What follows belongs to an exercise in optimizing a design on an open flow for small area, a short achievable clock period and few clock cycles per item; a production flow would make more cautious choices.
The RTL was checked by simulation tests, not by an equivalence proof against the original design.
Not every run is shown, and edits may drop behaviour that the tests do not exercise.

==> flow/design.v <==
module Sbox (input [47:0] S_in, output [31:0] S_out);
    S1 box1(.x(S_in[47:42]), .y(S_out[31:28]));
    S2 box2(.x(S_in[41:36]), .y(S_out[27:24]));
    S3 box3(.x(S_in[35:30]), .y(S_out[23:20]));
    S4 box4(.x(S_in[29:24]), .y(S_out[19:16]));
    S5 box5(.x(S_in[23:18]), .y(S_out[15:12]));
    S6 box6(.x(S_in[17:12]), .y(S_out[11:8]));
    S7 box7(.x(S_in[11:6]), .y(S_out[7:4]));
    S8 box8(.x(S_in[5:0]), .y(S_out[3:0]));
endmodule
module S1 (input [5:0] x, output [3:0] y);
    reg [3:0] o_data;
    assign y = o_data;
    always @(*) begin
        case ({x[5], x[0]})
            2'd0 : begin
                case (x[4:1])
                    4'd0 : o_data = 4'd14;
                    4'd1 : o_data = 4'd4;
                    4'd2 : o_data = 4'd13;
                    4'd3 : o_data = 4'd1;
                    4'd4 : o_data = 4'd2;
                    4'd5 : o_data = 4'd15;
                    4'd6 : o_data = 4'd11;
                    4'd7 : o_data = 4'd8;
                    4'd8 : o_data = 4'd3;
                    4'd9 : o_data = 4'd10;
                    4'd10 : o_data = 4'd6;
                    4'd11 : o_data = 4'd12;
                    4'd12 : o_data = 4'd5;
                    4'd13 : o_data = 4'd9;
                    4'd14 : o_data = 4'd0;
                    4'd15 : o_data = 4'd7;
                    default : o_data = 0;
                endcase
            end
            2'd1 : begin
                case (x[4:1])
                    4'd0 : o_data = 4'd0;
                    4'd1 : o_data = 4'd15;
                    4'd2 : o_data = 4'd7;
                    4'd3 : o_data = 4'd4;
                    4'd4 : o_data = 4'd14;
                    4'd5 : o_data = 4'd2;
                    4'd6 : o_data = 4'd13;
                    4'd7 : o_data = 4'd1;
                    4'd8 : o_data = 4'd10;
                    4'd9 : o_data = 4'd6;
                    4'd10 : o_data = 4'd12;
                    4'd11 : o_data = 4'd11;
                    4'd12 : o_data = 4'd9;
                    4'd13 : o_data = 4'd5;
                    4'd14 : o_data = 4'd3;
                    4'd15 : o_data = 4'd8;
                    default : o_data = 0;
                endcase
            end
            2'd2 : begin
                case (x[4:1])
                    4'd0 : o_data = 4'd4;
                    4'd1 : o_data = 4'd1;
                    4'd2 : o_data = 4'd14;
                    4'd3 : o_data = 4'd8;
                    4'd4 : o_data = 4'd13;
                    4'd5 : o_data = 4'd6;
                    4'd6 : o_data = 4'd2;
                    4'd7 : o_data = 4'd11;
                    4'd8 : o_data = 4'd15;
                    4'd9 : o_data = 4'd12;
                    4'd10 : o_data = 4'd9;
                    4'd11 : o_data = 4'd7;
                    4'd12 : o_data = 4'd3;
                    4'd13 : o_data = 4'd10;
                    4'd14 : o_data = 4'd5;
                    4'd15 : o_data = 4'd0;
                    default : o_data = 0;
                endcase
            end
            2'd3 : begin
                case (x[4:1])
                    4'd0 : o_data = 4'd15;
                    4'd1 : o_data = 4'd12;
                    4'd2 : o_data = 4'd8;
                    4'd3 : o_data = 4'd2;
                    4'd4 : o_data = 4'd4;
                    4'd5 : o_data = 4'd9;
                    4'd6 : o_data = 4'd1;
                    4'd7 : o_data = 4'd7;
                    4'd8 : o_data = 4'd5;
                    4'd9 : o_data = 4'd11;
                    4'd10 : o_data = 4'd3;
                    4'd11 : o_data = 4'd14;
                    4'd12 : o_data = 4'd10;
                    4'd13 : o_data = 4'd0;
                    4'd14 : o_data = 4'd6;
                    4'd15 : o_data = 4'd13;
                    default : o_data = 0;
                endcase
            end
        endcase
    end
endmodule
module S2 (input [5:0] x, output [3:0] y);
    reg [3:0] o_data;
    assign y = o_data;
    always @(*) begin
        case ({x[5], x[0]})
            2'd0 : begin
                case (x[4:1])
                    4'd0 : o_data = 4'd15;
                    4'd1 : o_data = 4'd1;
                    4'd2 : o_data = 4'd8;
                    4'd3 : o_data = 4'd14;
                    4'd4 : o_data = 4'd6;
                    4'd5 : o_data = 4'd11;
                    4'd6 : o_data = 4'd3;
                    4'd7 : o_data = 4'd4;
                    4'd8 : o_data = 4'd9;
                    4'd9 : o_data = 4'd7;
                    4'd10 : o_data = 4'd2;
                    4'd11 : o_data = 4'd13;
                    4'd12 : o_data = 4'd12;
                    4'd13 : o_data = 4'd0;
                    4'd14 : o_data = 4'd5;
                    4'd15 : o_data = 4'd10;
                    default : o_data = 0;
                endcase
            end
            2'd1 : begin
                case (x[4:1])
                    4'd0 : o_data = 4'd3;
                    4'd1 : o_data = 4'd13;
                    4'd2 : o_data = 4'd4;
                    4'd3 : o_data = 4'd7;
                    4'd4 : o_data = 4'd15;
                    4'd5 : o_data = 4'd2;
                    4'd6 : o_data = 4'd8;
                    4'd7 : o_data = 4'd14;
                    4'd8 : o_data = 4'd12;
                    4'd9 : o_data = 4'd0;
                    4'd10 : o_data = 4'd1;
                    4'd11 : o_data = 4'd10;
                    4'd12 : o_data = 4'd6;
                    4'd13 : o_data = 4'd9;
                    4'd14 : o_data = 4'd11;
                    4'd15 : o_data = 4'd5;
                    default : o_data = 0;
                endcase
            end
            2'd2 : begin
                case (x[4:1])
                    4'd0 : o_data = 4'd0;
                    4'd1 : o_data = 4'd14;
                    4'd2 : o_data = 4'd7;
                    4'd3 : o_data = 4'd11;
                    4'd4 : o_data = 4'd10;
                    4'd5 : o_data = 4'd4;
                    4'd6 : o_data = 4'd13;
                    4'd7 : o_data = 4'd1;
                    4'd8 : o_data = 4'd5;
                    4'd9 : o_data = 4'd8;
                    4'd10 : o_data = 4'd12;
                    4'd11 : o_data = 4'd6;
                    4'd12 : o_data = 4'd9;
                    4'd13 : o_data = 4'd3;
                    4'd14 : o_data = 4'd2;
                    4'd15 : o_data = 4'd15;
                    default : o_data = 0;
                endcase
            end
            2'd3 : begin
                case (x[4:1])
                    4'd0 : o_data = 4'd13;
                    4'd1 : o_data = 4'd8;
                    4'd2 : o_data = 4'd10;
                    4'd3 : o_data = 4'd1;
                    4'd4 : o_data = 4'd3;
                    4'd5 : o_data = 4'd15;
                    4'd6 : o_data = 4'd4;
                    4'd7 : o_data = 4'd2;
                    4'd8 : o_data = 4'd11;
                    4'd9 : o_data = 4'd6;
                    4'd10 : o_data = 4'd7;
                    4'd11 : o_data = 4'd12;
                    4'd12 : o_data = 4'd0;
                    4'd13 : o_data = 4'd5;
                    4'd14 : o_data = 4'd14;
                    4'd15 : o_data = 4'd9;
                    default : o_data = 0;
                endcase
            end
        endcase
    end
endmodule
module S3 (input [5:0] x, output [3:0] y);
    reg [3:0] o_data;
    assign y = o_data;
    always @(*) begin
        case ({x[5], x[0]})
            2'd0 : begin
                case (x[4:1])
                    4'd0 : o_data = 4'd10;
                    4'd1 : o_data = 4'd0;
                    4'd2 : o_data = 4'd9;
                    4'd3 : o_data = 4'd14;
                    4'd4 : o_data = 4'd6;
                    4'd5 : o_data = 4'd3;
                    4'd6 : o_data = 4'd15;
                    4'd7 : o_data = 4'd5;
                    4'd8 : o_data = 4'd1;
                    4'd9 : o_data = 4'd13;
                    4'd10 : o_data = 4'd12;
                    4'd11 : o_data = 4'd7;
                    4'd12 : o_data = 4'd11;
                    4'd13 : o_data = 4'd4;
                    4'd14 : o_data = 4'd2;
                    4'd15 : o_data = 4'd8;
                    default : o_data = 0;
                endcase
            end
            2'd1 : begin
                case (x[4:1])
                    4'd0 : o_data = 4'd13;
                    4'd1 : o_data = 4'd7;
                    4'd2 : o_data = 4'd0;
                    4'd3 : o_data = 4'd9;
                    4'd4 : o_data = 4'd3;
                    4'd5 : o_data = 4'd4;
                    4'd6 : o_data = 4'd6;
                    4'd7 : o_data = 4'd10;
                    4'd8 : o_data = 4'd2;
                    4'd9 : o_data = 4'd8;
                    4'd10 : o_data = 4'd5;
                    4'd11 : o_data = 4'd14;
                    4'd12 : o_data = 4'd12;
                    4'd13 : o_data = 4'd11;
                    4'd14 : o_data = 4'd15;
                    4'd15 : o_data = 4'd1;
                    default : o_data = 0;
                endcase
            end
            2'd2 : begin
                case (x[4:1])
                    4'd0 : o_data = 4'd13;
                    4'd1 : o_data = 4'd6;
                    4'd2 : o_data = 4'd4;
                    4'd3 : o_data = 4'd9;
                    4'd4 : o_data = 4'd8;
                    4'd5 : o_data = 4'd15;
                    4'd6 : o_data = 4'd3;
                    4'd7 : o_data = 4'd0;
                    4'd8 : o_data = 4'd11;
                    4'd9 : o_data = 4'd1;
                    4'd10 : o_data = 4'd2;
                    4'd11 : o_data = 4'd12;
                    4'd12 : o_data = 4'd5;
                    4'd13 : o_data = 4'd10;
                    4'd14 : o_data = 4'd14;
                    4'd15 : o_data = 4'd7;
                    default : o_data = 0;
                endcase
            end
            2'd3 : begin
                case (x[4:1])
                    4'd0 : o_data = 4'd1;
                    4'd1 : o_data = 4'd10;
                    4'd2 : o_data = 4'd13;
                    4'd3 : o_data = 4'd0;
                    4'd4 : o_data = 4'd6;
                    4'd5 : o_data = 4'd9;
                    4'd6 : o_data = 4'd8;
                    4'd7 : o_data = 4'd7;
                    4'd8 : o_data = 4'd4;
                    4'd9 : o_data = 4'd15;
                    4'd10 : o_data = 4'd14;
                    4'd11 : o_data = 4'd3;
                    4'd12 : o_data = 4'd11;
                    4'd13 : o_data = 4'd5;
                    4'd14 : o_data = 4'd2;
                    4'd15 : o_data = 4'd12;
                    default : o_data = 0;
                endcase
            end
        endcase
    end
endmodule
module S4 (input [5:0] x, output [3:0] y);
    reg [3:0] o_data;
    assign y = o_data;
    always @(*) begin
        case ({x[5], x[0]})
            2'd0 : begin
                case (x[4:1])
                    4'd0 : o_data = 4'd7;
                    4'd1 : o_data = 4'd13;
                    4'd2 : o_data = 4'd14;
                    4'd3 : o_data = 4'd3;
                    4'd4 : o_data = 4'd0;
                    4'd5 : o_data = 4'd6;
                    4'd6 : o_data = 4'd9;
                    4'd7 : o_data = 4'd10;
                    4'd8 : o_data = 4'd1;
                    4'd9 : o_data = 4'd2;
                    4'd10 : o_data = 4'd8;
                    4'd11 : o_data = 4'd5;
                    4'd12 : o_data = 4'd11;
                    4'd13 : o_data = 4'd12;
                    4'd14 : o_data = 4'd4;
                    4'd15 : o_data = 4'd15;
                    default : o_data = 0;
                endcase
            end
            2'd1 : begin
                case (x[4:1])
                    4'd0 : o_data = 4'd13;
                    4'd1 : o_data = 4'd8;
                    4'd2 : o_data = 4'd11;
                    4'd3 : o_data = 4'd5;
                    4'd4 : o_data = 4'd6;
                    4'd5 : o_data = 4'd15;
                    4'd6 : o_data = 4'd0;
                    4'd7 : o_data = 4'd3;
                    4'd8 : o_data = 4'd4;
                    4'd9 : o_data = 4'd7;
                    4'd10 : o_data = 4'd2;
                    4'd11 : o_data = 4'd12;
                    4'd12 : o_data = 4'd1;
                    4'd13 : o_data = 4'd10;
                    4'd14 : o_data = 4'd14;
                    4'd15 : o_data = 4'd9;
                    default : o_data = 0;
                endcase
            end
            2'd2 : begin
                case (x[4:1])
                    4'd0 : o_data = 4'd10;
                    4'd1 : o_data = 4'd6;
                    4'd2 : o_data = 4'd9;
                    4'd3 : o_data = 4'd0;
                    4'd4 : o_data = 4'd12;
                    4'd5 : o_data = 4'd11;
                    4'd6 : o_data = 4'd7;
                    4'd7 : o_data = 4'd13;
                    4'd8 : o_data = 4'd15;
                    4'd9 : o_data = 4'd1;
                    4'd10 : o_data = 4'd3;
                    4'd11 : o_data = 4'd14;
                    4'd12 : o_data = 4'd5;
                    4'd13 : o_data = 4'd2;
                    4'd14 : o_data = 4'd8;
                    4'd15 : o_data = 4'd4;
                    default : o_data = 0;
                endcase
            end
            2'd3 : begin
                case (x[4:1])
                    4'd0 : o_data = 4'd3;
                    4'd1 : o_data = 4'd15;
                    4'd2 : o_data = 4'd0;
                    4'd3 : o_data = 4'd6;
                    4'd4 : o_data = 4'd10;
                    4'd5 : o_data = 4'd1;
                    4'd6 : o_data = 4'd13;
                    4'd7 : o_data = 4'd8;
                    4'd8 : o_data = 4'd9;
                    4'd9 : o_data = 4'd4;
                    4'd10 : o_data = 4'd5;
                    4'd11 : o_data = 4'd11;
                    4'd12 : o_data = 4'd12;
                    4'd13 : o_data = 4'd7;
                    4'd14 : o_data = 4'd2;
                    4'd15 : o_data = 4'd14;
                    default : o_data = 0;
                endcase
            end
        endcase
    end
endmodule
module S5 (input [5:0] x, output [3:0] y);
    reg [3:0] o_data;
    assign y = o_data;
    always @(*) begin
        case ({x[5], x[0]})
            2'd0 : begin
                case (x[4:1])
                    4'd0 : o_data = 4'd2;
                    4'd1 : o_data = 4'd12;
                    4'd2 : o_data = 4'd4;
                    4'd3 : o_data = 4'd1;
                    4'd4 : o_data = 4'd7;
                    4'd5 : o_data = 4'd10;
                    4'd6 : o_data = 4'd11;
                    4'd7 : o_data = 4'd6;
                    4'd8 : o_data = 4'd8;
                    4'd9 : o_data = 4'd5;
                    4'd10 : o_data = 4'd3;
                    4'd11 : o_data = 4'd15;
                    4'd12 : o_data = 4'd13;
                    4'd13 : o_data = 4'd0;
                    4'd14 : o_data = 4'd14;
                    4'd15 : o_data = 4'd9;
                    default : o_data = 0;
                endcase
            end
            2'd1 : begin
                case (x[4:1])
                    4'd0 : o_data = 4'd14;
                    4'd1 : o_data = 4'd11;
                    4'd2 : o_data = 4'd2;
                    4'd3 : o_data = 4'd12;
                    4'd4 : o_data = 4'd4;
                    4'd5 : o_data = 4'd7;
                    4'd6 : o_data = 4'd13;
                    4'd7 : o_data = 4'd1;
                    4'd8 : o_data = 4'd5;
                    4'd9 : o_data = 4'd0;
                    4'd10 : o_data = 4'd15;
                    4'd11 : o_data = 4'd10;
                    4'd12 : o_data = 4'd3;
                    4'd13 : o_data = 4'd9;
                    4'd14 : o_data = 4'd8;
                    4'd15 : o_data = 4'd6;
                    default : o_data = 0;
                endcase
            end
            2'd2 : begin
                case (x[4:1])
                    4'd0 : o_data = 4'd4;
                    4'd1 : o_data = 4'd2;
                    4'd2 : o_data = 4'd1;
                    4'd3 : o_data = 4'd11;
                    4'd4 : o_data = 4'd10;
                    4'd5 : o_data = 4'd13;
                    4'd6 : o_data = 4'd7;
                    4'd7 : o_data = 4'd8;
                    4'd8 : o_data = 4'd15;
                    4'd9 : o_data = 4'd9;
                    4'd10 : o_data = 4'd12;
                    4'd11 : o_data = 4'd5;
                    4'd12 : o_data = 4'd6;
                    4'd13 : o_data = 4'd3;
                    4'd14 : o_data = 4'd0;
                    4'd15 : o_data = 4'd14;
                    default : o_data = 0;
                endcase
            end
            2'd3 : begin
                case (x[4:1])
                    4'd0 : o_data = 4'd11;
                    4'd1 : o_data = 4'd8;
                    4'd2 : o_data = 4'd12;
                    4'd3 : o_data = 4'd7;
                    4'd4 : o_data = 4'd1;
                    4'd5 : o_data = 4'd14;
                    4'd6 : o_data = 4'd2;
                    4'd7 : o_data = 4'd13;
                    4'd8 : o_data = 4'd6;
                    4'd9 : o_data = 4'd15;
                    4'd10 : o_data = 4'd0;
                    4'd11 : o_data = 4'd9;
                    4'd12 : o_data = 4'd10;
                    4'd13 : o_data = 4'd4;
                    4'd14 : o_data = 4'd5;
                    4'd15 : o_data = 4'd3;
                    default : o_data = 0;
                endcase
            end
        endcase
    end
endmodule
module S6 (input [5:0] x, output [3:0] y);
    reg [3:0] o_data;
    assign y = o_data;
    always @(*) begin
        case ({x[5], x[0]})
            2'd0 : begin
                case (x[4:1])
                    4'd0 : o_data = 4'd12;
                    4'd1 : o_data = 4'd1;
                    4'd2 : o_data = 4'd10;
                    4'd3 : o_data = 4'd15;
                    4'd4 : o_data = 4'd9;
                    4'd5 : o_data = 4'd2;
                    4'd6 : o_data = 4'd6;
                    4'd7 : o_data = 4'd8;
                    4'd8 : o_data = 4'd0;
                    4'd9 : o_data = 4'd13;
                    4'd10 : o_data = 4'd3;
                    4'd11 : o_data = 4'd4;
                    4'd12 : o_data = 4'd14;
                    4'd13 : o_data = 4'd7;
                    4'd14 : o_data = 4'd5;
                    4'd15 : o_data = 4'd11;
                    default : o_data = 0;
                endcase
            end
            2'd1 : begin
                case (x[4:1])
                    4'd0 : o_data = 4'd10;
                    4'd1 : o_data = 4'd15;
                    4'd2 : o_data = 4'd4;
                    4'd3 : o_data = 4'd2;
                    4'd4 : o_data = 4'd7;
                    4'd5 : o_data = 4'd12;
                    4'd6 : o_data = 4'd9;
                    4'd7 : o_data = 4'd5;
                    4'd8 : o_data = 4'd6;
                    4'd9 : o_data = 4'd1;
                    4'd10 : o_data = 4'd13;
                    4'd11 : o_data = 4'd14;
                    4'd12 : o_data = 4'd0;
                    4'd13 : o_data = 4'd11;
                    4'd14 : o_data = 4'd3;
                    4'd15 : o_data = 4'd8;
                    default : o_data = 0;
                endcase
            end
            2'd2 : begin
                case (x[4:1])
                    4'd0 : o_data = 4'd9;
                    4'd1 : o_data = 4'd14;
                    4'd2 : o_data = 4'd15;
                    4'd3 : o_data = 4'd5;
                    4'd4 : o_data = 4'd2;
                    4'd5 : o_data = 4'd8;
                    4'd6 : o_data = 4'd12;
                    4'd7 : o_data = 4'd3;
                    4'd8 : o_data = 4'd7;
                    4'd9 : o_data = 4'd0;
                    4'd10 : o_data = 4'd4;
                    4'd11 : o_data = 4'd10;
                    4'd12 : o_data = 4'd1;
                    4'd13 : o_data = 4'd13;
                    4'd14 : o_data = 4'd11;
                    4'd15 : o_data = 4'd6;
                    default : o_data = 0;
                endcase
            end
            2'd3 : begin
                case (x[4:1])
                    4'd0 : o_data = 4'd4;
                    4'd1 : o_data = 4'd3;
                    4'd2 : o_data = 4'd2;
                    4'd3 : o_data = 4'd12;
                    4'd4 : o_data = 4'd9;
                    4'd5 : o_data = 4'd5;
                    4'd6 : o_data = 4'd15;
                    4'd7 : o_data = 4'd10;
                    4'd8 : o_data = 4'd11;
                    4'd9 : o_data = 4'd14;
                    4'd10 : o_data = 4'd1;
                    4'd11 : o_data = 4'd7;
                    4'd12 : o_data = 4'd6;
                    4'd13 : o_data = 4'd0;
                    4'd14 : o_data = 4'd8;
                    4'd15 : o_data = 4'd13;
                    default : o_data = 0;
                endcase
            end
        endcase
    end
endmodule
module S7 (input [5:0] x, output [3:0] y);
    reg [3:0] o_data;
    assign y = o_data;
    always @(*) begin
        case ({x[5], x[0]})
            2'd0 : begin
                case (x[4:1])
                    4'd0 : o_data = 4'd4;
                    4'd1 : o_data = 4'd11;
                    4'd2 : o_data = 4'd2;
                    4'd3 : o_data = 4'd14;
                    4'd4 : o_data = 4'd15;
                    4'd5 : o_data = 4'd0;
                    4'd6 : o_data = 4'd8;
                    4'd7 : o_data = 4'd13;
                    4'd8 : o_data = 4'd3;
                    4'd9 : o_data = 4'd12;
                    4'd10 : o_data = 4'd9;
                    4'd11 : o_data = 4'd7;
                    4'd12 : o_data = 4'd5;
                    4'd13 : o_data = 4'd10;
                    4'd14 : o_data = 4'd6;
                    4'd15 : o_data = 4'd1;
                    default : o_data = 0;
                endcase
            end
            2'd1 : begin
                case (x[4:1])
                    4'd0 : o_data = 4'd13;
                    4'd1 : o_data = 4'd0;
                    4'd2 : o_data = 4'd11;
                    4'd3 : o_data = 4'd7;
                    4'd4 : o_data = 4'd4;
                    4'd5 : o_data = 4'd9;
                    4'd6 : o_data = 4'd1;
                    4'd7 : o_data = 4'd10;
                    4'd8 : o_data = 4'd14;
                    4'd9 : o_data = 4'd3;
                    4'd10 : o_data = 4'd5;
                    4'd11 : o_data = 4'd12;
                    4'd12 : o_data = 4'd2;
                    4'd13 : o_data = 4'd15;
                    4'd14 : o_data = 4'd8;
                    4'd15 : o_data = 4'd6;
                    default : o_data = 0;
                endcase
            end
            2'd2 : begin
                case (x[4:1])
                    4'd0 : o_data = 4'd1;
                    4'd1 : o_data = 4'd4;
                    4'd2 : o_data = 4'd11;
                    4'd3 : o_data = 4'd13;
                    4'd4 : o_data = 4'd12;
                    4'd5 : o_data = 4'd3;
                    4'd6 : o_data = 4'd7;
                    4'd7 : o_data = 4'd14;
                    4'd8 : o_data = 4'd10;
                    4'd9 : o_data = 4'd15;
                    4'd10 : o_data = 4'd6;
                    4'd11 : o_data = 4'd8;
                    4'd12 : o_data = 4'd0;
                    4'd13 : o_data = 4'd5;
                    4'd14 : o_data = 4'd9;
                    4'd15 : o_data = 4'd2;
                    default : o_data = 0;
                endcase
            end
            2'd3 : begin
                case (x[4:1])
                    4'd0 : o_data = 4'd6;
                    4'd1 : o_data = 4'd11;
                    4'd2 : o_data = 4'd13;
                    4'd3 : o_data = 4'd8;
                    4'd4 : o_data = 4'd1;
                    4'd5 : o_data = 4'd4;
                    4'd6 : o_data = 4'd10;
                    4'd7 : o_data = 4'd7;
                    4'd8 : o_data = 4'd9;
                    4'd9 : o_data = 4'd5;
                    4'd10 : o_data = 4'd0;
                    4'd11 : o_data = 4'd15;
                    4'd12 : o_data = 4'd14;
                    4'd13 : o_data = 4'd2;
                    4'd14 : o_data = 4'd3;
                    4'd15 : o_data = 4'd12;
                    default : o_data = 0;
                endcase
            end
        endcase
    end
endmodule
module S8 (input [5:0] x, output [3:0] y);
    reg [3:0] o_data;
    assign y = o_data;
    always @(*) begin
        case ({x[5], x[0]})
            2'd0 : begin
                case (x[4:1])
                    4'd0 : o_data = 4'd13;
                    4'd1 : o_data = 4'd2;
                    4'd2 : o_data = 4'd8;
                    4'd3 : o_data = 4'd4;
                    4'd4 : o_data = 4'd6;
                    4'd5 : o_data = 4'd15;
                    4'd6 : o_data = 4'd11;
                    4'd7 : o_data = 4'd1;
                    4'd8 : o_data = 4'd10;
                    4'd9 : o_data = 4'd9;
                    4'd10 : o_data = 4'd3;
                    4'd11 : o_data = 4'd14;
                    4'd12 : o_data = 4'd5;
                    4'd13 : o_data = 4'd0;
                    4'd14 : o_data = 4'd12;
                    4'd15 : o_data = 4'd7;
                    default : o_data = 0;
                endcase
            end
            2'd1 : begin
                case (x[4:1])
                    4'd0 : o_data = 4'd1;
                    4'd1 : o_data = 4'd15;
                    4'd2 : o_data = 4'd13;
                    4'd3 : o_data = 4'd8;
                    4'd4 : o_data = 4'd10;
                    4'd5 : o_data = 4'd3;
                    4'd6 : o_data = 4'd7;
                    4'd7 : o_data = 4'd4;
                    4'd8 : o_data = 4'd12;
                    4'd9 : o_data = 4'd5;
                    4'd10 : o_data = 4'd6;
                    4'd11 : o_data = 4'd11;
                    4'd12 : o_data = 4'd0;
                    4'd13 : o_data = 4'd14;
                    4'd14 : o_data = 4'd9;
                    4'd15 : o_data = 4'd2;
                    default : o_data = 0;
                endcase
            end
            2'd2 : begin
                case (x[4:1])
                    4'd0 : o_data = 4'd7;
                    4'd1 : o_data = 4'd11;
                    4'd2 : o_data = 4'd4;
                    4'd3 : o_data = 4'd1;
                    4'd4 : o_data = 4'd9;
                    4'd5 : o_data = 4'd12;
                    4'd6 : o_data = 4'd14;
                    4'd7 : o_data = 4'd2;
                    4'd8 : o_data = 4'd0;
                    4'd9 : o_data = 4'd6;
                    4'd10 : o_data = 4'd10;
                    4'd11 : o_data = 4'd13;
                    4'd12 : o_data = 4'd15;
                    4'd13 : o_data = 4'd3;
                    4'd14 : o_data = 4'd5;
                    4'd15 : o_data = 4'd8;
                    default : o_data = 0;
                endcase
            end
            2'd3 : begin
                case (x[4:1])
                    4'd0 : o_data = 4'd2;
                    4'd1 : o_data = 4'd1;
                    4'd2 : o_data = 4'd14;
                    4'd3 : o_data = 4'd7;
                    4'd4 : o_data = 4'd4;
                    4'd5 : o_data = 4'd10;
                    4'd6 : o_data = 4'd8;
                    4'd7 : o_data = 4'd13;
                    4'd8 : o_data = 4'd15;
                    4'd9 : o_data = 4'd12;
                    4'd10 : o_data = 4'd9;
                    4'd11 : o_data = 4'd0;
                    4'd12 : o_data = 4'd3;
                    4'd13 : o_data = 4'd5;
                    4'd14 : o_data = 4'd6;
                    4'd15 : o_data = 4'd11;
                    default : o_data = 0;
                endcase
            end
        endcase
    end
endmodule
module F_function (input [47:0] key, input [31:0] F_in, output [31:0] F_out);
    wire [47:0] o_exp, i_sbox;
    wire [31:0] o_sbox;
    assign i_sbox = key ^ o_exp;
    Expansion exp(.x(F_in), .y(o_exp));
    Sbox s_box(.S_in(i_sbox), .S_out(o_sbox));
    P p1(.x(o_sbox), .y(F_out));
endmodule
module Expansion (input [31:0] x, output [47:0] y);
    wire[47:0]  data;
    assign y = ~data;
    assign data = ~{x[0], x[31], x[30], x[29], x[28], x[27], x[28], x[27], 
                x[26], x[25], x[24], x[23], x[24], x[23], x[22], x[21], 
                x[20], x[19], x[20], x[19], x[18], x[17], x[16], x[15], 
                x[16], x[15], x[14], x[13], x[12], x[11], x[12], x[11], 
                x[10], x[9], x[8], x[7], x[8], x[7], x[6], x[5], 
                x[4], x[3], x[4], x[3], x[2], x[1], x[0], x[31]};
endmodule
module P (input [31:0] x, output [31:0] y);
    wire[31:0]  data;
    assign y = ~data;
    assign data = ~{x[16], x[25], x[12], x[11], x[3], x[20], x[4], x[15], 
                x[31], x[17], x[9], x[6], x[27], x[14], x[1], x[22], 
                x[30], x[24], x[8], x[18], x[0], x[5], x[29], x[23], 
                x[13], x[19], x[2], x[26], x[10], x[21], x[28], x[7]};
endmodule
module CRC (input clk, input rst, input en, input [127:0] i_data, output [2:0] o_data, output o_valid);
    localparam idle = 2'd0;
    localparam load = 2'd1;
    localparam crc_gen = 2'd2;
    localparam crc_out = 2'd3;
    localparam poly = 4'b1011;
    reg [1:0]   state, next_state;
    reg [2:0]   o_data_r;
    reg [3:0]   poly_reg;
    reg [6:0]   crc_cnt;
    reg [127:0] in_reg;
    assign o_valid = (state == crc_out);
    assign o_data = o_data_r;
    always @(*) begin
        case (state)
            idle : next_state = (en) ? load : idle;
            load : next_state = crc_gen;
            crc_gen : next_state = (&crc_cnt) ? crc_out : crc_gen;
            crc_out : next_state = idle;
            default : next_state = state;
        endcase
    end
    always @(posedge clk or posedge rst) begin
        if (rst) begin
            state <= idle;
            poly_reg <= 0;
            in_reg <= 0;
            crc_cnt <= 0;
            o_data_r <= 0;
        end else begin
            state <= next_state;
            in_reg <= (state == load) ? i_data : in_reg << 1;
            if (state == crc_gen) begin
                crc_cnt <= crc_cnt + 1;
                poly_reg <= (poly_reg[3]) ? {poly[2:0] ^ poly_reg[2:0], in_reg[123]} : {poly_reg[2:0], in_reg[123]};
            end else begin
                crc_cnt <= crc_cnt;
                poly_reg <= (state == load) ? i_data[127:124] : poly_reg;
            end
            o_data_r <= (state == crc_out) ? poly_reg[3:1] : 0;
        end
    end
endmodule
module Gray_Bin (input en, input[2:0] fn, input clk, input rst, input[127:0] i_data, output[127:0] o_data, output o_valid);
    parameter idle = 2'd0;
    parameter bin2gray = 2'd1;
    parameter gray2bin = 2'd2;
    parameter data_out = 2'd3;
    reg [1:0] state, next_state;
    reg [6:0] cnt;
    reg [128:0] data_reg;
    assign o_valid = (state == data_out);
    assign o_data = data_reg[127:0];
    always @(*) begin
        case (state) 
            idle : begin
                if (en) begin
                    case (fn)
                        4 : next_state = bin2gray;
                        5 : next_state = gray2bin;
                        default : next_state = state;
                    endcase
                end else next_state = idle;
            end
            bin2gray : next_state = (&cnt) ? data_out : bin2gray;
            gray2bin : next_state = (&cnt) ? data_out : gray2bin;
            data_out : next_state = idle;
            default : next_state = state;
        endcase
    end
    always @(posedge clk or posedge rst) begin
        if (rst) begin
            state <= idle;
            cnt <= 0;
            data_reg <= 0;
        end else begin
            state <= next_state;
            cnt <= (^state) ? cnt + 1 : 0;
            case (state)
                idle : data_reg <= (fn == 4) ? {1'b0, i_data} : (fn == 5) ? {i_data, 1'b0} : 0;
                bin2gray : data_reg <= {data_reg[127:0], ^data_reg[128:127]};
                gray2bin : data_reg <= {data_reg[127:0], data_reg[128] ^ data_reg[0]};
                default : data_reg <= data_reg;
            endcase
        end
    end
endmodule
module IOTDF (input clk, input rst, input in_en, input [7:0] iot_in, input [2:0] fn_sel, output busy, output valid, output [127:0] iot_out);
    integer i;
    reg         busy_w, busy_r, valid_w, valid_r;
    reg [127:0] iot_out_w, iot_out_r;
    assign busy = busy_r;
    assign valid = valid_r;
    assign iot_out = iot_out_r;
    wire        DES_valid, CRC_valid, GB_valid;
    wire        DES_en, CRC_en, GB_en; 
    wire[2:0]   o_CRC;
    wire[63:0]  o_DES;
    wire[47:0]  sub_key;
    reg [3:0]   state, next_state;
    reg [3:0]   load_cnt, key_cnt;
    reg [7:0]   in_reg[15:0];
    wire[63:0]  Left_data, Right_data;
    wire[127:0] o_GB;
    Key_generator kg(.fn(fn_sel), .clk(clk), .rst(rst), .key_cnt(key_cnt), .i_mk(Left_data), .o_sk(sub_key));
    Plaintext pt(.state(state), .clk(clk), .rst(rst), .key(sub_key), .key_cnt(key_cnt), .i_pt(Right_data), .o_ct(o_DES), .o_valid(DES_valid));
    CRC crc(.clk(clk), .rst(rst), .en(CRC_en), .i_data({Left_data, Right_data}), .o_data(o_CRC), .o_valid(CRC_valid));
    Gray_Bin GB(.en(GB_en), .fn(fn_sel), .clk(clk), .rst(rst), .i_data({Left_data, Right_data}), .o_data(o_GB), .o_valid(GB_valid));
    assign Left_data = {in_reg[15], in_reg[14], in_reg[13], in_reg[12], in_reg[11], in_reg[10], in_reg[9], in_reg[8]};
    assign Right_data = {in_reg[7], in_reg[6], in_reg[5], in_reg[4], in_reg[3], in_reg[2], in_reg[1], in_reg[0]};
    assign CRC_en = (state == 3);
    assign GB_en = (state == 4);
    always @(*) begin
        case (state)
            0 : next_state = 1;
            1 : begin
                if(&load_cnt)begin
                    case (fn_sel)
                        1, 2 : next_state = 2;
                        3 : next_state = 3;
                        4 : next_state = 4;
                        5 : next_state = 4;
                        default : next_state = state;
                    endcase
                end else next_state = 1;
            end
            2 : next_state = (DES_valid) ? 5 : 2;
            3 : next_state = (CRC_valid) ? 5 : 3;
            4 : next_state = (GB_valid) ? 5 : 4;
            5 : next_state = 0;
            default : next_state = state;
        endcase
        busy_w = (state == 1) ? &load_cnt[3:1] : (state != 0);
        valid_w = (state == 5);
        case (fn_sel)
            1, 2 : iot_out_w = (state == 5) ? {Left_data, o_DES} : 0;
            3 : iot_out_w = (state == 5) ? {125'b0, o_CRC} : 0;
            4, 5 : iot_out_w = (state == 5) ? o_GB : 0;
            default : iot_out_w = iot_out_r; 
        endcase
    end
    always @(posedge clk or posedge rst) begin
        if (rst) begin
            busy_r <= 1; valid_r <= 0; iot_out_r <= 0;
            state <= 0;
            load_cnt <= 0;
            key_cnt <= 0;
            for(i = 0;i < 16; i = i + 1) in_reg[i] <= 0;
        end else begin
            busy_r <= busy_w; valid_r <= valid_w; iot_out_r <= iot_out_w;
            state <= next_state;
            load_cnt <= (in_en) ? load_cnt + 1 : load_cnt;
            key_cnt <= (state == 2) ? key_cnt + 1 : 0;
            in_reg[0] <= (in_en) ? iot_in : in_reg[0];
            for(i = 1;i < 16; i = i + 1) in_reg[i] <= (in_en) ? in_reg[i - 1] : in_reg[i];
        end
    end
endmodule
module Key_generator (input[2:0] fn, input clk, input rst, input[3:0] key_cnt, input[63:0] i_mk, output[47:0] o_sk);
    wire[55:0]  cipher_key, x;
    reg [27:0]  inL_w, inL, inR_w, inR;
    assign x = {inL, inR};
    assign cipher_key =  
        {i_mk[7], i_mk[15], i_mk[23], i_mk[31], i_mk[39], i_mk[47], i_mk[55], i_mk[63], 
         i_mk[6], i_mk[14], i_mk[22], i_mk[30], i_mk[38], i_mk[46], i_mk[54], i_mk[62], 
         i_mk[5], i_mk[13], i_mk[21], i_mk[29], i_mk[37], i_mk[45], i_mk[53], i_mk[61], 
         i_mk[4], i_mk[12], i_mk[20], i_mk[28], i_mk[1], i_mk[9], i_mk[17], i_mk[25], 
         i_mk[33], i_mk[41], i_mk[49], i_mk[57], i_mk[2], i_mk[10], i_mk[18], i_mk[26], 
         i_mk[34], i_mk[42], i_mk[50], i_mk[58], i_mk[3], i_mk[11], i_mk[19], i_mk[27], 
         i_mk[35], i_mk[43], i_mk[51], i_mk[59], i_mk[36], i_mk[44], i_mk[52], i_mk[60]};
    assign o_sk =  
        {x[42], x[39], x[45], x[32], x[55], x[51], x[53], x[28], 
         x[41], x[50], x[35], x[46], x[33], x[37], x[44], x[52], 
         x[30], x[48], x[40], x[49], x[29], x[36], x[43], x[54], 
         x[15], x[4], x[25], x[19], x[9], x[1], x[26], x[16], 
         x[5], x[11], x[23], x[8], x[12], x[7], x[17], x[0], 
         x[22], x[3], x[10], x[14], x[6], x[20], x[27], x[24]};
    always @(*) begin
        if (fn == 1) begin
            case (key_cnt)
                4'h0 : {inL_w, inR_w} = {{cipher_key[54:28], cipher_key[55]}, {cipher_key[26:0], cipher_key[27]}};
                4'h1, 4'h8, 4'hF : {inL_w, inR_w} = {{inL[26:0], inL[27]}, {inR[26:0], inR[27]}};
                default : {inL_w, inR_w} = {{inL[25:0], inL[27:26]}, {inR[25:0], inR[27:26]}};
            endcase
        end else if (fn == 2) begin
            case (key_cnt)
                4'h0 : {inL_w, inR_w} = {cipher_key[55:28], cipher_key[27:0]};
                4'h1, 4'h8, 4'hF : {inL_w, inR_w} = {{inL[0], inL[27:1]}, {inR[0], inR[27:1]}};
                default : {inL_w, inR_w} = {{inL[1:0], inL[27:2]}, {inR[1:0], inR[27:2]}};
            endcase            
        end else {inL_w, inR_w} = 0;
    end
    always @(posedge clk or posedge rst) begin
        if (rst) begin
            inL <= 0;   inR <= 0;
        end else begin
            inL <= inL_w;   inR <= inR_w;
        end
    end    
endmodule
module Plaintext (input[3:0] state, input clk, input rst, input[47:0] key, input[3:0] key_cnt, input[63:0] i_pt, output[63:0] o_ct, output o_valid);
    wire[31:0]  dataL, dataR, f_out, LxorF;
    wire[63:0]  x;
    reg [3:0]   DES_cnt;
    reg [31:0]  Ln, Rn;
    assign o_valid = &DES_cnt;
    assign x = {Ln, Rn};
    assign dataL = {i_pt[6], i_pt[14], i_pt[22], i_pt[30], i_pt[38], i_pt[46], i_pt[54], i_pt[62], 
                    i_pt[4], i_pt[12], i_pt[20], i_pt[28], i_pt[36], i_pt[44], i_pt[52], i_pt[60], 
                    i_pt[2], i_pt[10], i_pt[18], i_pt[26], i_pt[34], i_pt[42], i_pt[50], i_pt[58], 
                    i_pt[0], i_pt[8], i_pt[16], i_pt[24], i_pt[32], i_pt[40], i_pt[48], i_pt[56]};
    assign dataR = {i_pt[7], i_pt[15], i_pt[23], i_pt[31], i_pt[39], i_pt[47], i_pt[55], i_pt[63], 
                    i_pt[5], i_pt[13], i_pt[21], i_pt[29], i_pt[37], i_pt[45], i_pt[53], i_pt[61], 
                    i_pt[3], i_pt[11], i_pt[19], i_pt[27], i_pt[35], i_pt[43], i_pt[51], i_pt[59], 
                    i_pt[1], i_pt[9], i_pt[17], i_pt[25], i_pt[33], i_pt[41], i_pt[49], i_pt[57]};
    assign o_ct = {x[24], x[56], x[16], x[48], x[8], x[40], x[0], x[32], 
                   x[25], x[57], x[17], x[49], x[9], x[41], x[1], x[33], 
                   x[26], x[58], x[18], x[50], x[10], x[42], x[2], x[34], 
                   x[27], x[59], x[19], x[51], x[11], x[43], x[3], x[35], 
                   x[28], x[60], x[20], x[52], x[12], x[44], x[4], x[36], 
                   x[29], x[61], x[21], x[53], x[13], x[45], x[5], x[37], 
                   x[30], x[62], x[22], x[54], x[14], x[46], x[6], x[38], 
                   x[31], x[63], x[23], x[55], x[15], x[47], x[7], x[39]};
    assign LxorF = Ln ^ f_out;
    F_function f(.key(key), .F_in(Rn), .F_out(f_out));
    always @(posedge clk or posedge rst) begin
        if (rst) begin
            DES_cnt <= 0;
            Ln <= 0;
            Rn <= 0;
        end else begin
            DES_cnt <= key_cnt;
            if(state == 2) begin
                Ln <= (~|key_cnt & ~|DES_cnt) ? dataL : (~|key_cnt & (&DES_cnt)) ? LxorF : Rn;
                Rn <= (~|key_cnt & ~|DES_cnt) ? dataR : (~|key_cnt & (&DES_cnt)) ? Rn : LxorF;                
            end else begin
                Ln <= Ln;
                Rn <= Rn;
            end
        end
    end
endmodule
==> flow/run.sh <==
#!/bin/bash
# synth_recipe.tcl (not shown) runs the flow's synth.tcl, then flattens the netlist and writes it again
# the make line also repeats each setting of config.mk as NAME=value (left out here)
make -C /OpenROAD-flow-scripts/flow DESIGN_CONFIG=/design/flow/config.mk WORK_HOME=/design/flow/orfs CLKGATE_MAP_FILE= SYNTH_SCRIPT=/design/flow/synth_recipe.tcl finish
==> flow/config.mk <==
export PLATFORM = sky130hd
export DESIGN_NAME = IOTDF
export DESIGN_NICKNAME = IOTDF
export VERILOG_FILES = /design/flow/design.v
export SDC_FILE = /design/flow/constraint.sdc
export NUM_CORES = 4
export LEC_CHECK = 0
export CAP_MARGIN = 20
export CORE_MARGIN = 2
export CORE_UTILIZATION = 40
export SLEW_MARGIN = 20
==> flow/constraint.sdc <==
create_clock -name core_clock -period 4.5 [get_ports {clk}]
set_input_delay 0.9000 -clock core_clock [delete_from_list [all_inputs] [get_ports {clk}]]
set_output_delay 0.9000 -clock core_clock [all_outputs]
set_load 0.01 [all_outputs]
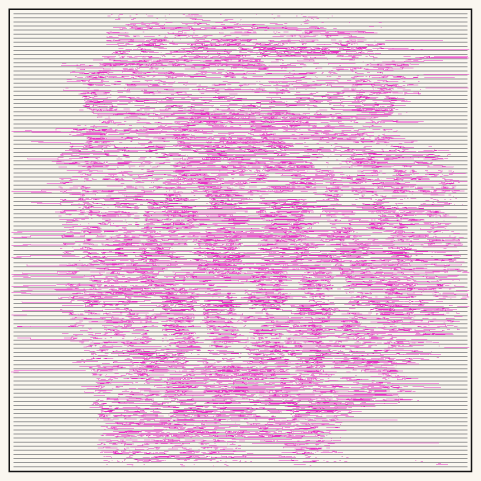
(run_1/layer_met1.png)
Drawn at 1.5 px/um. Supply wires on this layer in gray.
longest straight run = 78.9 um
main direction = horizontal
wire length on this layer = 49.1 mm
share of all routed wire = 46%

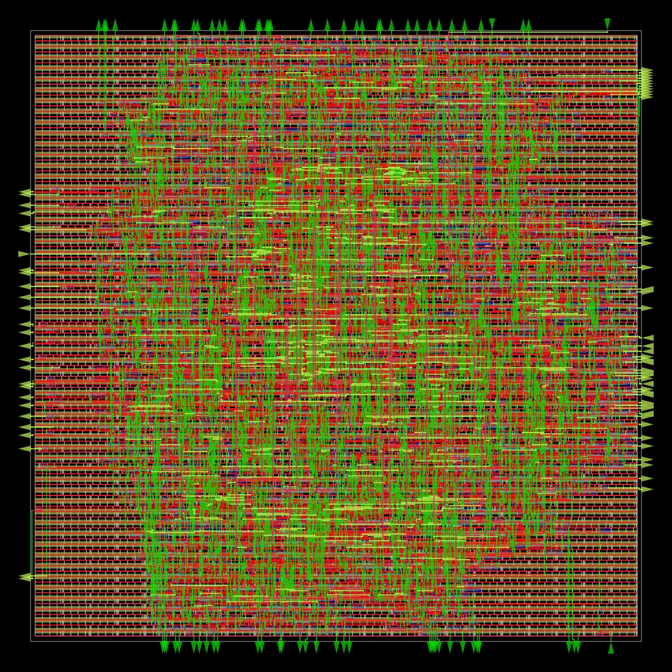
(run_1/routing.png)
all-layer global routing usage: 22.5%
wire length per cell after detailed routing: 22.4 um

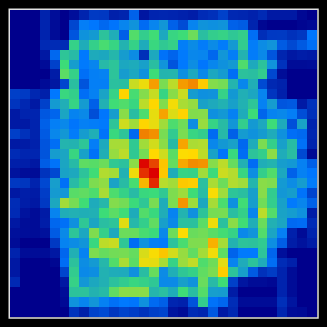
(run_1/metal_density.png)
Drawn at 1 px/um. The die is cut into 31 by 31 equal tiles; dark blue is low, red is high, scaled to the fullest tile. Values are wire area over tile area, all layers added.
densest ninth of the die = middle
nearly empty tiles = 11%
fullest tile = 0.57
mean over tiles = 0.18
tiles over half the peak = 21%

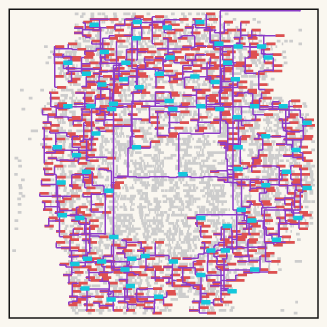
(run_1/clk_routes.png)
Drawn at 1 px/um.
purple -> clock wires  # length 9300 um
red -> flip-flops  # count 671
cyan -> clock drivers  # count 75
routed clock nets = 76
flops lie = spread over the die
Post-Route Skew: 0.0309 ns

==> impl.org, run 1 <==
** Placed design
- Number of placed cells counting well taps :: 4626
- Buffers placed on the I/O ports in this run total around 140.
- Post-DP HPWL :: about 71 mm

** CTS
- Number of buffers added for setup after CTS :: 0
- CTS placed an instance of sky130_fd_sc_hd__clkbuf_16 at the clock tree root.
- Number of H-tree branching levels :: 3
- After clock tree synthesis, the clock-pin slew on the worst setup and hold paths is around 0.07 ns.
- Insertion delay to the later sink of the worst-skew pair :: 0.65 ns
- Number of cells upsized or downsized after cts :: 0
- Buffers inserted during clock tree synthesis total 75.
- For this design, the sink count on the clock tree is roughly 670.
- TritonCTS built the clock tree.

** Final layout
- Share of the final layout cell area in sequential cells :: around two fifths
- Portion of the layout cell area used by non-clock buffers :: between 5 and 6%
- Cell group occupying the most layout area :: multi-input gates
- The plain and repair buffers instantiated in the layout total between 200 and 250.
- In the finished design the tool counted flip-flops and latches totalling around 670.
- Register area :: between 15000 and 20000 um2
- Total of fill cells in the finished design :: 8431
- The clock network takes up approximately 5.9% of total cell area after layout.
- Clock Buffer Count :: between 100 and 150
- Ant diodes :: 0
- Of the total standard cell area in the layout, the multi-input combinational portion is between 40% and 50%.
- The register with the most flip-flops in the layout has between 100 and 150 of them.
- Layout multi-input combinational cell count :: about 2400
- Fin cells :: ~4800
- For this run, the share of the core covered by cells in the final layout is 46.0%.

** Synth
- By instance count, the leading cell after synthesis is sky130_fd_sc_hd__dfrtp_1.
- Counting every net in the synthesized netlist gives around 3600.
- Sequential fraction of the synthesis area :: roughly 46%
- Compound-Gate Fraction of Synth Area :: between 15 and 20%
- In this run, synthesis produced a sequential element count of around 670.
- Counting flops with an async set or reset pin after synthesis yields a share of 100%.
- In the synthesized netlist, the number of instances is 3508.
- After synthesis, the cell types taking the most area are sky130_fd_sc_hd__dfrtp_1, sky130_fd_sc_hd__mux2_2, sky130_fd_sc_hd__a221oi_1.
- Fraction of the mapped netlist area in simple logic gates :: between 7 and 8%
- Number of unique standard cell types used by synthesis :: just over 80
- Top cell type's share of synthesized area :: a little under half
- Number of enable flip-flop cells after synthesis :: 0
- Netlist Area Pre-Place :: between 30000 and 40000 um2

** Critical path
- The kind of cell with the highest combined delay along the critical path is XOR/XNOR gates.
- The most critical setup path has its startpoint at pt.Rn[0].
- The worst setup path is launched from a flop.
- Counting cells, the worst reg-to-reg path comes to 9.
- The worst register-to-register path has a setup slack of roughly 0.97 ns.
- CP max stage delay :: just under 0.9 ns
- Required time reported for the critical path endpoint :: just over 5 ns
- Critical path class :: reg -> reg
- Crit path max-delay cell type :: sky130_fd_sc_hd__xnor2_1
- The number of buffers and inverters on the critical path is 1.
- For the worst setup path, the data arrival time is 4.10 ns.
- Along the worst path, the maximum fanout reaches 12.

** GRT
- Via count of the first global-routing pass :: ~27000
- Entering global routing, the biggest net connects ~130 pins.
- Final global-route overflow total :: 0
- The first global-routing pass estimated 169 mm of wire.

** Die
- After floorplanning, the core was sized to cover around 90000 um2.
- The die is roughly 300 um wide.
- Number of rows in the core area :: about 110
- The die is roughly 310 um tall.
- The die covers roughly 94000 um2.

** Status
- Outcome :: complete, no violations

** Routing
- After the first detailed-routing iteration, the DRC count stood at between 2000 and 3000.
- The count of nets left with antenna violations once routing finished came out at 0.
- The first TritonRoute pass finished after 7 iterations.
- In the routed layout, each cell is associated on average with a via count of about 6.
- Top layer in use :: met4
- Wire segments on met2 add up to 48.2 mm in the final route.
- Total wirelength of the detailed-routed design :: ~110 mm
- Summed over all nets, wire length on met3 after detailed routing comes to a little over 6 mm.

** STA
- Final hold slack :: roughly 0.46 ns
- For the pin with the worst max-slew slack, the measured transition is between 1 and 1.5 ns.
- The smallest clock period supported by the final layout is computed as about 3.5 ns.
- Setup repair after global routing left no endpoint under its margin.
- For this run, the top clock speed supported by timing is 283 MHz.
- Total negative slack for setup checks :: 0 ns
- Final slew viol count :: 0
- The worst pin sits at a relative slew slack of 25.7%.
- Share of the clock period used by the worst path after layout :: ~80%

** Flow run
- The tool flagged a number of max-cap violations equal to 0.

** Min path
- The worst hold path passes through 0 cells.
- Path type of the worst min-delay path :: reg -> reg
Testbench counts for the RTL of run 1, summed over its fixed seeds: cycles 49,356, items 480.
## run 1: worst max path at each step
stage	endpoint	slack [ns]	depth (start not counted)
2_1_floorplan	GB.cnt[0]	-5.58	1
3_3_place_gp	pt.Rn[5]	1.09	9
3_5_place_dp	pt.Rn[5]	1.02	9
4_1_cts	pt.Rn[5]	1.00	9
5_1_grt	pt.Rn[5]	0.78	9
6_report	pt.Rn[5]	0.97	9
## run 1: per-layer routing
layer | GRT usage, % | vias to the layer above
met1 | 32.8 | 14324
met5 | 0 | -
li1 | - | 13020
met4 | 7.63 | 0
met3 | 3.13 | 151
met2 | 34.3 | 898
## run 1: cells in the final DEF (no fill, tap or decap), types with 23 or more instances in the layout
cell type,Yosys,final
sky130_fd_sc_hd__mux2i_1,63,63
sky130_fd_sc_hd__dfrtp_1,670,670
sky130_fd_sc_hd__clkdlybuf4s50_1,0,141
sky130_fd_sc_hd__a221oi_1,246,246
sky130_fd_sc_hd__nor2b_1,59,58
sky130_fd_sc_hd__nand2_1,253,251
sky130_fd_sc_hd__mux2_2,389,389
sky130_fd_sc_hd__buf_4,5,63
sky130_fd_sc_hd__ha_1,77,75
sky130_fd_sc_hd__nor3_1,38,38
sky130_fd_sc_hd__and3_1,25,25
sky130_fd_sc_hd__clkbuf_16,0,75
sky130_fd_sc_hd__xor2_1,44,44
sky130_fd_sc_hd__o21ai_0,175,175
sky130_fd_sc_hd__xnor2_1,73,72
sky130_fd_sc_hd__a211oi_1,27,27
sky130_fd_sc_hd__o22ai_1,86,86
sky130_fd_sc_hd__mux4_2,36,36
sky130_fd_sc_hd__nor2_1,108,105
sky130_fd_sc_hd__buf_12,0,23
sky130_fd_sc_hd__nand3_1,62,62
sky130_fd_sc_hd__a22oi_1,130,129
sky130_fd_sc_hd__a21oi_1,217,216
sky130_fd_sc_hd__inv_1,178,177
## run 1: through the flow
step	worst slack, ns
after detailed placement	1.02
after CTS	1.00
after global routing	0.783
after floorplan	-5.58
after global placement	1.09
final	0.969
==> run_1/congestion.png <==
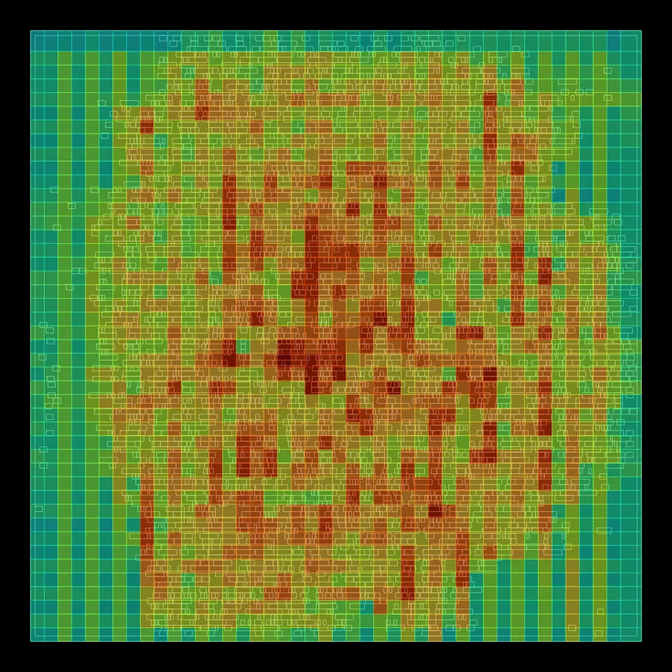

## Run 2: files that changed since run 1, shown whole
==> flow/design.v <==
module IOTDF (input clk, input rst, input in_en, input [7:0] iot_in, input [2:0] fn_sel,
              output busy, output valid, output [127:0] iot_out);
    function [3:0] s1;
        input [5:0] x;
        case (x)
            6'd0: s1 = 4'd14;
            6'd1: s1 = 4'd0;
            6'd2: s1 = 4'd4;
            6'd3: s1 = 4'd15;
            6'd4: s1 = 4'd13;
            6'd5: s1 = 4'd7;
            6'd6: s1 = 4'd1;
            6'd7: s1 = 4'd4;
            6'd8: s1 = 4'd2;
            6'd9: s1 = 4'd14;
            6'd10: s1 = 4'd15;
            6'd11: s1 = 4'd2;
            6'd12: s1 = 4'd11;
            6'd13: s1 = 4'd13;
            6'd14: s1 = 4'd8;
            6'd15: s1 = 4'd1;
            6'd16: s1 = 4'd3;
            6'd17: s1 = 4'd10;
            6'd18: s1 = 4'd10;
            6'd19: s1 = 4'd6;
            6'd20: s1 = 4'd6;
            6'd21: s1 = 4'd12;
            6'd22: s1 = 4'd12;
            6'd23: s1 = 4'd11;
            6'd24: s1 = 4'd5;
            6'd25: s1 = 4'd9;
            6'd26: s1 = 4'd9;
            6'd27: s1 = 4'd5;
            6'd28: s1 = 4'd0;
            6'd29: s1 = 4'd3;
            6'd30: s1 = 4'd7;
            6'd31: s1 = 4'd8;
            6'd32: s1 = 4'd4;
            6'd33: s1 = 4'd15;
            6'd34: s1 = 4'd1;
            6'd35: s1 = 4'd12;
            6'd36: s1 = 4'd14;
            6'd37: s1 = 4'd8;
            6'd38: s1 = 4'd8;
            6'd39: s1 = 4'd2;
            6'd40: s1 = 4'd13;
            6'd41: s1 = 4'd4;
            6'd42: s1 = 4'd6;
            6'd43: s1 = 4'd9;
            6'd44: s1 = 4'd2;
            6'd45: s1 = 4'd1;
            6'd46: s1 = 4'd11;
            6'd47: s1 = 4'd7;
            6'd48: s1 = 4'd15;
            6'd49: s1 = 4'd5;
            6'd50: s1 = 4'd12;
            6'd51: s1 = 4'd11;
            6'd52: s1 = 4'd9;
            6'd53: s1 = 4'd3;
            6'd54: s1 = 4'd7;
            6'd55: s1 = 4'd14;
            6'd56: s1 = 4'd3;
            6'd57: s1 = 4'd10;
            6'd58: s1 = 4'd10;
            6'd59: s1 = 4'd0;
            6'd60: s1 = 4'd5;
            6'd61: s1 = 4'd6;
            6'd62: s1 = 4'd0;
            6'd63: s1 = 4'd13;
        endcase
    endfunction
    function [3:0] s2;
        input [5:0] x;
        case (x)
            6'd0: s2 = 4'd15;
            6'd1: s2 = 4'd3;
            6'd2: s2 = 4'd1;
            6'd3: s2 = 4'd13;
            6'd4: s2 = 4'd8;
            6'd5: s2 = 4'd4;
            6'd6: s2 = 4'd14;
            6'd7: s2 = 4'd7;
            6'd8: s2 = 4'd6;
            6'd9: s2 = 4'd15;
            6'd10: s2 = 4'd11;
            6'd11: s2 = 4'd2;
            6'd12: s2 = 4'd3;
            6'd13: s2 = 4'd8;
            6'd14: s2 = 4'd4;
            6'd15: s2 = 4'd14;
            6'd16: s2 = 4'd9;
            6'd17: s2 = 4'd12;
            6'd18: s2 = 4'd7;
            6'd19: s2 = 4'd0;
            6'd20: s2 = 4'd2;
            6'd21: s2 = 4'd1;
            6'd22: s2 = 4'd13;
            6'd23: s2 = 4'd10;
            6'd24: s2 = 4'd12;
            6'd25: s2 = 4'd6;
            6'd26: s2 = 4'd0;
            6'd27: s2 = 4'd9;
            6'd28: s2 = 4'd5;
            6'd29: s2 = 4'd11;
            6'd30: s2 = 4'd10;
            6'd31: s2 = 4'd5;
            6'd32: s2 = 4'd0;
            6'd33: s2 = 4'd13;
            6'd34: s2 = 4'd14;
            6'd35: s2 = 4'd8;
            6'd36: s2 = 4'd7;
            6'd37: s2 = 4'd10;
            6'd38: s2 = 4'd11;
            6'd39: s2 = 4'd1;
            6'd40: s2 = 4'd10;
            6'd41: s2 = 4'd3;
            6'd42: s2 = 4'd4;
            6'd43: s2 = 4'd15;
            6'd44: s2 = 4'd13;
            6'd45: s2 = 4'd4;
            6'd46: s2 = 4'd1;
            6'd47: s2 = 4'd2;
            6'd48: s2 = 4'd5;
            6'd49: s2 = 4'd11;
            6'd50: s2 = 4'd8;
            6'd51: s2 = 4'd6;
            6'd52: s2 = 4'd12;
            6'd53: s2 = 4'd7;
            6'd54: s2 = 4'd6;
            6'd55: s2 = 4'd12;
            6'd56: s2 = 4'd9;
            6'd57: s2 = 4'd0;
            6'd58: s2 = 4'd3;
            6'd59: s2 = 4'd5;
            6'd60: s2 = 4'd2;
            6'd61: s2 = 4'd14;
            6'd62: s2 = 4'd15;
            6'd63: s2 = 4'd9;
        endcase
    endfunction
    function [3:0] s3;
        input [5:0] x;
        case (x)
            6'd0: s3 = 4'd10;
            6'd1: s3 = 4'd13;
            6'd2: s3 = 4'd0;
            6'd3: s3 = 4'd7;
            6'd4: s3 = 4'd9;
            6'd5: s3 = 4'd0;
            6'd6: s3 = 4'd14;
            6'd7: s3 = 4'd9;
            6'd8: s3 = 4'd6;
            6'd9: s3 = 4'd3;
            6'd10: s3 = 4'd3;
            6'd11: s3 = 4'd4;
            6'd12: s3 = 4'd15;
            6'd13: s3 = 4'd6;
            6'd14: s3 = 4'd5;
            6'd15: s3 = 4'd10;
            6'd16: s3 = 4'd1;
            6'd17: s3 = 4'd2;
            6'd18: s3 = 4'd13;
            6'd19: s3 = 4'd8;
            6'd20: s3 = 4'd12;
            6'd21: s3 = 4'd5;
            6'd22: s3 = 4'd7;
            6'd23: s3 = 4'd14;
            6'd24: s3 = 4'd11;
            6'd25: s3 = 4'd12;
            6'd26: s3 = 4'd4;
            6'd27: s3 = 4'd11;
            6'd28: s3 = 4'd2;
            6'd29: s3 = 4'd15;
            6'd30: s3 = 4'd8;
            6'd31: s3 = 4'd1;
            6'd32: s3 = 4'd13;
            6'd33: s3 = 4'd1;
            6'd34: s3 = 4'd6;
            6'd35: s3 = 4'd10;
            6'd36: s3 = 4'd4;
            6'd37: s3 = 4'd13;
            6'd38: s3 = 4'd9;
            6'd39: s3 = 4'd0;
            6'd40: s3 = 4'd8;
            6'd41: s3 = 4'd6;
            6'd42: s3 = 4'd15;
            6'd43: s3 = 4'd9;
            6'd44: s3 = 4'd3;
            6'd45: s3 = 4'd8;
            6'd46: s3 = 4'd0;
            6'd47: s3 = 4'd7;
            6'd48: s3 = 4'd11;
            6'd49: s3 = 4'd4;
            6'd50: s3 = 4'd1;
            6'd51: s3 = 4'd15;
            6'd52: s3 = 4'd2;
            6'd53: s3 = 4'd14;
            6'd54: s3 = 4'd12;
            6'd55: s3 = 4'd3;
            6'd56: s3 = 4'd5;
            6'd57: s3 = 4'd11;
            6'd58: s3 = 4'd10;
            6'd59: s3 = 4'd5;
            6'd60: s3 = 4'd14;
            6'd61: s3 = 4'd2;
            6'd62: s3 = 4'd7;
            6'd63: s3 = 4'd12;
        endcase
    endfunction
    function [3:0] s4;
        input [5:0] x;
        case (x)
            6'd0: s4 = 4'd7;
            6'd1: s4 = 4'd13;
            6'd2: s4 = 4'd13;
            6'd3: s4 = 4'd8;
            6'd4: s4 = 4'd14;
            6'd5: s4 = 4'd11;
            6'd6: s4 = 4'd3;
            6'd7: s4 = 4'd5;
            6'd8: s4 = 4'd0;
            6'd9: s4 = 4'd6;
            6'd10: s4 = 4'd6;
            6'd11: s4 = 4'd15;
            6'd12: s4 = 4'd9;
            6'd13: s4 = 4'd0;
            6'd14: s4 = 4'd10;
            6'd15: s4 = 4'd3;
            6'd16: s4 = 4'd1;
            6'd17: s4 = 4'd4;
            6'd18: s4 = 4'd2;
            6'd19: s4 = 4'd7;
            6'd20: s4 = 4'd8;
            6'd21: s4 = 4'd2;
            6'd22: s4 = 4'd5;
            6'd23: s4 = 4'd12;
            6'd24: s4 = 4'd11;
            6'd25: s4 = 4'd1;
            6'd26: s4 = 4'd12;
            6'd27: s4 = 4'd10;
            6'd28: s4 = 4'd4;
            6'd29: s4 = 4'd14;
            6'd30: s4 = 4'd15;
            6'd31: s4 = 4'd9;
            6'd32: s4 = 4'd10;
            6'd33: s4 = 4'd3;
            6'd34: s4 = 4'd6;
            6'd35: s4 = 4'd15;
            6'd36: s4 = 4'd9;
            6'd37: s4 = 4'd0;
            6'd38: s4 = 4'd0;
            6'd39: s4 = 4'd6;
            6'd40: s4 = 4'd12;
            6'd41: s4 = 4'd10;
            6'd42: s4 = 4'd11;
            6'd43: s4 = 4'd1;
            6'd44: s4 = 4'd7;
            6'd45: s4 = 4'd13;
            6'd46: s4 = 4'd13;
            6'd47: s4 = 4'd8;
            6'd48: s4 = 4'd15;
            6'd49: s4 = 4'd9;
            6'd50: s4 = 4'd1;
            6'd51: s4 = 4'd4;
            6'd52: s4 = 4'd3;
            6'd53: s4 = 4'd5;
            6'd54: s4 = 4'd14;
            6'd55: s4 = 4'd11;
            6'd56: s4 = 4'd5;
            6'd57: s4 = 4'd12;
            6'd58: s4 = 4'd2;
            6'd59: s4 = 4'd7;
            6'd60: s4 = 4'd8;
            6'd61: s4 = 4'd2;
            6'd62: s4 = 4'd4;
            6'd63: s4 = 4'd14;
        endcase
    endfunction
    function [3:0] s5;
        input [5:0] x;
        case (x)
            6'd0: s5 = 4'd2;
            6'd1: s5 = 4'd14;
            6'd2: s5 = 4'd12;
            6'd3: s5 = 4'd11;
            6'd4: s5 = 4'd4;
            6'd5: s5 = 4'd2;
            6'd6: s5 = 4'd1;
            6'd7: s5 = 4'd12;
            6'd8: s5 = 4'd7;
            6'd9: s5 = 4'd4;
            6'd10: s5 = 4'd10;
            6'd11: s5 = 4'd7;
            6'd12: s5 = 4'd11;
            6'd13: s5 = 4'd13;
            6'd14: s5 = 4'd6;
            6'd15: s5 = 4'd1;
            6'd16: s5 = 4'd8;
            6'd17: s5 = 4'd5;
            6'd18: s5 = 4'd5;
            6'd19: s5 = 4'd0;
            6'd20: s5 = 4'd3;
            6'd21: s5 = 4'd15;
            6'd22: s5 = 4'd15;
            6'd23: s5 = 4'd10;
            6'd24: s5 = 4'd13;
            6'd25: s5 = 4'd3;
            6'd26: s5 = 4'd0;
            6'd27: s5 = 4'd9;
            6'd28: s5 = 4'd14;
            6'd29: s5 = 4'd8;
            6'd30: s5 = 4'd9;
            6'd31: s5 = 4'd6;
            6'd32: s5 = 4'd4;
            6'd33: s5 = 4'd11;
            6'd34: s5 = 4'd2;
            6'd35: s5 = 4'd8;
            6'd36: s5 = 4'd1;
            6'd37: s5 = 4'd12;
            6'd38: s5 = 4'd11;
            6'd39: s5 = 4'd7;
            6'd40: s5 = 4'd10;
            6'd41: s5 = 4'd1;
            6'd42: s5 = 4'd13;
            6'd43: s5 = 4'd14;
            6'd44: s5 = 4'd7;
            6'd45: s5 = 4'd2;
            6'd46: s5 = 4'd8;
            6'd47: s5 = 4'd13;
            6'd48: s5 = 4'd15;
            6'd49: s5 = 4'd6;
            6'd50: s5 = 4'd9;
            6'd51: s5 = 4'd15;
            6'd52: s5 = 4'd12;
            6'd53: s5 = 4'd0;
            6'd54: s5 = 4'd5;
            6'd55: s5 = 4'd9;
            6'd56: s5 = 4'd6;
            6'd57: s5 = 4'd10;
            6'd58: s5 = 4'd3;
            6'd59: s5 = 4'd4;
            6'd60: s5 = 4'd0;
            6'd61: s5 = 4'd5;
            6'd62: s5 = 4'd14;
            6'd63: s5 = 4'd3;
        endcase
    endfunction
    function [3:0] s6;
        input [5:0] x;
        case (x)
            6'd0: s6 = 4'd12;
            6'd1: s6 = 4'd10;
            6'd2: s6 = 4'd1;
            6'd3: s6 = 4'd15;
            6'd4: s6 = 4'd10;
            6'd5: s6 = 4'd4;
            6'd6: s6 = 4'd15;
            6'd7: s6 = 4'd2;
            6'd8: s6 = 4'd9;
            6'd9: s6 = 4'd7;
            6'd10: s6 = 4'd2;
            6'd11: s6 = 4'd12;
            6'd12: s6 = 4'd6;
            6'd13: s6 = 4'd9;
            6'd14: s6 = 4'd8;
            6'd15: s6 = 4'd5;
            6'd16: s6 = 4'd0;
            6'd17: s6 = 4'd6;
            6'd18: s6 = 4'd13;
            6'd19: s6 = 4'd1;
            6'd20: s6 = 4'd3;
            6'd21: s6 = 4'd13;
            6'd22: s6 = 4'd4;
            6'd23: s6 = 4'd14;
            6'd24: s6 = 4'd14;
            6'd25: s6 = 4'd0;
            6'd26: s6 = 4'd7;
            6'd27: s6 = 4'd11;
            6'd28: s6 = 4'd5;
            6'd29: s6 = 4'd3;
            6'd30: s6 = 4'd11;
            6'd31: s6 = 4'd8;
            6'd32: s6 = 4'd9;
            6'd33: s6 = 4'd4;
            6'd34: s6 = 4'd14;
            6'd35: s6 = 4'd3;
            6'd36: s6 = 4'd15;
            6'd37: s6 = 4'd2;
            6'd38: s6 = 4'd5;
            6'd39: s6 = 4'd12;
            6'd40: s6 = 4'd2;
            6'd41: s6 = 4'd9;
            6'd42: s6 = 4'd8;
            6'd43: s6 = 4'd5;
            6'd44: s6 = 4'd12;
            6'd45: s6 = 4'd15;
            6'd46: s6 = 4'd3;
            6'd47: s6 = 4'd10;
            6'd48: s6 = 4'd7;
            6'd49: s6 = 4'd11;
            6'd50: s6 = 4'd0;
            6'd51: s6 = 4'd14;
            6'd52: s6 = 4'd4;
            6'd53: s6 = 4'd1;
            6'd54: s6 = 4'd10;
            6'd55: s6 = 4'd7;
            6'd56: s6 = 4'd1;
            6'd57: s6 = 4'd6;
            6'd58: s6 = 4'd13;
            6'd59: s6 = 4'd0;
            6'd60: s6 = 4'd11;
            6'd61: s6 = 4'd8;
            6'd62: s6 = 4'd6;
            6'd63: s6 = 4'd13;
        endcase
    endfunction
    function [3:0] s7;
        input [5:0] x;
        case (x)
            6'd0: s7 = 4'd4;
            6'd1: s7 = 4'd13;
            6'd2: s7 = 4'd11;
            6'd3: s7 = 4'd0;
            6'd4: s7 = 4'd2;
            6'd5: s7 = 4'd11;
            6'd6: s7 = 4'd14;
            6'd7: s7 = 4'd7;
            6'd8: s7 = 4'd15;
            6'd9: s7 = 4'd4;
            6'd10: s7 = 4'd0;
            6'd11: s7 = 4'd9;
            6'd12: s7 = 4'd8;
            6'd13: s7 = 4'd1;
            6'd14: s7 = 4'd13;
            6'd15: s7 = 4'd10;
            6'd16: s7 = 4'd3;
            6'd17: s7 = 4'd14;
            6'd18: s7 = 4'd12;
            6'd19: s7 = 4'd3;
            6'd20: s7 = 4'd9;
            6'd21: s7 = 4'd5;
            6'd22: s7 = 4'd7;
            6'd23: s7 = 4'd12;
            6'd24: s7 = 4'd5;
            6'd25: s7 = 4'd2;
            6'd26: s7 = 4'd10;
            6'd27: s7 = 4'd15;
            6'd28: s7 = 4'd6;
            6'd29: s7 = 4'd8;
            6'd30: s7 = 4'd1;
            6'd31: s7 = 4'd6;
            6'd32: s7 = 4'd1;
            6'd33: s7 = 4'd6;
            6'd34: s7 = 4'd4;
            6'd35: s7 = 4'd11;
            6'd36: s7 = 4'd11;
            6'd37: s7 = 4'd13;
            6'd38: s7 = 4'd13;
            6'd39: s7 = 4'd8;
            6'd40: s7 = 4'd12;
            6'd41: s7 = 4'd1;
            6'd42: s7 = 4'd3;
            6'd43: s7 = 4'd4;
            6'd44: s7 = 4'd7;
            6'd45: s7 = 4'd10;
            6'd46: s7 = 4'd14;
            6'd47: s7 = 4'd7;
            6'd48: s7 = 4'd10;
            6'd49: s7 = 4'd9;
            6'd50: s7 = 4'd15;
            6'd51: s7 = 4'd5;
            6'd52: s7 = 4'd6;
            6'd53: s7 = 4'd0;
            6'd54: s7 = 4'd8;
            6'd55: s7 = 4'd15;
            6'd56: s7 = 4'd0;
            6'd57: s7 = 4'd14;
            6'd58: s7 = 4'd5;
            6'd59: s7 = 4'd2;
            6'd60: s7 = 4'd9;
            6'd61: s7 = 4'd3;
            6'd62: s7 = 4'd2;
            6'd63: s7 = 4'd12;
        endcase
    endfunction
    function [3:0] s8;
        input [5:0] x;
        case (x)
            6'd0: s8 = 4'd13;
            6'd1: s8 = 4'd1;
            6'd2: s8 = 4'd2;
            6'd3: s8 = 4'd15;
            6'd4: s8 = 4'd8;
            6'd5: s8 = 4'd13;
            6'd6: s8 = 4'd4;
            6'd7: s8 = 4'd8;
            6'd8: s8 = 4'd6;
            6'd9: s8 = 4'd10;
            6'd10: s8 = 4'd15;
            6'd11: s8 = 4'd3;
            6'd12: s8 = 4'd11;
            6'd13: s8 = 4'd7;
            6'd14: s8 = 4'd1;
            6'd15: s8 = 4'd4;
            6'd16: s8 = 4'd10;
            6'd17: s8 = 4'd12;
            6'd18: s8 = 4'd9;
            6'd19: s8 = 4'd5;
            6'd20: s8 = 4'd3;
            6'd21: s8 = 4'd6;
            6'd22: s8 = 4'd14;
            6'd23: s8 = 4'd11;
            6'd24: s8 = 4'd5;
            6'd25: s8 = 4'd0;
            6'd26: s8 = 4'd0;
            6'd27: s8 = 4'd14;
            6'd28: s8 = 4'd12;
            6'd29: s8 = 4'd9;
            6'd30: s8 = 4'd7;
            6'd31: s8 = 4'd2;
            6'd32: s8 = 4'd7;
            6'd33: s8 = 4'd2;
            6'd34: s8 = 4'd11;
            6'd35: s8 = 4'd1;
            6'd36: s8 = 4'd4;
            6'd37: s8 = 4'd14;
            6'd38: s8 = 4'd1;
            6'd39: s8 = 4'd7;
            6'd40: s8 = 4'd9;
            6'd41: s8 = 4'd4;
            6'd42: s8 = 4'd12;
            6'd43: s8 = 4'd10;
            6'd44: s8 = 4'd14;
            6'd45: s8 = 4'd8;
            6'd46: s8 = 4'd2;
            6'd47: s8 = 4'd13;
            6'd48: s8 = 4'd0;
            6'd49: s8 = 4'd15;
            6'd50: s8 = 4'd6;
            6'd51: s8 = 4'd12;
            6'd52: s8 = 4'd10;
            6'd53: s8 = 4'd9;
            6'd54: s8 = 4'd13;
            6'd55: s8 = 4'd0;
            6'd56: s8 = 4'd15;
            6'd57: s8 = 4'd3;
            6'd58: s8 = 4'd3;
            6'd59: s8 = 4'd5;
            6'd60: s8 = 4'd5;
            6'd61: s8 = 4'd6;
            6'd62: s8 = 4'd8;
            6'd63: s8 = 4'd11;
        endcase
    endfunction
    function [55:0] pc1;
        input [63:0] k;
        pc1 = {k[7], k[15], k[23], k[31], k[39], k[47], k[55], k[63], k[6], k[14], k[22], k[30], k[38], k[46], k[54], k[62], k[5], k[13], k[21], k[29], k[37], k[45], k[53], k[61], k[4], k[12], k[20], k[28], k[1], k[9], k[17], k[25], k[33], k[41], k[49], k[57], k[2], k[10], k[18], k[26], k[34], k[42], k[50], k[58], k[3], k[11], k[19], k[27], k[35], k[43], k[51], k[59], k[36], k[44], k[52], k[60]};
    endfunction
    function [63:0] ipc1;
        input [55:0] cd;
        input [7:0] p;
        ipc1 = {cd[48], cd[40], cd[32], cd[0], cd[4], cd[12], cd[20], p[7], cd[49], cd[41], cd[33], cd[1], cd[5], cd[13], cd[21], p[6], cd[50], cd[42], cd[34], cd[2], cd[6], cd[14], cd[22], p[5], cd[51], cd[43], cd[35], cd[3], cd[7], cd[15], cd[23], p[4], cd[52], cd[44], cd[36], cd[28], cd[8], cd[16], cd[24], p[3], cd[53], cd[45], cd[37], cd[29], cd[9], cd[17], cd[25], p[2], cd[54], cd[46], cd[38], cd[30], cd[10], cd[18], cd[26], p[1], cd[55], cd[47], cd[39], cd[31], cd[11], cd[19], cd[27], p[0]};
    endfunction
    function [47:0] pc2;
        input [55:0] x;
        pc2 = {x[42], x[39], x[45], x[32], x[55], x[51], x[53], x[28], x[41], x[50], x[35], x[46], x[33], x[37], x[44], x[52], x[30], x[48], x[40], x[49], x[29], x[36], x[43], x[54], x[15], x[4], x[25], x[19], x[9], x[1], x[26], x[16], x[5], x[11], x[23], x[8], x[12], x[7], x[17], x[0], x[22], x[3], x[10], x[14], x[6], x[20], x[27], x[24]};
    endfunction
    function [63:0] ip;
        input [63:0] p;
        ip = {p[6], p[14], p[22], p[30], p[38], p[46], p[54], p[62], p[4], p[12], p[20], p[28], p[36], p[44], p[52], p[60], p[2], p[10], p[18], p[26], p[34], p[42], p[50], p[58], p[0], p[8], p[16], p[24], p[32], p[40], p[48], p[56], p[7], p[15], p[23], p[31], p[39], p[47], p[55], p[63], p[5], p[13], p[21], p[29], p[37], p[45], p[53], p[61], p[3], p[11], p[19], p[27], p[35], p[43], p[51], p[59], p[1], p[9], p[17], p[25], p[33], p[41], p[49], p[57]};
    endfunction
    function [63:0] fp;
        input [63:0] x;
        fp = {x[24], x[56], x[16], x[48], x[8], x[40], x[0], x[32], x[25], x[57], x[17], x[49], x[9], x[41], x[1], x[33], x[26], x[58], x[18], x[50], x[10], x[42], x[2], x[34], x[27], x[59], x[19], x[51], x[11], x[43], x[3], x[35], x[28], x[60], x[20], x[52], x[12], x[44], x[4], x[36], x[29], x[61], x[21], x[53], x[13], x[45], x[5], x[37], x[30], x[62], x[22], x[54], x[14], x[46], x[6], x[38], x[31], x[63], x[23], x[55], x[15], x[47], x[7], x[39]};
    endfunction
    function [47:0] e;
        input [31:0] x;
        e = {x[0], x[31], x[30], x[29], x[28], x[27], x[28], x[27], x[26], x[25], x[24], x[23], x[24], x[23], x[22], x[21], x[20], x[19], x[20], x[19], x[18], x[17], x[16], x[15], x[16], x[15], x[14], x[13], x[12], x[11], x[12], x[11], x[10], x[9], x[8], x[7], x[8], x[7], x[6], x[5], x[4], x[3], x[4], x[3], x[2], x[1], x[0], x[31]};
    endfunction
    function [31:0] pp;
        input [31:0] x;
        pp = {x[16], x[25], x[12], x[11], x[3], x[20], x[4], x[15], x[31], x[17], x[9], x[6], x[27], x[14], x[1], x[22], x[30], x[24], x[8], x[18], x[0], x[5], x[29], x[23], x[13], x[19], x[2], x[26], x[10], x[21], x[28], x[7]};
    endfunction
    function [2:0] crc8;
        input [2:0] r;
        input [7:0] d;
        integer i;
        reg [2:0] c;
        reg fb;
        begin
            c = r;
            for (i = 7; i >= 0; i = i - 1) begin
                fb = c[2] ^ d[i];
                c = {c[1], c[0] ^ fb, fb};
            end
            crc8 = c;
        end
    endfunction
    function [7:0] g2b;
        input c;
        input [7:0] g;
        integer i;
        reg b;
        begin
            b = c;
            for (i = 7; i >= 0; i = i - 1) begin
                b = b ^ g[i];
                g2b[i] = b;
            end
        end
    endfunction
    reg         busy_r, valid_r;
    reg [3:0]   cnt;         
    reg         sv;          
    reg [7:0]   S;           
    reg         m_des, m_enc, m_crc, m_b2g, m_g2b;    
    reg         plsb;        
    reg [127:0] O;           
    reg         act;         
    reg [3:0]   rc;          
    reg [31:0]  Lr, Rr;
    reg [27:0]  Cr, Dr;
    reg [7:0]   P;           
    assign busy = busy_r;
    assign valid = valid_r;
    assign iot_out = O;
    wire [127:0] blk   = {O[119:0], S};            
    wire         first = sv & (cnt == 4'd1);
    wire         load  = sv & (cnt == 4'd0) & m_des;
    wire         copy  = act & (rc == 4'd0);
    wire [55:0]  cd0 = pc1(blk[127:64]);
    wire [47:0]  K   = pc2({Cr, Dr});
    wire [47:0]  sx  = e(Rr) ^ K;
    wire [31:0]  so  = {s1(sx[47:42]), s2(sx[41:36]), s3(sx[35:30]), s4(sx[29:24]),
                        s5(sx[23:18]), s6(sx[17:12]), s7(sx[11:6]), s8(sx[5:0])};
    wire [31:0]  Rn  = Lr ^ pp(so);
    wire [63:0]  des_out = fp({Rn, Rr});
    wire [55:0]  cd_key  = m_enc ? {Cr, Dr} : {Cr[0], Cr[27:1], Dr[0], Dr[27:1]};
    wire [63:0]  key_out = ipc1(cd_key, P);
    wire         amt1 = (rc == 4'd1) | (rc == 4'd8) | (rc == 4'd15);
    wire         c_in = first ? 1'b0 : (m_g2b ? O[0] : plsb);
    wire [2:0]   crc_in = first ? 3'd0 : O[2:0];
    reg  [7:0]   byte_in;
    always @(*) begin
        if (m_crc)      byte_in = {5'd0, crc8(crc_in, S)};
        else if (m_b2g) byte_in = S ^ {c_in, S[7:1]};
        else if (m_g2b) byte_in = g2b(c_in, S);
        else            byte_in = S;
    end
    wire busy_n = ~(in_en & (cnt == 4'd14)) &
                  ((in_en & (cnt == 4'd15) & m_des) | load |
                   (act & ~((rc == 4'd0) | (rc == 4'd14) | (rc == 4'd15))));
    wire valid_n = (sv & (cnt == 4'd0) & ~m_des) | copy;
    always @(posedge clk or posedge rst) begin
        if (rst) begin
            busy_r <= 1'b0; valid_r <= 1'b0;
            cnt <= 4'd0; sv <= 1'b0;
            act <= 1'b0; rc <= 4'd0;
        end else begin
            busy_r <= busy_n; valid_r <= valid_n;
            if (in_en) cnt <= cnt + 4'd1;
            sv <= in_en;
            if (load) begin
                act <= 1'b1; rc <= 4'd1;
            end else begin
                if (copy) act <= 1'b0;
                rc <= rc + 4'd1;
            end
        end
    end
    always @(posedge clk) begin
        S <= iot_in;
        plsb <= S[0];
        m_des <= (fn_sel == 3'd1) | (fn_sel == 3'd2);
        m_enc <= (fn_sel == 3'd1);
        m_crc <= (fn_sel == 3'd3);
        m_b2g <= (fn_sel == 3'd4);
        m_g2b <= (fn_sel == 3'd5);
        if (copy) O <= {key_out, des_out};
        else O <= {O[119:8], O[7:3], O[2:0] & {3{~m_crc}}, byte_in};
        if (load) begin
            {Lr, Rr} <= ip(blk[63:0]);
            {Cr, Dr} <= m_enc ? {cd0[54:28], cd0[55], cd0[26:0], cd0[27]} : cd0;
            P <= {blk[120], blk[112], blk[104], blk[96], blk[88], blk[80], blk[72], blk[64]};
        end else begin
            Lr <= Rr;
            Rr <= Rn;
            if (m_enc) begin
                if (amt1) {Cr, Dr} <= {Cr[26:0], Cr[27], Dr[26:0], Dr[27]};
                else      {Cr, Dr} <= {Cr[25:0], Cr[27:26], Dr[25:0], Dr[27:26]};
            end else begin
                if (amt1) {Cr, Dr} <= {Cr[0], Cr[27:1], Dr[0], Dr[27:1]};
                else      {Cr, Dr} <= {Cr[1:0], Cr[27:2], Dr[1:0], Dr[27:2]};
            end
        end
    end
endmodule
==> flow/config.mk <==
export PLATFORM = sky130hd
export DESIGN_NAME = IOTDF
export DESIGN_NICKNAME = IOTDF
export VERILOG_FILES = /design/flow/design.v
export SDC_FILE = /design/flow/constraint.sdc
export NUM_CORES = 4
export LEC_CHECK = 0
export ABC_CLOCK_PERIOD_IN_PS = 2200
export CAP_MARGIN = 20
export CORE_MARGIN = 2
export CORE_UTILIZATION = 65
export SETUP_SLACK_MARGIN = 2.3
export SLEW_MARGIN = 20
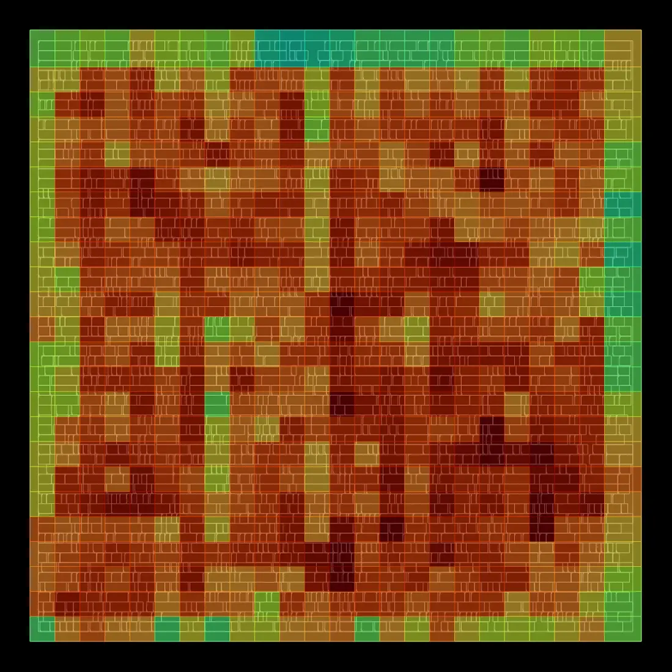
(run_2/congestion.png)
wire length per cell after detailed routing: 26.9 um
highest-utilization routing layer at the global route stage: met2

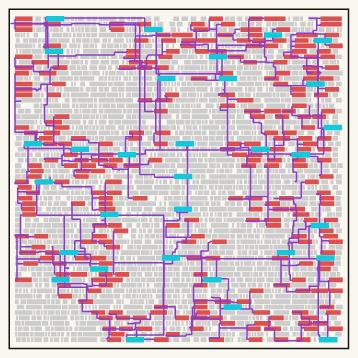
(run_2/clk_routes.png)
Drawn at 2 px/um.
red -> flip-flops  # count 282
purple -> clock wires  # length 3930 um
cyan -> clock drivers  # count 31
routed clock nets = 32

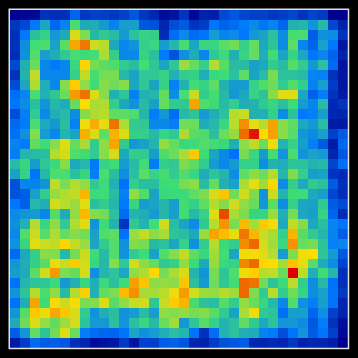
(run_2/metal_density.png)
Drawn at 2 px/um. The die is cut into 34 by 34 equal tiles; dark blue is low, red is high, scaled to the fullest tile. Values are wire area over tile area, all layers added.
tiles over half the peak = 36%
fullest tile = 1.0
mean over tiles = 0.45
nearly empty tiles = 0.60%
vias post-DR: 18770
total wirelength of the detailed-routed design: 70.6 mm
all-layer global routing usage: 40.1%

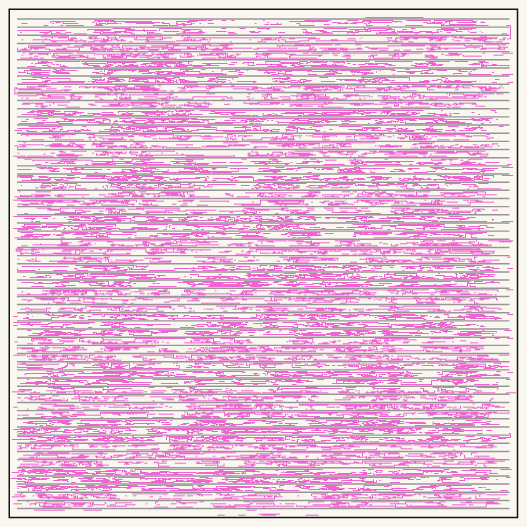
(run_2/layer_met1.png)
Drawn at 3 px/um. Supply wires on this layer in gray.
wire length on this layer = 23.8 mm
nets with wire on the layer = 2154
met1 track demand over resource in global routing: 52.5%

==> run 2 against run 1 <==
Clock skew down 0.012 ns. Setup slack better by 0.86 ns. Via count decreased by 34%. Core utilization up 46 points. Sequential share of layout area fell by 16 points. Global-route usage is 18 points higher. Die area decreased by 70%. Critical path type unchanged. Highest routed layer unchanged.
==> impl.org, run 2 <==
** Status
- Outcome :: complete, no violations

** Die
- Number of rows in the core area :: 60
- The die is 169 um tall.
- Floorplan Core Area :: about 27000 um2
- During I/O placement, the number of pins put on the boundary was between 100 and 150.
- Once the floorplan was initialized, standard cells occupied around 66% of the core.
- The floorplan step defined a die boundary enclosing between 20000 and 30000 um2.
- The die is between 150 and 200 um wide.

** Synth
- After synthesis, the share of flip-flops with an asynchronous set or reset is under 10%.
- Counting instances in the post-synthesis netlist gives the leading cell types as sky130_fd_sc_hd__nand2_1, sky130_fd_sc_hd__dfxtp_1, sky130_fd_sc_hd__nor2_1.
- Sequential fraction of the synthesis area :: around a third
- Top area cells in the synthesized netlist :: sky130_fd_sc_hd__dfxtp_1, sky130_fd_sc_hd__mux4_2, sky130_fd_sc_hd__mux2i_1
- Count of warnings emitted by yosys :: 1
- Largest family of logic cells by synthesized area :: multiplexers
- Number of unique standard cell types used by synthesis :: 73
- Adder and majority cell fraction of the synthesized area :: around 4.5%
- A synthesized cell averages approximately 8.8 um2.
- Summing the areas of all compound-gate instances in the mapped netlist gives ~15% of the synthesized area.
- The synthesized netlist occupies a cell area of between 15000 and 20000 um2.
- Synthesized netlist cell count :: between 2000 and 2500
- Most frequent cell after synthesis :: sky130_fd_sc_hd__nand2_1
- Top cell type by total area after synthesis :: sky130_fd_sc_hd__dfxtp_1
- Post-Syn Nets :: ~2100
- Of the total synthesized cell area, the portion taken by XOR and XNOR cells is ~9%.
- Number of enable flip-flop cells after synthesis :: 8
- In this run the biggest area consumer among cell types represents roughly 30% of the synthesized area.
- Synthesis-stage register bit count :: approximately 280
- Fraction of the mapped netlist area in simple logic gates :: between 10% and 20%
- Fraction of synthesized area in multiplexers :: between 10% and 20%

** Final layout
- From synthesis to final layout, the design area changed by 39.7%.
- Commonest cells after routing, fill and taps aside :: sky130_fd_sc_hd__nand2_1, sky130_fd_sc_hd__buf_4, sky130_fd_sc_hd__dfxtp_1, sky130_fd_sc_hd__mux2i_1, sky130_fd_sc_hd__nor2_1
- Counting the fill cells in the layout gives 1000.
- The register with the most flip-flops in the layout has ~130 of them.
- Commonest non-fill, non-tap cell in the layout :: sky130_fd_sc_hd__nand2_1
- Final Core Density :: between 90 and 100%
- For this run, the post-layout net count is between 2000 and 2500.
- Area of all placed cells without fillers :: between 20000 and 25000 um2

** Placed design
- Total cell area at the placement stage :: 19500 um2
- Buffers placed on the I/O ports in this run total around 140.
- Detailed placement finished with a half-perimeter wire length of 33.1 mm.

** Routing
- DR iter-0 viols :: slightly above 3000
- Once detail routing completed, the nets flagged for antenna violations numbered 0.
- After detailed routing, the wire length on met1 is ~24 mm.
- The routed design uses ~32 mm of met2 wire.
- Pre-Repair DR Iteration Count :: 8
- Top layer in use :: met4
- Via-to-Cell Ratio :: between 7 and 8
- Wire segments on met3 add up to roughly 9.4 mm in the final route.

** Critical path
- Data on the critical path is required at its endpoint by slightly below 5 ns.
- For the worst setup path, the data arrival time is between 3 and 4 ns.
- Critical path class :: reg -> reg
- CP Launch Type :: flop
- Along the worst path, the maximum fanout reaches 7.

** CTS
- Buffer depth of the longest clock path :: 3
- Clock tree from TritonCTS :: yes
- The number of clock buffers added by TritonCTS is 31.
- CTS built an H-tree with a depth of 1.
- CTS placed an instance of sky130_fd_sc_hd__clkbuf_16 at the clock tree root.
- Insertion delay to the later sink of the worst-skew pair :: around 0.58 ns
- The tree built by TritonCTS fans out to around 280 sinks.
- Cts-stage hold buffer count :: 0
- After clock tree synthesis, the clock-pin slew on the worst setup and hold paths is roughly 0.070 ns.
- Number of cells upsized or downsized after cts :: between 500 and 600
- Number of buffers added for setup after CTS :: around 140

** STA
- Final slew viol count :: 0
- Static timing analysis puts the maximum clock frequency at approximately 370 MHz.
- Final hold slack :: 0.442 ns
- Setup violations remaining at the end of the flow were counted as 0.
- Max_slew headroom :: roughly two fifths
- Shortest clock period the worst path allows after layout :: 2.67 ns
- The worst path uses between 50% and 60% of the clock period.
- Setup total negative slack on the finished layout was measured at 0 ns.
- Clock skew on the completed layout was measured at 0.0185 ns.
- Slew of the pin with the lowest slew margin :: between 0.9 and 1 ns
- Setup repair after global routing could not meet its margin everywhere.

** Flow run
- Across the run, the number of max-cap violations was 0.

** GRT
- The number of global-route vias before repair is approximately 17000.
- After global routing the overflow that remains totals 0.
- The first global-routing pass estimated between 90 and 100 mm of wire.
- Initial antenna violation count :: 0
- Pin count of the biggest net entering global routing :: roughly 170

** Min path
- The worst hold path belongs to the class reg -> reg.
Testbench counts for the RTL of run 2, summed over its fixed seeds: cycles 8,152, items 480.
[run 2: routing by layer]
metal | up-vias | track usage, %
li1 | 7586 | -
met1 | 8845 | 52.5
met2 | 1827 | 65.0
met3 | 512 | 8.37
met4 | 0 | 16.5
met5 | - | 0
[run 2: final timing paths]
check | from | end | slack, ns | cells after the start
min in group asynchronous | rst | sv | 0.63 | 2
worst max-delay path | Rr[12] | O[62] | 1.83 | 9
worst min register to register | P[0] | O[64] | 0.44 | 2
worst min-delay path | P[0] | O[64] | 0.44 | 2
worst max register to register | Rr[12] | O[62] | 1.83 | 9
max in group asynchronous | rst | valid_r | 3.55 | 2
[run 2: through the flow]
stage,setup slack (ns),std cells
4_1_cts,2.13,2567
3_5_place_dp,1.52,2361
2_1_floorplan,2.18,2017
5_1_grt,1.78,2627
6_report,1.83,2628
3_3_place_gp,1.57,2361
[run 2: cell families (layout without fill, tap and decap cells)]
family | after synthesis | in the layout
other cells | 0 | 1
flops | 282 | 282
buf+inv | 205 | 472
fa+ha+maj | 64 | 64
simple gates | 646 | 646
mux | 236 | 236
xor+xnor | 158 | 160
compound gates | 426 | 426
[run 2: cell type report]
cell class	instances	area (um2)	area share [%]
Antenna cell	1	2.50	0.0101
Timing Repair Buffer	376	3490	14.2
Clock buffer	44	938	3.80
Multi-Input combinational cell	1532	13400	54.3
Tap cell	341	427	1.73
Clock inverter	14	211	0.856
Sequential cell	282	6010	24.4
Inverter	38	194	0.785
[run 2: worst max-delay path, stage by stage (launching register included)]
cell and delay [ns]:
sky130_fd_sc_hd__dfxtp_4 0.40, sky130_fd_sc_hd__xor2_4 0.30, sky130_fd_sc_hd__buf_6 0.17, sky130_fd_sc_hd__ha_4 0.22
sky130_fd_sc_hd__mux4_2 0.47, sky130_fd_sc_hd__or2_4 0.23, sky130_fd_sc_hd__o211ai_1 0.11, sky130_fd_sc_hd__o21ai_1 0.12
sky130_fd_sc_hd__xnor2_1 0.38, sky130_fd_sc_hd__o21ai_1 0.12
==> run_2/routing.png <==
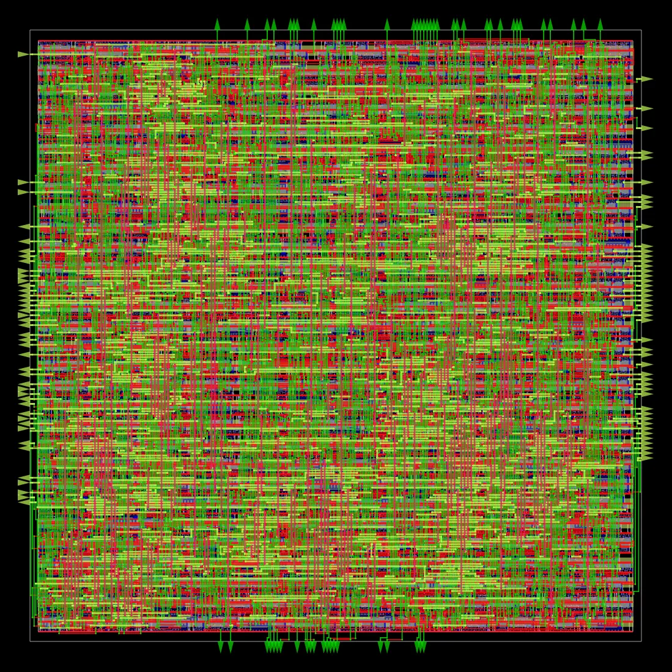

==> inputs of run 3 (changes only) <==
--- a/flow/config.mk
+++ b/flow/config.mk
@@ -9,5 +9,5 @@
 export CAP_MARGIN = 20
 export CORE_MARGIN = 2
-export CORE_UTILIZATION = 65
+export CORE_UTILIZATION = 40
 export SETUP_SLACK_MARGIN = 2.3
 export SLEW_MARGIN = 20
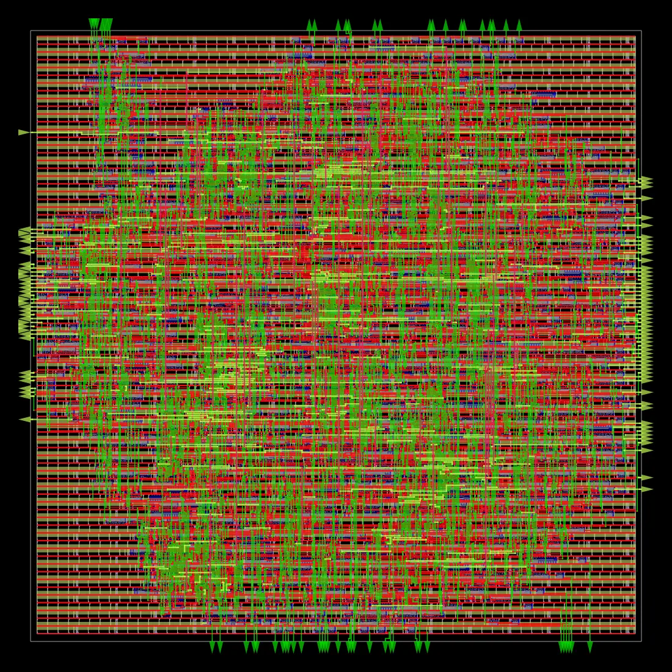
(run_3/routing.png)
top layer in use: met4
all-layer global routing usage: 24.0%
vias post-DR: 16097
wire length per cell after detailed routing: 20.2 um
length of routed wiring on met1: 25.8 mm

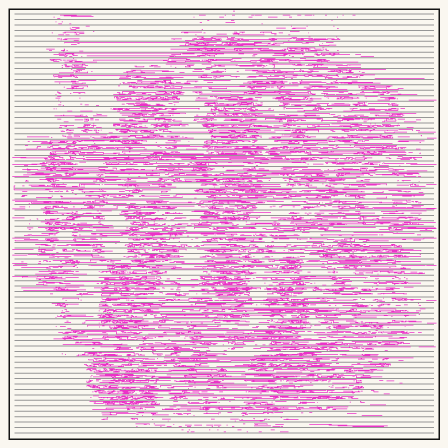
(run_3/layer_met1.png)
Drawn at 2 px/um. Supply wires on this layer in gray.
longest straight run = 108 um
wire length on this layer = 25.8 mm
main direction = horizontal

==> run 3 against run 2 <==
Design area is 0.31% lower. Core utilization is 36 points lower. Non-clock buffer count is 30 lower. Highest routed layer unchanged. Synthesized cell count stayed put. Setup slack better by 0.19 ns. Largest cell class unchanged. Critical path depth is 2 higher. Clock-buffer cell count is 2 lower. Fmax is 7.6% higher. Routed wire length is 18% lower.
==> impl.org, run 3 <==
** Status
- The run finished with no timing, DRC or antenna violations.

** Routing
- Pre-Repair DR Iteration Count :: 5
- Met2 routed WL :: 26.0 mm
- Metal3 WL :: between 3 and 4 mm
- Routed Antenna Nets :: 0
- After detailed routing, the number of vias per cell comes to 5.64.

** Final layout
- Area of all placed cells without fillers :: 24600 um2
- Fin cells :: between 2000 and 3000
- 0 antenna diodes ended up in the layout.
- Signed area change from the synthesized netlist to the final layout :: 39.2%
- Number of flip-flops in the largest register :: between 100 and 150

** Synth
- Synthesized netlist cell count :: approximately 2000
- After synthesis, flip-flops and latches occupy 32.7% of the total area.
- The synthesized netlist devotes 14.6% of its cell area to compound gates.
- Top cell type by total area after synthesis :: sky130_fd_sc_hd__dfxtp_1
- For this run, the number of Yosys warnings is 1.
- Summed over its instances, the top area cell type makes up 29.7% of the synthesized netlist area.
- Adder and majority cell fraction of the synthesized area :: between 4 and 5%
- Fraction of the mapped netlist area in simple logic gates :: 15.1%
- Largest family of logic cells by synthesized area :: multiplexers
- Synthesis-stage register bit count :: roughly 280
- Measured against the total synthesized area, the mux share comes to 19.5%.
- Of all flip-flops after synthesis, the portion carrying an async set or reset was between 4 and 5%.

** Placed design
- After detailed placement, the design holds a cell count of between 2000 and 3000.
- Total cell area at the placement stage :: a little under 20000 um2
- Port Buf Inserts :: approximately 140

** STA
- The number of max-slew violations in the final report came to 0.
- Setup violations remaining at the end of the flow were counted as 0.
- Measured against its own limit, the worst slew margin works out to 27.6%.
- Max Fclk :: between 400 and 500 MHz
- Total negative slack for setup checks :: 0 ns
- At the pin with the least slew margin, the transition time is 1.08 ns.

** CTS
- Insertion delay to the later sink of the worst-skew pair :: between 0.5 and 0.6 ns
- Number of CTS-inserted buffers :: 34
- Cts-stage hold buffer count :: 0
- After clock tree synthesis, the clock-pin slew on the worst setup and hold paths is around 0.060 ns.
- TritonCTS built the clock tree.
- Number of H-tree branching levels :: 2
- No sink is reached through more buffers than the 3 on the longest clock path.
- Number of buffers added for setup after CTS :: about 130

** Die
- Top-level I/O count :: 144
- In this run the standard cell core region covers approximately 44000 um2.
- Die Wd :: around 210 um

** GRT
- Pin count of the biggest net entering global routing :: 98
- Highest-utilization routing layer at the global route stage :: met2
- For met3 alone, demand over resource in global routing was a little under 5%.

** Critical path
- Critical path class :: reg -> reg
- Sequence of cells on the critical path :: xor2_4, buf_4, buf_6, ha_4, nor2_2, mux4_2, nor2_1, a31oi_1, o21ai_2, xor2_1, mux2_2
- The largest single stage delay on the critical path is about 0.46 ns.
- STA classifies the critical path startpoint as a flop.
- At the worst endpoint, the arrival time is around 2.9 ns.
- Required time reported for the critical path endpoint :: 4.94 ns

** Flow run
- Maximum capacitance violations :: 0
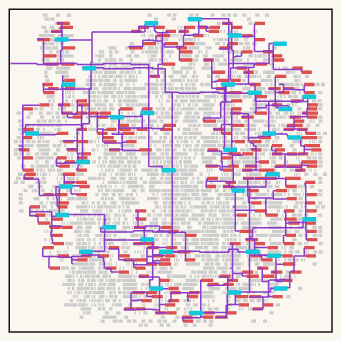
(run_3/clk_routes.png)
Drawn at 1.5 px/um.
red -> flip-flops  # count 282
purple -> clock wires  # length 4160 um
cyan -> clock drivers  # count 34
flops lie = spread over the die
routed clock nets = 35

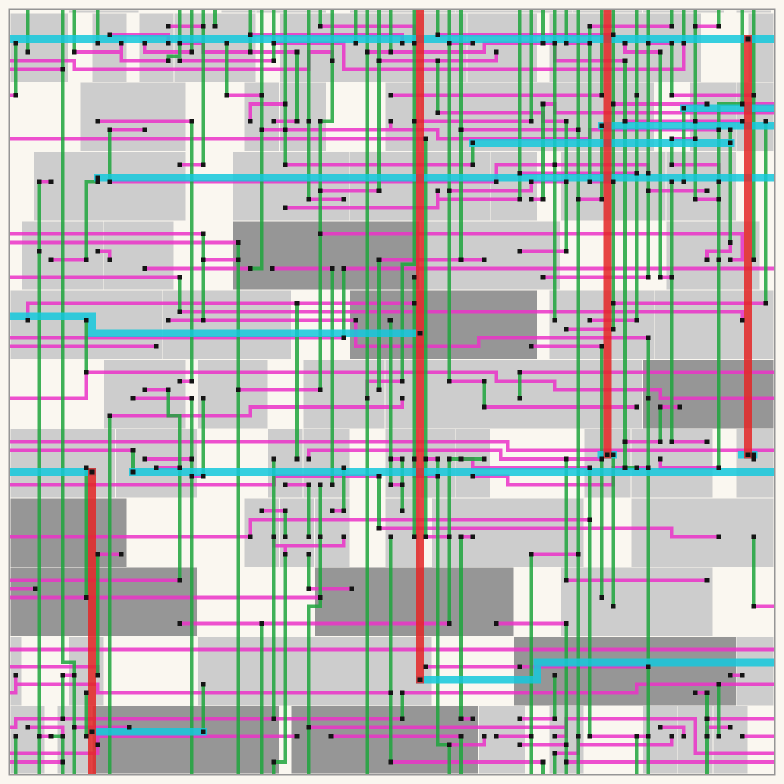
(run_3/detail.png)
Region (92, 49) to (122, 79) um. Cells in gray, sequential cells in the stronger gray; small squares are vias.
magenta -> metal 1
green -> metal 2
red -> metal 4
cyan -> metal 3
netlist names of flops here include = O (4), Rr (3), Lr (2)
sequential cells in the window = 9
cells with their middle in the window = 64
most frequent = nand2_1 (17), dfxtp_1 (5), buf_4 (4)

run 3: changes by cell type in the layout (fill, tap and decap cells not counted), moves of 4 or more:
cell / before / now
sky130_fd_sc_hd__buf_4: 169 / 142
sky130_fd_sc_hd__buf_12: 8 / 15
sky130_fd_sc_hd__nor2_4: 10 / 6
sky130_fd_sc_hd__dfxtp_2: 72 / 63
sky130_fd_sc_hd__o21ai_0: 86 / 92
sky130_fd_sc_hd__xor2_1: 22 / 26
sky130_fd_sc_hd__o21ai_1: 51 / 45
sky130_fd_sc_hd__dlygate4sd2_1: 124 / 120
sky130_fd_sc_hd__dfxtp_1: 153 / 157
sky130_fd_sc_hd__buf_6: 44 / 38
sky130_fd_sc_hd__nor2_1: 126 / 131
sky130_fd_sc_hd__dfxtp_4: 37 / 42
run 3: final cells by class:
| type | count | area [um2] | area share (%) |
|---|---|---|---|
| sequential | 282 | 6020 | 24.5 |
| clock buffer | 42 | 932 | 3.79 |
| inverter | 38 | 220 | 0.895 |
| clock inverter | 20 | 275 | 1.12 |
| timing repair buffer | 346 | 3270 | 13.3 |
| multi-input combinational | 1534 | 13100 | 53.4 |
| tap | 592 | 741 | 3.01 |
| timing repair inverter | 1 | 8.76 | 0.0356 |
run 3: per-stage QoR:
step / hold WS [ns] / setup WS [ns]
6_report: 0.422 / 2.02
5_1_grt: 0.445 / 1.94
4_1_cts: 0.425 / 2.03
3_5_place_dp: 0.417 / 1.64
3_3_place_gp: 0.413 / 1.71
2_1_floorplan: 0.329 / 2.18
run 3: logic make-up after synthesis:
kind of cell    after synthesis
fa+ha+maj                    64
compound gates              426
flops                       282
buf+inv                     205
mux                         236
xor+xnor                    158
simple gates                646
run 3: path summary, 6_finish.rpt:
path / from / end / slack, ns / depth (start not counted)
max: Dr[9] / Rr[7] / 2.02 / 11
min: P[1] / O[72] / 0.42 / 2
max reg2reg: Dr[9] / Rr[7] / 2.02 / 11
min reg2reg: P[1] / O[72] / 0.42 / 2
max in group asynchronous: rst / rc[0] / 3.44 / 2
min in group asynchronous: rst / rc[3] / 0.68 / 2
==> run_3/congestion.png <==
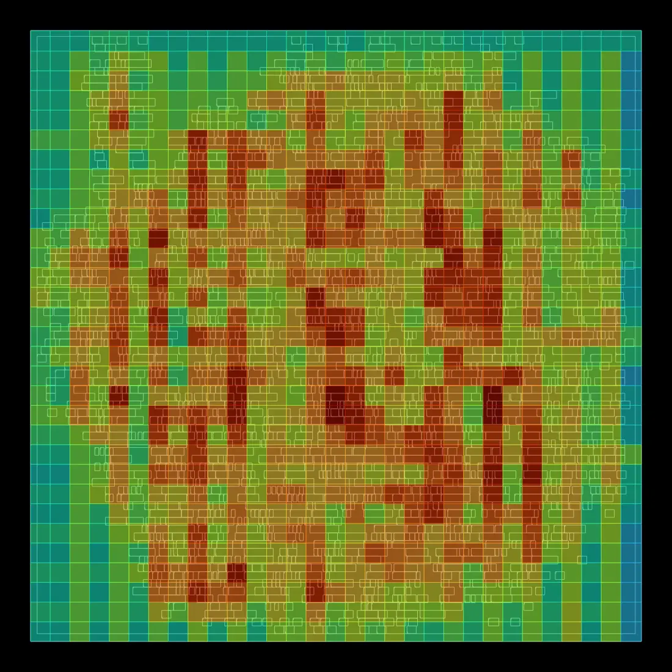

==> inputs of run 4 (changes only) <==
--- a/flow/config.mk
+++ b/flow/config.mk
@@ -6,8 +6,6 @@
 export NUM_CORES = 4
 export LEC_CHECK = 0
-export ABC_CLOCK_PERIOD_IN_PS = 2200
 export CAP_MARGIN = 20
 export CORE_MARGIN = 2
 export CORE_UTILIZATION = 40
-export SETUP_SLACK_MARGIN = 2.3
 export SLEW_MARGIN = 20
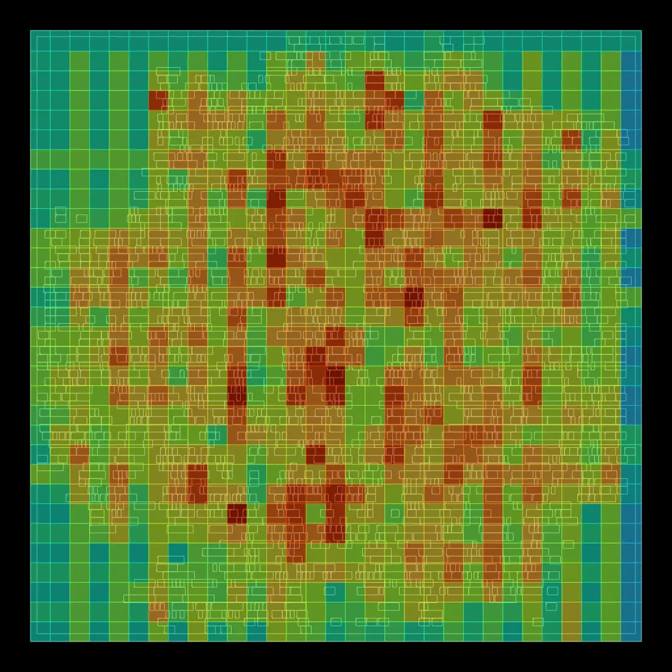
(run_4/congestion.png)
met1 track demand over resource in global routing: 31.1%
GR Util met3: 4.09%

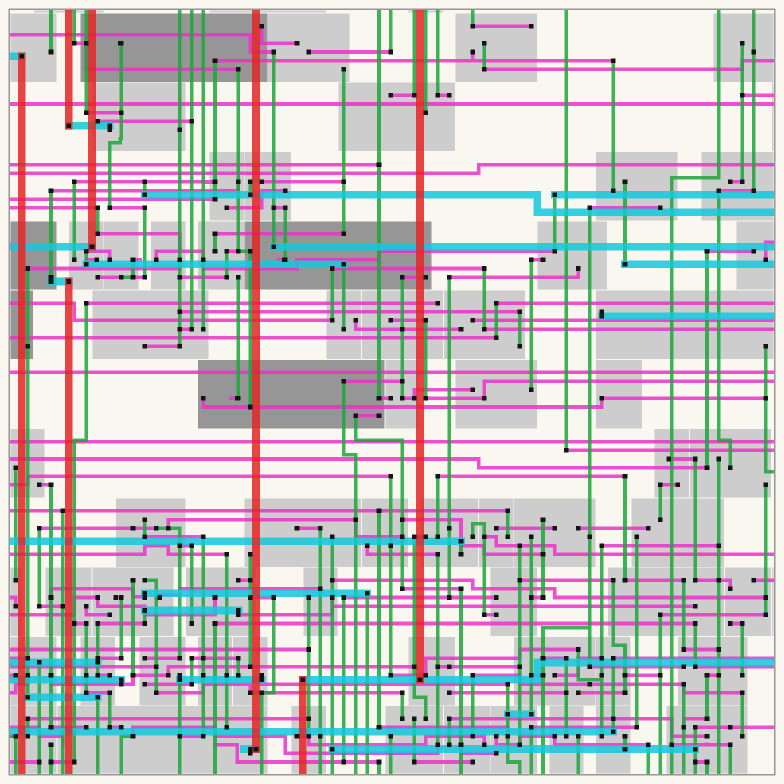
(run_4/detail.png)
Region (92, 49) to (122, 79) um. Cells in gray, sequential cells in the stronger gray; small squares are vias.
cyan -> metal 3
green -> metal 2
red -> metal 4
magenta -> metal 1
sequential cells in the window = 3
most frequent = nand2_1 (10)
cells with their middle in the window = 61

==> run 4 against run 3 <==
Still clean on timing, DRC and antenna. Die area unchanged. Fmax decreased by 29%.
==> impl.org, run 4 <==
** STA
- Slew of the pin with the lowest slew margin :: 1.09 ns
- Total negative slack for setup checks :: 0 ns
- Based on the critical path, the design can be clocked at up to 285 MHz.
- Final hold slack :: roughly 0.43 ns
- Setup violations remaining at the end of the flow were counted as 0.
- Post-Route Skew :: around 0.024 ns

** Critical path
- The number of cells on the worst reg-to-reg path is 9.
- By startpoint and endpoint, the worst setup path is classified as reg -> reg.
- The most critical setup path has its endpoint at Rr[27].
- Data on the critical path arrives at its endpoint at around 4 ns.
- Walking the worst path, the cells encountered are xor2_1, inv_1, ha_1, nor2_1, a21oi_1, mux4_2, mux2i_1, xor2_1, o21ai_0.
- The slowest stage of the critical path is the sky130_fd_sc_hd__xor2_1 cell.
- Source of the worst register-to-register timing path :: Dr[27]
- The critical path starts at Dr[27].
- In this run the critical register-to-register path is captured at Rr[27].

** Synth
- Post-Syn Nets :: between 2000 and 2500
- Top cell type's share of synthesized area :: roughly 30%
- For this run, the number of Yosys warnings is 1.
- In the synthesized netlist, the number of instances is roughly 2000.
- In this run, synthesis inferred 8 flip-flops with an integrated enable.
- Number of unique standard cell types used by synthesis :: 73
- In the post-synthesis netlist, the cell with the most instances is sky130_fd_sc_hd__nand2_1.
- List of most frequent post-synthesis cells :: sky130_fd_sc_hd__nand2_1, sky130_fd_sc_hd__dfxtp_1, sky130_fd_sc_hd__nor2_1
- Average size of a mapped cell :: 8.76 um2

** Routing
- Routed Antenna Nets :: 0
- Dividing the detail-routed via count by the number of cells gives around 5.6.
- Wire length per cell after detailed routing :: 18.9 um

** Die
- Chip height :: ~210 um
- Starting Density :: 40.2%
- The die covers approximately 46000 um2.
- For this design the top-level I/O count stands at approximately 140.
- Floorplan Core Area :: 43900 um2

** CTS
- Hold repair after CTS inserted 0 buffers.
- The later pin in the worst-skew pair is clocked with a latency of between 0.5 and 0.6 ns.
- Buffer type at the clock tree root :: sky130_fd_sc_hd__clkbuf_16
- The longest clock path from root to sink contains 3 buffers.
- Clock tree synthesis found a total of ~280 sinks.

** Final layout
- In the layout the commonest cells are sky130_fd_sc_hd__nand2_1, sky130_fd_sc_hd__dfxtp_1, sky130_fd_sc_hd__nor2_1, sky130_fd_sc_hd__mux2i_1, sky130_fd_sc_hd__clkdlybuf4s50_1.
- Ant diodes :: 0
- Leaving out fill and tap cells, the most frequent cell in the layout is sky130_fd_sc_hd__nand2_1.
- The filler cells instantiated in the layout total around 4200.
- Final Core Density :: 47.1%
- Number of flip-flops in the largest register :: 128
- At the end of the flow, the number of nets in the layout was approximately 2100.

** Placed design
- Detailed placement finished with a half-perimeter wire length of approximately 36 mm.

** GRT
- Final global-route overflow total :: 0
- The initial antenna violation count was 0.

** Min path
- Min-Delay Path Depth :: 2

** Status
- Outcome :: complete, no violations

** Flow run
- Max-cap violations in this run came to 0.
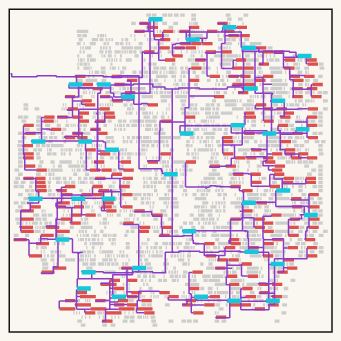
(run_4/clk_routes.png)
Drawn at 1.5 px/um.
red -> flip-flops  # count 282
cyan -> clock drivers  # count 35
purple -> clock wires  # length 4140 um
flops lie = spread over the die

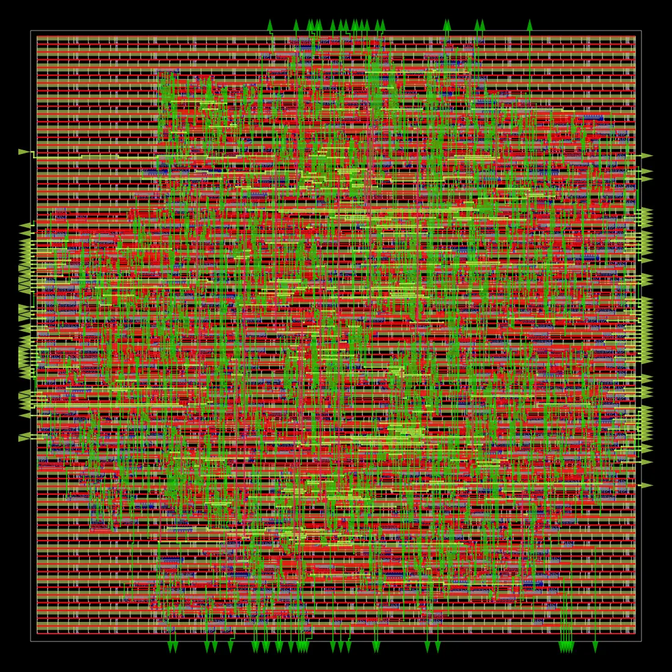
(run_4/routing.png)
vias post-DR: 14911
all-layer global routing usage: 21.4%

==> run 4: cell counts after synthesis <==
No cell type changed its count.
==> run 4: per-layer routing <==
layer	share of wire, %	vias up	GRT usage (%)
met5	0	-	0
met4	2.3	0	5.83
met3	6.4	65	4.09
met2	44	487	32.2
met1	47	7162	31.1
li1	-	7197	-
==> run 4: layout make-up <==
class	count	area, um2	area share (%)
multi-input combinational	1530	11100	53.6
sequential	282	5790	28.0
timing repair buffer	178	1720	8.30
clock buffer	47	1010	4.89
tap	592	741	3.58
clock inverter	14	195	0.942
inverter	38	150	0.725
==> run 4: cells by family after synthesis <==
group	share of synthesized area (%)
buffers and inverters	4.74
xor gates and xnor gates	8.83
AOI/OAI and AO/OA	14.6
DFF	32.7
and+or+nand+nor	15.1
muxes	19.5
adders and majority gates	4.53
==> run 4: stage by stage <==
stage / instance area (um2)
after floorplan: 17700
after global placement: 19500
after detailed placement: 19500
after CTS: 20700
after global routing: 20700
final: 20700
==> run 4: critical path: cells and delay by family (launching register included) <==
family                     cells  cell delay [ns]
AOI/OAI and AO/OA              2             0.17
xor gates and xnor gates       2             1.02
adders and majority gates      1             0.31
buffers and inverters          1             0.30
DFF                            1             0.45
muxes                          2             0.87
and+or+nand+nor                1             0.24
==> run 4: how the worst min path moves through the flow <==
stage	from	endpoint	slack [ns]
final	P[4]	O[96]	0.43
after global routing	P[5]	O[104]	0.45
after CTS	P[4]	O[96]	0.43
after detailed placement	P[4]	O[96]	0.42
after global placement	P[3]	O[88]	0.41
after floorplan	S[0]	plsb	0.33
==> run_4/metal_density.png <==
Drawn at 1.5 px/um. The die is cut into 21 by 21 equal tiles; dark blue is low, red is high, scaled to the fullest tile. Values are wire area over tile area, all layers added.
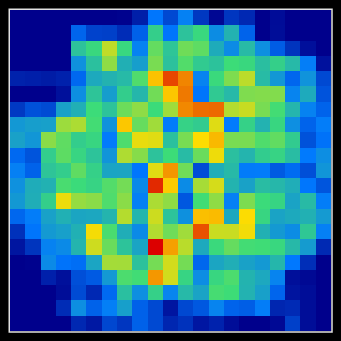

==> inputs of run 5 (changes only) <==
--- a/flow/design.v
+++ b/flow/design.v
@@ -612,7 +612,5 @@
     reg         busy_r, valid_r;
     reg [3:0]   cnt;         
-    reg         sv;          
-    reg [7:0]   S;           
-    reg         m_des, m_enc, m_crc, m_b2g, m_g2b;    
+    reg         m_des, m_enc;    
     reg         plsb;        
     reg [127:0] O;           
@@ -625,7 +623,8 @@
     assign valid = valid_r;
     assign iot_out = O;
-    wire [127:0] blk   = {O[119:0], S};            
-    wire         first = sv & (cnt == 4'd1);
-    wire         load  = sv & (cnt == 4'd0) & m_des;
+    wire [127:0] blk   = {O[119:0], iot_in};       
+    wire         first = (cnt == 4'd0);
+    wire         last  = in_en & (cnt == 4'd15);
+    wire         load  = last & m_des;
     wire         copy  = act & (rc == 4'd0);
     wire [55:0]  cd0 = pc1(blk[127:64]);
@@ -639,44 +638,38 @@
     wire [63:0]  key_out = ipc1(cd_key, P);
     wire         amt1 = (rc == 4'd1) | (rc == 4'd8) | (rc == 4'd15);
-    wire         c_in = first ? 1'b0 : (m_g2b ? O[0] : plsb);
+    wire         f_crc = (fn_sel == 3'd3);
+    wire         f_b2g = (fn_sel == 3'd4);
+    wire         f_g2b = (fn_sel == 3'd5);
+    wire         c_in = ~first & (f_g2b ? O[0] : plsb);
     wire [2:0]   crc_in = first ? 3'd0 : O[2:0];
     reg  [7:0]   byte_in;
     always @(*) begin
-        if (m_crc)      byte_in = {5'd0, crc8(crc_in, S)};
-        else if (m_b2g) byte_in = S ^ {c_in, S[7:1]};
-        else if (m_g2b) byte_in = g2b(c_in, S);
-        else            byte_in = S;
+        if (f_crc)      byte_in = {5'd0, crc8(crc_in, iot_in)};
+        else if (f_b2g) byte_in = iot_in ^ {c_in, iot_in[7:1]};
+        else if (f_g2b) byte_in = g2b(c_in, iot_in);
+        else            byte_in = iot_in;
     end
     wire busy_n = ~(in_en & (cnt == 4'd14)) &
-                  ((in_en & (cnt == 4'd15) & m_des) | load |
-                   (act & ~((rc == 4'd0) | (rc == 4'd14) | (rc == 4'd15))));
-    wire valid_n = (sv & (cnt == 4'd0) & ~m_des) | copy;
+                  (load | (act & ~((rc == 4'd0) | (rc == 4'd15))));
+    wire valid_n = (last & ~m_des) | copy;
     always @(posedge clk or posedge rst) begin
         if (rst) begin
             busy_r <= 1'b0; valid_r <= 1'b0;
-            cnt <= 4'd0; sv <= 1'b0;
-            act <= 1'b0; rc <= 4'd0;
+            cnt <= 4'd0;
+            act <= 1'b0;
         end else begin
             busy_r <= busy_n; valid_r <= valid_n;
             if (in_en) cnt <= cnt + 4'd1;
-            sv <= in_en;
-            if (load) begin
-                act <= 1'b1; rc <= 4'd1;
-            end else begin
-                if (copy) act <= 1'b0;
-                rc <= rc + 4'd1;
-            end
+            if (load) act <= 1'b1;
+            else if (copy) act <= 1'b0;
         end
     end
     always @(posedge clk) begin
-        S <= iot_in;
-        plsb <= S[0];
+        plsb <= iot_in[0];
         m_des <= (fn_sel == 3'd1) | (fn_sel == 3'd2);
         m_enc <= (fn_sel == 3'd1);
-        m_crc <= (fn_sel == 3'd3);
-        m_b2g <= (fn_sel == 3'd4);
-        m_g2b <= (fn_sel == 3'd5);
+        rc <= load ? 4'd1 : rc + 4'd1;
         if (copy) O <= {key_out, des_out};
-        else O <= {O[119:8], O[7:3], O[2:0] & {3{~m_crc}}, byte_in};
+        else O <= {O[119:8], O[7:3], O[2:0] & {3{~f_crc}}, byte_in};
         if (load) begin
             {Lr, Rr} <= ip(blk[63:0]);
--- a/flow/config.mk
+++ b/flow/config.mk
@@ -6,6 +6,8 @@
 export NUM_CORES = 4
 export LEC_CHECK = 0
+export ABC_CLOCK_PERIOD_IN_PS = 2800
 export CAP_MARGIN = 20
 export CORE_MARGIN = 2
 export CORE_UTILIZATION = 40
+export SETUP_SLACK_MARGIN = 1.7
 export SLEW_MARGIN = 20
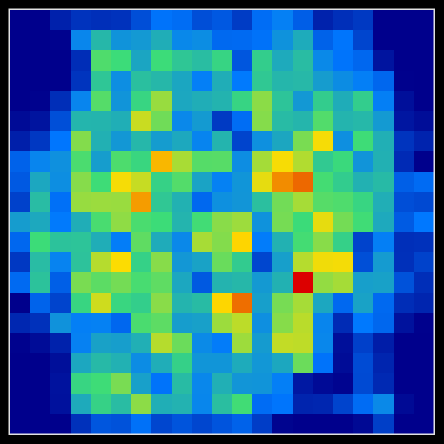
(run_5/metal_density.png)
Drawn at 2 px/um. The die is cut into 21 by 21 equal tiles; dark blue is low, red is high, scaled to the fullest tile. Values are wire area over tile area, all layers added.
tiles over half the peak = 21%
emptiest ninth of the die = bottom right
fullest tile = 0.57
mean over tiles = 0.18
nearly empty tiles = 12%
vias post-DR: 14745
all-layer global routing usage: 22.4%

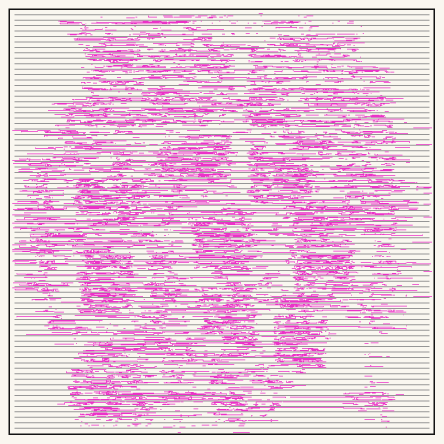
(run_5/layer_met1.png)
Drawn at 2 px/um. Supply wires on this layer in gray.
main direction = horizontal
share of all routed wire = 45%
longest straight run = 87.9 um
wire length on this layer = 22.5 mm
total wirelength of the detailed-routed design: 50.7 mm
met1 track demand over resource in global routing: 30.7%

==> run 5 against run 4 <==
Still clean. Via count shrank 1.1%. Flip-flop and latch count shrank 12. Critical endpoint is now Rr[17]. Highest routed layer unchanged.
==> impl.org, run 5 <==
** Synth
- Top cell type by total area after synthesis :: sky130_fd_sc_hd__dfxtp_1
- In this run the mean area of a mapped cell was 8.72 um2.
- Adder and majority cell fraction of the synthesized area :: 4.49%
- Synthesis handed over a netlist of roughly 2000 instances.
- Top area cells in the synthesized netlist :: sky130_fd_sc_hd__dfxtp_1, sky130_fd_sc_hd__mux4_2, sky130_fd_sc_hd__mux2i_1
- List of most frequent post-synthesis cells :: sky130_fd_sc_hd__nand2_1, sky130_fd_sc_hd__dfxtp_1, sky130_fd_sc_hd__mux2i_1
- Multiplexer cells account for between 10% and 20% of the synthesized area.
- The synthesized netlist devotes 8.87% of its cell area to XOR and XNOR gates.
- In this run, synthesis produced a sequential element count of between 200 and 300.
- Most frequent cell after synthesis :: sky130_fd_sc_hd__nand2_1
- Synthesis produced a netlist with a net count of 2056.
- In this run, distinct cell masters in the synthesized netlist total between 70 and 80.
- Count of warnings emitted by yosys :: 1
- Async set-reset flop share out of synthesis :: roughly 2.6%
- Sequential cells were found to cover 32.0% of the synthesized design area.
- Compound-Gate Fraction of Synth Area :: 15.6%
- The synthesized design contains 8 enable-type register cells.
- Fraction of the mapped netlist area in simple logic gates :: between 10% and 20%
- Top cell type's share of synthesized area :: between 20% and 30%
- Netlist Area Pre-Place :: around 17000 um2
- After synthesis, the largest family of logic cells by area is multiplexers.

** Status
- Outcome :: complete, no violations

** Final layout
- Commonest cells after routing, fill and taps aside :: sky130_fd_sc_hd__nand2_1, sky130_fd_sc_hd__dfxtp_1, sky130_fd_sc_hd__mux2i_1, sky130_fd_sc_hd__clkdlybuf4s50_1, sky130_fd_sc_hd__o21ai_0
- Register area :: around 5600 um2
- In the final design database the tool counted 2110 nets.
- The finished cells cover around 21000 um2.
- The layout has between 4000 and 5000 filler cells.
- Signed area change from the synthesized netlist to the final layout :: 20.6%
- The library cell used most frequently in the layout, excluding fill and tap cells, is sky130_fd_sc_hd__nand2_1.
- In the final layout, the multi-input gates occupy roughly 11000 um2.
- Ant diodes :: 0
- The register with the most flip-flops in the layout has 128 of them.

** Critical path
- CP max stage delay :: about 0.48 ns
- Required time reported for the critical path endpoint :: slightly below 5 ns
- The critical path contains buffers and inverters numbering 2 combined.
- Broken down by cell family, the worst path's largest delay share belongs to multiplexers.
- Critical path class :: reg -> reg
- The critical path goes through xor2_1, buf_4, inv_2, ha_1, nor2_2, mux4_2, nand2_1, o211ai_1, o21ai_2, xnor2_1, o21ai_0.
- Worst endpoint data arrival time :: around 3.1 ns
- Along the worst path, the maximum fanout reaches 10.
- The worst setup path is launched from a flop.
- Crit path max-delay cell type :: sky130_fd_sc_hd__mux4_2

** Die
- After floorplanning, the core was sized to cover between 40000 and 50000 um2.
- The floorplan step set the die height to about 210 um.
- The die is around 210 um wide.
- The die covers between 40000 and 50000 um2.
- Row generation in the floorplan step produced 76 rows.
- Top-level I/O count :: 144
- Starting Density :: 40.3%

** Placed design
- Input and output buffers added on the ports amount to approximately 140.
- After legalization and detailed placement, the total HPWL measured 35.3 mm.
- After detailed placement, the total cell area comes to approximately 19000 um2.

** Routing
- The detailed router used layers up to and including met4.
- Routed Antenna Nets :: 0
- Pre-Repair DR Iteration Count :: 6
- The first routing iteration left 1233 violations.
- Using the TritonRoute via totals, the vias-per-cell ratio works out to between 5 and 6.

** CTS
- Clock tree from TritonCTS :: yes
- CTS saw 270 sinks.
- Number of H-tree branching levels :: 2
- Buffer depth of the longest clock path :: 3
- Cts-stage hold buffer count :: 0
- Counting the buffers created by CTS gives 34.
- After clock tree synthesis, the clock-pin slew on the worst setup and hold paths is about 0.06 ns.
- At the later pin of the worst-skew pair, clock insertion delay measures ~0.54 ns.
- CTS placed an instance of sky130_fd_sc_hd__clkbuf_16 at the clock tree root.

** STA
- Derived from the worst setup path, the maximum achievable clock frequency is 372 MHz.
- Dividing the final minimum period by the clock period gives between 50% and 60%.
- Setup violations remaining at the end of the flow were counted as 0.
- The clock arrives with 0.0162 ns of skew.
- The count of endpoints failing hold in the final timing report was 0.
- Final slew viol count :: 0
- Adding up every negative setup slack in the final design gives 0 ns.
- Max_slew headroom :: about 32%
- For the finished layout, the period the worst path requires is 2.69 ns.
- Setup repair after global routing left no endpoint under its margin.
- Slew of the pin with the lowest slew margin :: around 1.0 ns

** GRT
- Global routing finished with a remaining overflow of 0.
- Via count of the first global-routing pass :: 13633
- Global routing consumed, on the met2 layer, a little under two fifths of the routing resources.
- For this run, global-route usage on met3 was measured as under 10%.
- Pin count of the biggest net entering global routing :: around 130
- Initial antenna violation count :: 0
- After global routing, the most crowded layer is met2.
- The first global-routing pass estimated slightly below 80 mm of wire.

** Flow run
- Across the run, the number of max-cap violations was 0.

** Min path
- Path type of the worst min-delay path :: reg -> reg
Testbench counts for the RTL of run 5, summed over its fixed seeds: cycles 8,100, items 480.
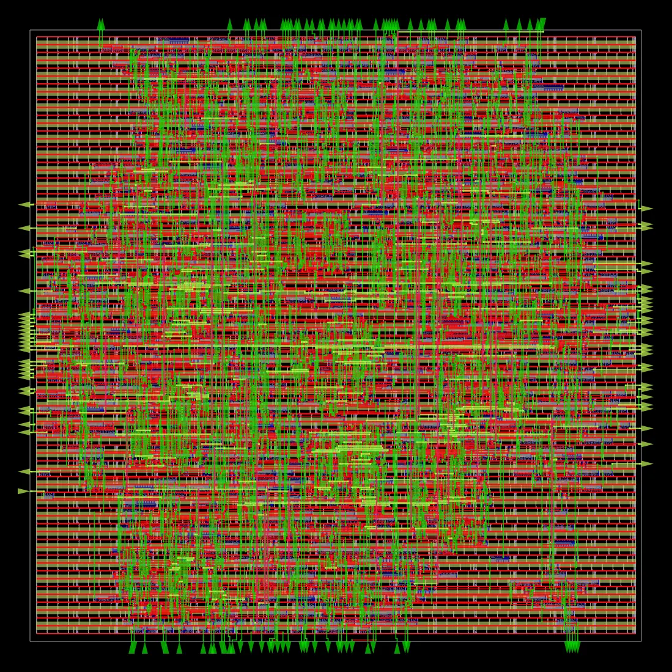
(run_5/routing.png)
length of routed wiring on met1: 22.5 mm
met2 routed WL: 23.9 mm
wire length per cell after detailed routing: 19.2 um
metal3 WL: 2.62 mm

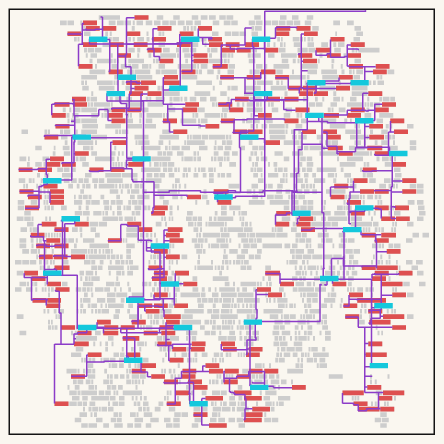
(run_5/clk_routes.png)
Drawn at 2 px/um.
purple -> clock wires  # length 4060 um
cyan -> clock drivers  # count 34
red -> flip-flops  # count 270
routed clock nets = 35
flops lie = spread over the die

==> run 5: changes by cell type after synthesis, sizes merged, moves of 8 or more <==
| cell | previous run | this run |
|---|---|---|
| xnor2 | 90 | 78 |
| nor2 | 148 | 128 |
| o311ai | 14 | 3 |
| nand2 | 383 | 395 |
| o211ai | 15 | 39 |
| a21oi | 130 | 119 |
| inv | 38 | 46 |
==> run 5: kinds of logic (layout without fill, tap and decap cells) <==
family	after synthesis	after routing
xor+xnor	149	149
flops	270	270
mux	238	238
fa+ha+maj	62	62
buf+inv	211	290
compound gates	438	438
simple gates	612	612
==> run 5: final cells by class <==
class | instances | share of cell area, %
clock buffer | 45 | 4.62
clock inverter | 16 | 0.967
inverter | 46 | 0.895
tap | 585 | 3.51
multi-input combinational | 1499 | 54.7
timing repair buffer | 183 | 8.59
sequential | 270 | 26.7
==> run 5: worst paths after layout <==
| check | to | depth (start not counted) | start | slack [ns] |
|---|---|---|---|---|
| worst max-delay path | Rr[17] | 11 | Dr[24] | 1.81 |
| worst min-delay path | O[112] | 2 | P[6] | 0.43 |
| worst max register to register | Rr[17] | 11 | Dr[24] | 1.81 |
| worst min register to register | O[112] | 2 | P[6] | 0.43 |
| max in group asynchronous | cnt[3] | 2 | rst | 3.67 |
| min in group asynchronous | cnt[1] | 2 | rst | 0.61 |
==> run 5: timing repair <==
| action | in CTS | in global routing |
|---|---|---|
| pin swaps | 3 | 3 |
| resized for setup | 45 | 58 |
| buffers inserted | 3 | 8 |
| endpoints found under the setup margin | 52 | 61 |
==> run 5: stage by stage <==
stage | hold slack, ns | setup WS [ns] | instances | util [%]
2_1_floorplan | 0.403 | 1.70 | 1980 | -
3_3_place_gp | 0.412 | 1.07 | 2572 | 44.4
3_5_place_dp | 0.422 | 1.03 | 2572 | 44.4
4_1_cts | 0.437 | 1.70 | 2636 | 47.7
5_1_grt | 0.454 | 1.66 | 2644 | 48.6
6_report | 0.433 | 1.81 | 2644 | 48.6
==> run 5: tightest hold or removal path, cell delays in order, from the launching register on <==
cell                       delay [ns]
sky130_fd_sc_hd__edfxtp_1        0.32
sky130_fd_sc_hd__nand2_1         0.04
sky130_fd_sc_hd__nand2_1         0.04
==> run_5/congestion.png <==
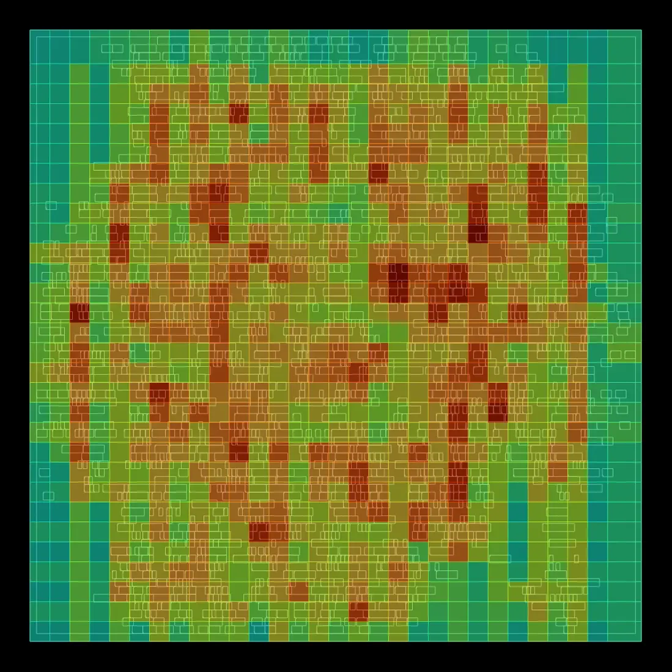

==> inputs of run 6 (changes only) <==
--- a/flow/config.mk
+++ b/flow/config.mk
@@ -6,8 +6,8 @@
 export NUM_CORES = 4
 export LEC_CHECK = 0
-export ABC_CLOCK_PERIOD_IN_PS = 2800
+export ABC_CLOCK_PERIOD_IN_PS = 1900
 export CAP_MARGIN = 20
 export CORE_MARGIN = 2
 export CORE_UTILIZATION = 40
-export SETUP_SLACK_MARGIN = 1.7
+export SETUP_SLACK_MARGIN = 2.6
 export SLEW_MARGIN = 20
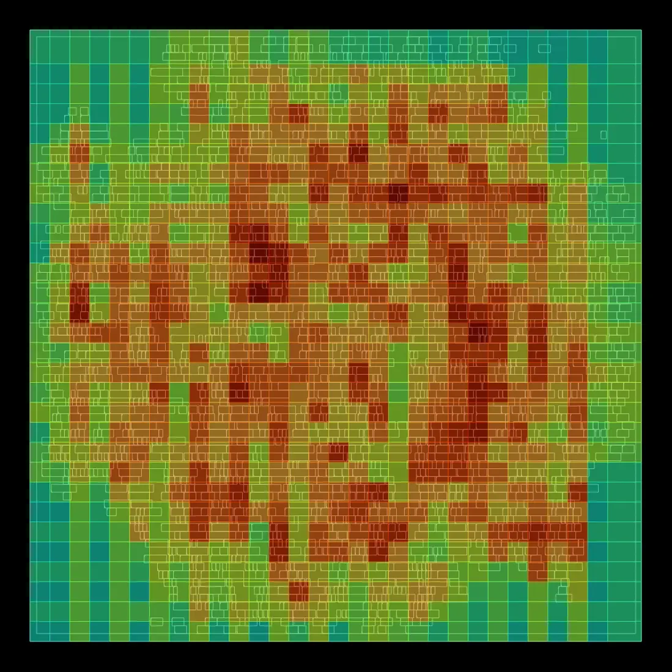
(run_6/congestion.png)
all-layer global routing usage: 26.0%
global routing usage on met2: 44.7%

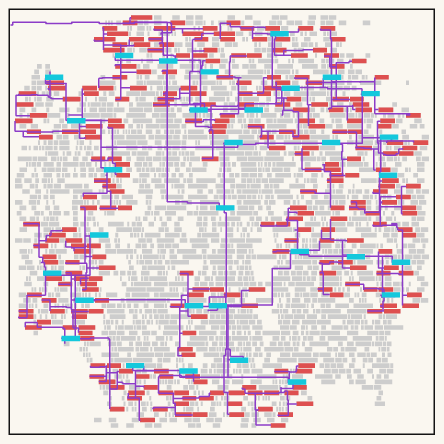
(run_6/clk_routes.png)
Drawn at 2 px/um.
purple -> clock wires  # length 3930 um
red -> flip-flops  # count 270
cyan -> clock drivers  # count 31
flops lie = spread over the die

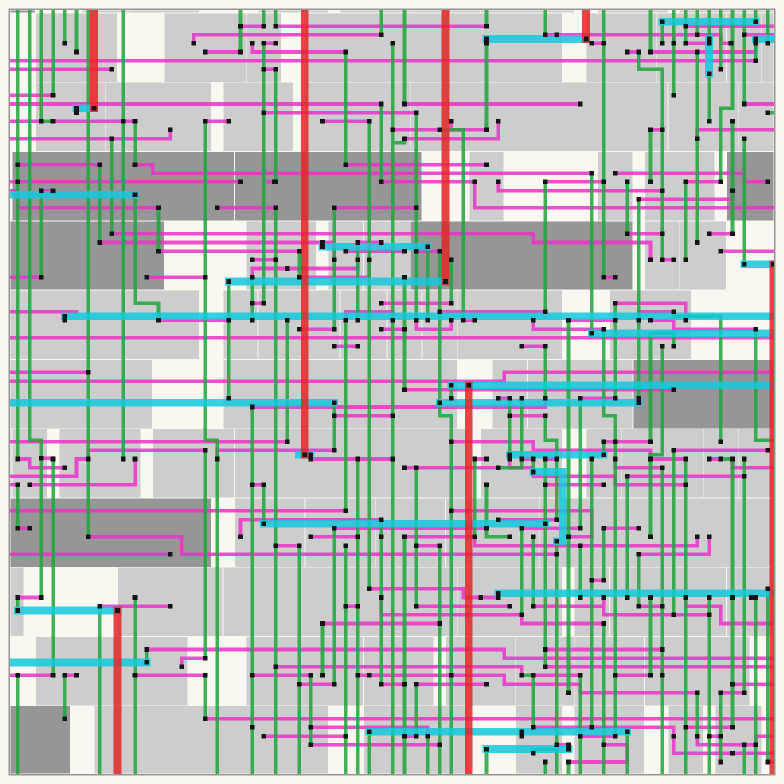
(run_6/detail.png)
Region (91, 49) to (121, 79) um. Cells in gray, sequential cells in the stronger gray; small squares are vias.
cyan -> metal 3
magenta -> metal 1
green -> metal 2
red -> metal 4
netlist names of flops here include = O (3), Rr (2)
sequential cells in the window = 6
cells with their middle in the window = 72
most frequent = buf_4 (12), nand2_1 (10), buf_6 (6)

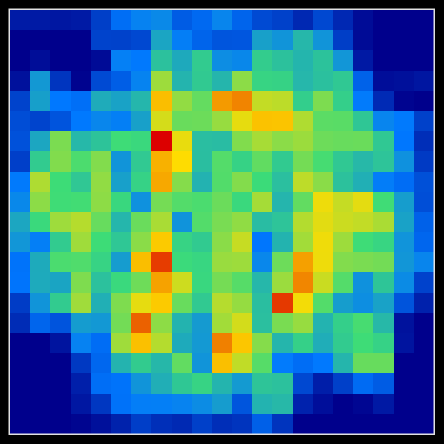
(run_6/metal_density.png)
Drawn at 2 px/um. The die is cut into 21 by 21 equal tiles; dark blue is low, red is high, scaled to the fullest tile. Values are wire area over tile area, all layers added.
nearly empty tiles = 12%
fullest tile = 0.61
densest ninth of the die = middle
mean over tiles = 0.22

==> run 6 against run 5 <==
Critical path type unchanged. Hold slack got worse by 0.0071 ns. Largest cell class unchanged. Clock-buffer cell count is 8 lower. Core utilization rose by 12 points. Setup slack better by 0.22 ns. Synthesized cell count unchanged. Non-clock buffer count is 325 higher.
==> impl.org, run 6 <==
** Synth
- Top area cells in the synthesized netlist :: sky130_fd_sc_hd__dfxtp_1, sky130_fd_sc_hd__mux4_2, sky130_fd_sc_hd__mux2i_1
- Xor and xnor area share after synthesis :: between 8 and 9%
- After synthesis, the mean cell area works out to just under 9 um2.
- Number of unique standard cell types used by synthesis :: 74
- Synthesis-stage register bit count :: 270
- Fraction of the mapped netlist area in simple logic gates :: between 10 and 15%
- Yosys instantiated no cell more often than sky130_fd_sc_hd__nand2_1.
- Top cell type's share of synthesized area :: 29.6%
- Fraction of synthesized area in multiplexers :: 19.7%
- Of the total synthesized cell area, the portion taken by full adders, half adders and majority gates is about 4.5%.
- Synthesized netlist cell count :: 1980
- Netlist Area Pre-Place :: 17300 um2

** STA
- Share of the clock period used by the worst path after layout :: a little over half
- Across the routed clock network, the largest skew measured is approximately 0.022 ns.
- Setup repair after global routing could not meet its margin everywhere.
- The number of max-slew violations in the final report was 0.
- Final setup vio count :: 0
- After layout, the minimum clock period comes to 2.47 ns.
- For the pin with the worst max-slew slack, the measured transition is around 0.63 ns.
- Final Hold Fails :: 0

** CTS
- Clock tree from TritonCTS :: yes
- CTS saw 270 sinks.
- After clock tree synthesis, the clock-pin slew on the worst setup and hold paths is 0.07 ns.
- Buffer depth of the longest clock path :: 3
- Buffer type at the clock tree root :: sky130_fd_sc_hd__clkbuf_16

** Final layout
- The finished layout holds 2974 standard cells, fillers aside.
- Number of nets in the final layout :: approximately 2400

** Routing
- Pre-Repair DR Iteration Count :: 5
- Length of routed wiring on met1 :: approximately 26 mm
- The first routing iteration left approximately 1200 violations.
- In this run the remaining antenna-violating nets after routing total 0.
- The highest metal layer carrying signal wires in the routed design is met4.
- Metal3 WL :: slightly above 4 mm

** Die
- Chip height :: ~210 um
- Top-level I/O count :: approximately 140
- Area of the die :: 44900 um2
- Number of rows in the core area :: 76
- Floorplan Core Area :: between 40000 and 50000 um2
- For this configuration, the core starts out at a cell density of 40.3%.

** Status
- The run finished with no timing, DRC or antenna violations.

** GRT
- Via count of the first global-routing pass :: 15661
- Initial antenna violation count :: 0
- The first global-routing pass estimated 91.3 mm of wire.

** Critical path
- Walking the worst path, the cells encountered are xnor2_4, inv_2, ha_4, buf_12, inv_6, mux4_2, nand2_2, o311ai_4, o31ai_4, xor2_1, o21ai_1.
- Required time reported for the critical path endpoint :: between 4 and 5 ns
- Crit path max-delay cell type :: sky130_fd_sc_hd__mux4_2
- Of all nets on the critical path, the largest fanout is 5.

** Min path
- The tightest min-delay check is of the reg -> reg type.

** Flow run
- Maximum capacitance violations :: 0
[run 6: cell counts after synthesis]
Identical to the previous run, type by type.
[run 6: per-stage QoR]
stage	util, %	cell area, um2	hold slack (ns)
finish	60.8	26100	0.426
global placement	46.0	19700	0.413
CTS	57.4	24600	0.427
floorplan	-	18300	0.403
global route	60.8	26100	0.436
detailed placement	46.0	19700	0.419
[run 6: timing repair]
item,CTS,global route
gates resized for setup,1124,174
pin swaps,113,108
endpoints found under the setup margin,362,259
cloned,10,4
setup buffers,265,71
[run 6: critical path: cells and delay by family, from the launching register on]
| family | cells | cell delay (ns) |
|---|---|---|
| flip-flops | 1 | 0.38 |
| multiplexers | 1 | 0.46 |
| AO/OA/AOI/OAI | 3 | 0.33 |
| adder cells (fa/ha/maj) | 1 | 0.30 |
| buffers and inverters | 3 | 0.25 |
| XOR/XNOR | 2 | 0.49 |
| AND/OR/NAND/NOR | 1 | 0.10 |
[run 6: kinds of logic (layout without fill, tap and decap cells)]
family,after synthesis,after routing
AO/OA/AOI/OAI,438,438
XOR/XNOR,149,150
flip-flops,270,270
other,0,1
AND/OR/NAND/NOR,612,614
multiplexers,238,238
adder cells (fa/ha/maj),62,62
buffers and inverters,211,616
[run 6: area by class of cell]
cell class	instances	area [um2]	share of cell area, %
repair inverters	4	37.5	0.144
clock buffers	37	808	3.10
inverters	46	248	0.951
multi-input cells	1502	13300	51.0
flip-flops and latches	270	5950	22.8
repair buffers	508	4810	18.4
well taps	585	732	2.81
clock inverters	21	198	0.758
diodes	1	2.50	0.00960
[run 6: path summary, 6_finish.rpt]
kind,start,slack [ns],to,cells after the start
worst min register to register,rc[0],0.43,rc[0],1
worst min-delay path,rc[0],0.43,rc[0],1
worst max register to register,Cr[23],2.03,O[50],11
min in group asynchronous,rst,0.56,valid_r,2
worst max-delay path,Cr[23],2.03,O[50],11
max in group asynchronous,rst,3.73,cnt[2],2
[run 6: routing by layer]
| metal | vias up | track usage, % |
|---|---|---|
| li1 | 7785 | - |
| met3 | 114 | 3.41 |
| met2 | 665 | 44.7 |
| met1 | 8128 | 34.1 |
| met5 | - | 0 |
| met4 | 0 | 7.82 |
==> run_6/routing.png <==
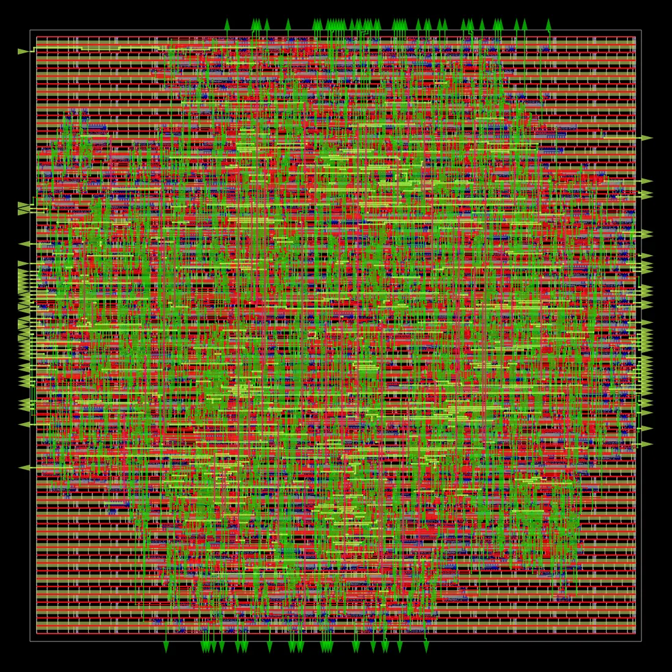

==> inputs of run 7 (changes only) <==
--- a/flow/config.mk
+++ b/flow/config.mk
@@ -6,8 +6,8 @@
 export NUM_CORES = 4
 export LEC_CHECK = 0
-export ABC_CLOCK_PERIOD_IN_PS = 1900
+export ABC_CLOCK_PERIOD_IN_PS = 2600
 export CAP_MARGIN = 20
 export CORE_MARGIN = 2
 export CORE_UTILIZATION = 40
-export SETUP_SLACK_MARGIN = 2.6
+export SETUP_SLACK_MARGIN = 1.9
 export SLEW_MARGIN = 20
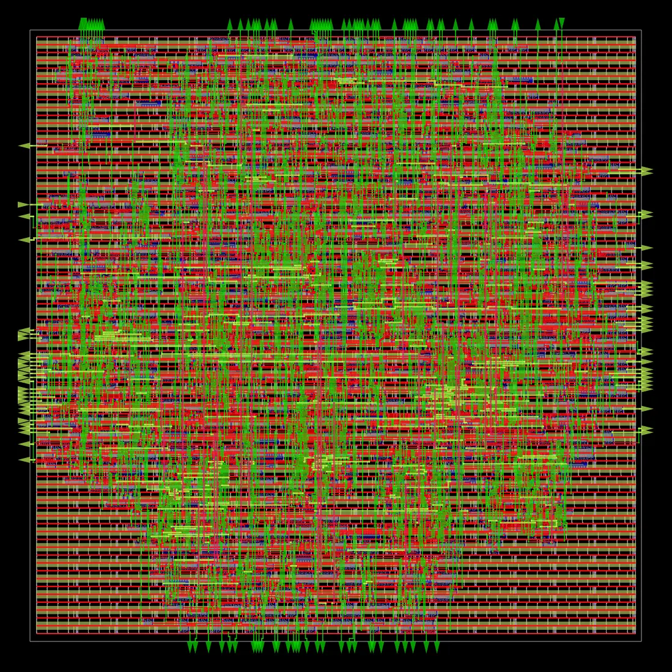
(run_7/routing.png)
total wirelength of the detailed-routed design: 52.3 mm
wire length per cell after detailed routing: 19.4 um

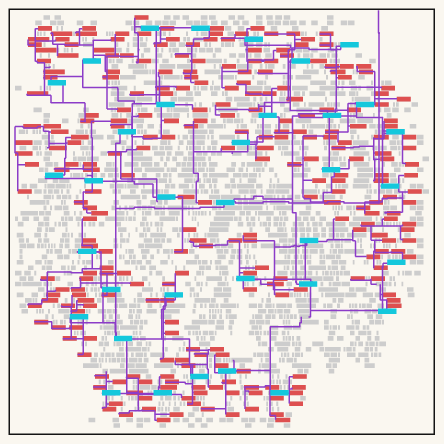
(run_7/clk_routes.png)
Drawn at 2 px/um.
cyan -> clock drivers  # count 35
purple -> clock wires  # length 4110 um
red -> flip-flops  # count 270
flops lie = spread over the die
routed clock nets = 36

==> run 7 against run 6 <==
Final cell count is 9.6% lower. Clock skew is 0.00089 ns lower. Setup slack worse by 0.095 ns. Die area stayed put. Still clean on timing, DRC and antenna. Clock-buffer cell count is 9 higher. Non-clock buffer count is 280 lower. Critical endpoint is now O[4]. Routed wire length is 16% lower.
==> impl.org, run 7 <==
** Routing
- In the routed design, unresolved DRC markers number 0.
- The first detailed-routing pass ran for 6 iterations.
- In this run, the number of DRC markers left after iteration 0 of detailed routing was 1300.
- Routed Antenna Nets :: 0
- Via-to-Cell Ratio :: between 5 and 6

** Status
- Outcome :: complete, no violations

** Final layout
- Relative to the synthesized area, the layout overhead comes to 25.0%.
- Number of flip-flops in the largest register :: 128
- Fraction of final layout cells sized beyond drive strength 1 :: between 10% and 20%
- Measured on the finished design, the core utilization comes to between 50% and 60%.
- Commonest non-fill, non-tap cell in the layout :: sky130_fd_sc_hd__nand2_1
- Number of nets in the final layout :: between 2000 and 2500
- Fin cells :: around 2700
- Area of all placed cells without fillers :: 21600 um2
- Total of fill cells in the finished design :: 4018
- Ant diodes :: 0
- The library cells used most frequently in the layout, excluding fill and tap cells, are sky130_fd_sc_hd__nand2_1, sky130_fd_sc_hd__dfxtp_1, sky130_fd_sc_hd__mux2i_1, sky130_fd_sc_hd__clkdlybuf4s50_1, sky130_fd_sc_hd__o21ai_0.

** GRT
- For this run the aggregate overflow at the end of global routing stands at 0.
- Initial antenna violation count :: 0
- Pin count of the biggest net entering global routing :: between 150 and 200
- The first global-routing pass estimated ~80 mm of wire.
- Via count of the first global-routing pass :: 14104

** CTS
- The clock passes through at most 3 buffers.
- CTS placed an instance of sky130_fd_sc_hd__clkbuf_16 at the clock tree root.
- Number of CTS-inserted buffers :: 35
- Number of H-tree branching levels :: 2
- Cts-stage hold buffer count :: 0
- Insertion delay to the later sink of the worst-skew pair :: 0.55 ns
- Worst-path clk slew :: roughly 0.06 ns
- Post-CTS timing repair inserted 29 buffers for setup.
- Clock tree from TritonCTS :: yes
- CTS saw 270 sinks.
- Post-CTS repair changed the size of 119 cells.

** Synth
- For this run, the leading register cell type out of synthesis is sky130_fd_sc_hd__dfxtp_1.
- Averaged over all synthesized cells, the footprint is slightly below 9 um2.
- Sequential cells were found to cover 32.0% of the synthesized design area.
- For this run, the number of Yosys warnings is 1.
- Synthesized netlist cell count :: between 1500 and 2000
- The synthesized design contains 8 enable-type register cells.
- Top cell type's share of synthesized area :: slightly below 30%
- Netlist Area Pre-Place :: around 17000 um2
- Synthesis-stage register bit count :: 270
- Post-Syn Nets :: 2056
- Top cell type by total area after synthesis :: sky130_fd_sc_hd__dfxtp_1
- In the post-synthesis netlist, the cell with the most instances is sky130_fd_sc_hd__nand2_1.
- List of most frequent post-synthesis cells :: sky130_fd_sc_hd__nand2_1, sky130_fd_sc_hd__dfxtp_1, sky130_fd_sc_hd__mux2i_1
- In the synthesized netlist the async set-or-reset flop fraction comes to about 2.6%.
- Top area cells in the synthesized netlist :: sky130_fd_sc_hd__dfxtp_1, sky130_fd_sc_hd__mux4_2, sky130_fd_sc_hd__mux2i_1
- The number of different library cells used by synthesis comes to 74.

** Min path
- Path type of the worst min-delay path :: reg -> reg

** Die
- Floorplan Core Area :: between 40000 and 50000 um2
- Starting Density :: 40.3%
- The floorplan step defined a die boundary enclosing 44900 um2.
- Number of rows in the core area :: 76
- For this design the top-level I/O count stands at 144.
- In this run the horizontal extent of the chip is roughly 210 um.
- Chip height :: between 200 and 250 um

** Critical path
- Crit end category :: flop
- Required time reported for the critical path endpoint :: 4.89 ns
- Of all nets on the critical path, the largest fanout is 6.
- The worst setup path is of the reg -> reg kind.
- CP Launch Type :: flop
- Data arrives at the worst endpoint at around 3.0 ns.

** Placed design
- Number of placed cells counting well taps :: approximately 2600
- OpenSTA, run right after detailed placement, puts the worst setup slack at 0.680 ns.
- Routability-driven placement finished with a final weighted congestion of approximately 0.9.
- In this run the tool buffered the top-level ports with about 140 buffer cells.
- The HPWL after detailed placement is 36.0 mm.
- Once placement finished, the instance area stood at about 19000 um2.

** STA
- Max Fclk :: approximately 390 MHz
- The tightest hold path in the finished design has a slack of 0.429 ns.
- Final slew viol count :: 0
- The count of endpoints failing hold in the final timing report is 0.
- Across the routed clock network, the largest skew measured is between 0.02 and 0.025 ns.
- Summed over all failing endpoints, the final setup total negative slack is 0 ns.
- Shortest clock period the worst path allows after layout :: between 2 and 3 ns
- In this run the tightest slew margin relative to its limit is a little over a third.
- Slew of the pin with the lowest slew margin :: 0.960 ns
- Final setup vio count :: 0
- Unrepaired setup endpoints after global routing :: yes
- Share of the clock period used by the worst path after layout :: 57.0%
- Setup slack closes at around 1.9 ns.

** Flow run
- Across the run, the number of max-cap violations was 0.
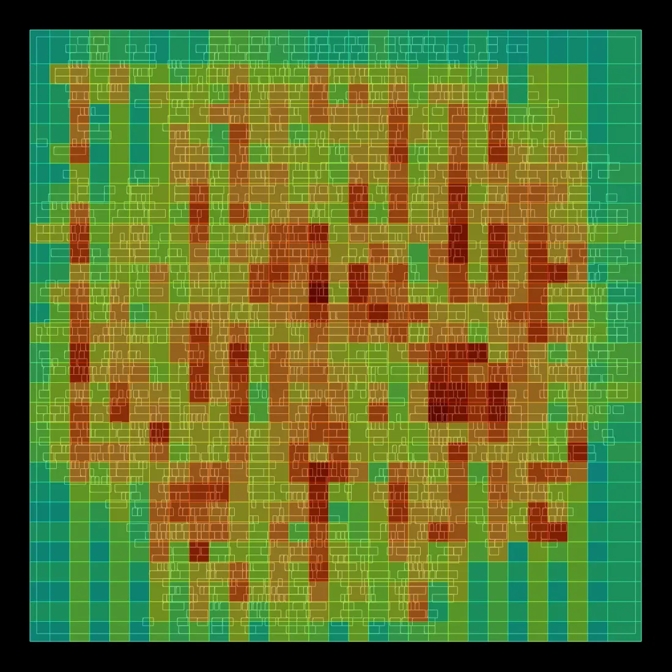
(run_7/congestion.png)
met1 track demand over resource in global routing: 29.9%
all-layer global routing usage: 23.2%

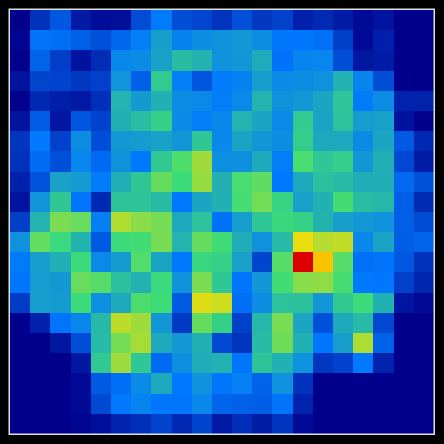
(run_7/metal_density.png)
Drawn at 2 px/um. The die is cut into 21 by 21 equal tiles; dark blue is low, red is high, scaled to the fullest tile. Values are wire area over tile area, all layers added.
fullest tile = 0.69
tiles over half the peak = 11%
nearly empty tiles = 12%
densest ninth of the die = middle
mean over tiles = 0.19
emptiest ninth of the die = bottom right
vias post-DR: 15052

==> run 7: changes by cell type in the layout (fill, tap and decap cells not counted), sizes merged, moves of 2 or more <==
cell,previous run,this run
clkdlybuf4s50,3,136
clkdlybuf4s15,6,1
inv,53,46
clkinvlp,1,3
buf,495,85
clkbuf,40,50
clkinv,14,8
==> run 7: layer usage <==
layer | track usage, % | wire (um) | share of wire, %
met2 | 39.7 | 25600 | 49
met1 | 29.9 | 22100 | 42
met5 | 0 | 0 | 0
met3 | 3.09 | 2670 | 5.1
met4 | 8.72 | 1870 | 3.6
==> run 7: area by class of cell <==
cell class / instances / area, um2 / share of cell area (%)
clock buffers: 46 / 968 / 4.49
inverters: 46 / 184 / 0.852
flip-flops and latches: 270 / 5630 / 26.1
well taps: 585 / 732 / 3.39
multi-input cells: 1499 / 11800 / 54.6
clock inverters: 14 / 173 / 0.800
repair buffers: 228 / 2120 / 9.82
==> run 7: worst max-delay path, stage by stage, from the launching register on <==
cell                      delay, ns
sky130_fd_sc_hd__dfxtp_4       0.42
sky130_fd_sc_hd__xor2_4        0.27
sky130_fd_sc_hd__buf_4         0.18
sky130_fd_sc_hd__ha_1          0.23
sky130_fd_sc_hd__inv_1         0.08
sky130_fd_sc_hd__o21ai_0       0.27
sky130_fd_sc_hd__a21oi_1       0.11
sky130_fd_sc_hd__mux4_2        0.54
sky130_fd_sc_hd__xor2_2        0.20
sky130_fd_sc_hd__o21ai_1       0.10
==> run 7: logic make-up (layout without fill, tap and decap cells) <==
kind of cell	after synthesis	count (layout)	synth area share, %
xor+xnor	149	149	8.87
buf+inv	211	334	5.08
fa+ha+maj	62	62	4.49
compound gates	438	438	15.6
mux	238	238	19.7
flops	270	270	32.0
simple gates	612	612	14.3
==> run 7: worst paths after layout <==
path	start	end	slack (ns)	cells past startpoint
max in group asynchronous	rst	act	3.72	2
setup reg to reg	Cr[27]	O[4]	1.94	9
setup / recovery	Cr[27]	O[4]	1.94	9
min in group asynchronous	rst	valid_r	0.58	2
hold reg to reg	P[4]	O[96]	0.43	2
hold / removal	P[4]	O[96]	0.43	2
==> run_7/detail.png <==
Region (91, 49) to (121, 79) um. Cells in gray, sequential cells in the stronger gray; small squares are vias.
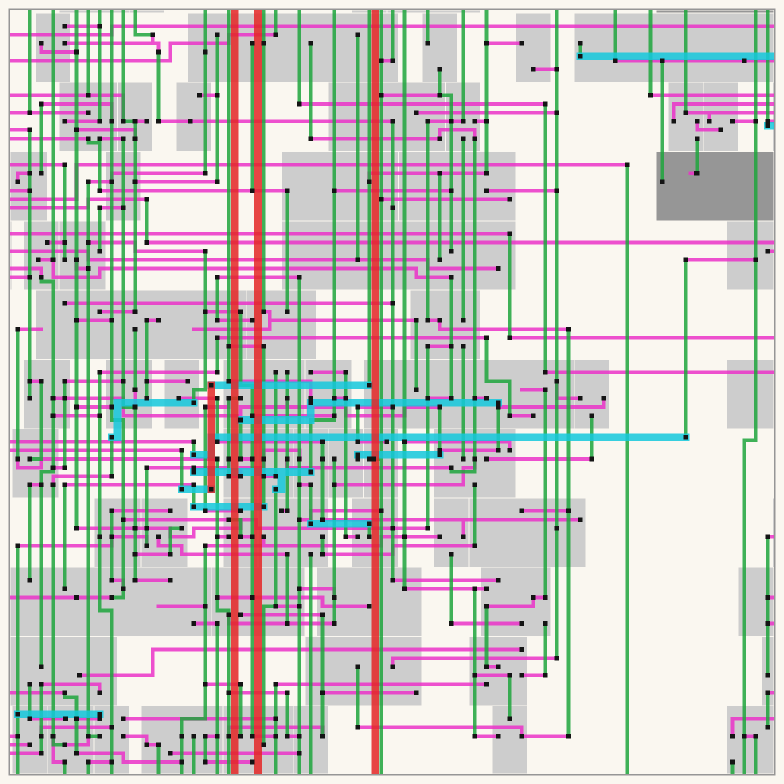

==> inputs of run 8 (changes only) <==
--- a/flow/config.mk
+++ b/flow/config.mk
@@ -6,8 +6,8 @@
 export NUM_CORES = 4
 export LEC_CHECK = 0
-export ABC_CLOCK_PERIOD_IN_PS = 2600
+export ABC_CLOCK_PERIOD_IN_PS = 3000
 export CAP_MARGIN = 20
 export CORE_MARGIN = 2
 export CORE_UTILIZATION = 40
-export SETUP_SLACK_MARGIN = 1.9
+export SETUP_SLACK_MARGIN = 1.5
 export SLEW_MARGIN = 20
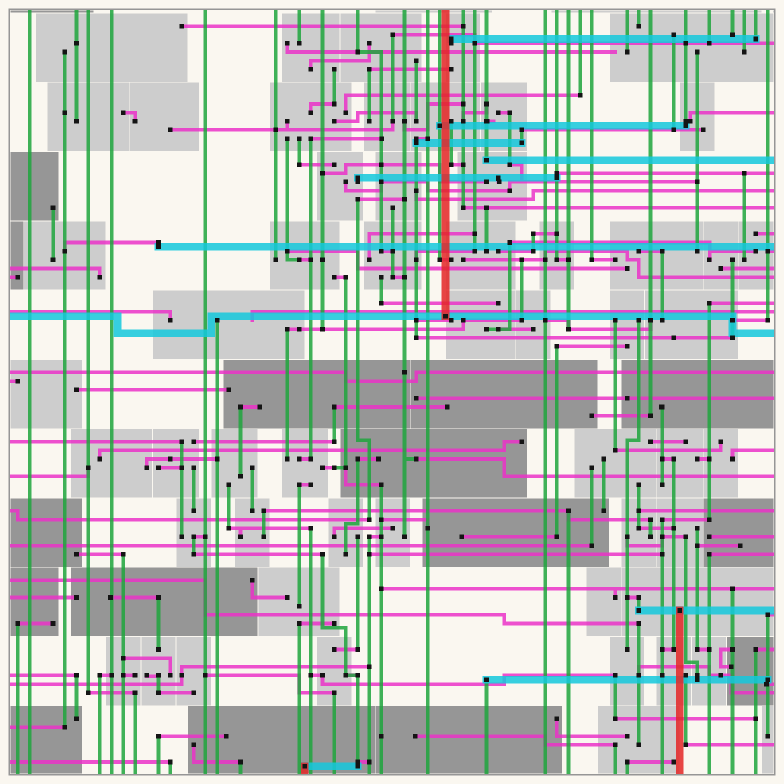
(run_8/detail.png)
Region (91, 49) to (121, 79) um. Cells in gray, sequential cells in the stronger gray; small squares are vias.
red -> metal 4
magenta -> metal 1
cyan -> metal 3
green -> metal 2
sequential cells in the window = 8
netlist names of flops here include = Lr (4), O (2), Rr (2)
cells with their middle in the window = 60
most frequent = nand2_1 (16), dfxtp_1 (7)

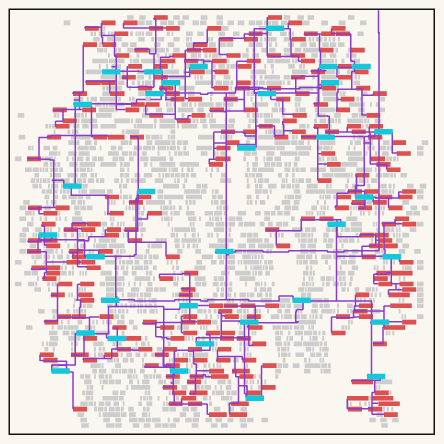
(run_8/clk_routes.png)
Drawn at 2 px/um.
red -> flip-flops  # count 270
cyan -> clock drivers  # count 34
purple -> clock wires  # length 4000 um
routed clock nets = 35

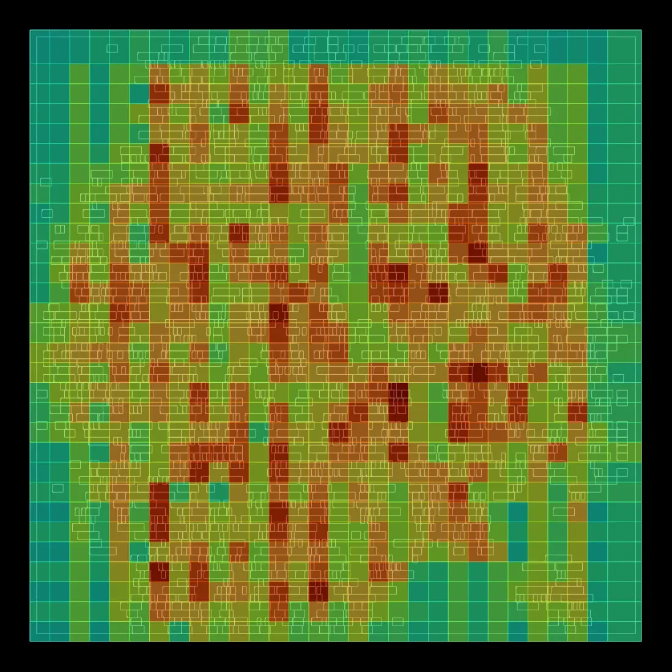
(run_8/congestion.png)
GR Util met3: 4.67%
all-layer global routing usage: 22.5%
Final Core Density: 47.7%
wire length per cell after detailed routing: 19.1 um
global routing usage on met2: 36.1%

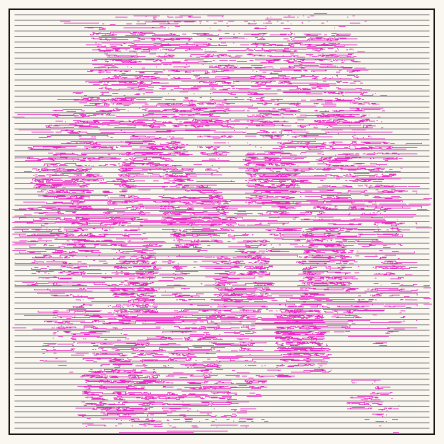
(run_8/layer_met1.png)
Drawn at 2 px/um. Supply wires on this layer in gray.
longest straight run = 58.9 um
nets with wire on the layer = 1895
main direction = horizontal
wire length on this layer = 22.1 mm
share of all routed wire = 44%
met1 track demand over resource in global routing: 29.6%
total wirelength of the detailed-routed design: 50.2 mm
vias post-DR: 14703

==> run 8 against run 7 <==
Die area unchanged. First-iteration DRC count decreased by 19%. Clock skew increased by 0.0069 ns. Routed wire length is 3.9% lower. Hold slack better by 0.0032 ns. Critical path depth fell by 2. Via count decreased by 2.3%. Global-route usage down 0.69 points. Largest cell class unchanged. Highest routed layer unchanged.
==> impl.org, run 8 <==
** Routing
- Via-to-Cell Ratio :: approximately 5.6
- DRC Markers :: 0
- Pre-Repair DR Iteration Count :: 5
- The count of nets left with antenna violations once routing finished came out at 0.
- DR iter-0 viols :: about 1100

** Placed design
- Post-DP HPWL :: 35.2 mm
- Port Buf Inserts :: approximately 140
- The congestion estimate from routability-driven global placement came to roughly 0.9.

** Critical path
- Cell type group with the largest total delay on the critical path :: XOR/XNOR gates
- The slowest stage of the critical path belongs to the cell sky130_fd_sc_hd__xor2_2.
- Source of the worst register-to-register timing path :: Cr[13]
- The signal on the critical path passes through xor2_2, nand2_1, a21oi_1, a311oi_1, o31ai_1, xnor2_1, o21ai_1.
- Crit end category :: flop
- Critical path class :: reg -> reg
- Required time reported for the critical path endpoint :: 4.92 ns
- Critical Path Source :: Cr[13]
- For this run, the slowest stage of the critical path takes between 0.7 and 0.8 ns.
- STA classifies the critical path startpoint as a flop.
- At the worst endpoint, the arrival time is ~3.3 ns.
- In this run the worst path has a maximum fanout of 18.
- Worst Path Buf+Inv :: 0

** Synth
- Netlist Area Pre-Place :: between 15000 and 20000 um2
- Async set-reset flop share out of synthesis :: between 2 and 3%
- Number of unique standard cell types used by synthesis :: 74
- Count of warnings emitted by yosys :: 1
- Post-Syn Nets :: roughly 2000
- Synthesized netlist cell count :: around 2000
- The average instance in the mapped netlist occupies between 8 and 9 um2.
- Top cell type's share of synthesized area :: 29.6%
- The biggest area contributor in the post-synthesis netlist is sky130_fd_sc_hd__dfxtp_1.
- Number of enable flip-flop cells after synthesis :: 8
- After synthesis the netlist holds a flip-flop and latch count of between 200 and 300.
- In the post-synthesis netlist, the cell with the most instances is sky130_fd_sc_hd__nand2_1.
- Sequential fraction of the synthesis area :: 32.0%
- The most used flip-flop cell after synthesis is sky130_fd_sc_hd__dfxtp_1.
- Top area cells in the synthesized netlist :: sky130_fd_sc_hd__dfxtp_1, sky130_fd_sc_hd__mux4_2, sky130_fd_sc_hd__mux2i_1
- Ranked by instance count, the synthesized netlist is headed by sky130_fd_sc_hd__nand2_1, sky130_fd_sc_hd__dfxtp_1, sky130_fd_sc_hd__mux2i_1.

** CTS
- The H-tree was split into 2 levels.
- Worst-path clk slew :: around 0.06 ns
- The number of setup buffers added after CTS is 0.
- Buffer type at the clock tree root :: sky130_fd_sc_hd__clkbuf_16
- Num Clock Sinks :: 270
- TritonCTS built the clock tree.
- Cts-stage hold buffer count :: 0
- Insertion delay to the later sink of the worst-skew pair :: roughly 0.54 ns
- Buffer depth of the longest clock path :: 3
- Number of CTS-inserted buffers :: 34

** Final layout
- Cells with a size suffix above 1 make up 12.4% of the layout.
- Number of flip-flops in the largest register :: around 130
- In the layout the commonest cells are sky130_fd_sc_hd__nand2_1, sky130_fd_sc_hd__dfxtp_1, sky130_fd_sc_hd__mux2i_1, sky130_fd_sc_hd__clkdlybuf4s50_1, sky130_fd_sc_hd__o21ai_0.
- Ant diodes :: 0
- Signed area change from the synthesized netlist to the final layout :: 18.3%
- Commonest non-fill, non-tap cell in the layout :: sky130_fd_sc_hd__nand2_1
- Number of nets in the final layout :: approximately 2100

** Die
- In this run the vertical extent of the chip is approximately 210 um.
- Starting Density :: between 40% and 50%
- In this run the horizontal extent of the chip is between 200 and 250 um.
- Top-level I/O count :: 144
- Row generation in the floorplan step produced 76 rows.
- Area of the die :: about 45000 um2
- The core region is roughly 43000 um2.

** STA
- Share of the clock period used by the worst path after layout :: approximately two thirds
- The number of max-slew violations in the final report is 0.
- Total negative slack for setup checks :: 0 ns
- For the pin with the worst max-slew slack, the measured transition is about 0.99 ns.
- Shortest clock period the worst path allows after layout :: ~3 ns
- Final Hold Fails :: 0
- Post-Route Skew :: 0.0279 ns
- Setup violations remaining at the end of the flow were counted as 0.
- For this run, the top clock speed supported by timing is roughly 340 MHz.
- Headroom to the max-slew limit came out at ~34%.
- Setup repair after global routing could not meet its margin everywhere.

** Min path
- In this run the most critical hold path is launched from P[7].
- The min-delay analysis places its worst path in the category reg -> reg.

** GRT
- Final global-route overflow total :: 0
- The initial antenna violation count is 0.
- Via count of the first global-routing pass :: roughly 14000
- Wire length of the first global-routing pass :: 79.6 mm
- Pin count of the biggest net entering global routing :: between 100 and 150

** Status
- Outcome :: complete, no violations

** Flow run
- Maximum capacitance violations :: 0
## run 8: cell count changes in the layout (fill, tap and decap cells not counted), moves of 10 or more
cell	before	now
sky130_fd_sc_hd__xor2_4	22	8
sky130_fd_sc_hd__dfxtp_4	22	1
sky130_fd_sc_hd__buf_4	77	21
sky130_fd_sc_hd__xor2_1	33	44
sky130_fd_sc_hd__dfxtp_1	211	242
sky130_fd_sc_hd__dfxtp_2	22	12
sky130_fd_sc_hd__xnor2_4	12	2
## run 8: per-layer routing
layer,vias up,global-route usage (%),part of all wire [%]
met1,7121,29.6,44
met2,425,36.1,47
met5,-,0,0
li1,7067,-,-
met4,0,9.49,3.8
met3,90,4.67,5.7
## run 8: layout make-up
class,instances,area [um2]
clock buffer,50,1070
inverter,46,179
clock inverter,11,77.6
tap,585,732
sequential,270,5540
timing repair buffer,167,1660
fill,4104,22400
multi-input combinational,1499,11200
## run 8: kinds of logic (layout without fill, tap and decap cells)
family / after synthesis / after routing / share of synthesized area, %
buf+inv: 211 / 274 / 5.08
compound gates: 438 / 438 / 15.6
simple gates: 612 / 612 / 14.3
xor+xnor: 149 / 149 / 8.87
flops: 270 / 270 / 32.0
mux: 238 / 238 / 19.7
fa+ha+maj: 62 / 62 / 4.49
## run 8: timing repair
| action | 4_1_cts | 5_1_grt |
|---|---|---|
| setup endpoints to repair | 33 | 43 |
| resized for setup | 15 | 34 |
| pin swaps | 0 | 1 |
## run 8: through the flow
step	instances	cell area, um2	setup WS [ns]	hold WS (ns)
global placement	2567	19000	1.05	0.416
CTS	2628	20200	1.50	0.439
finish	2628	20400	1.58	0.432
global route	2628	20400	1.41	0.454
floorplan	1980	17300	1.59	0.403
detailed placement	2567	19000	0.993	0.427
## run 8: worst paths after layout
path / to / slack (ns) / cells past startpoint
worst max-delay path: Rr[14] / 1.58 / 7
worst min-delay path: O[120] / 0.43 / 2
worst max register to register: Rr[14] / 1.58 / 7
worst min register to register: O[120] / 0.43 / 2
max in group asynchronous: act / 3.58 / 2
min in group asynchronous: busy_r / 0.64 / 2
==> run_8/metal_density.png <==
Drawn at 2 px/um. The die is cut into 21 by 21 equal tiles; dark blue is low, red is high, scaled to the fullest tile. Values are wire area over tile area, all layers added.
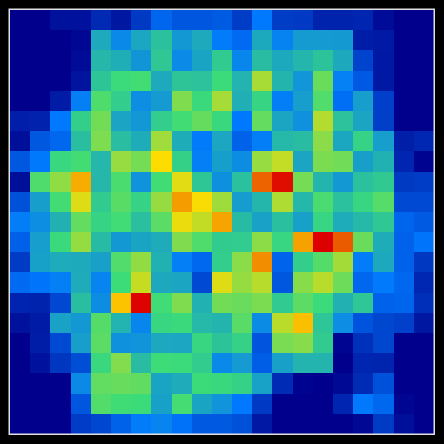

==> inputs of run 9 (changes only) <==
==> flow/flow/run.sh (new file) <==
#!/bin/bash
# Standard ORFS layout (standard.sh, standard synthesis), with the
# port buffers made of sky130_fd_sc_hd__buf_1 instead of the resizer's default pick.
set -uo pipefail
export BUFFER_PORTS_ARGS="-buffer_cell sky130_fd_sc_hd__buf_1"
bash standard.sh > standard_flow.log 2>&1
==> flow/standard.sh (new file) <==
#!/bin/bash
# synth_recipe.tcl (not shown) runs the flow's synth.tcl, then flattens the netlist and writes it again
# the make line also repeats each setting of config.mk as NAME=value (left out here)
make -C /OpenROAD-flow-scripts/flow DESIGN_CONFIG=/design/flow/config.mk WORK_HOME=/design/flow/orfs CLKGATE_MAP_FILE= SYNTH_SCRIPT=/design/flow/synth_recipe.tcl "${@:-finish}"
--- a/flow/config.mk
+++ b/flow/config.mk
@@ -6,8 +6,8 @@
 export NUM_CORES = 4
 export LEC_CHECK = 0
-export ABC_CLOCK_PERIOD_IN_PS = 3000
+export ABC_CLOCK_PERIOD_IN_PS = 2600
 export CAP_MARGIN = 20
 export CORE_MARGIN = 2
 export CORE_UTILIZATION = 40
-export SETUP_SLACK_MARGIN = 1.5
+export SETUP_SLACK_MARGIN = 1.9
 export SLEW_MARGIN = 20
removed: flow/run.sh
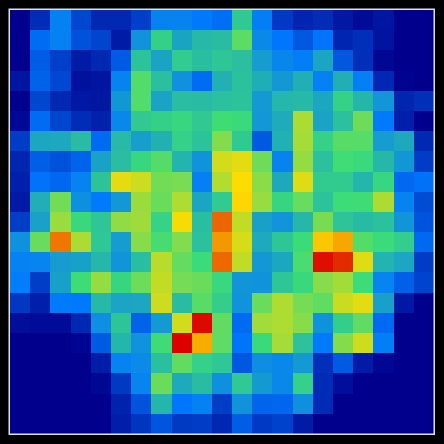
(run_9/metal_density.png)
Drawn at 2 px/um. The die is cut into 21 by 21 equal tiles; dark blue is low, red is high, scaled to the fullest tile. Values are wire area over tile area, all layers added.
nearly empty tiles = 14%
emptiest ninth of the die = bottom left
densest ninth of the die = middle
tiles over half the peak = 21%

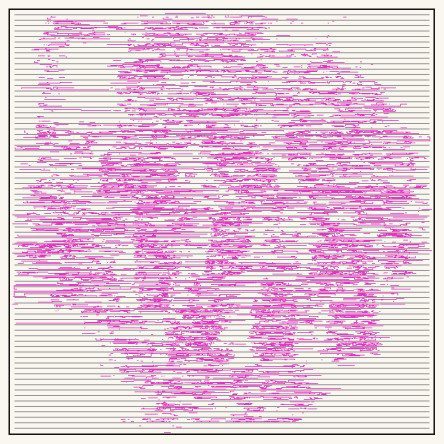
(run_9/layer_met1.png)
Drawn at 2 px/um. Supply wires on this layer in gray.
nets with wire on the layer = 1952
wire length on this layer = 21.9 mm
longest straight run = 68.1 um
vias post-DR: 15129
met1 track demand over resource in global routing: 29.5%
total wirelength of the detailed-routed design: 52.1 mm

==> run 9 against run 8 <==
Synthesized area unchanged. Flip-flop and latch count unchanged. Final cell count up 2.5%. Global-route usage about the same. Via count up 2.9%. Synthesized cell count unchanged. Hold slack worse by 0.18 ns. Design area up 1.2%. Clock-buffer cell count down 4. Die area unchanged. Setup slack better by 0.37 ns. Critical path type unchanged. Critical endpoint is now Rr[7]. Largest cell class unchanged. Highest routed layer unchanged.
==> impl.org, run 9 <==
** Synth
- Counting flops and latches in the post-synthesis netlist gives between 200 and 300.
- Post-Syn Nets :: slightly above 2000
- A synthesized cell averages 8.72 um2.
- Summing the sequential cell areas from Yosys gives a little under a third of the chip area.
- Yosys attributes the largest share of cell area to sky130_fd_sc_hd__dfxtp_1, sky130_fd_sc_hd__mux4_2, sky130_fd_sc_hd__mux2i_1.
- For this run, the leading register cell type out of synthesis is sky130_fd_sc_hd__dfxtp_1.
- The synthesized netlist occupies a cell area of between 15000 and 20000 um2.
- Top cell type by total area after synthesis :: sky130_fd_sc_hd__dfxtp_1
- Counting flops with a built-in enable in the synthesized netlist gives 8.
- The share of synthesized area in the top cell type comes to between 20% and 30%.
- After synthesis, the share of flip-flops with an asynchronous set or reset is under 10%.
- In this run, distinct cell masters in the synthesized netlist total 74.
- Sorting the synthesized cells by how often they occur yields sky130_fd_sc_hd__nand2_1, sky130_fd_sc_hd__dfxtp_1, sky130_fd_sc_hd__mux2i_1.

** Critical path
- The largest single stage delay on the critical path is 0.48 ns.
- Source of the worst register-to-register timing path :: Rr[12]
- Sequence of cells on the critical path :: xnor2_4, inv_1, ha_1, nor2_1, mux4_2, o211ai_1, o21ai_1, xnor2_1, mux2_2
- On the critical path, the stage with the largest delay is an instance of sky130_fd_sc_hd__mux4_2.
- Of all nets on the critical path, the largest fanout is 5.
- Critical Path Source :: Rr[12]
- STA classifies the critical path endpoint as a flop.
- Critical path class :: reg -> reg

** Flow run
- Across the run, the number of max-cap violations was 0.

** STA
- In this run the tightest slew margin relative to its limit is 37.6%.
- For the final routed database, the setup TNS stands at 0 ns.
- Final Hold Fails :: 0
- Final setup vio count :: 0
- Share of the clock period used by the worst path after layout :: a little under three fifths
- For the pin with the worst max-slew slack, the measured transition is between 0.9 and 1 ns.
- Post-Route Skew :: approximately 0.02 ns
- After layout, the minimum clock period comes to approximately 2.5 ns.
- Min setup slack post-route :: ~2.0 ns

** Routing
- After detailed routing, the wire length on met1 is 21.9 mm.
- DR iter-0 viols :: around 1200
- Via-to-Cell Ratio :: ~5.6
- The detail route stage leaves a number of antenna-violating nets equal to 0.
- Signal routing reaches up to met4.
- In the routed design, unresolved DRC markers number 0.
- Met2 routed WL :: 25.6 mm
- The routed design uses roughly 2.8 mm of met3 wire.
- Pre-Repair DR Iteration Count :: 4

** Final layout
- Area of all placed cells without fillers :: ~21000 um2
- Signed area change from the synthesized netlist to the final layout :: 19.7%
- Commonest cells after routing, fill and taps aside :: sky130_fd_sc_hd__nand2_1, sky130_fd_sc_hd__dfxtp_1, sky130_fd_sc_hd__mux2i_1, sky130_fd_sc_hd__buf_1, sky130_fd_sc_hd__o21ai_0
- Commonest non-fill, non-tap cell in the layout :: sky130_fd_sc_hd__nand2_1
- The sequential cells in the finished layout cover a total of between 5000 and 6000 um2.
- The number of antenna diodes in the final layout is 0.
- Number of flip-flops in the largest register :: 128
- Cells with a size suffix above 1 make up around a fifth of the layout.
- The multi-input combinational cells in the finished layout cover a total of about 12000 um2.
- Total of fill cells in the finished design :: ~4100

** CTS
- Buffer depth of the longest clock path :: 3
- Worst-path clk slew :: around 0.06 ns
- Counting every sink on the clock net gives 270.
- Insertion delay to the later sink of the worst-skew pair :: 0.55 ns
- Number of H-tree branching levels :: 2
- TritonCTS built the clock tree.
- Number of CTS-inserted buffers :: 34

** GRT
- Initial antenna violation count :: 0
- The number of global-route vias before repair came to roughly 14000.
- All-layer global routing usage :: a little under a quarter
- Wire length of the first global-routing pass :: roughly 80 mm
- Final global-route overflow total :: 0
- Entering global routing, the biggest net connects 140 pins.
- The global routing stage identified its most utilized layer as met2.

** Placed design
- Port Buf Inserts :: 143
- At the placement stage, the worst setup path has a slack of just under 1 ns.
- Total cell area at the placement stage :: roughly 18000 um2
- At the end of routability-driven placement, the weighted congestion stood at 0.893.
- Detailed placement ended at an HPWL of roughly 36 mm.

** Die
- The floorplan has 76 rows.
- Starting Density :: between 40% and 50%
- Chip height :: about 210 um
- The die is 212 um wide.
- The core region is 42900 um2.

** Status
- Outcome :: complete, no violations

** Min path
- The worst hold path belongs to the class in -> async.
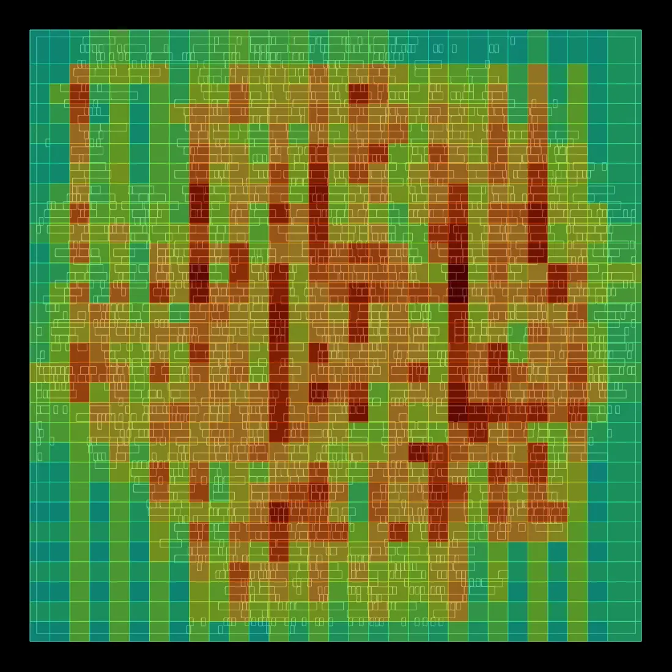
(run_9/congestion.png)
global routing usage on met2: 37.9%
Final Core Density: 48.2%
GR Util met3: 2.97%
wire length per cell after detailed routing: 19.3 um

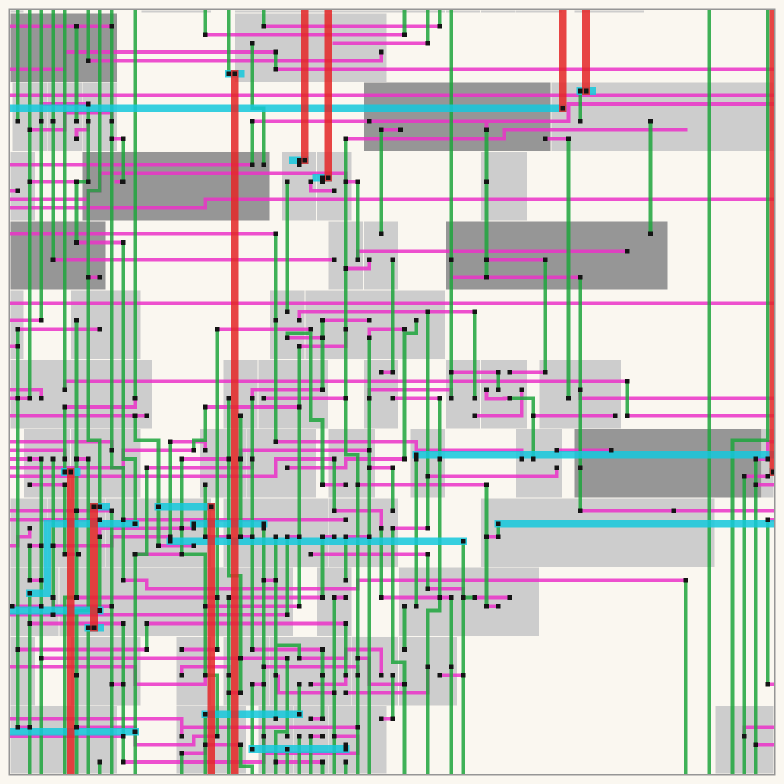
(run_9/detail.png)
Region (91, 49) to (121, 79) um. Cells in gray, sequential cells in the stronger gray; small squares are vias.
green -> metal 2
cyan -> metal 3
red -> metal 4
magenta -> metal 1
sequential cells in the window = 6
most frequent = nand2_1 (14), buf_4 (6), dfxtp_1 (5)
cells with their middle in the window = 55
netlist names of flops here include = Lr (2), O (2), Rr (2)

-- run 9: cell types whose count changed in the layout (fill, tap and decap cells not counted), moves of 8 or more --
cell,previous run,this run
sky130_fd_sc_hd__clkdlybuf4s50_1,140,0
sky130_fd_sc_hd__buf_1,0,138
sky130_fd_sc_hd__xnor2_4,2,10
sky130_fd_sc_hd__dfxtp_1,242,215
sky130_fd_sc_hd__dfxtp_4,1,22
sky130_fd_sc_hd__xnor2_1,64,56
sky130_fd_sc_hd__ha_1,57,49
sky130_fd_sc_hd__xor2_1,44,34
sky130_fd_sc_hd__xor2_4,8,23
sky130_fd_sc_hd__buf_4,21,86
-- run 9: cell families after synthesis --
group	after synthesis	share of synthesized area, %
adder cells (fa/ha/maj)	62	4.49
XOR/XNOR	149	8.87
buffers and inverters	211	5.08
flip-flops	270	32.0
AO/OA/AOI/OAI	438	15.6
AND/OR/NAND/NOR	612	14.3
multiplexers	238	19.7
-- run 9: through the flow --
| step | instances | hold WS (ns) |
|---|---|---|
| after global placement | 2567 | 0.415 |
| after CTS | 2641 | 0.237 |
| after detailed placement | 2567 | 0.424 |
| after global routing | 2693 | 0.265 |
| final | 2693 | 0.257 |
| after floorplan | 1980 | 0.403 |
-- run 9: critical path: cells and delay by family, from the launching register on --
| family | cells | cell delay [ns] |
|---|---|---|
| simple gates | 1 | 0.11 |
| flops | 1 | 0.39 |
| xor+xnor | 2 | 0.35 |
| compound gates | 2 | 0.36 |
| fa+ha+maj | 1 | 0.29 |
| buf+inv | 1 | 0.17 |
| mux | 2 | 0.75 |
-- run 9: area by class of cell --
| cell class | instances | area share [%] |
|---|---|---|
| Inverter | 46 | 0.907 |
| Sequential cell | 270 | 27.2 |
| Clock inverter | 11 | 0.563 |
| Clock buffer | 46 | 4.72 |
| Tap cell | 585 | 3.54 |
| Timing Repair Buffer | 236 | 6.34 |
| Multi-Input combinational cell | 1499 | 56.7 |
-- run 9: path summary, 6_finish.rpt --
check	end	slack, ns	depth (start not counted)
setup / recovery	Rr[7]	1.96	9
hold / removal	cnt[1]	0.26	2
setup reg to reg	Rr[7]	1.96	9
hold reg to reg	O[120]	0.43	2
max in group asynchronous	cnt[0]	4.03	2
min in group core_clock	O[120]	0.43	2
-- run 9: timing repair --
item / 4_1_cts / 5_1_grt
endpoints found under the setup margin: 80 / 62
pin swaps: 12 / 22
setup buffers: 17 / 52
gates resized for setup: 99 / 88
==> run_9/routing.png <==
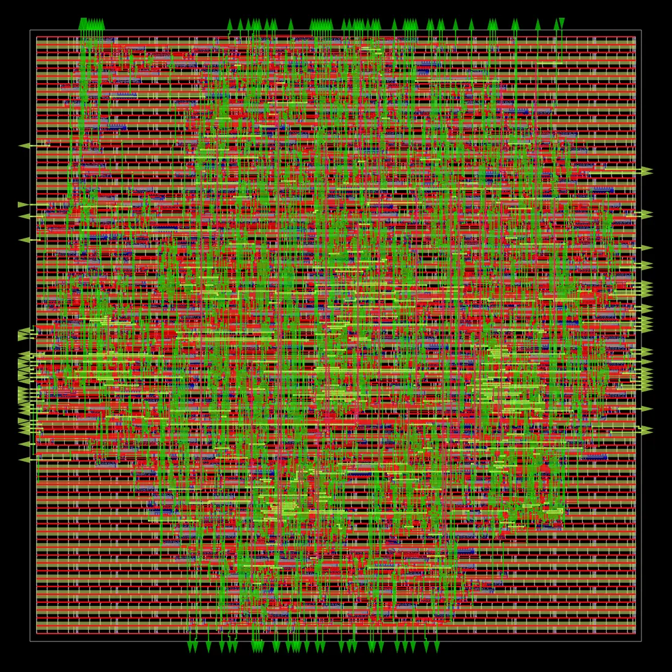

==> inputs of run 10 (changes only) <==
--- a/flow/config.mk
+++ b/flow/config.mk
@@ -10,4 +10,7 @@
 export CORE_MARGIN = 2
 export CORE_UTILIZATION = 40
+export CTS_BUF_LIST = sky130_fd_sc_hd__clkbuf_8
+export CTS_CLUSTER_DIAMETER = 60
+export CTS_CLUSTER_SIZE = 14
 export SETUP_SLACK_MARGIN = 1.9
 export SLEW_MARGIN = 20
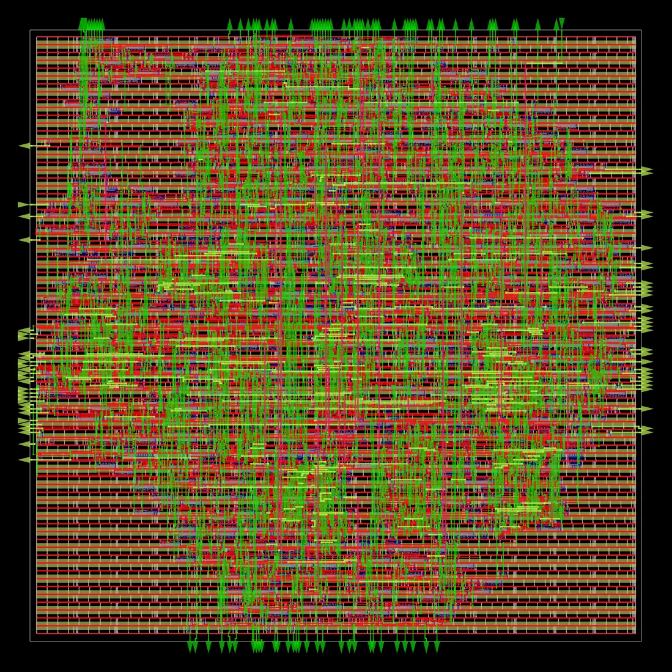
(run_10/routing.png)
length of routed wiring on met1: 21.7 mm
all-layer global routing usage: 22.2%
met2 routed WL: 25.4 mm

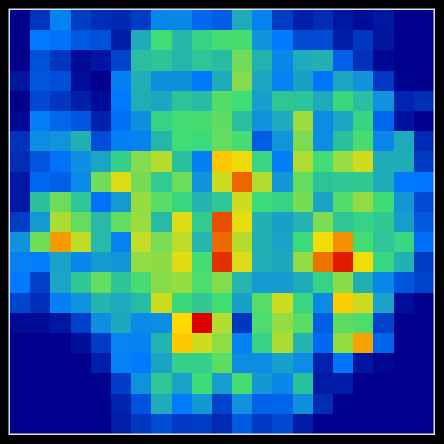
(run_10/metal_density.png)
Drawn at 2 px/um. The die is cut into 21 by 21 equal tiles; dark blue is low, red is high, scaled to the fullest tile. Values are wire area over tile area, all layers added.
tiles over half the peak = 22%
densest ninth of the die = middle
emptiest ninth of the die = bottom left

==> run 10 against run 9 <==
Still clean on timing, DRC and antenna. Core utilization decreased by 0.99 points. Sequential share of layout area increased by 0.62 points. Largest cell class unchanged. Register-to-register slack is essentially flat. Clock-buffer cell count fell by 15. Highest routed layer unchanged.
==> impl.org, run 10 <==
** Status
- Outcome :: complete, no violations

** CTS
- After clock tree synthesis, the clock-pin slew on the worst setup and hold paths is approximately 0.090 ns.
- Counting every sink on the clock net gives 270.
- Buffer type at the clock tree root :: sky130_fd_sc_hd__clkbuf_8
- TritonCTS built the clock tree.
- Buffers inserted to repair hold after CTS numbered 0.
- The clock passes through at most 3 buffers.

** Synth
- Average size of a mapped cell :: between 8 and 9 um2
- Sorting the synthesized cells by area gives the leading types as sky130_fd_sc_hd__dfxtp_1, sky130_fd_sc_hd__mux4_2, sky130_fd_sc_hd__mux2i_1.
- Netlist Area Pre-Place :: between 15000 and 20000 um2
- For this run, the number of Yosys warnings is 1.
- Async set-reset flop share out of synthesis :: ~2.6%
- Most used DFF post-synth :: sky130_fd_sc_hd__dfxtp_1
- Most frequent cell after synthesis :: sky130_fd_sc_hd__nand2_1
- Sequential fraction of the synthesis area :: a little under a third
- In this run, synthesis inferred 8 flip-flops with an integrated enable.
- Number of unique standard cell types used by synthesis :: 74
- Synthesis produced slightly below 2000 cells.
- Ranked by instance count, the synthesized netlist is headed by sky130_fd_sc_hd__nand2_1, sky130_fd_sc_hd__dfxtp_1, sky130_fd_sc_hd__mux2i_1.
- The number of nets in the synthesized netlist is between 2000 and 2500.
- Synthesis-stage register bit count :: 270

** Critical path
- Required time reported for the critical path endpoint :: roughly 5 ns
- Walking the worst path, the cells encountered are buf_1, xor3_2, xnor3_1, a21oi_1, nor2_1, mux2_2, a311oi_1, o21ai_1.
- Cell type group with the largest total delay on the critical path :: XOR/XNOR gates
- The startpoint identified for the worst register-to-register timing path is Rr[11].
- CP max stage delay :: 0.54 ns
- Worst Setup EP :: O[1]
- Of all nets on the critical path, the largest fanout is 6.
- The setup check on the worst reg-to-reg path leaves a slack of slightly below 2 ns.
- Number of cells on the worst reg-to-reg path :: 9
- STA classifies the critical path startpoint as a primary input.
- Critical path class :: in -> reg
- STA classifies the critical path endpoint as a flop.
- Critical Path Source :: iot_in[7]
- RR Endpoint :: Rr[7]
- Worst Path Buf+Inv :: 1

** Routing
- Pre-Repair DR Iteration Count :: 5
- Summing over every cut layer, the via total after detailed routing is approximately 15000.
- Total wirelength of the detailed-routed design :: ~52 mm
- The count of nets left with antenna violations once routing finished came out at 0.
- Dividing the detail-routed wire length by the instance count gives 19.2 um.
- The detailed router finished its first iteration with between 1000 and 1500 violations.
- DRC Markers :: 0
- Using the TritonRoute via totals, the vias-per-cell ratio works out to about 5.6.

** STA
- Share of the clock period used by the worst path after layout :: ~57%
- Final hold analysis gives a worst-case slack of 0.132 ns.
- Setup violations remaining at the end of the flow were counted as 0.
- For this run, the top clock speed supported by timing is approximately 390 MHz.
- Setup repair after global routing could not meet its margin everywhere.
- Measured against its own limit, the worst slew margin works out to about two fifths.
- Final slew viol count :: 0

** Min path
- The path class of the tightest hold or removal check is in -> async.

** Flow run
- Across the run, the number of max-cap violations was 0.

** Die
- Once the floorplan was initialized, standard cells occupied about two fifths of the core.
- In this run the count of I/O pins placed on the die edge is between 100 and 150.
- Area of the die :: around 45000 um2
- The total area inside the core boundary comes to ~43000 um2.
- Die Wd :: 212 um
- Chip height :: about 210 um

** Final layout
- Signed area change from the synthesized netlist to the final layout :: 17.3%
- Number of nets in the final layout :: 2156
- The register with the most flip-flops in the layout has ~130 of them.
- Fraction of final layout cells sized beyond drive strength 1 :: roughly 18%
- The repair_antennas step left the layout with diodes totalling 0.
- Once layout is done, the placed cells without fillers occupy slightly above 20000 um2.
- In the layout the commonest cells are sky130_fd_sc_hd__nand2_1, sky130_fd_sc_hd__dfxtp_1, sky130_fd_sc_hd__mux2i_1, sky130_fd_sc_hd__buf_1, sky130_fd_sc_hd__o21ai_0.
- At the end of the flow the core is filled with cells to between 40% and 50%.
- Leaving out fill and tap cells, the most frequent cell in the layout is sky130_fd_sc_hd__nand2_1.

** Placed design
- Post-DP HPWL :: 35.5 mm
- Weighted congestion reported at the end of routability-driven placement :: 0.893
- Port Buf Inserts :: between 100 and 150
- Prior to clock tree synthesis, the placed netlist has a worst setup slack of roughly 0.99 ns.

** GRT
- Initial antenna violation count :: 0
- Global routing used 29.4% of the available met1 tracks.
- For met3 alone, demand over resource in global routing was around 2.6%.
- Global routing usage on met2 :: roughly two fifths
- The layer flagged by global routing as most heavily used is met2.
- The first global-routing pass estimated between 70 and 80 mm of wire.
- The number of global-route vias before repair is about 14000.
- Entering global routing, the biggest net connects 140 pins.
- Final global-route overflow total :: 0
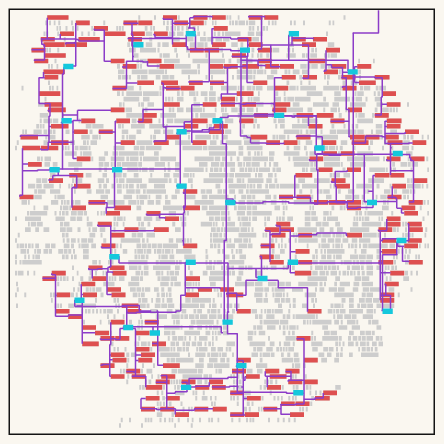
(run_10/clk_routes.png)
Drawn at 2 px/um.
cyan -> clock drivers  # count 30
red -> flip-flops  # count 270
purple -> clock wires  # length 3800 um
flops lie = spread over the die
Post-Route Skew: 0.0329 ns
insertion delay to the later sink of the worst-skew pair: 0.64 ns

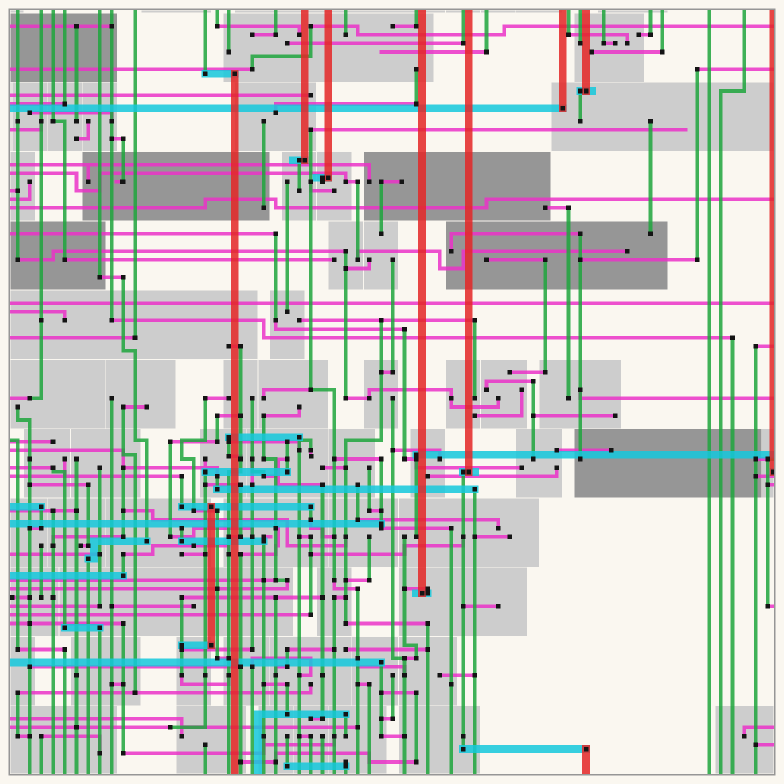
(run_10/detail.png)
Region (91, 49) to (121, 79) um. Cells in gray, sequential cells in the stronger gray; small squares are vias.
red -> metal 4
cyan -> metal 3
green -> metal 2
magenta -> metal 1
cells with their middle in the window = 56
most frequent = nand2_1 (14), dfxtp_1 (5), buf_4 (5)
sequential cells in the window = 6
netlist names of flops here include = Lr (2), O (2), Rr (2)

## run 10: cell types whose count changed in the layout (fill, tap and decap cells not counted), sizes merged
cell      previous run  this run
clkinvlp             5         3
clkbuf              49        33
bufinv               1         2
buf                233       231
clkinv               4         7
inv                 47        56
## run 10: worst min path at each step
| stage | slack (ns) | to | cells past startpoint |
|---|---|---|---|
| floorplan | 0.40 | rc[0] | 1 |
| global placement | 0.41 | O[112] | 2 |
| detailed placement | 0.42 | O[120] | 2 |
| CTS | 0.1 | cnt[1] | 2 |
| global route | 0.12 | cnt[1] | 2 |
| finish | 0.13 | cnt[1] | 2 |
## run 10: cell type report
class                      instances  area (um2)
clock buffer                      31         427
clock inverter                    22         210
fill                            4118       22600
inverter                          46         185
multi-input combinational       1499       11800
sequential                       270        5640
tap                              585         732
timing repair buffer             233        1290
## run 10: per-stage QoR
stage | instances
3_3_place_gp | 2567
2_1_floorplan | 1980
3_5_place_dp | 2567
5_1_grt | 2686
4_1_cts | 2637
6_report | 2686
## run 10: cell families after synthesis
family	Yosys count	synth area share (%)
simple gates	612	14.3
mux	238	19.7
fa+ha+maj	62	4.49
flops	270	32.0
xor+xnor	149	8.87
buf+inv	211	5.08
compound gates	438	15.6
## run 10: worst register-to-register path: stages (launching register included)
cell and delay (ns):
sky130_fd_sc_hd__dfxtp_4 0.47, sky130_fd_sc_hd__xor2_4 0.24, sky130_fd_sc_hd__buf_4 0.16, sky130_fd_sc_hd__ha_1 0.20, sky130_fd_sc_hd__inv_1 0.07, sky130_fd_sc_hd__mux4_2 0.48
sky130_fd_sc_hd__o211ai_1 0.18, sky130_fd_sc_hd__o21ai_1 0.18, sky130_fd_sc_hd__xnor2_1 0.20, sky130_fd_sc_hd__mux2_2 0.28
## run 10: what timing repair did
item	4_1_cts	5_1_grt
endpoints found under the setup margin	81	64
hold endpoints to repair	0	0
setup buffers	17	49
gates resized for setup	99	91
pin swaps	14	28
## run 10: metal layers
metal	share of wire, %	up-vias
met1	42	7251
met3	5.6	74
met2	49	482
li1	-	7170
met4	2.9	0
met5	0	-
==> run_10/congestion.png <==
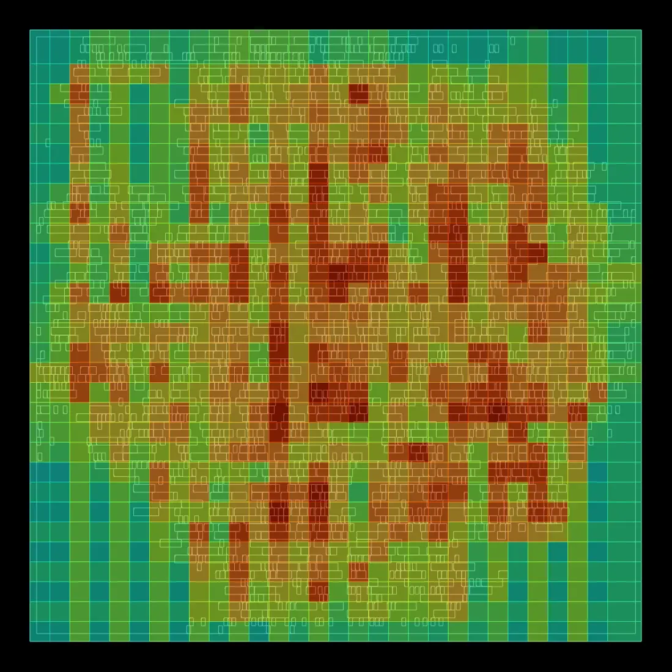

==> inputs of run 11 (changes only) <==
--- a/flow/config.mk
+++ b/flow/config.mk
@@ -6,5 +6,6 @@
 export NUM_CORES = 4
 export LEC_CHECK = 0
-export ABC_CLOCK_PERIOD_IN_PS = 2600
+export ABC_AREA = 1
+export ABC_CLOCK_PERIOD_IN_PS = 2150
 export CAP_MARGIN = 20
 export CORE_MARGIN = 2
@@ -13,4 +14,4 @@
 export CTS_CLUSTER_DIAMETER = 60
 export CTS_CLUSTER_SIZE = 14
-export SETUP_SLACK_MARGIN = 1.9
+export SETUP_SLACK_MARGIN = 2.35
 export SLEW_MARGIN = 20
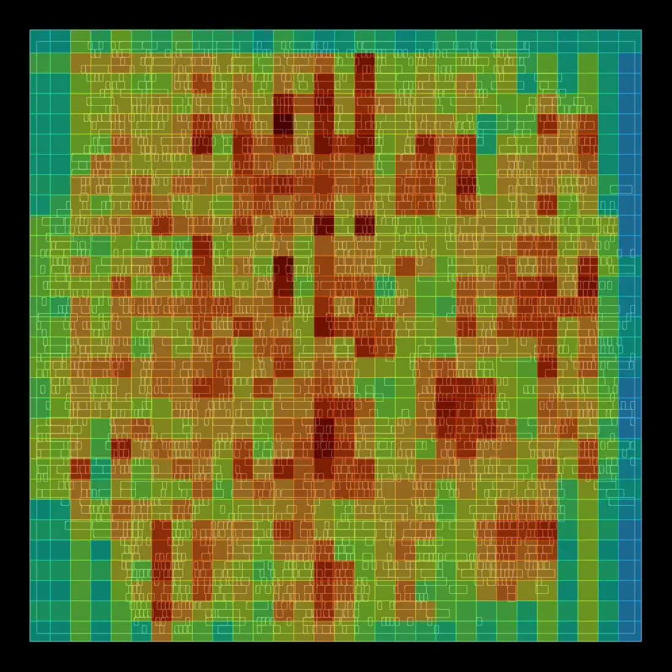
(run_11/congestion.png)
all-layer global routing usage: 26.2%
global routing usage on met2: 41.1%
met1 track demand over resource in global routing: 38.2%

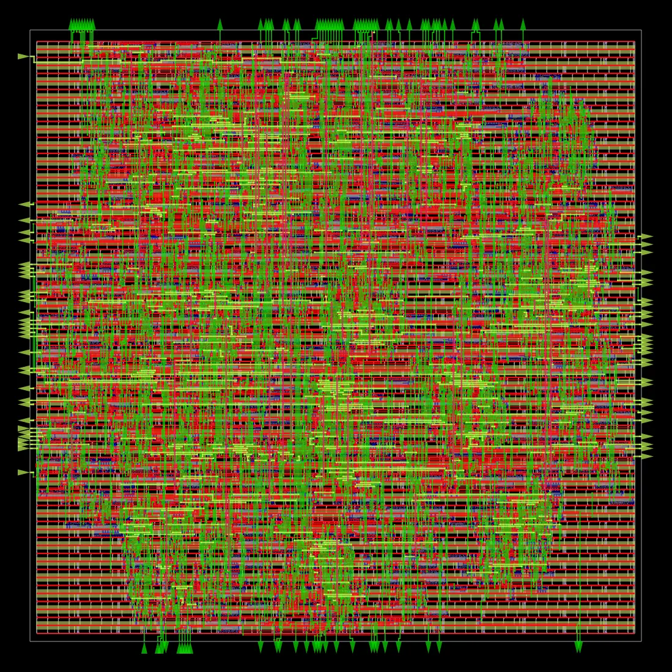
(run_11/routing.png)
wire length per cell after detailed routing: 19.2 um
total wirelength of the detailed-routed design: 62.2 mm
vias post-DR: 18260
length of routed wiring on met1: 27.8 mm
met2 routed WL: 28.2 mm

==> run 11 against run 10 <==
Routed wire length increased by 21%. Hold slack improved by 0.019 ns. Critical endpoint is now Rr[28]. Synthesized area is 3.7% lower. Global-route usage rose by 4.0 points. Final cell count is 21% higher. Flip-flop and latch count stayed put. Synthesized cell count increased by 26%.
==> impl.org, run 11 <==
** Status
- Outcome :: complete, no violations

** Synth
- Synthesis-stage register bit count :: 270
- After synthesis, the most frequently instantiated cells are sky130_fd_sc_hd__nand2_1, sky130_fd_sc_hd__nand3_1, sky130_fd_sc_hd__dfxtp_1.
- Yosys mapped the design onto 48 distinct sky130hd cell types.
- The cell area that synthesis handed to floorplanning was 16600 um2.
- Top area cells in the synthesized netlist :: sky130_fd_sc_hd__dfxtp_1, sky130_fd_sc_hd__nand2_1, sky130_fd_sc_hd__nand3_1
- Most frequent cell after synthesis :: sky130_fd_sc_hd__nand2_1
- Top cell type by total area after synthesis :: sky130_fd_sc_hd__dfxtp_1
- Counting flops with an async set or reset pin after synthesis yields a share of 2.59%.
- Synthesized netlist cell count :: around 2500
- Summing the sequential cell areas from Yosys gives ~33% of the chip area.
- Post-Syn Nets :: about 2600
- For this run, the number of Yosys warnings is 1.
- Yosys mapped a number of flops with a built-in enable equal to 8.

** Final layout
- Fraction of final layout cells sized beyond drive strength 1 :: 22.3%
- For this run, the number of standard cells in the final layout without fillers is between 3000 and 4000.
- Number of nets in the final layout :: ~2800
- The finished cells cover 21000 um2.
- Leaving out fill and tap cells, the most frequent cell in the layout is sky130_fd_sc_hd__nand2_1.
- From synthesis to final layout, the design area changed by 26.0%.
- Final Core Density :: 51.2%
- Commonest cells after routing, fill and taps aside :: sky130_fd_sc_hd__nand2_1, sky130_fd_sc_hd__nand3_1, sky130_fd_sc_hd__o21ai_0, sky130_fd_sc_hd__nor2_1, sky130_fd_sc_hd__dfxtp_1
- Ant diodes :: 0
- The register with the most flip-flops in the layout has 128 of them.

** Critical path
- Register-to-register setup slack :: 2.28 ns
- Worst Path Buf+Inv :: 1
- CP max stage delay :: about 0.39 ns
- On the critical path the largest part of the delay comes from XOR/XNOR gates.
- At the worst endpoint, the arrival time is 2.76 ns.
- The worst setup path is launched from a flop.
- The most numerous cell type found on the critical path is sky130_fd_sc_hd__nand2_1.
- Required time reported for the critical path endpoint :: between 5 and 6 ns
- Crit path max-delay cell type :: sky130_fd_sc_hd__dfxtp_4
- STA classifies the critical path endpoint as a flop.
- The worst setup path is of the reg -> reg kind.

** STA
- Max_slew headroom :: roughly half
- The count of endpoints failing hold in the final timing report is 0.
- Total negative slack for setup checks :: 0 ns
- Min setup slack post-route :: 2.28 ns
- The worst path uses 49.3% of the clock period.
- Shortest clock period the worst path allows after layout :: 2.22 ns
- Final setup vio count :: 0
- The number of max-slew violations in the final report is 0.
- Max Fclk :: between 400 and 500 MHz

** CTS
- Number of CTS-inserted buffers :: 28
- CTS built an H-tree with a depth of 1.
- At the later pin of the worst-skew pair, clock insertion delay measures ~0.64 ns.
- Buffer depth of the longest clock path :: 3
- Buffer type at the clock tree root :: sky130_fd_sc_hd__clkbuf_8
- Cts-stage hold buffer count :: 0
- Counting every sink on the clock net gives between 200 and 300.

** Placed design
- Total cell area at the placement stage :: roughly 17000 um2
- Port Buf Inserts :: 143
- Number of placed cells counting well taps :: ~3000
- OpenSTA, run right after detailed placement, puts the worst setup slack at about 1.6 ns.
- After legalization and detailed placement, the total HPWL measured ~42 mm.

** Die
- The die covers ~43000 um2.
- Number of rows in the core area :: 74
- Die Wd :: roughly 210 um
- In this run the standard cell core region covers 40900 um2.
- Measured along the y axis, the die boundary spans between 200 and 250 um.

** Min path
- Path type of the worst min-delay path :: in -> async

** GRT
- Wire length of the first global-routing pass :: between 90 and 100 mm
- Final global-route overflow total :: 0
- Initial antenna violation count :: 0
- Entering global routing, the biggest net connects approximately 160 pins.

** Routing
- DRC Markers :: 0
- The first routing iteration left roughly 2000 violations.
- Using the TritonRoute via totals, the vias-per-cell ratio works out to 5.63.
- Routed Antenna Nets :: 0
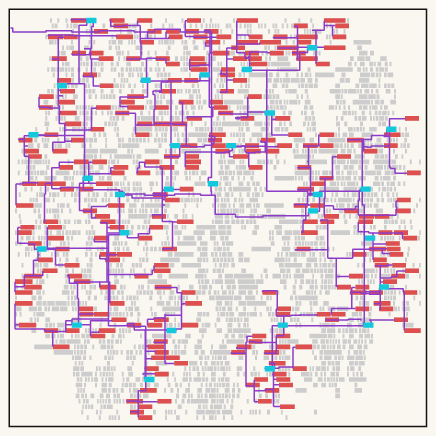
(run_11/clk_routes.png)
Drawn at 2 px/um.
cyan -> clock drivers  # count 28
purple -> clock wires  # length 3790 um
red -> flip-flops  # count 270
flops lie = spread over the die
routed clock nets = 29
Post-Route Skew: 0.0501 ns

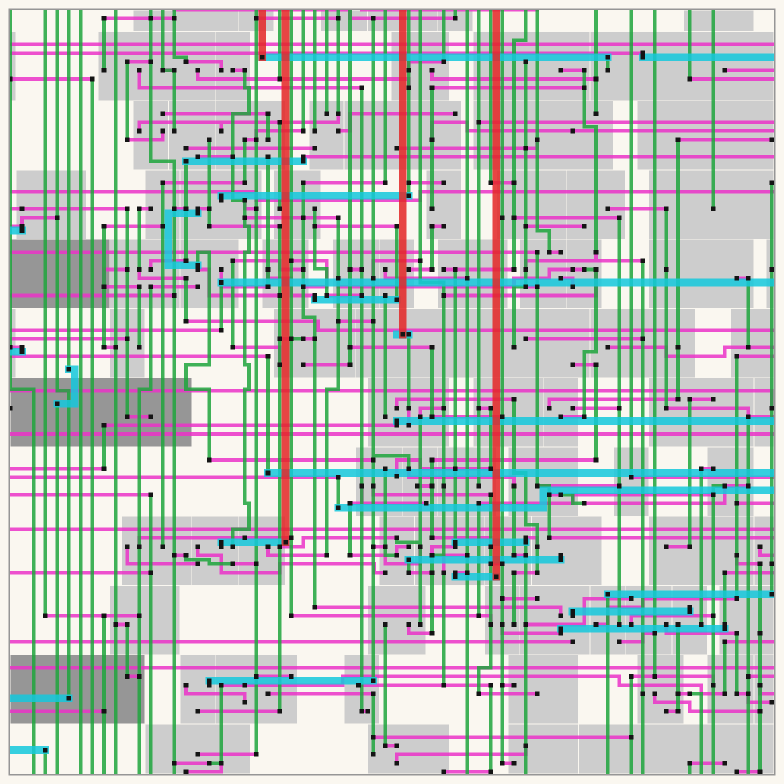
(run_11/detail.png)
Region (89, 47) to (119, 77) um. Cells in gray, sequential cells in the stronger gray; small squares are vias.
cyan -> metal 3
green -> metal 2
red -> metal 4
magenta -> metal 1
sequential cells in the window = 3
most frequent = nand2_1 (9), buf_4 (8), nor2_1 (5)
cells with their middle in the window = 73

run 11: cell count changes in the layout (fill, tap and decap cells not counted), moves of 63 or more:
cell / before / now
sky130_fd_sc_hd__inv_1: 36 / 149
sky130_fd_sc_hd__a21oi_1: 115 / 35
sky130_fd_sc_hd__mux4_2: 80 / 0
sky130_fd_sc_hd__nand2_1: 394 / 671
sky130_fd_sc_hd__mux2i_1: 149 / 0
sky130_fd_sc_hd__nand3_1: 28 / 324
sky130_fd_sc_hd__dfxtp_1: 214 / 151
run 11: worst paths after layout:
check	depth (start not counted)	to	from
max reg2reg	13	Rr[28]	Dr[8]
min reg2reg	1	rc[0]	rc[0]
max	13	Rr[28]	Dr[8]
min	2	cnt[1]	rst
max in group asynchronous	2	act	rst
min in group core_clock	1	rc[0]	rc[0]
run 11: stage by stage:
step	hold slack, ns
finish	0.151
global route	0.176
CTS	0.134
detailed placement	0.435
global placement	0.425
floorplan	0.413
run 11: layout make-up:
class | count | area (um2)
clock inverters | 16 | 139
repair buffers | 295 | 1990
clock buffers | 32 | 440
flip-flops and latches | 270 | 5750
fillers | 4034 | 20000
well taps | 532 | 666
inverters | 202 | 838
multi-input cells | 1898 | 11100
repair inverters | 1 | 7.51
run 11: routing by layer:
| metal | track usage, % | vias to the layer above | wire length, um |
|---|---|---|---|
| li1 | - | 8729 | - |
| met1 | 38.2 | 8610 | 27800 |
| met2 | 41.1 | 825 | 28200 |
| met3 | 3.46 | 96 | 4520 |
| met4 | 5.80 | 0 | 1720 |
| met5 | 0 | - | 0 |
run 11: cell families (layout without fill, tap and decap cells):
family                     Yosys count  after routing  synth area share [%]
AOI/OAI and AO/OA                  480            480                  17.2
xor gates and xnor gates            71             71                  4.67
adders and majority gates           62             62                  4.67
buffers and inverters              333            546                  8.22
DFF                                270            270                  33.2
and+or+nand+nor                   1283           1285                  32.1
run 11: worst reg2reg max path: cells and delay by family (launching register included):
kind                     cells  cell delay, ns
AO/OA/AOI/OAI                4            0.44
buffers and inverters        1            0.20
XOR/XNOR                     2            0.47
adder cells (fa/ha/maj)      1            0.22
flip-flops                   1            0.39
AND/OR/NAND/NOR              5            0.39
run 11: timing repair:
item / 4_1_cts / 5_1_grt
setup buffers: 64 / 73
setup endpoints to repair: 260 / 216
gates resized for setup: 275 / 288
cloned: 1 / 7
pin swaps: 45 / 125
==> run_11/layer_met1.png <==
Drawn at 2 px/um. Supply wires on this layer in gray.
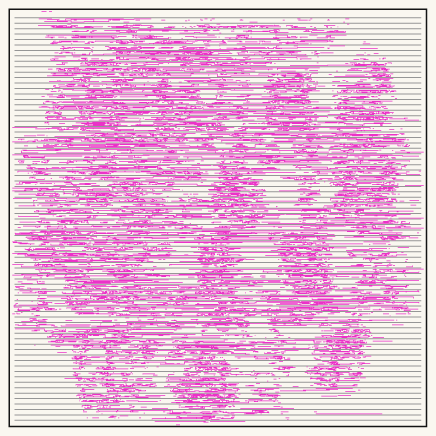

==> inputs of run 12 (changes only) <==
--- a/flow/config.mk
+++ b/flow/config.mk
@@ -11,7 +11,4 @@
 export CORE_MARGIN = 2
 export CORE_UTILIZATION = 40
-export CTS_BUF_LIST = sky130_fd_sc_hd__clkbuf_8
-export CTS_CLUSTER_DIAMETER = 60
-export CTS_CLUSTER_SIZE = 14
 export SETUP_SLACK_MARGIN = 2.35
 export SLEW_MARGIN = 20
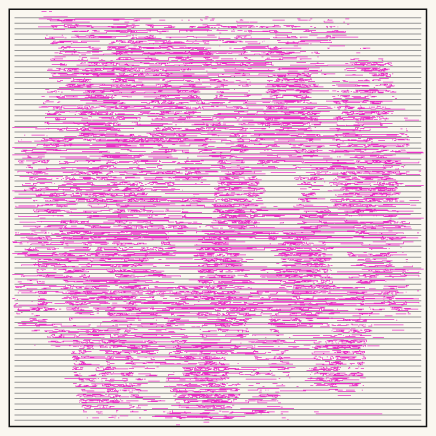
(run_12/layer_met1.png)
Drawn at 2 px/um. Supply wires on this layer in gray.
nets with wire on the layer = 2547
longest straight run = 129 um
main direction = horizontal
met1 track demand over resource in global routing: 38.4%
vias post-DR: 18223
total wirelength of the detailed-routed design: 62.1 mm

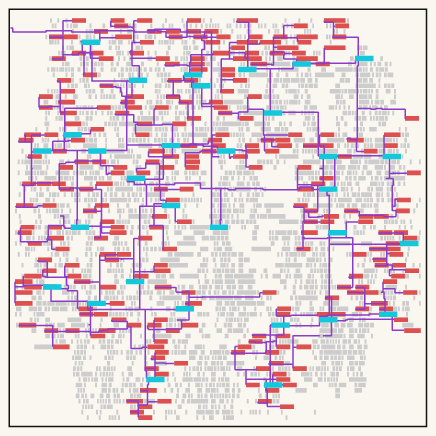
(run_12/clk_routes.png)
Drawn at 2 px/um.
cyan -> clock drivers  # count 31
red -> flip-flops  # count 270
purple -> clock wires  # length 4010 um
routed clock nets = 32
flops lie = spread over the die
insertion delay to the later sink of the worst-skew pair: 0.60 ns
Post-Route Skew: 0.0260 ns

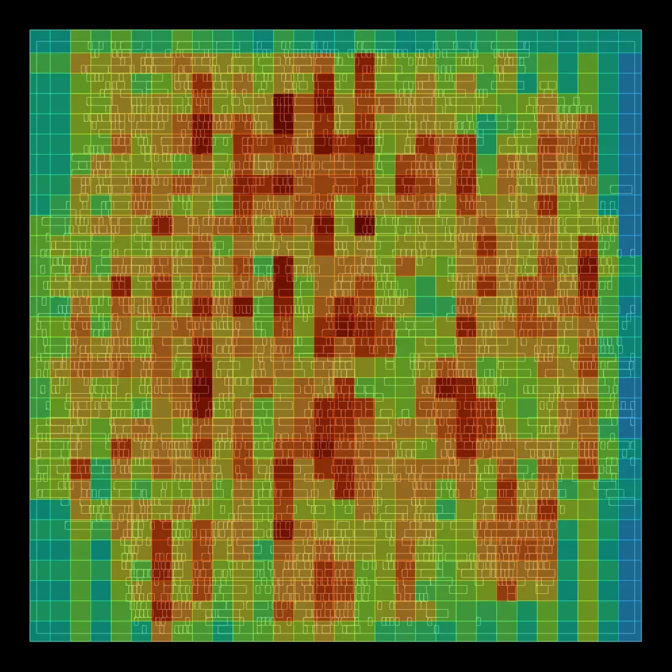
(run_12/congestion.png)
wire length per cell after detailed routing: 19.1 um
global routing usage on met2: 41.0%
GR Util met3: 3.11%
Final Core Density: 51.8%

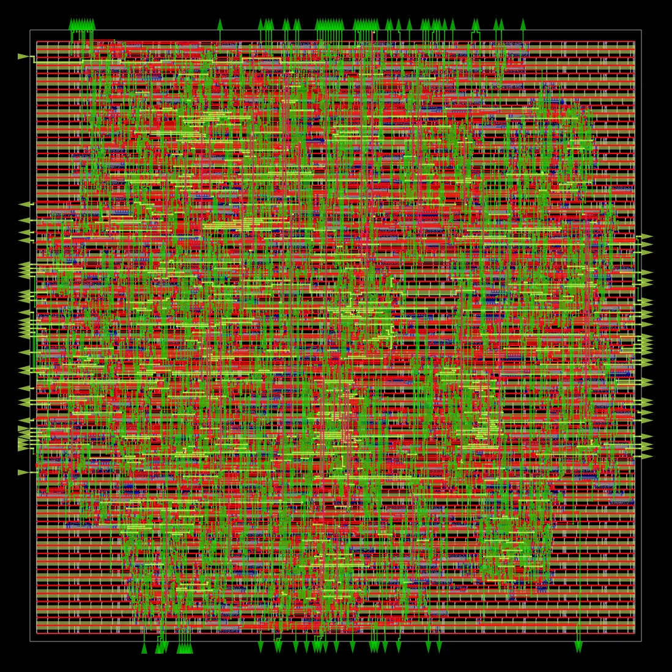
(run_12/routing.png)
metal3 WL: 4.31 mm
met2 routed WL: 27.8 mm
length of routed wiring on met1: 28.1 mm
all-layer global routing usage: 26.2%

==> run 12 against run 11 <==
Still clean on timing, DRC and antenna. Die area stayed put. Hold slack better by 0.043 ns. Routed wire length shrank 0.24%. Synthesized cell count unchanged. Sequential share of layout area is 0.62 points lower. Synthesized area unchanged. Critical endpoint is now O[10].
==> impl.org, run 12 <==
** STA
- After layout, the worst path uses a little under 50% of the clock period.
- The count of endpoints failing hold in the final timing report was 0.
- Final slew viol count :: 0
- Total negative slack for setup checks :: 0 ns
- Setup slack closes at roughly 2.3 ns.
- Headroom to the max-slew limit came out at between 30% and 40%.
- For this run, the top clock speed supported by timing is 461 MHz.
- For the pin with the worst max-slew slack, the measured transition is 1.02 ns.
- Setup violations remaining at the end of the flow were counted as 0.
- Unrepaired setup endpoints after global routing :: yes

** Flow run
- Maximum capacitance violations :: 0

** Status
- Outcome :: complete, no violations

** Synth
- Count of warnings emitted by yosys :: 1
- The share of the Yosys chip area taken by registers is around a third.
- Top cell type by total area after synthesis :: sky130_fd_sc_hd__dfxtp_1
- The share of synthesized area in the top cell type comes to between 30% and 40%.
- Sorting the synthesized cells by how often they occur yields sky130_fd_sc_hd__nand2_1, sky130_fd_sc_hd__nand3_1, sky130_fd_sc_hd__dfxtp_1.
- In this run the mean area of a mapped cell was about 6.7 um2.
- The synthesized netlist contains 48 unique library cells.
- sky130_fd_sc_hd__nand2_1 is the most common cell in the netlist.
- Counting every net in the synthesized netlist gives 2575.
- Synthesis-stage register bit count :: 270
- Number of enable flip-flop cells after synthesis :: 8

** Final layout
- Leaving out fill and tap cells, the most frequent cell in the layout is sky130_fd_sc_hd__nand2_1.
- The library cells used most frequently in the layout, excluding fill and tap cells, are sky130_fd_sc_hd__nand2_1, sky130_fd_sc_hd__nand3_1, sky130_fd_sc_hd__dfxtp_1, sky130_fd_sc_hd__o21ai_0, sky130_fd_sc_hd__nor2_1.
- Fraction of final layout cells sized beyond drive strength 1 :: 19.4%
- Area of the multi-input gates :: 11100 um2
- Fill cells in the final layout number just over 4000.
- The finished layout holds 3245 standard cells, fillers aside.

** Placed design
- In this run the cell area measured after placement is ~17000 um2.
- The number of placed instances, taps included, is a little over 3000.
- Timing analysis after detailed placement gives a worst setup slack of between 1.5 and 2 ns.
- The congestion estimate from routability-driven global placement came to 0.965.

** Die
- The initialized floorplan defines 74 standard-cell rows.
- The total area inside the core boundary comes to slightly above 40000 um2.
- Area of the die :: 43200 um2

** CTS
- For this design, the CTS-stage hold fixing added 0 buffers.
- In this run the deepest clock path goes through 3 buffers.
- Clock-pin slew was measured on the worst setup and hold paths at 0.07 ns.
- Num Clock Sinks :: 270

** Critical path
- Worst endpoint data arrival time :: between 2 and 3 ns
- Highest net fanout along the worst path :: 4
- The endpoint identified for the worst register-to-register timing path is O[10].

** GRT
- Initial antenna violation count :: 0
- Wire length of the first global-routing pass :: about 90 mm
- Pin count of the biggest net entering global routing :: between 150 and 200
- The number of global-route vias before repair is about 16000.

** Min path
- Path type of the worst min-delay path :: in -> async

** Routing
- Via-to-Cell Ratio :: between 5 and 6
- The first routing iteration left roughly 1800 violations.
- The pre-antenna-repair detailed-routing pass consisted of 6 iterations.
-- run 12: final cells by class --
class,count,area share [%]
clock inverter,9,0.555
tap,532,3.14
multi-input combinational,1897,52.2
sequential,270,26.8
clock buffer,46,4.16
timing repair buffer,287,9.09
timing repair inverter,1,0.0354
inverter,202,3.97
antenna,1,0.0118
-- run 12: logic make-up (layout without fill, tap and decap cells) --
family	after synthesis	count (layout)	share of synthesized area, %
AOI/OAI and AO/OA	480	480	17.2
xor gates and xnor gates	71	71	4.67
adders and majority gates	62	62	4.67
buffers and inverters	333	545	8.22
DFF	270	270	33.2
other	0	1	0
and+or+nand+nor	1283	1284	32.1
-- run 12: what timing repair did --
action                                  4_1_cts  5_1_grt
gates resized for setup                     216      256
pin swaps                                    44      110
buffers inserted                             58       69
endpoints found under the setup margin      219      192
gates cloned                                  1        8
-- run 12: critical path, stage by stage, from the launching register on --
cell,delay [ns]
sky130_fd_sc_hd__dfxtp_4,0.38
sky130_fd_sc_hd__xnor2_4,0.27
sky130_fd_sc_hd__inv_2,0.11
sky130_fd_sc_hd__ha_4,0.32
sky130_fd_sc_hd__inv_4,0.05
sky130_fd_sc_hd__nand2_4,0.06
sky130_fd_sc_hd__nand2_2,0.05
sky130_fd_sc_hd__o211ai_1,0.20
sky130_fd_sc_hd__o21ai_1,0.11
sky130_fd_sc_hd__o21ai_2,0.16
sky130_fd_sc_hd__xor2_1,0.21
sky130_fd_sc_hd__nand2_1,0.07
sky130_fd_sc_hd__o21ai_1,0.08
-- run 12: per-layer routing --
metal	track usage, %	up-vias	part of all wire, %
met3	3.11	117	6.9
met5	0	-	0
met4	6.51	0	3.0
met2	41.0	803	45
met1	38.4	8579	45
li1	-	8724	-
-- run 12: how the worst max path moves through the flow --
stage                 from  endpoint  slack, ns  cells past startpoint
global placement     in_en     Rr[7]       1.64                      7
finish               Cr[7]     O[10]       2.33                     12
floorplan            Dr[9]      O[0]       2.29                     14
global route         Cr[7]     O[10]       2.21                     12
CTS                 Rr[23]     O[10]       2.31                     13
detailed placement   in_en     Rr[7]       1.57                      7
==> run_12/detail.png <==
Region (89, 47) to (119, 77) um. Cells in gray, sequential cells in the stronger gray; small squares are vias.
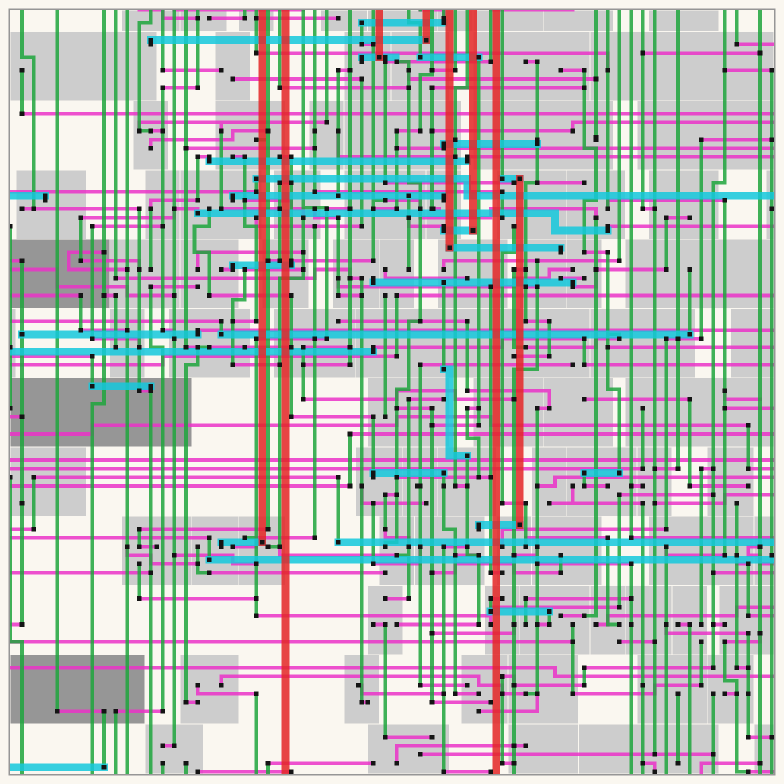

==> inputs of run 13 (changes only) <==
--- a/flow/config.mk
+++ b/flow/config.mk
@@ -7,8 +7,11 @@
 export LEC_CHECK = 0
 export ABC_AREA = 1
-export ABC_CLOCK_PERIOD_IN_PS = 2150
+export ABC_CLOCK_PERIOD_IN_PS = 2300
 export CAP_MARGIN = 20
 export CORE_MARGIN = 2
 export CORE_UTILIZATION = 40
-export SETUP_SLACK_MARGIN = 2.35
+export CTS_BUF_LIST = sky130_fd_sc_hd__clkbuf_8
+export CTS_CLUSTER_DIAMETER = 60
+export CTS_CLUSTER_SIZE = 14
+export SETUP_SLACK_MARGIN = 2.2
 export SLEW_MARGIN = 20
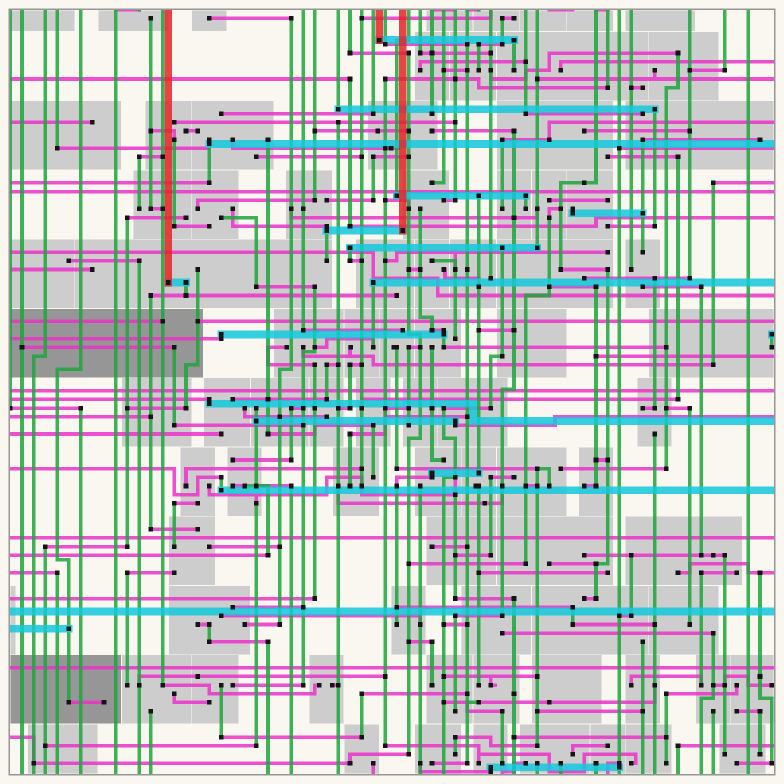
(run_13/detail.png)
Region (89, 47) to (119, 77) um. Cells in gray, sequential cells in the stronger gray; small squares are vias.
red -> metal 4
green -> metal 2
cyan -> metal 3
magenta -> metal 1
netlist names of flops here include = O (1), Rr (1)
cells with their middle in the window = 72
most frequent = nand2_1 (12), o21ai_0 (7)
sequential cells in the window = 2

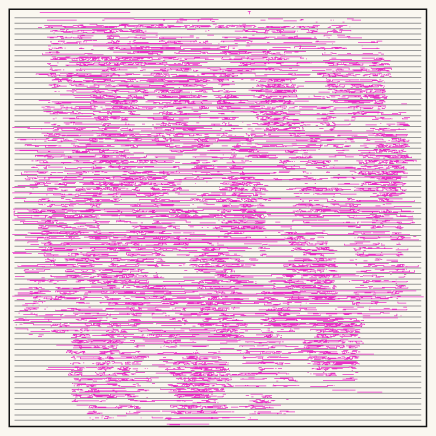
(run_13/layer_met1.png)
Drawn at 2 px/um. Supply wires on this layer in gray.
main direction = horizontal
nets with wire on the layer = 2487
longest straight run = 106 um
wire length on this layer = 26.2 mm
share of all routed wire = 44%

==> run 13 against run 12 <==
Global-route usage decreased by 0.78 points. Core utilization decreased by 3.7 points. Critical path type unchanged. Die area unchanged. Still clean. Critical endpoint is now O[20]. Clock skew increased by 0.0029 ns. Hold slack got worse by 0.033 ns.
==> impl.org, run 13 <==
** Synth
- Synthesis-stage register bit count :: 270
- List of most frequent post-synthesis cells :: sky130_fd_sc_hd__nand2_1, sky130_fd_sc_hd__nand3_1, sky130_fd_sc_hd__dfxtp_1
- Synthesized netlist cell count :: between 2000 and 2500
- Most frequent cell after synthesis :: sky130_fd_sc_hd__nand2_1
- A synthesized cell averages about 6.7 um2.
- For this run, the register share of the synthesized area comes to 33.2%.
- In this run the biggest area consumer among cell types represents 30.7% of the synthesized area.
- In the synthesized netlist the async set-or-reset flop fraction comes to between 2 and 3%.
- Number of enable flip-flop cells after synthesis :: 8
- Among all flip-flop cells after synthesis, the most frequent one is sky130_fd_sc_hd__dfxtp_1.
- After synthesis the cells add up to 16600 um2.
- The synthesized netlist contains 48 unique library cells.
- Post-Syn Nets :: 2575
- Top cell type by total area after synthesis :: sky130_fd_sc_hd__dfxtp_1

** CTS
- CTS built an H-tree with a depth of 1.
- Buffer depth of the longest clock path :: 3
- Clock tree from TritonCTS :: yes
- Counting every sink on the clock net gives 270.
- Buffer type at the clock tree root :: sky130_fd_sc_hd__clkbuf_8
- Worst-path clk slew :: 0.09 ns
- Number of CTS-inserted buffers :: 30

** Final layout
- For this run, the post-layout net count is approximately 2700.
- In the final layout, the share of cells above drive strength 1 is 13.7%.
- Fin cells :: 3201
- Commonest non-fill, non-tap cell in the layout :: sky130_fd_sc_hd__nand2_1
- Final Core Density :: 48.1%
- After filler insertion, the fill cell instance count of the layout stands at between 4000 and 5000.

** Die
- The total area inside the core boundary comes to between 40000 and 50000 um2.
- Area of the die :: about 43000 um2
- For this configuration, the core starts out at a cell density of 40.6%.
- Chip height :: about 210 um
- After floorplanning, the core was divided into between 70 and 80 placement rows.
- In this run the horizontal extent of the chip is between 200 and 250 um.

** Placed design
- Timing analysis after detailed placement gives a worst setup slack of between 1.5 and 2 ns.
- Post-DP HPWL :: approximately 42 mm
- At the end of routability-driven placement, the weighted congestion stood at roughly 0.93.
- Number of placed cells counting well taps :: approximately 3000

** STA
- Shortest clock period the worst path allows after layout :: ~2.3 ns
- Dividing the final minimum period by the clock period gives between 50% and 60%.
- Slew of the pin with the lowest slew margin :: ~0.95 ns
- Unrepaired setup endpoints after global routing :: yes
- Final slew viol count :: 0
- Post-Route Skew :: a little under 0.03 ns
- Final setup vio count :: 0
- The count of endpoints failing hold in the final timing report came to 0.

** Routing
- Total wirelength of the detailed-routed design :: between 50 and 60 mm
- Before antenna repair, the detailed router went through 6 iterations.
- DRC Markers :: 0
- Via-to-Cell Ratio :: ~5.5
- After detailed routing, the average wire length per cell comes to 18.4 um.
- In this run, the number of DRC markers left after iteration 0 of detailed routing was approximately 2000.

** Critical path
- CP max stage delay :: about 0.38 ns
- Setup slack on the worst reg-to-reg path comes out at 2.23 ns.
- Together, buffers and inverters on the worst path number 3.
- The cell family contributing the most delay on the critical path is simple AND/OR/NAND/NOR gates.
- By instance count, the cell type seen most on the critical path is sky130_fd_sc_hd__nand2_2.
- Critical path class :: reg -> reg
- Worst endpoint data arrival time :: roughly 2.8 ns
- Highest net fanout along the worst path :: 4
- Number of cells on the worst reg-to-reg path :: 14
- RR Endpoint :: O[20]
- STA puts the critical path data required time at 5.06 ns.
- CP Launch Type :: flop
- The worst setup path is captured at a flop.

** GRT
- Via count of the first global-routing pass :: ~16000
- Pin count of the biggest net entering global routing :: roughly 160
- Final global-route overflow total :: 0
- The initial antenna violation count was 0.

** Status
- The run finished with no timing, DRC or antenna violations.

** Min path
- Path type of the worst min-delay path :: in -> async
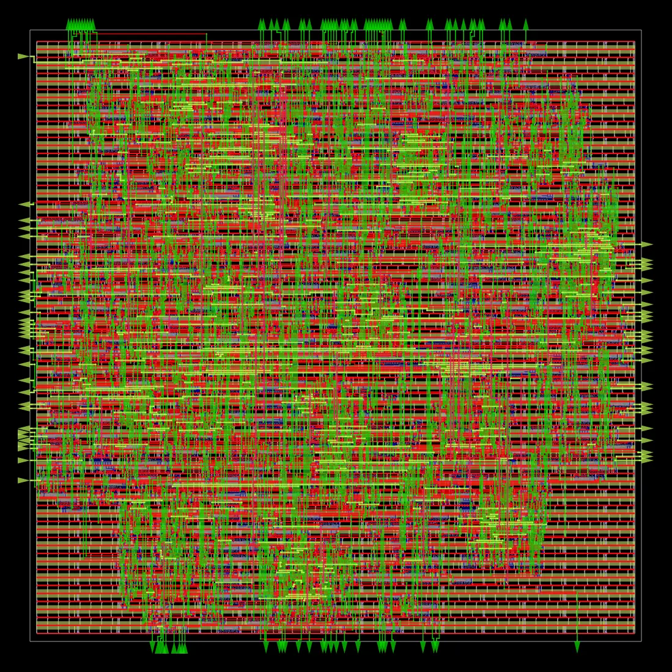
(run_13/routing.png)
vias post-DR: 17683
all-layer global routing usage: 25.5%

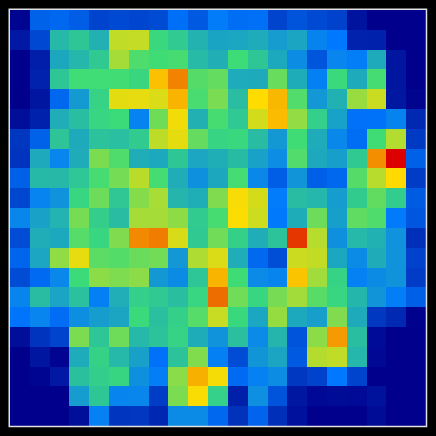
(run_13/metal_density.png)
Drawn at 2 px/um. The die is cut into 21 by 21 equal tiles; dark blue is low, red is high, scaled to the fullest tile. Values are wire area over tile area, all layers added.
emptiest ninth of the die = bottom right
mean over tiles = 0.22
nearly empty tiles = 8.8%
tiles over half the peak = 26%
fullest tile = 0.62

run 13: how the worst max path moves through the flow:
stage | startpoint | to | slack [ns] | cells past startpoint
6_report | Rr[7] | O[20] | 2.23 | 14
3_5_place_dp | in_en | Rr[7] | 1.55 | 7
3_3_place_gp | in_en | Rr[7] | 1.59 | 7
4_1_cts | Rr[8] | Rr[21] | 2.19 | 12
5_1_grt | Rr[15] | Rr[12] | 2.14 | 13
2_1_floorplan | Rr[11] | O[0] | 2.22 | 14
run 13: repair_timing:
action / 4_1_cts / 5_1_grt
gates resized for setup: 103 / 150
gates cloned: 1 / 3
pin swaps: 18 / 54
buffers inserted: 23 / 61
hold buffers: 0 / 0
endpoints found under the setup margin: 198 / 107
run 13: through the flow:
step | cell area (um2) | hold WS (ns)
after global placement | 17400 | 0.425
after global routing | 19700 | 0.182
final | 19700 | 0.160
after detailed placement | 17400 | 0.436
after floorplan | 16600 | 0.413
after CTS | 18700 | 0.140
run 13: logic make-up after synthesis:
group	Yosys count	synth area share (%)
simple gates	1283	32.1
compound gates	480	17.2
buf+inv	333	8.22
flops	270	33.2
xor+xnor	71	4.67
fa+ha+maj	62	4.67
run 13: cell type report:
| type | count | area [um2] | share of cell area [%] |
|---|---|---|---|
| multi-input combinational | 1897 | 10500 | 53.2 |
| sequential | 270 | 5650 | 28.7 |
| timing repair buffer | 243 | 1400 | 7.08 |
| inverter | 202 | 815 | 4.14 |
| tap | 532 | 666 | 3.38 |
| clock buffer | 42 | 578 | 2.93 |
| clock inverter | 13 | 109 | 0.553 |
| timing repair inverter | 2 | 12.5 | 0.0635 |
run 13: routing by layer:
layer	global-route usage, %	vias to the layer above	wire length [um]
met5	0	-	0
met4	7.75	0	1640
met3	4.12	101	4690
met2	39.3	705	26400
met1	36.3	8264	26200
li1	-	8613	-
==> run_13/congestion.png <==
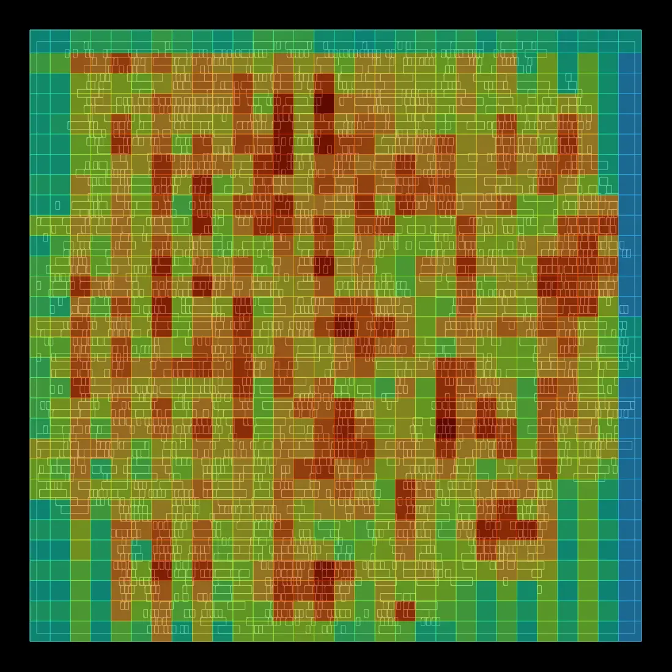

==> inputs of run 14 (changes only) <==
--- a/flow/config.mk
+++ b/flow/config.mk
@@ -10,5 +10,5 @@
 export CAP_MARGIN = 20
 export CORE_MARGIN = 2
-export CORE_UTILIZATION = 40
+export CORE_UTILIZATION = 50
 export CTS_BUF_LIST = sky130_fd_sc_hd__clkbuf_8
 export CTS_CLUSTER_DIAMETER = 60
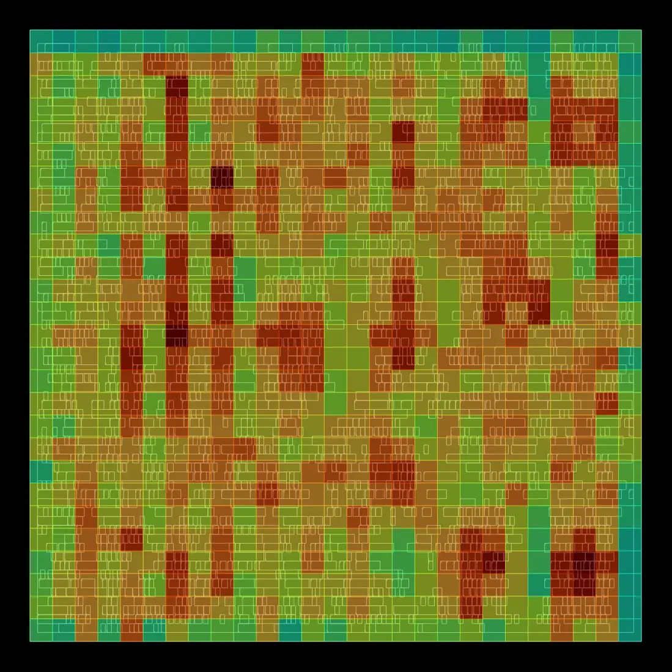
(run_14/congestion.png)
wire length per cell after detailed routing: 18.2 um
global routing usage on met2: 48.2%
all-layer global routing usage: 30.3%

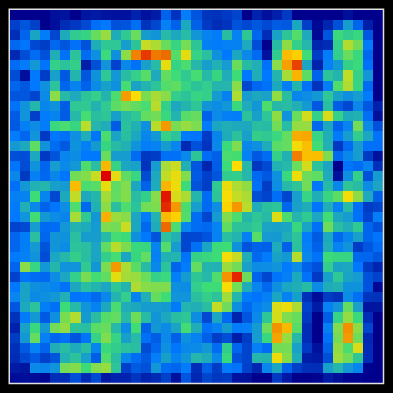
(run_14/metal_density.png)
Drawn at 2 px/um. The die is cut into 37 by 37 equal tiles; dark blue is low, red is high, scaled to the fullest tile. Values are wire area over tile area, all layers added.
tiles over half the peak = 19%
mean over tiles = 0.27
nearly empty tiles = 3.5%
fullest tile = 0.77
vias post-DR: 17716
total wirelength of the detailed-routed design: 56.1 mm

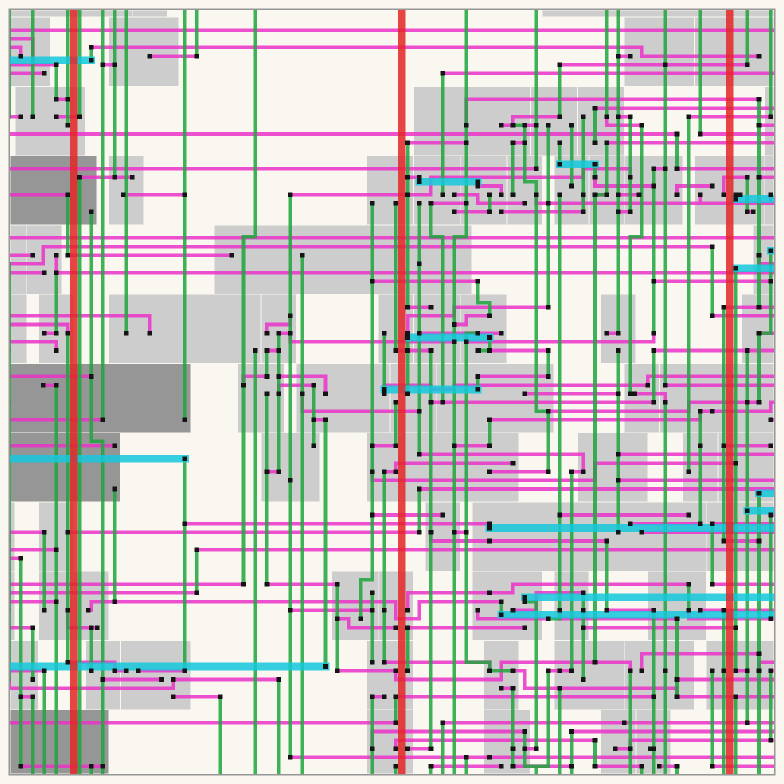
(run_14/detail.png)
Region (78, 41) to (108, 71) um. Cells in gray, sequential cells in the stronger gray; small squares are vias.
cyan -> metal 3
magenta -> metal 1
green -> metal 2
red -> metal 4
sequential cells in the window = 3
cells with their middle in the window = 64
most frequent = nand2_1 (15), nand3_1 (9), inv_1 (6)

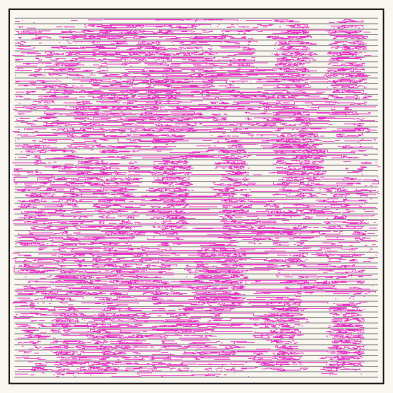
(run_14/layer_met1.png)
Drawn at 2 px/um. Supply wires on this layer in gray.
main direction = horizontal
longest straight run = 115 um
nets with wire on the layer = 2451
wire length on this layer = 25.1 mm

==> run 14 against run 13 <==
Still clean on timing, DRC and antenna. Critical path type is now reg -> out. Core utilization is 11 points higher. Synthesized area unchanged.
==> impl.org, run 14 <==
** Status
- The flow ran to the end and the layout has no timing, DRC or antenna violations.

** CTS
- Num Clock Sinks :: 270
- Clock tree from TritonCTS :: yes
- Buffer depth of the longest clock path :: 3
- Number of CTS-inserted buffers :: 27
- Cts-stage hold buffer count :: 0
- For the worst-skew pair, the clock arrives at the later sink with an insertion delay of between 0.6 and 0.7 ns.
- Buffer type at the clock tree root :: sky130_fd_sc_hd__clkbuf_8
- Clock-pin slew was measured on the worst setup and hold paths at 0.10 ns.
- In this run the number of H-tree levels came out at 1.

** Synth
- Number of unique standard cell types used by synthesis :: 48
- Of the post-synthesis cell area, the part taken by muxes is 0%.
- Top cell type's share of synthesized area :: a little under a third
- Most frequent cell after synthesis :: sky130_fd_sc_hd__nand2_1
- Average size of a mapped cell :: 6.65 um2
- Post-Syn Nets :: between 2000 and 3000
- Xor and xnor area share after synthesis :: 4.67%
- For this run, the register share of the synthesized area comes to 33.2%.
- Top area cells in the synthesized netlist :: sky130_fd_sc_hd__dfxtp_1, sky130_fd_sc_hd__nand2_1, sky130_fd_sc_hd__nand3_1
- Summing the areas of all compound-gate instances in the mapped netlist gives between 15 and 20% of the synthesized area.
- By area, the combinational part of the netlist is dominated by simple AND/OR/NAND/NOR gates.
- Adder and majority cell fraction of the synthesized area :: roughly 4.7%
- Netlist Area Pre-Place :: roughly 17000 um2
- The synthesized design spends more area on one cell type than any other, namely sky130_fd_sc_hd__dfxtp_1.
- List of most frequent post-synthesis cells :: sky130_fd_sc_hd__nand2_1, sky130_fd_sc_hd__nand3_1, sky130_fd_sc_hd__dfxtp_1
- After Yosys synthesis, and, or, nand and nor cells account for between 30% and 40% of the synthesized area.
- Count of warnings emitted by yosys :: 1
- Most used DFF post-synth :: sky130_fd_sc_hd__dfxtp_1
- Counting flops with a built-in enable in the synthesized netlist gives 8.
- Synthesis-stage register bit count :: between 200 and 300
- Of all flip-flops after synthesis, the portion carrying an async set or reset was around 2.6%.
- Synthesized netlist cell count :: 2499

** Critical path
- On the worst path, the slowest cell contributes a delay of a little under 0.6 ns.
- STA puts the critical path data required time at around 3.6 ns.
- Number of cells on the worst reg-to-reg path :: 9
- Of all nets on the critical path, the largest fanout is 4.
- The setup path with the least slack is of type reg -> out.
- Register-to-register setup slack :: 2.22 ns
- The worst setup path is captured at an output pin.
- The slowest stage of the critical path belongs to the cell sky130_fd_sc_hd__dfxtp_1.
- The cell family contributing the most delay on the critical path is flip-flops.
- Worst Setup EP :: iot_out[62]
- Sequence of cells on the critical path :: buf_1
- Depth of the critical timing path with buffers and inverters included :: 1
- The endpoint identified for the worst register-to-register timing path is Rr[4].
- In this run the critical register-to-register path is launched from Cr[13].
- The critical path starts at O[62].
- Worst endpoint data arrival time :: 1.38 ns
- Together, buffers and inverters on the worst path number 1.
- CP Launch Type :: flop

** Final layout
- Fraction of final layout cells sized beyond drive strength 1 :: between 10% and 20%
- Fin cells :: 3083
- Commonest cells after routing, fill and taps aside :: sky130_fd_sc_hd__nand2_1, sky130_fd_sc_hd__nand3_1, sky130_fd_sc_hd__o21ai_0, sky130_fd_sc_hd__dfxtp_1, sky130_fd_sc_hd__inv_1
- The area growth from synthesis to layout is 16.5%.
- Number of nets in the final layout :: between 2000 and 3000
- Number of flip-flops in the largest register :: between 100 and 150
- Total of fill cells in the finished design :: roughly 3100
- Area of all placed cells without fillers :: 19400 um2
- The library cell used most frequently in the layout, excluding fill and tap cells, is sky130_fd_sc_hd__nand2_1.
- Ant diodes :: 0

** Flow run
- Across the run, the number of max-cap violations was 0.

** STA
- Final slew viol count :: 0
- Shortest clock period the worst path allows after layout :: between 2 and 2.5 ns
- Slew of the pin with the lowest slew margin :: approximately 0.96 ns
- Based on the critical path, the design can be clocked at up to 438 MHz.
- Post-Route Skew :: 0.0584 ns
- Adding up every negative setup slack in the final design gives 0 ns.
- Unrepaired setup endpoints after global routing :: yes
- The count of endpoints failing hold in the final timing report came to 0.
- Share of the clock period used by the worst path after layout :: 50.8%
- The worst pin sits at a relative slew slack of ~36%.
- Final setup vio count :: 0

** Placed design
- Weighted congestion reported at the end of routability-driven placement :: around 0.95
- Post-DP HPWL :: 40.1 mm
- Port Buf Inserts :: around 140
- Summing all placed instances gives a cell area of approximately 17000 um2.
- Number of placed cells counting well taps :: roughly 3000

** Die
- After floorplanning, the core was sized to cover 32600 um2.
- The die covers 34700 um2.
- Die Wd :: 186 um
- For this configuration, the core starts out at a cell density of between 50% and 60%.
- Number of rows in the core area :: 66
- The floorplan step set the die height to 186 um.
- Top-level I/O count :: ~140

** GRT
- Via count of the first global-routing pass :: between 15000 and 20000
- Entering global routing, the biggest net connects 98 pins.
- Wire length of the first global-routing pass :: about 85 mm
- Initial antenna violation count :: 0
- After global routing the overflow that remains totals 0.

** Routing
- Via-to-Cell Ratio :: around 5.7
- Routed Antenna Nets :: 0
- DRC Markers :: 0
- For this block, the initial DRC count from the detailed router was 2123.
- The first detailed-routing pass took 6 iterations.

** Min path
- Path type of the worst min-delay path :: in -> async
==> run 14: changes by cell type in the layout (fill, tap and decap cells not counted), sizes merged <==
cell      previous run  this run
clkinv               5         4
bufinv               0         2
clkinvlp             9         7
buf                242       226
inv                203       204
clkbuf              43        31
==> run 14: cell type report <==
cell class / count / area, um2 / share of cell area (%)
Clock buffer: 30 / 413 / 2.13
Sequential cell: 270 / 5640 / 29.1
Inverter: 202 / 800 / 4.13
Clock inverter: 14 / 156 / 0.808
Timing Repair Buffer: 227 / 1330 / 6.85
Tap cell: 442 / 553 / 2.86
Multi-Input combinational cell: 1897 / 10500 / 54.1
Timing Repair inverter: 1 / 5.00 / 0.0258
==> run 14: how the worst min path moves through the flow <==
stage	from	endpoint	slack (ns)	cells after the start
after floorplan	rc[0]	rc[0]	0.41	1
after global placement	P[4]	O[96]	0.42	2
after detailed placement	P[7]	O[120]	0.43	2
after CTS	rst	act	0.15	2
after global routing	rst	act	0.18	2
final	rst	act	0.17	2
==> run 14: logic make-up (layout without fill, tap and decap cells) <==
kind of cell	Yosys count	in the layout
flip-flops	270	270
adder cells (fa/ha/maj)	62	62
XOR/XNOR	71	71
AO/OA/AOI/OAI	480	480
AND/OR/NAND/NOR	1283	1284
buffers and inverters	333	474
==> run 14: through the flow <==
| step | hold slack [ns] | utilization [%] | setup slack (ns) |
|---|---|---|---|
| floorplan | 0.413 | - | 2.22 |
| global placement | 0.424 | 52.9 | 1.41 |
| detailed placement | 0.433 | 52.9 | 1.46 |
| CTS | 0.150 | 56.9 | 2.21 |
| global route | 0.184 | 59.4 | 2.11 |
| finish | 0.166 | 59.4 | 2.22 |
==> run 14: routing by layer <==
metal  GRT usage (%)  vias to the layer above  routed length [um]
met4            7.60                        0                1450
met5               0                        -                   0
li1                -                     8562                   -
met3            3.54                       88                4410
met2            48.2                      846               25200
met1            43.6                     8220               25100
==> run 14: timing repair <==
item                       4_1_cts  5_1_grt
pin swaps                       17       31
setup endpoints to repair      143      125
setup buffers                   26       45
gates cloned                     0        3
resized for setup              103      121
==> run_14/clk_routes.png <==
Drawn at 2 px/um.
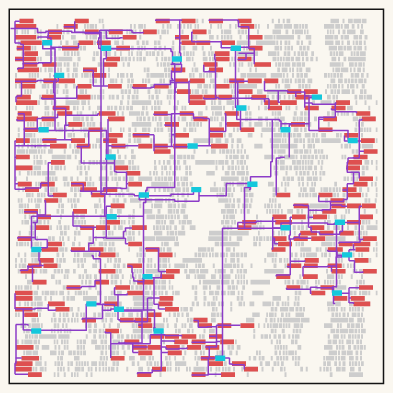

==> inputs of run 15 (changes only) <==
--- a/flow/config.mk
+++ b/flow/config.mk
@@ -10,5 +10,5 @@
 export CAP_MARGIN = 20
 export CORE_MARGIN = 2
-export CORE_UTILIZATION = 50
+export CORE_UTILIZATION = 22
 export CTS_BUF_LIST = sky130_fd_sc_hd__clkbuf_8
 export CTS_CLUSTER_DIAMETER = 60
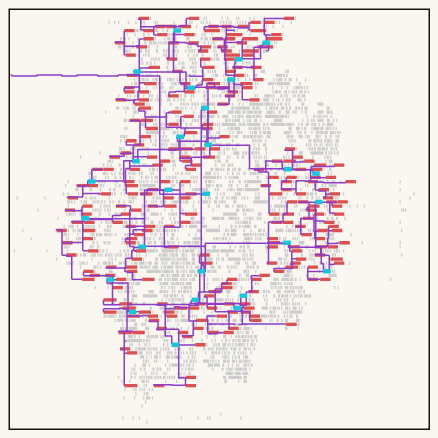
(run_15/clk_routes.png)
Drawn at 1.5 px/um.
purple -> clock wires  # length 3820 um
cyan -> clock drivers  # count 27
red -> flip-flops  # count 270
routed clock nets = 28
insertion delay to the later sink of the worst-skew pair: 0.63 ns
Post-Route Skew: 0.0408 ns

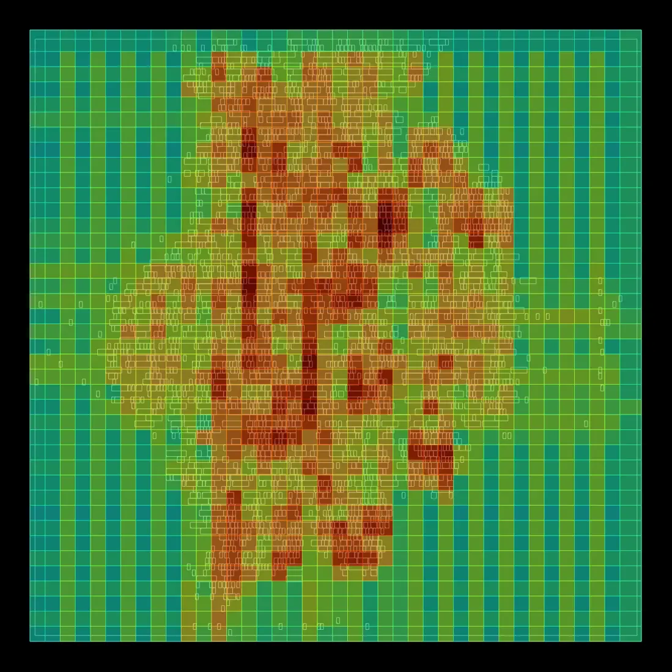
(run_15/congestion.png)
Final Core Density: 26.9%
wire length per cell after detailed routing: 17.3 um

==> run 15 against run 14 <==
Critical path depth increased by 13. First-iteration DRC count shrank 15%. Hold slack improved by 0.010 ns. Still clean on timing, DRC and antenna. Flip-flop and latch count stayed put. Fmax is 0.75% higher. Setup slack improved by 0.017 ns. Clock skew shrank 0.018 ns. Register-to-register slack better by 0.02 ns. Routed wire length up 12%. Clock-buffer cell count fell by 3.
==> impl.org, run 15 <==
** Routing
- Total wirelength of the detailed-routed design :: between 60 and 70 mm
- Pre-Repair DR Iteration Count :: 5
- Metal3 WL :: 4.98 mm
- Met2 routed WL :: around 28 mm
- DRC Markers :: 0
- Length of routed wiring on met1 :: around 28 mm
- The first routing iteration left between 1500 and 2000 violations.
- After detailed routing, the number of vias per cell comes to ~4.8.
- The count of nets left with antenna violations once routing finished came out at 0.
- Top layer in use :: met4

** Critical path
- CP max stage delay :: approximately 0.38 ns
- Critical Path Source :: Rr[28]
- Required time reported for the critical path endpoint :: 4.99 ns
- The slowest stage of the critical path is the sky130_fd_sc_hd__dfxtp_4 cell.
- CP Launch Type :: flop
- Source of the worst register-to-register timing path :: Rr[28]
- Highest net fanout along the worst path :: 5
- Data arrives at the worst endpoint at approximately 2.8 ns.
- Cell type group with the largest total delay on the critical path :: buffers and inverters
- Worst Path Buf+Inv :: 4
- STA classifies the critical path endpoint as a flop.
- The critical path is of the reg -> reg type.
- Register-to-register setup slack :: between 2 and 2.5 ns
- Walking the worst path, the cells encountered are xnor2_1, buf_4, clkinvlp_4, buf_12, ha_1, nand2_2, inv_1, o21ai_0, nand3_1, nand3_1, nand2_1, xnor2_2, nand2_1, o21ai_0.

** CTS
- Buffer depth of the longest clock path :: 3
- Buffer type at the clock tree root :: sky130_fd_sc_hd__clkbuf_8
- Number of buffers added for setup after CTS :: 32
- Cts-stage hold buffer count :: 0
- Number of cells upsized or downsized after cts :: 101
- CTS built an H-tree with a depth of 1.
- For this design, the sink count on the clock tree is 270.
- Number of CTS-inserted buffers :: 27
- Clock tree from TritonCTS :: yes
- Clock-pin slew was measured on the worst setup and hold paths at ~0.090 ns.

** Die
- From bottom edge to top edge, the die measures 279 um.
- For this design the top-level I/O count stands at 144.
- Die Wd :: 279 um
- Number of rows in the core area :: 100
- Area of the die :: 77800 um2
- Starting Density :: roughly 22%
- Floorplan Core Area :: roughly 75000 um2

** GRT
- met2 is the most crowded layer.
- Entering global routing, the biggest net connects 119 pins.
- For this run, global-route usage on met3 was measured as 2.86%.
- The first global-routing pass estimated around 93 mm of wire.
- Global routing usage on met2 :: 23.7%
- For this run the aggregate overflow at the end of global routing stands at 0.
- Global routing consumed, on the met1 layer, 20.8% of the routing resources.
- Via count of the first global-routing pass :: ~16000
- Initial antenna violation count :: 2

** Final layout
- Fraction of final layout cells sized beyond drive strength 1 :: between 10% and 20%
- Number of flip-flops in the largest register :: ~130
- Commonest cells after routing, fill and taps aside :: sky130_fd_sc_hd__nand2_1, sky130_fd_sc_hd__nand3_1, sky130_fd_sc_hd__dfxtp_1, sky130_fd_sc_hd__o21ai_0, sky130_fd_sc_hd__inv_1
- The net count of the finished layout is 2726.
- From synthesis to final layout, the design area changed by 20.7%.
- The library cell used most frequently in the layout, excluding fill and tap cells, is sky130_fd_sc_hd__nand2_1.

** Status
- Outcome :: complete, no violations

** STA
- Of the available clock period, the critical path in the final layout requires between 50 and 60%.
- Max Fclk :: around 440 MHz
- The number of max-slew violations in the final report came to 0.
- Setup violations remaining at the end of the flow were counted as 0.
- Final hold slack :: about 0.18 ns
- After routing, the total negative slack on setup checks comes to 0 ns.
- Final Hold Fails :: 0
- Setup repair after global routing could not meet its margin everywhere.
- Max_slew headroom :: 38.2%
- At the pin with the least slew margin, the transition time is between 0.9 and 1 ns.
- The worst path in the final design needs a cycle of 2.27 ns, including I/O delays and setup.

** Synth
- In the synthesized netlist the async set-or-reset flop fraction comes to approximately 2.6%.
- Average size of a mapped cell :: around 6.7 um2
- Top cell type by total area after synthesis :: sky130_fd_sc_hd__dfxtp_1
- By area the synthesized netlist is led by sky130_fd_sc_hd__dfxtp_1, sky130_fd_sc_hd__nand2_1, sky130_fd_sc_hd__nand3_1.
- List of most frequent post-synthesis cells :: sky130_fd_sc_hd__nand2_1, sky130_fd_sc_hd__nand3_1, sky130_fd_sc_hd__dfxtp_1
- Count of warnings emitted by yosys :: 1
- Of the post-synthesis cell area, the dominant cell type holds approximately 31%.
- Yosys instantiated no cell more often than sky130_fd_sc_hd__nand2_1.
- Synthesized netlist cell count :: about 2500
- Counting flops and latches in the post-synthesis netlist gives 270.
- Summing the sequential cell areas from Yosys gives 33.2% of the chip area.
- Number of enable flip-flop cells after synthesis :: 8
- Number of unique standard cell types used by synthesis :: 48
- Among all flip-flop cells after synthesis, the most frequent one is sky130_fd_sc_hd__dfxtp_1.
- In this run the cell area of the synthesized design comes to roughly 17000 um2.
- Post-Syn Nets :: around 2600

** Placed design
- Weighted congestion reported at the end of routability-driven placement :: 0.935
- Post-DP HPWL :: roughly 46 mm
- Buffers placed on the I/O ports in this run total ~140.

** Flow run
- The tool flagged a number of max-cap violations equal to 0.

** Min path
- Path type of the worst min-delay path :: in -> async
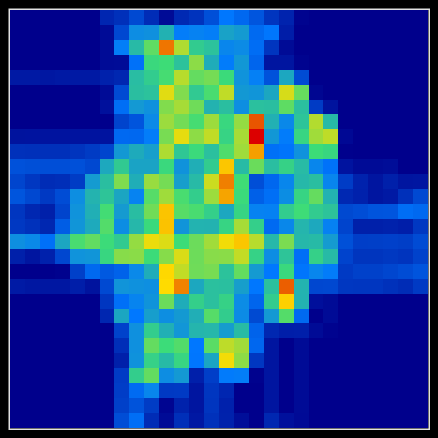
(run_15/metal_density.png)
Drawn at 1.5 px/um. The die is cut into 28 by 28 equal tiles; dark blue is low, red is high, scaled to the fullest tile. Values are wire area over tile area, all layers added.
emptiest ninth of the die = bottom right
nearly empty tiles = 34%
mean over tiles = 0.13
all-layer global routing usage: 15.1%
vias post-DR: 17616

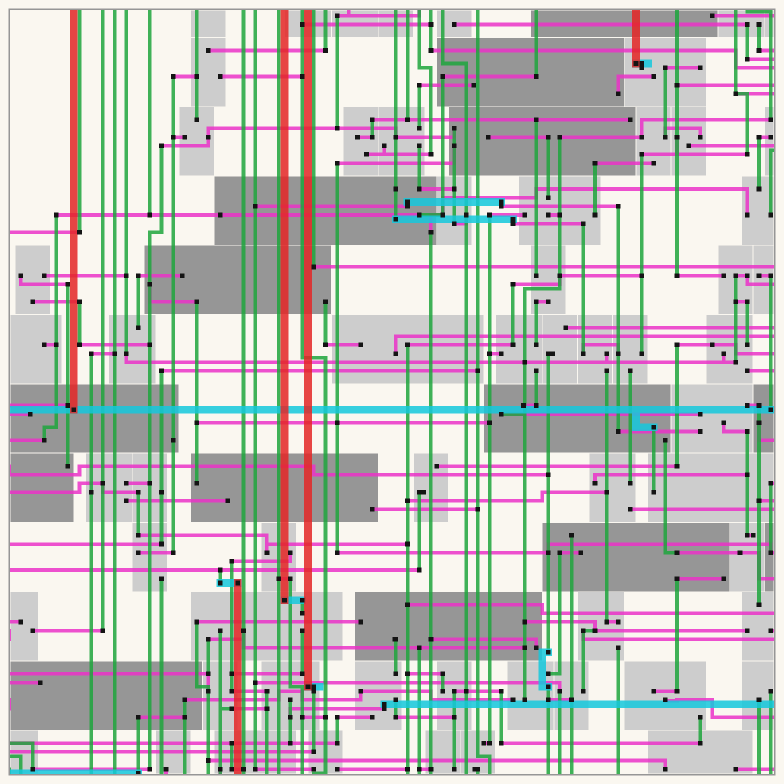
(run_15/detail.png)
Region (124, 69) to (154, 99) um. Cells in gray, sequential cells in the stronger gray; small squares are vias.
red -> metal 4
cyan -> metal 3
magenta -> metal 1
green -> metal 2
cells with their middle in the window = 57
sequential cells in the window = 10
most frequent = nand2_1 (21), dfxtp_1 (8), o21ai_0 (7)
netlist names of flops here include = O (5), Lr (3), Rr (2)

-- run 15: cell types whose count changed in the layout (fill, tap and decap cells not counted), moves of 4 or more --
cell                         before  now
sky130_fd_sc_hd__dfxtp_4         25   29
sky130_fd_sc_hd__xnor2_4         18   12
sky130_fd_sc_hd__nand2_1        721  715
sky130_fd_sc_hd__o21ai_2          7   14
sky130_fd_sc_hd__buf_12           9    2
sky130_fd_sc_hd__clkinvlp_4       6   10
sky130_fd_sc_hd__buf_4           67   93
sky130_fd_sc_hd__o21ai_1         37   42
sky130_fd_sc_hd__o21ai_0        219  206
-- run 15: kinds of logic (layout without fill, tap and decap cells) --
logic type	Yosys count	in the layout	synth area share [%]
other	0	1	0
buffers and inverters	333	497	8.22
DFF	270	270	33.2
and+or+nand+nor	1283	1284	32.1
adders and majority gates	62	62	4.67
xor gates and xnor gates	71	71	4.67
AOI/OAI and AO/OA	480	480	17.2
-- run 15: path summary, 6_finish.rpt --
kind	endpoint	cells past startpoint
min	valid_r	2
max reg2reg	Rr[23]	14
max	Rr[23]	14
max in group asynchronous	cnt[0]	2
min in group core_clock	O[80]	2
min reg2reg	O[80]	2
-- run 15: final cells by class --
cell class                 count  area (um2)
antenna                        1        2.50
clock buffer                  27         372
clock inverter                16         128
fill                        8134       54600
inverter                     202         831
multi-input combinational   1897       10400
sequential                   270        5650
tap                          969        1210
timing repair buffer         250        1450
timing repair inverter         2        12.5
-- run 15: through the flow --
| stage | instances | area (um2) | util, % | setup WS, ns |
|---|---|---|---|---|
| after detailed placement | 3498 | 18000 | 24.0 | 1.65 |
| after global placement | 3498 | 18000 | 24.0 | 1.65 |
| after CTS | 3574 | 19100 | 25.6 | 2.12 |
| after floorplan | 2499 | 16600 | - | 2.22 |
| final | 3634 | 20100 | 26.9 | 2.23 |
| after global routing | 3633 | 20100 | 26.9 | 2.09 |

afterwards: timing with drivers on the ports:
The results above use ideal ports. As a check the final layouts listed here were re-extracted and re-timed, cells and wires unchanged.
Step 1, drivers: a clkbuf_16 drives clk and a buf_2 each remaining input, both assumed.
Step 2 moves the port delays by t, midway between the first and last clock arrival at a register: inputs arrive t later, outputs are due t later. That takes back most of the time a late clock gives input paths.
Three values: ideal, step 1, step 2; two values: the first two.
run	t (ns)	setup WS [ns]	clock arrival spread, ns
run 1	0.706	0.969 / 0.969 / 0.936	0.031 / 0.031
run 2	0.631	1.829 / 1.829 / 1.829	0.019 / 0.019
run 3	0.603	2.018 / 2.002 / 2.018	0.025 / 0.025
run 4	0.595	0.991 / 0.991 / 0.991	0.027 / 0.027
run 5	0.582	1.812 / 1.812 / 1.305	0.017 / 0.016
run 6	0.631	2.030 / 2.030 / 1.443	0.026 / 0.026
run 7	0.594	1.936 / 1.929 / 1.420	0.022 / 0.022
run 8	0.581	1.581 / 1.581 / 1.104	0.029 / 0.029
run 9	0.593	1.955 / 1.955 / 1.488	0.020 / 0.021
run 10	0.673	1.955 / 1.955 / 1.310	0.034 / 0.034
run 11	0.666	2.281 / 2.281 / 1.907	0.053 / 0.053
run 12	0.647	2.332 / 2.305 / 1.859	0.026 / 0.027
run 13	0.677	2.234 / 2.225 / 1.778	0.030 / 0.029
run 14	0.664	2.215 / 2.164 / 1.837	0.060 / 0.060
run 15	0.668	2.232 / 2.193 / 1.788	0.041 / 0.041
After both steps every run listed still meets setup and hold. The setup slack of run 10, which loses most, moves by 0.000 ns with the drivers and by -0.645 ns with both steps.
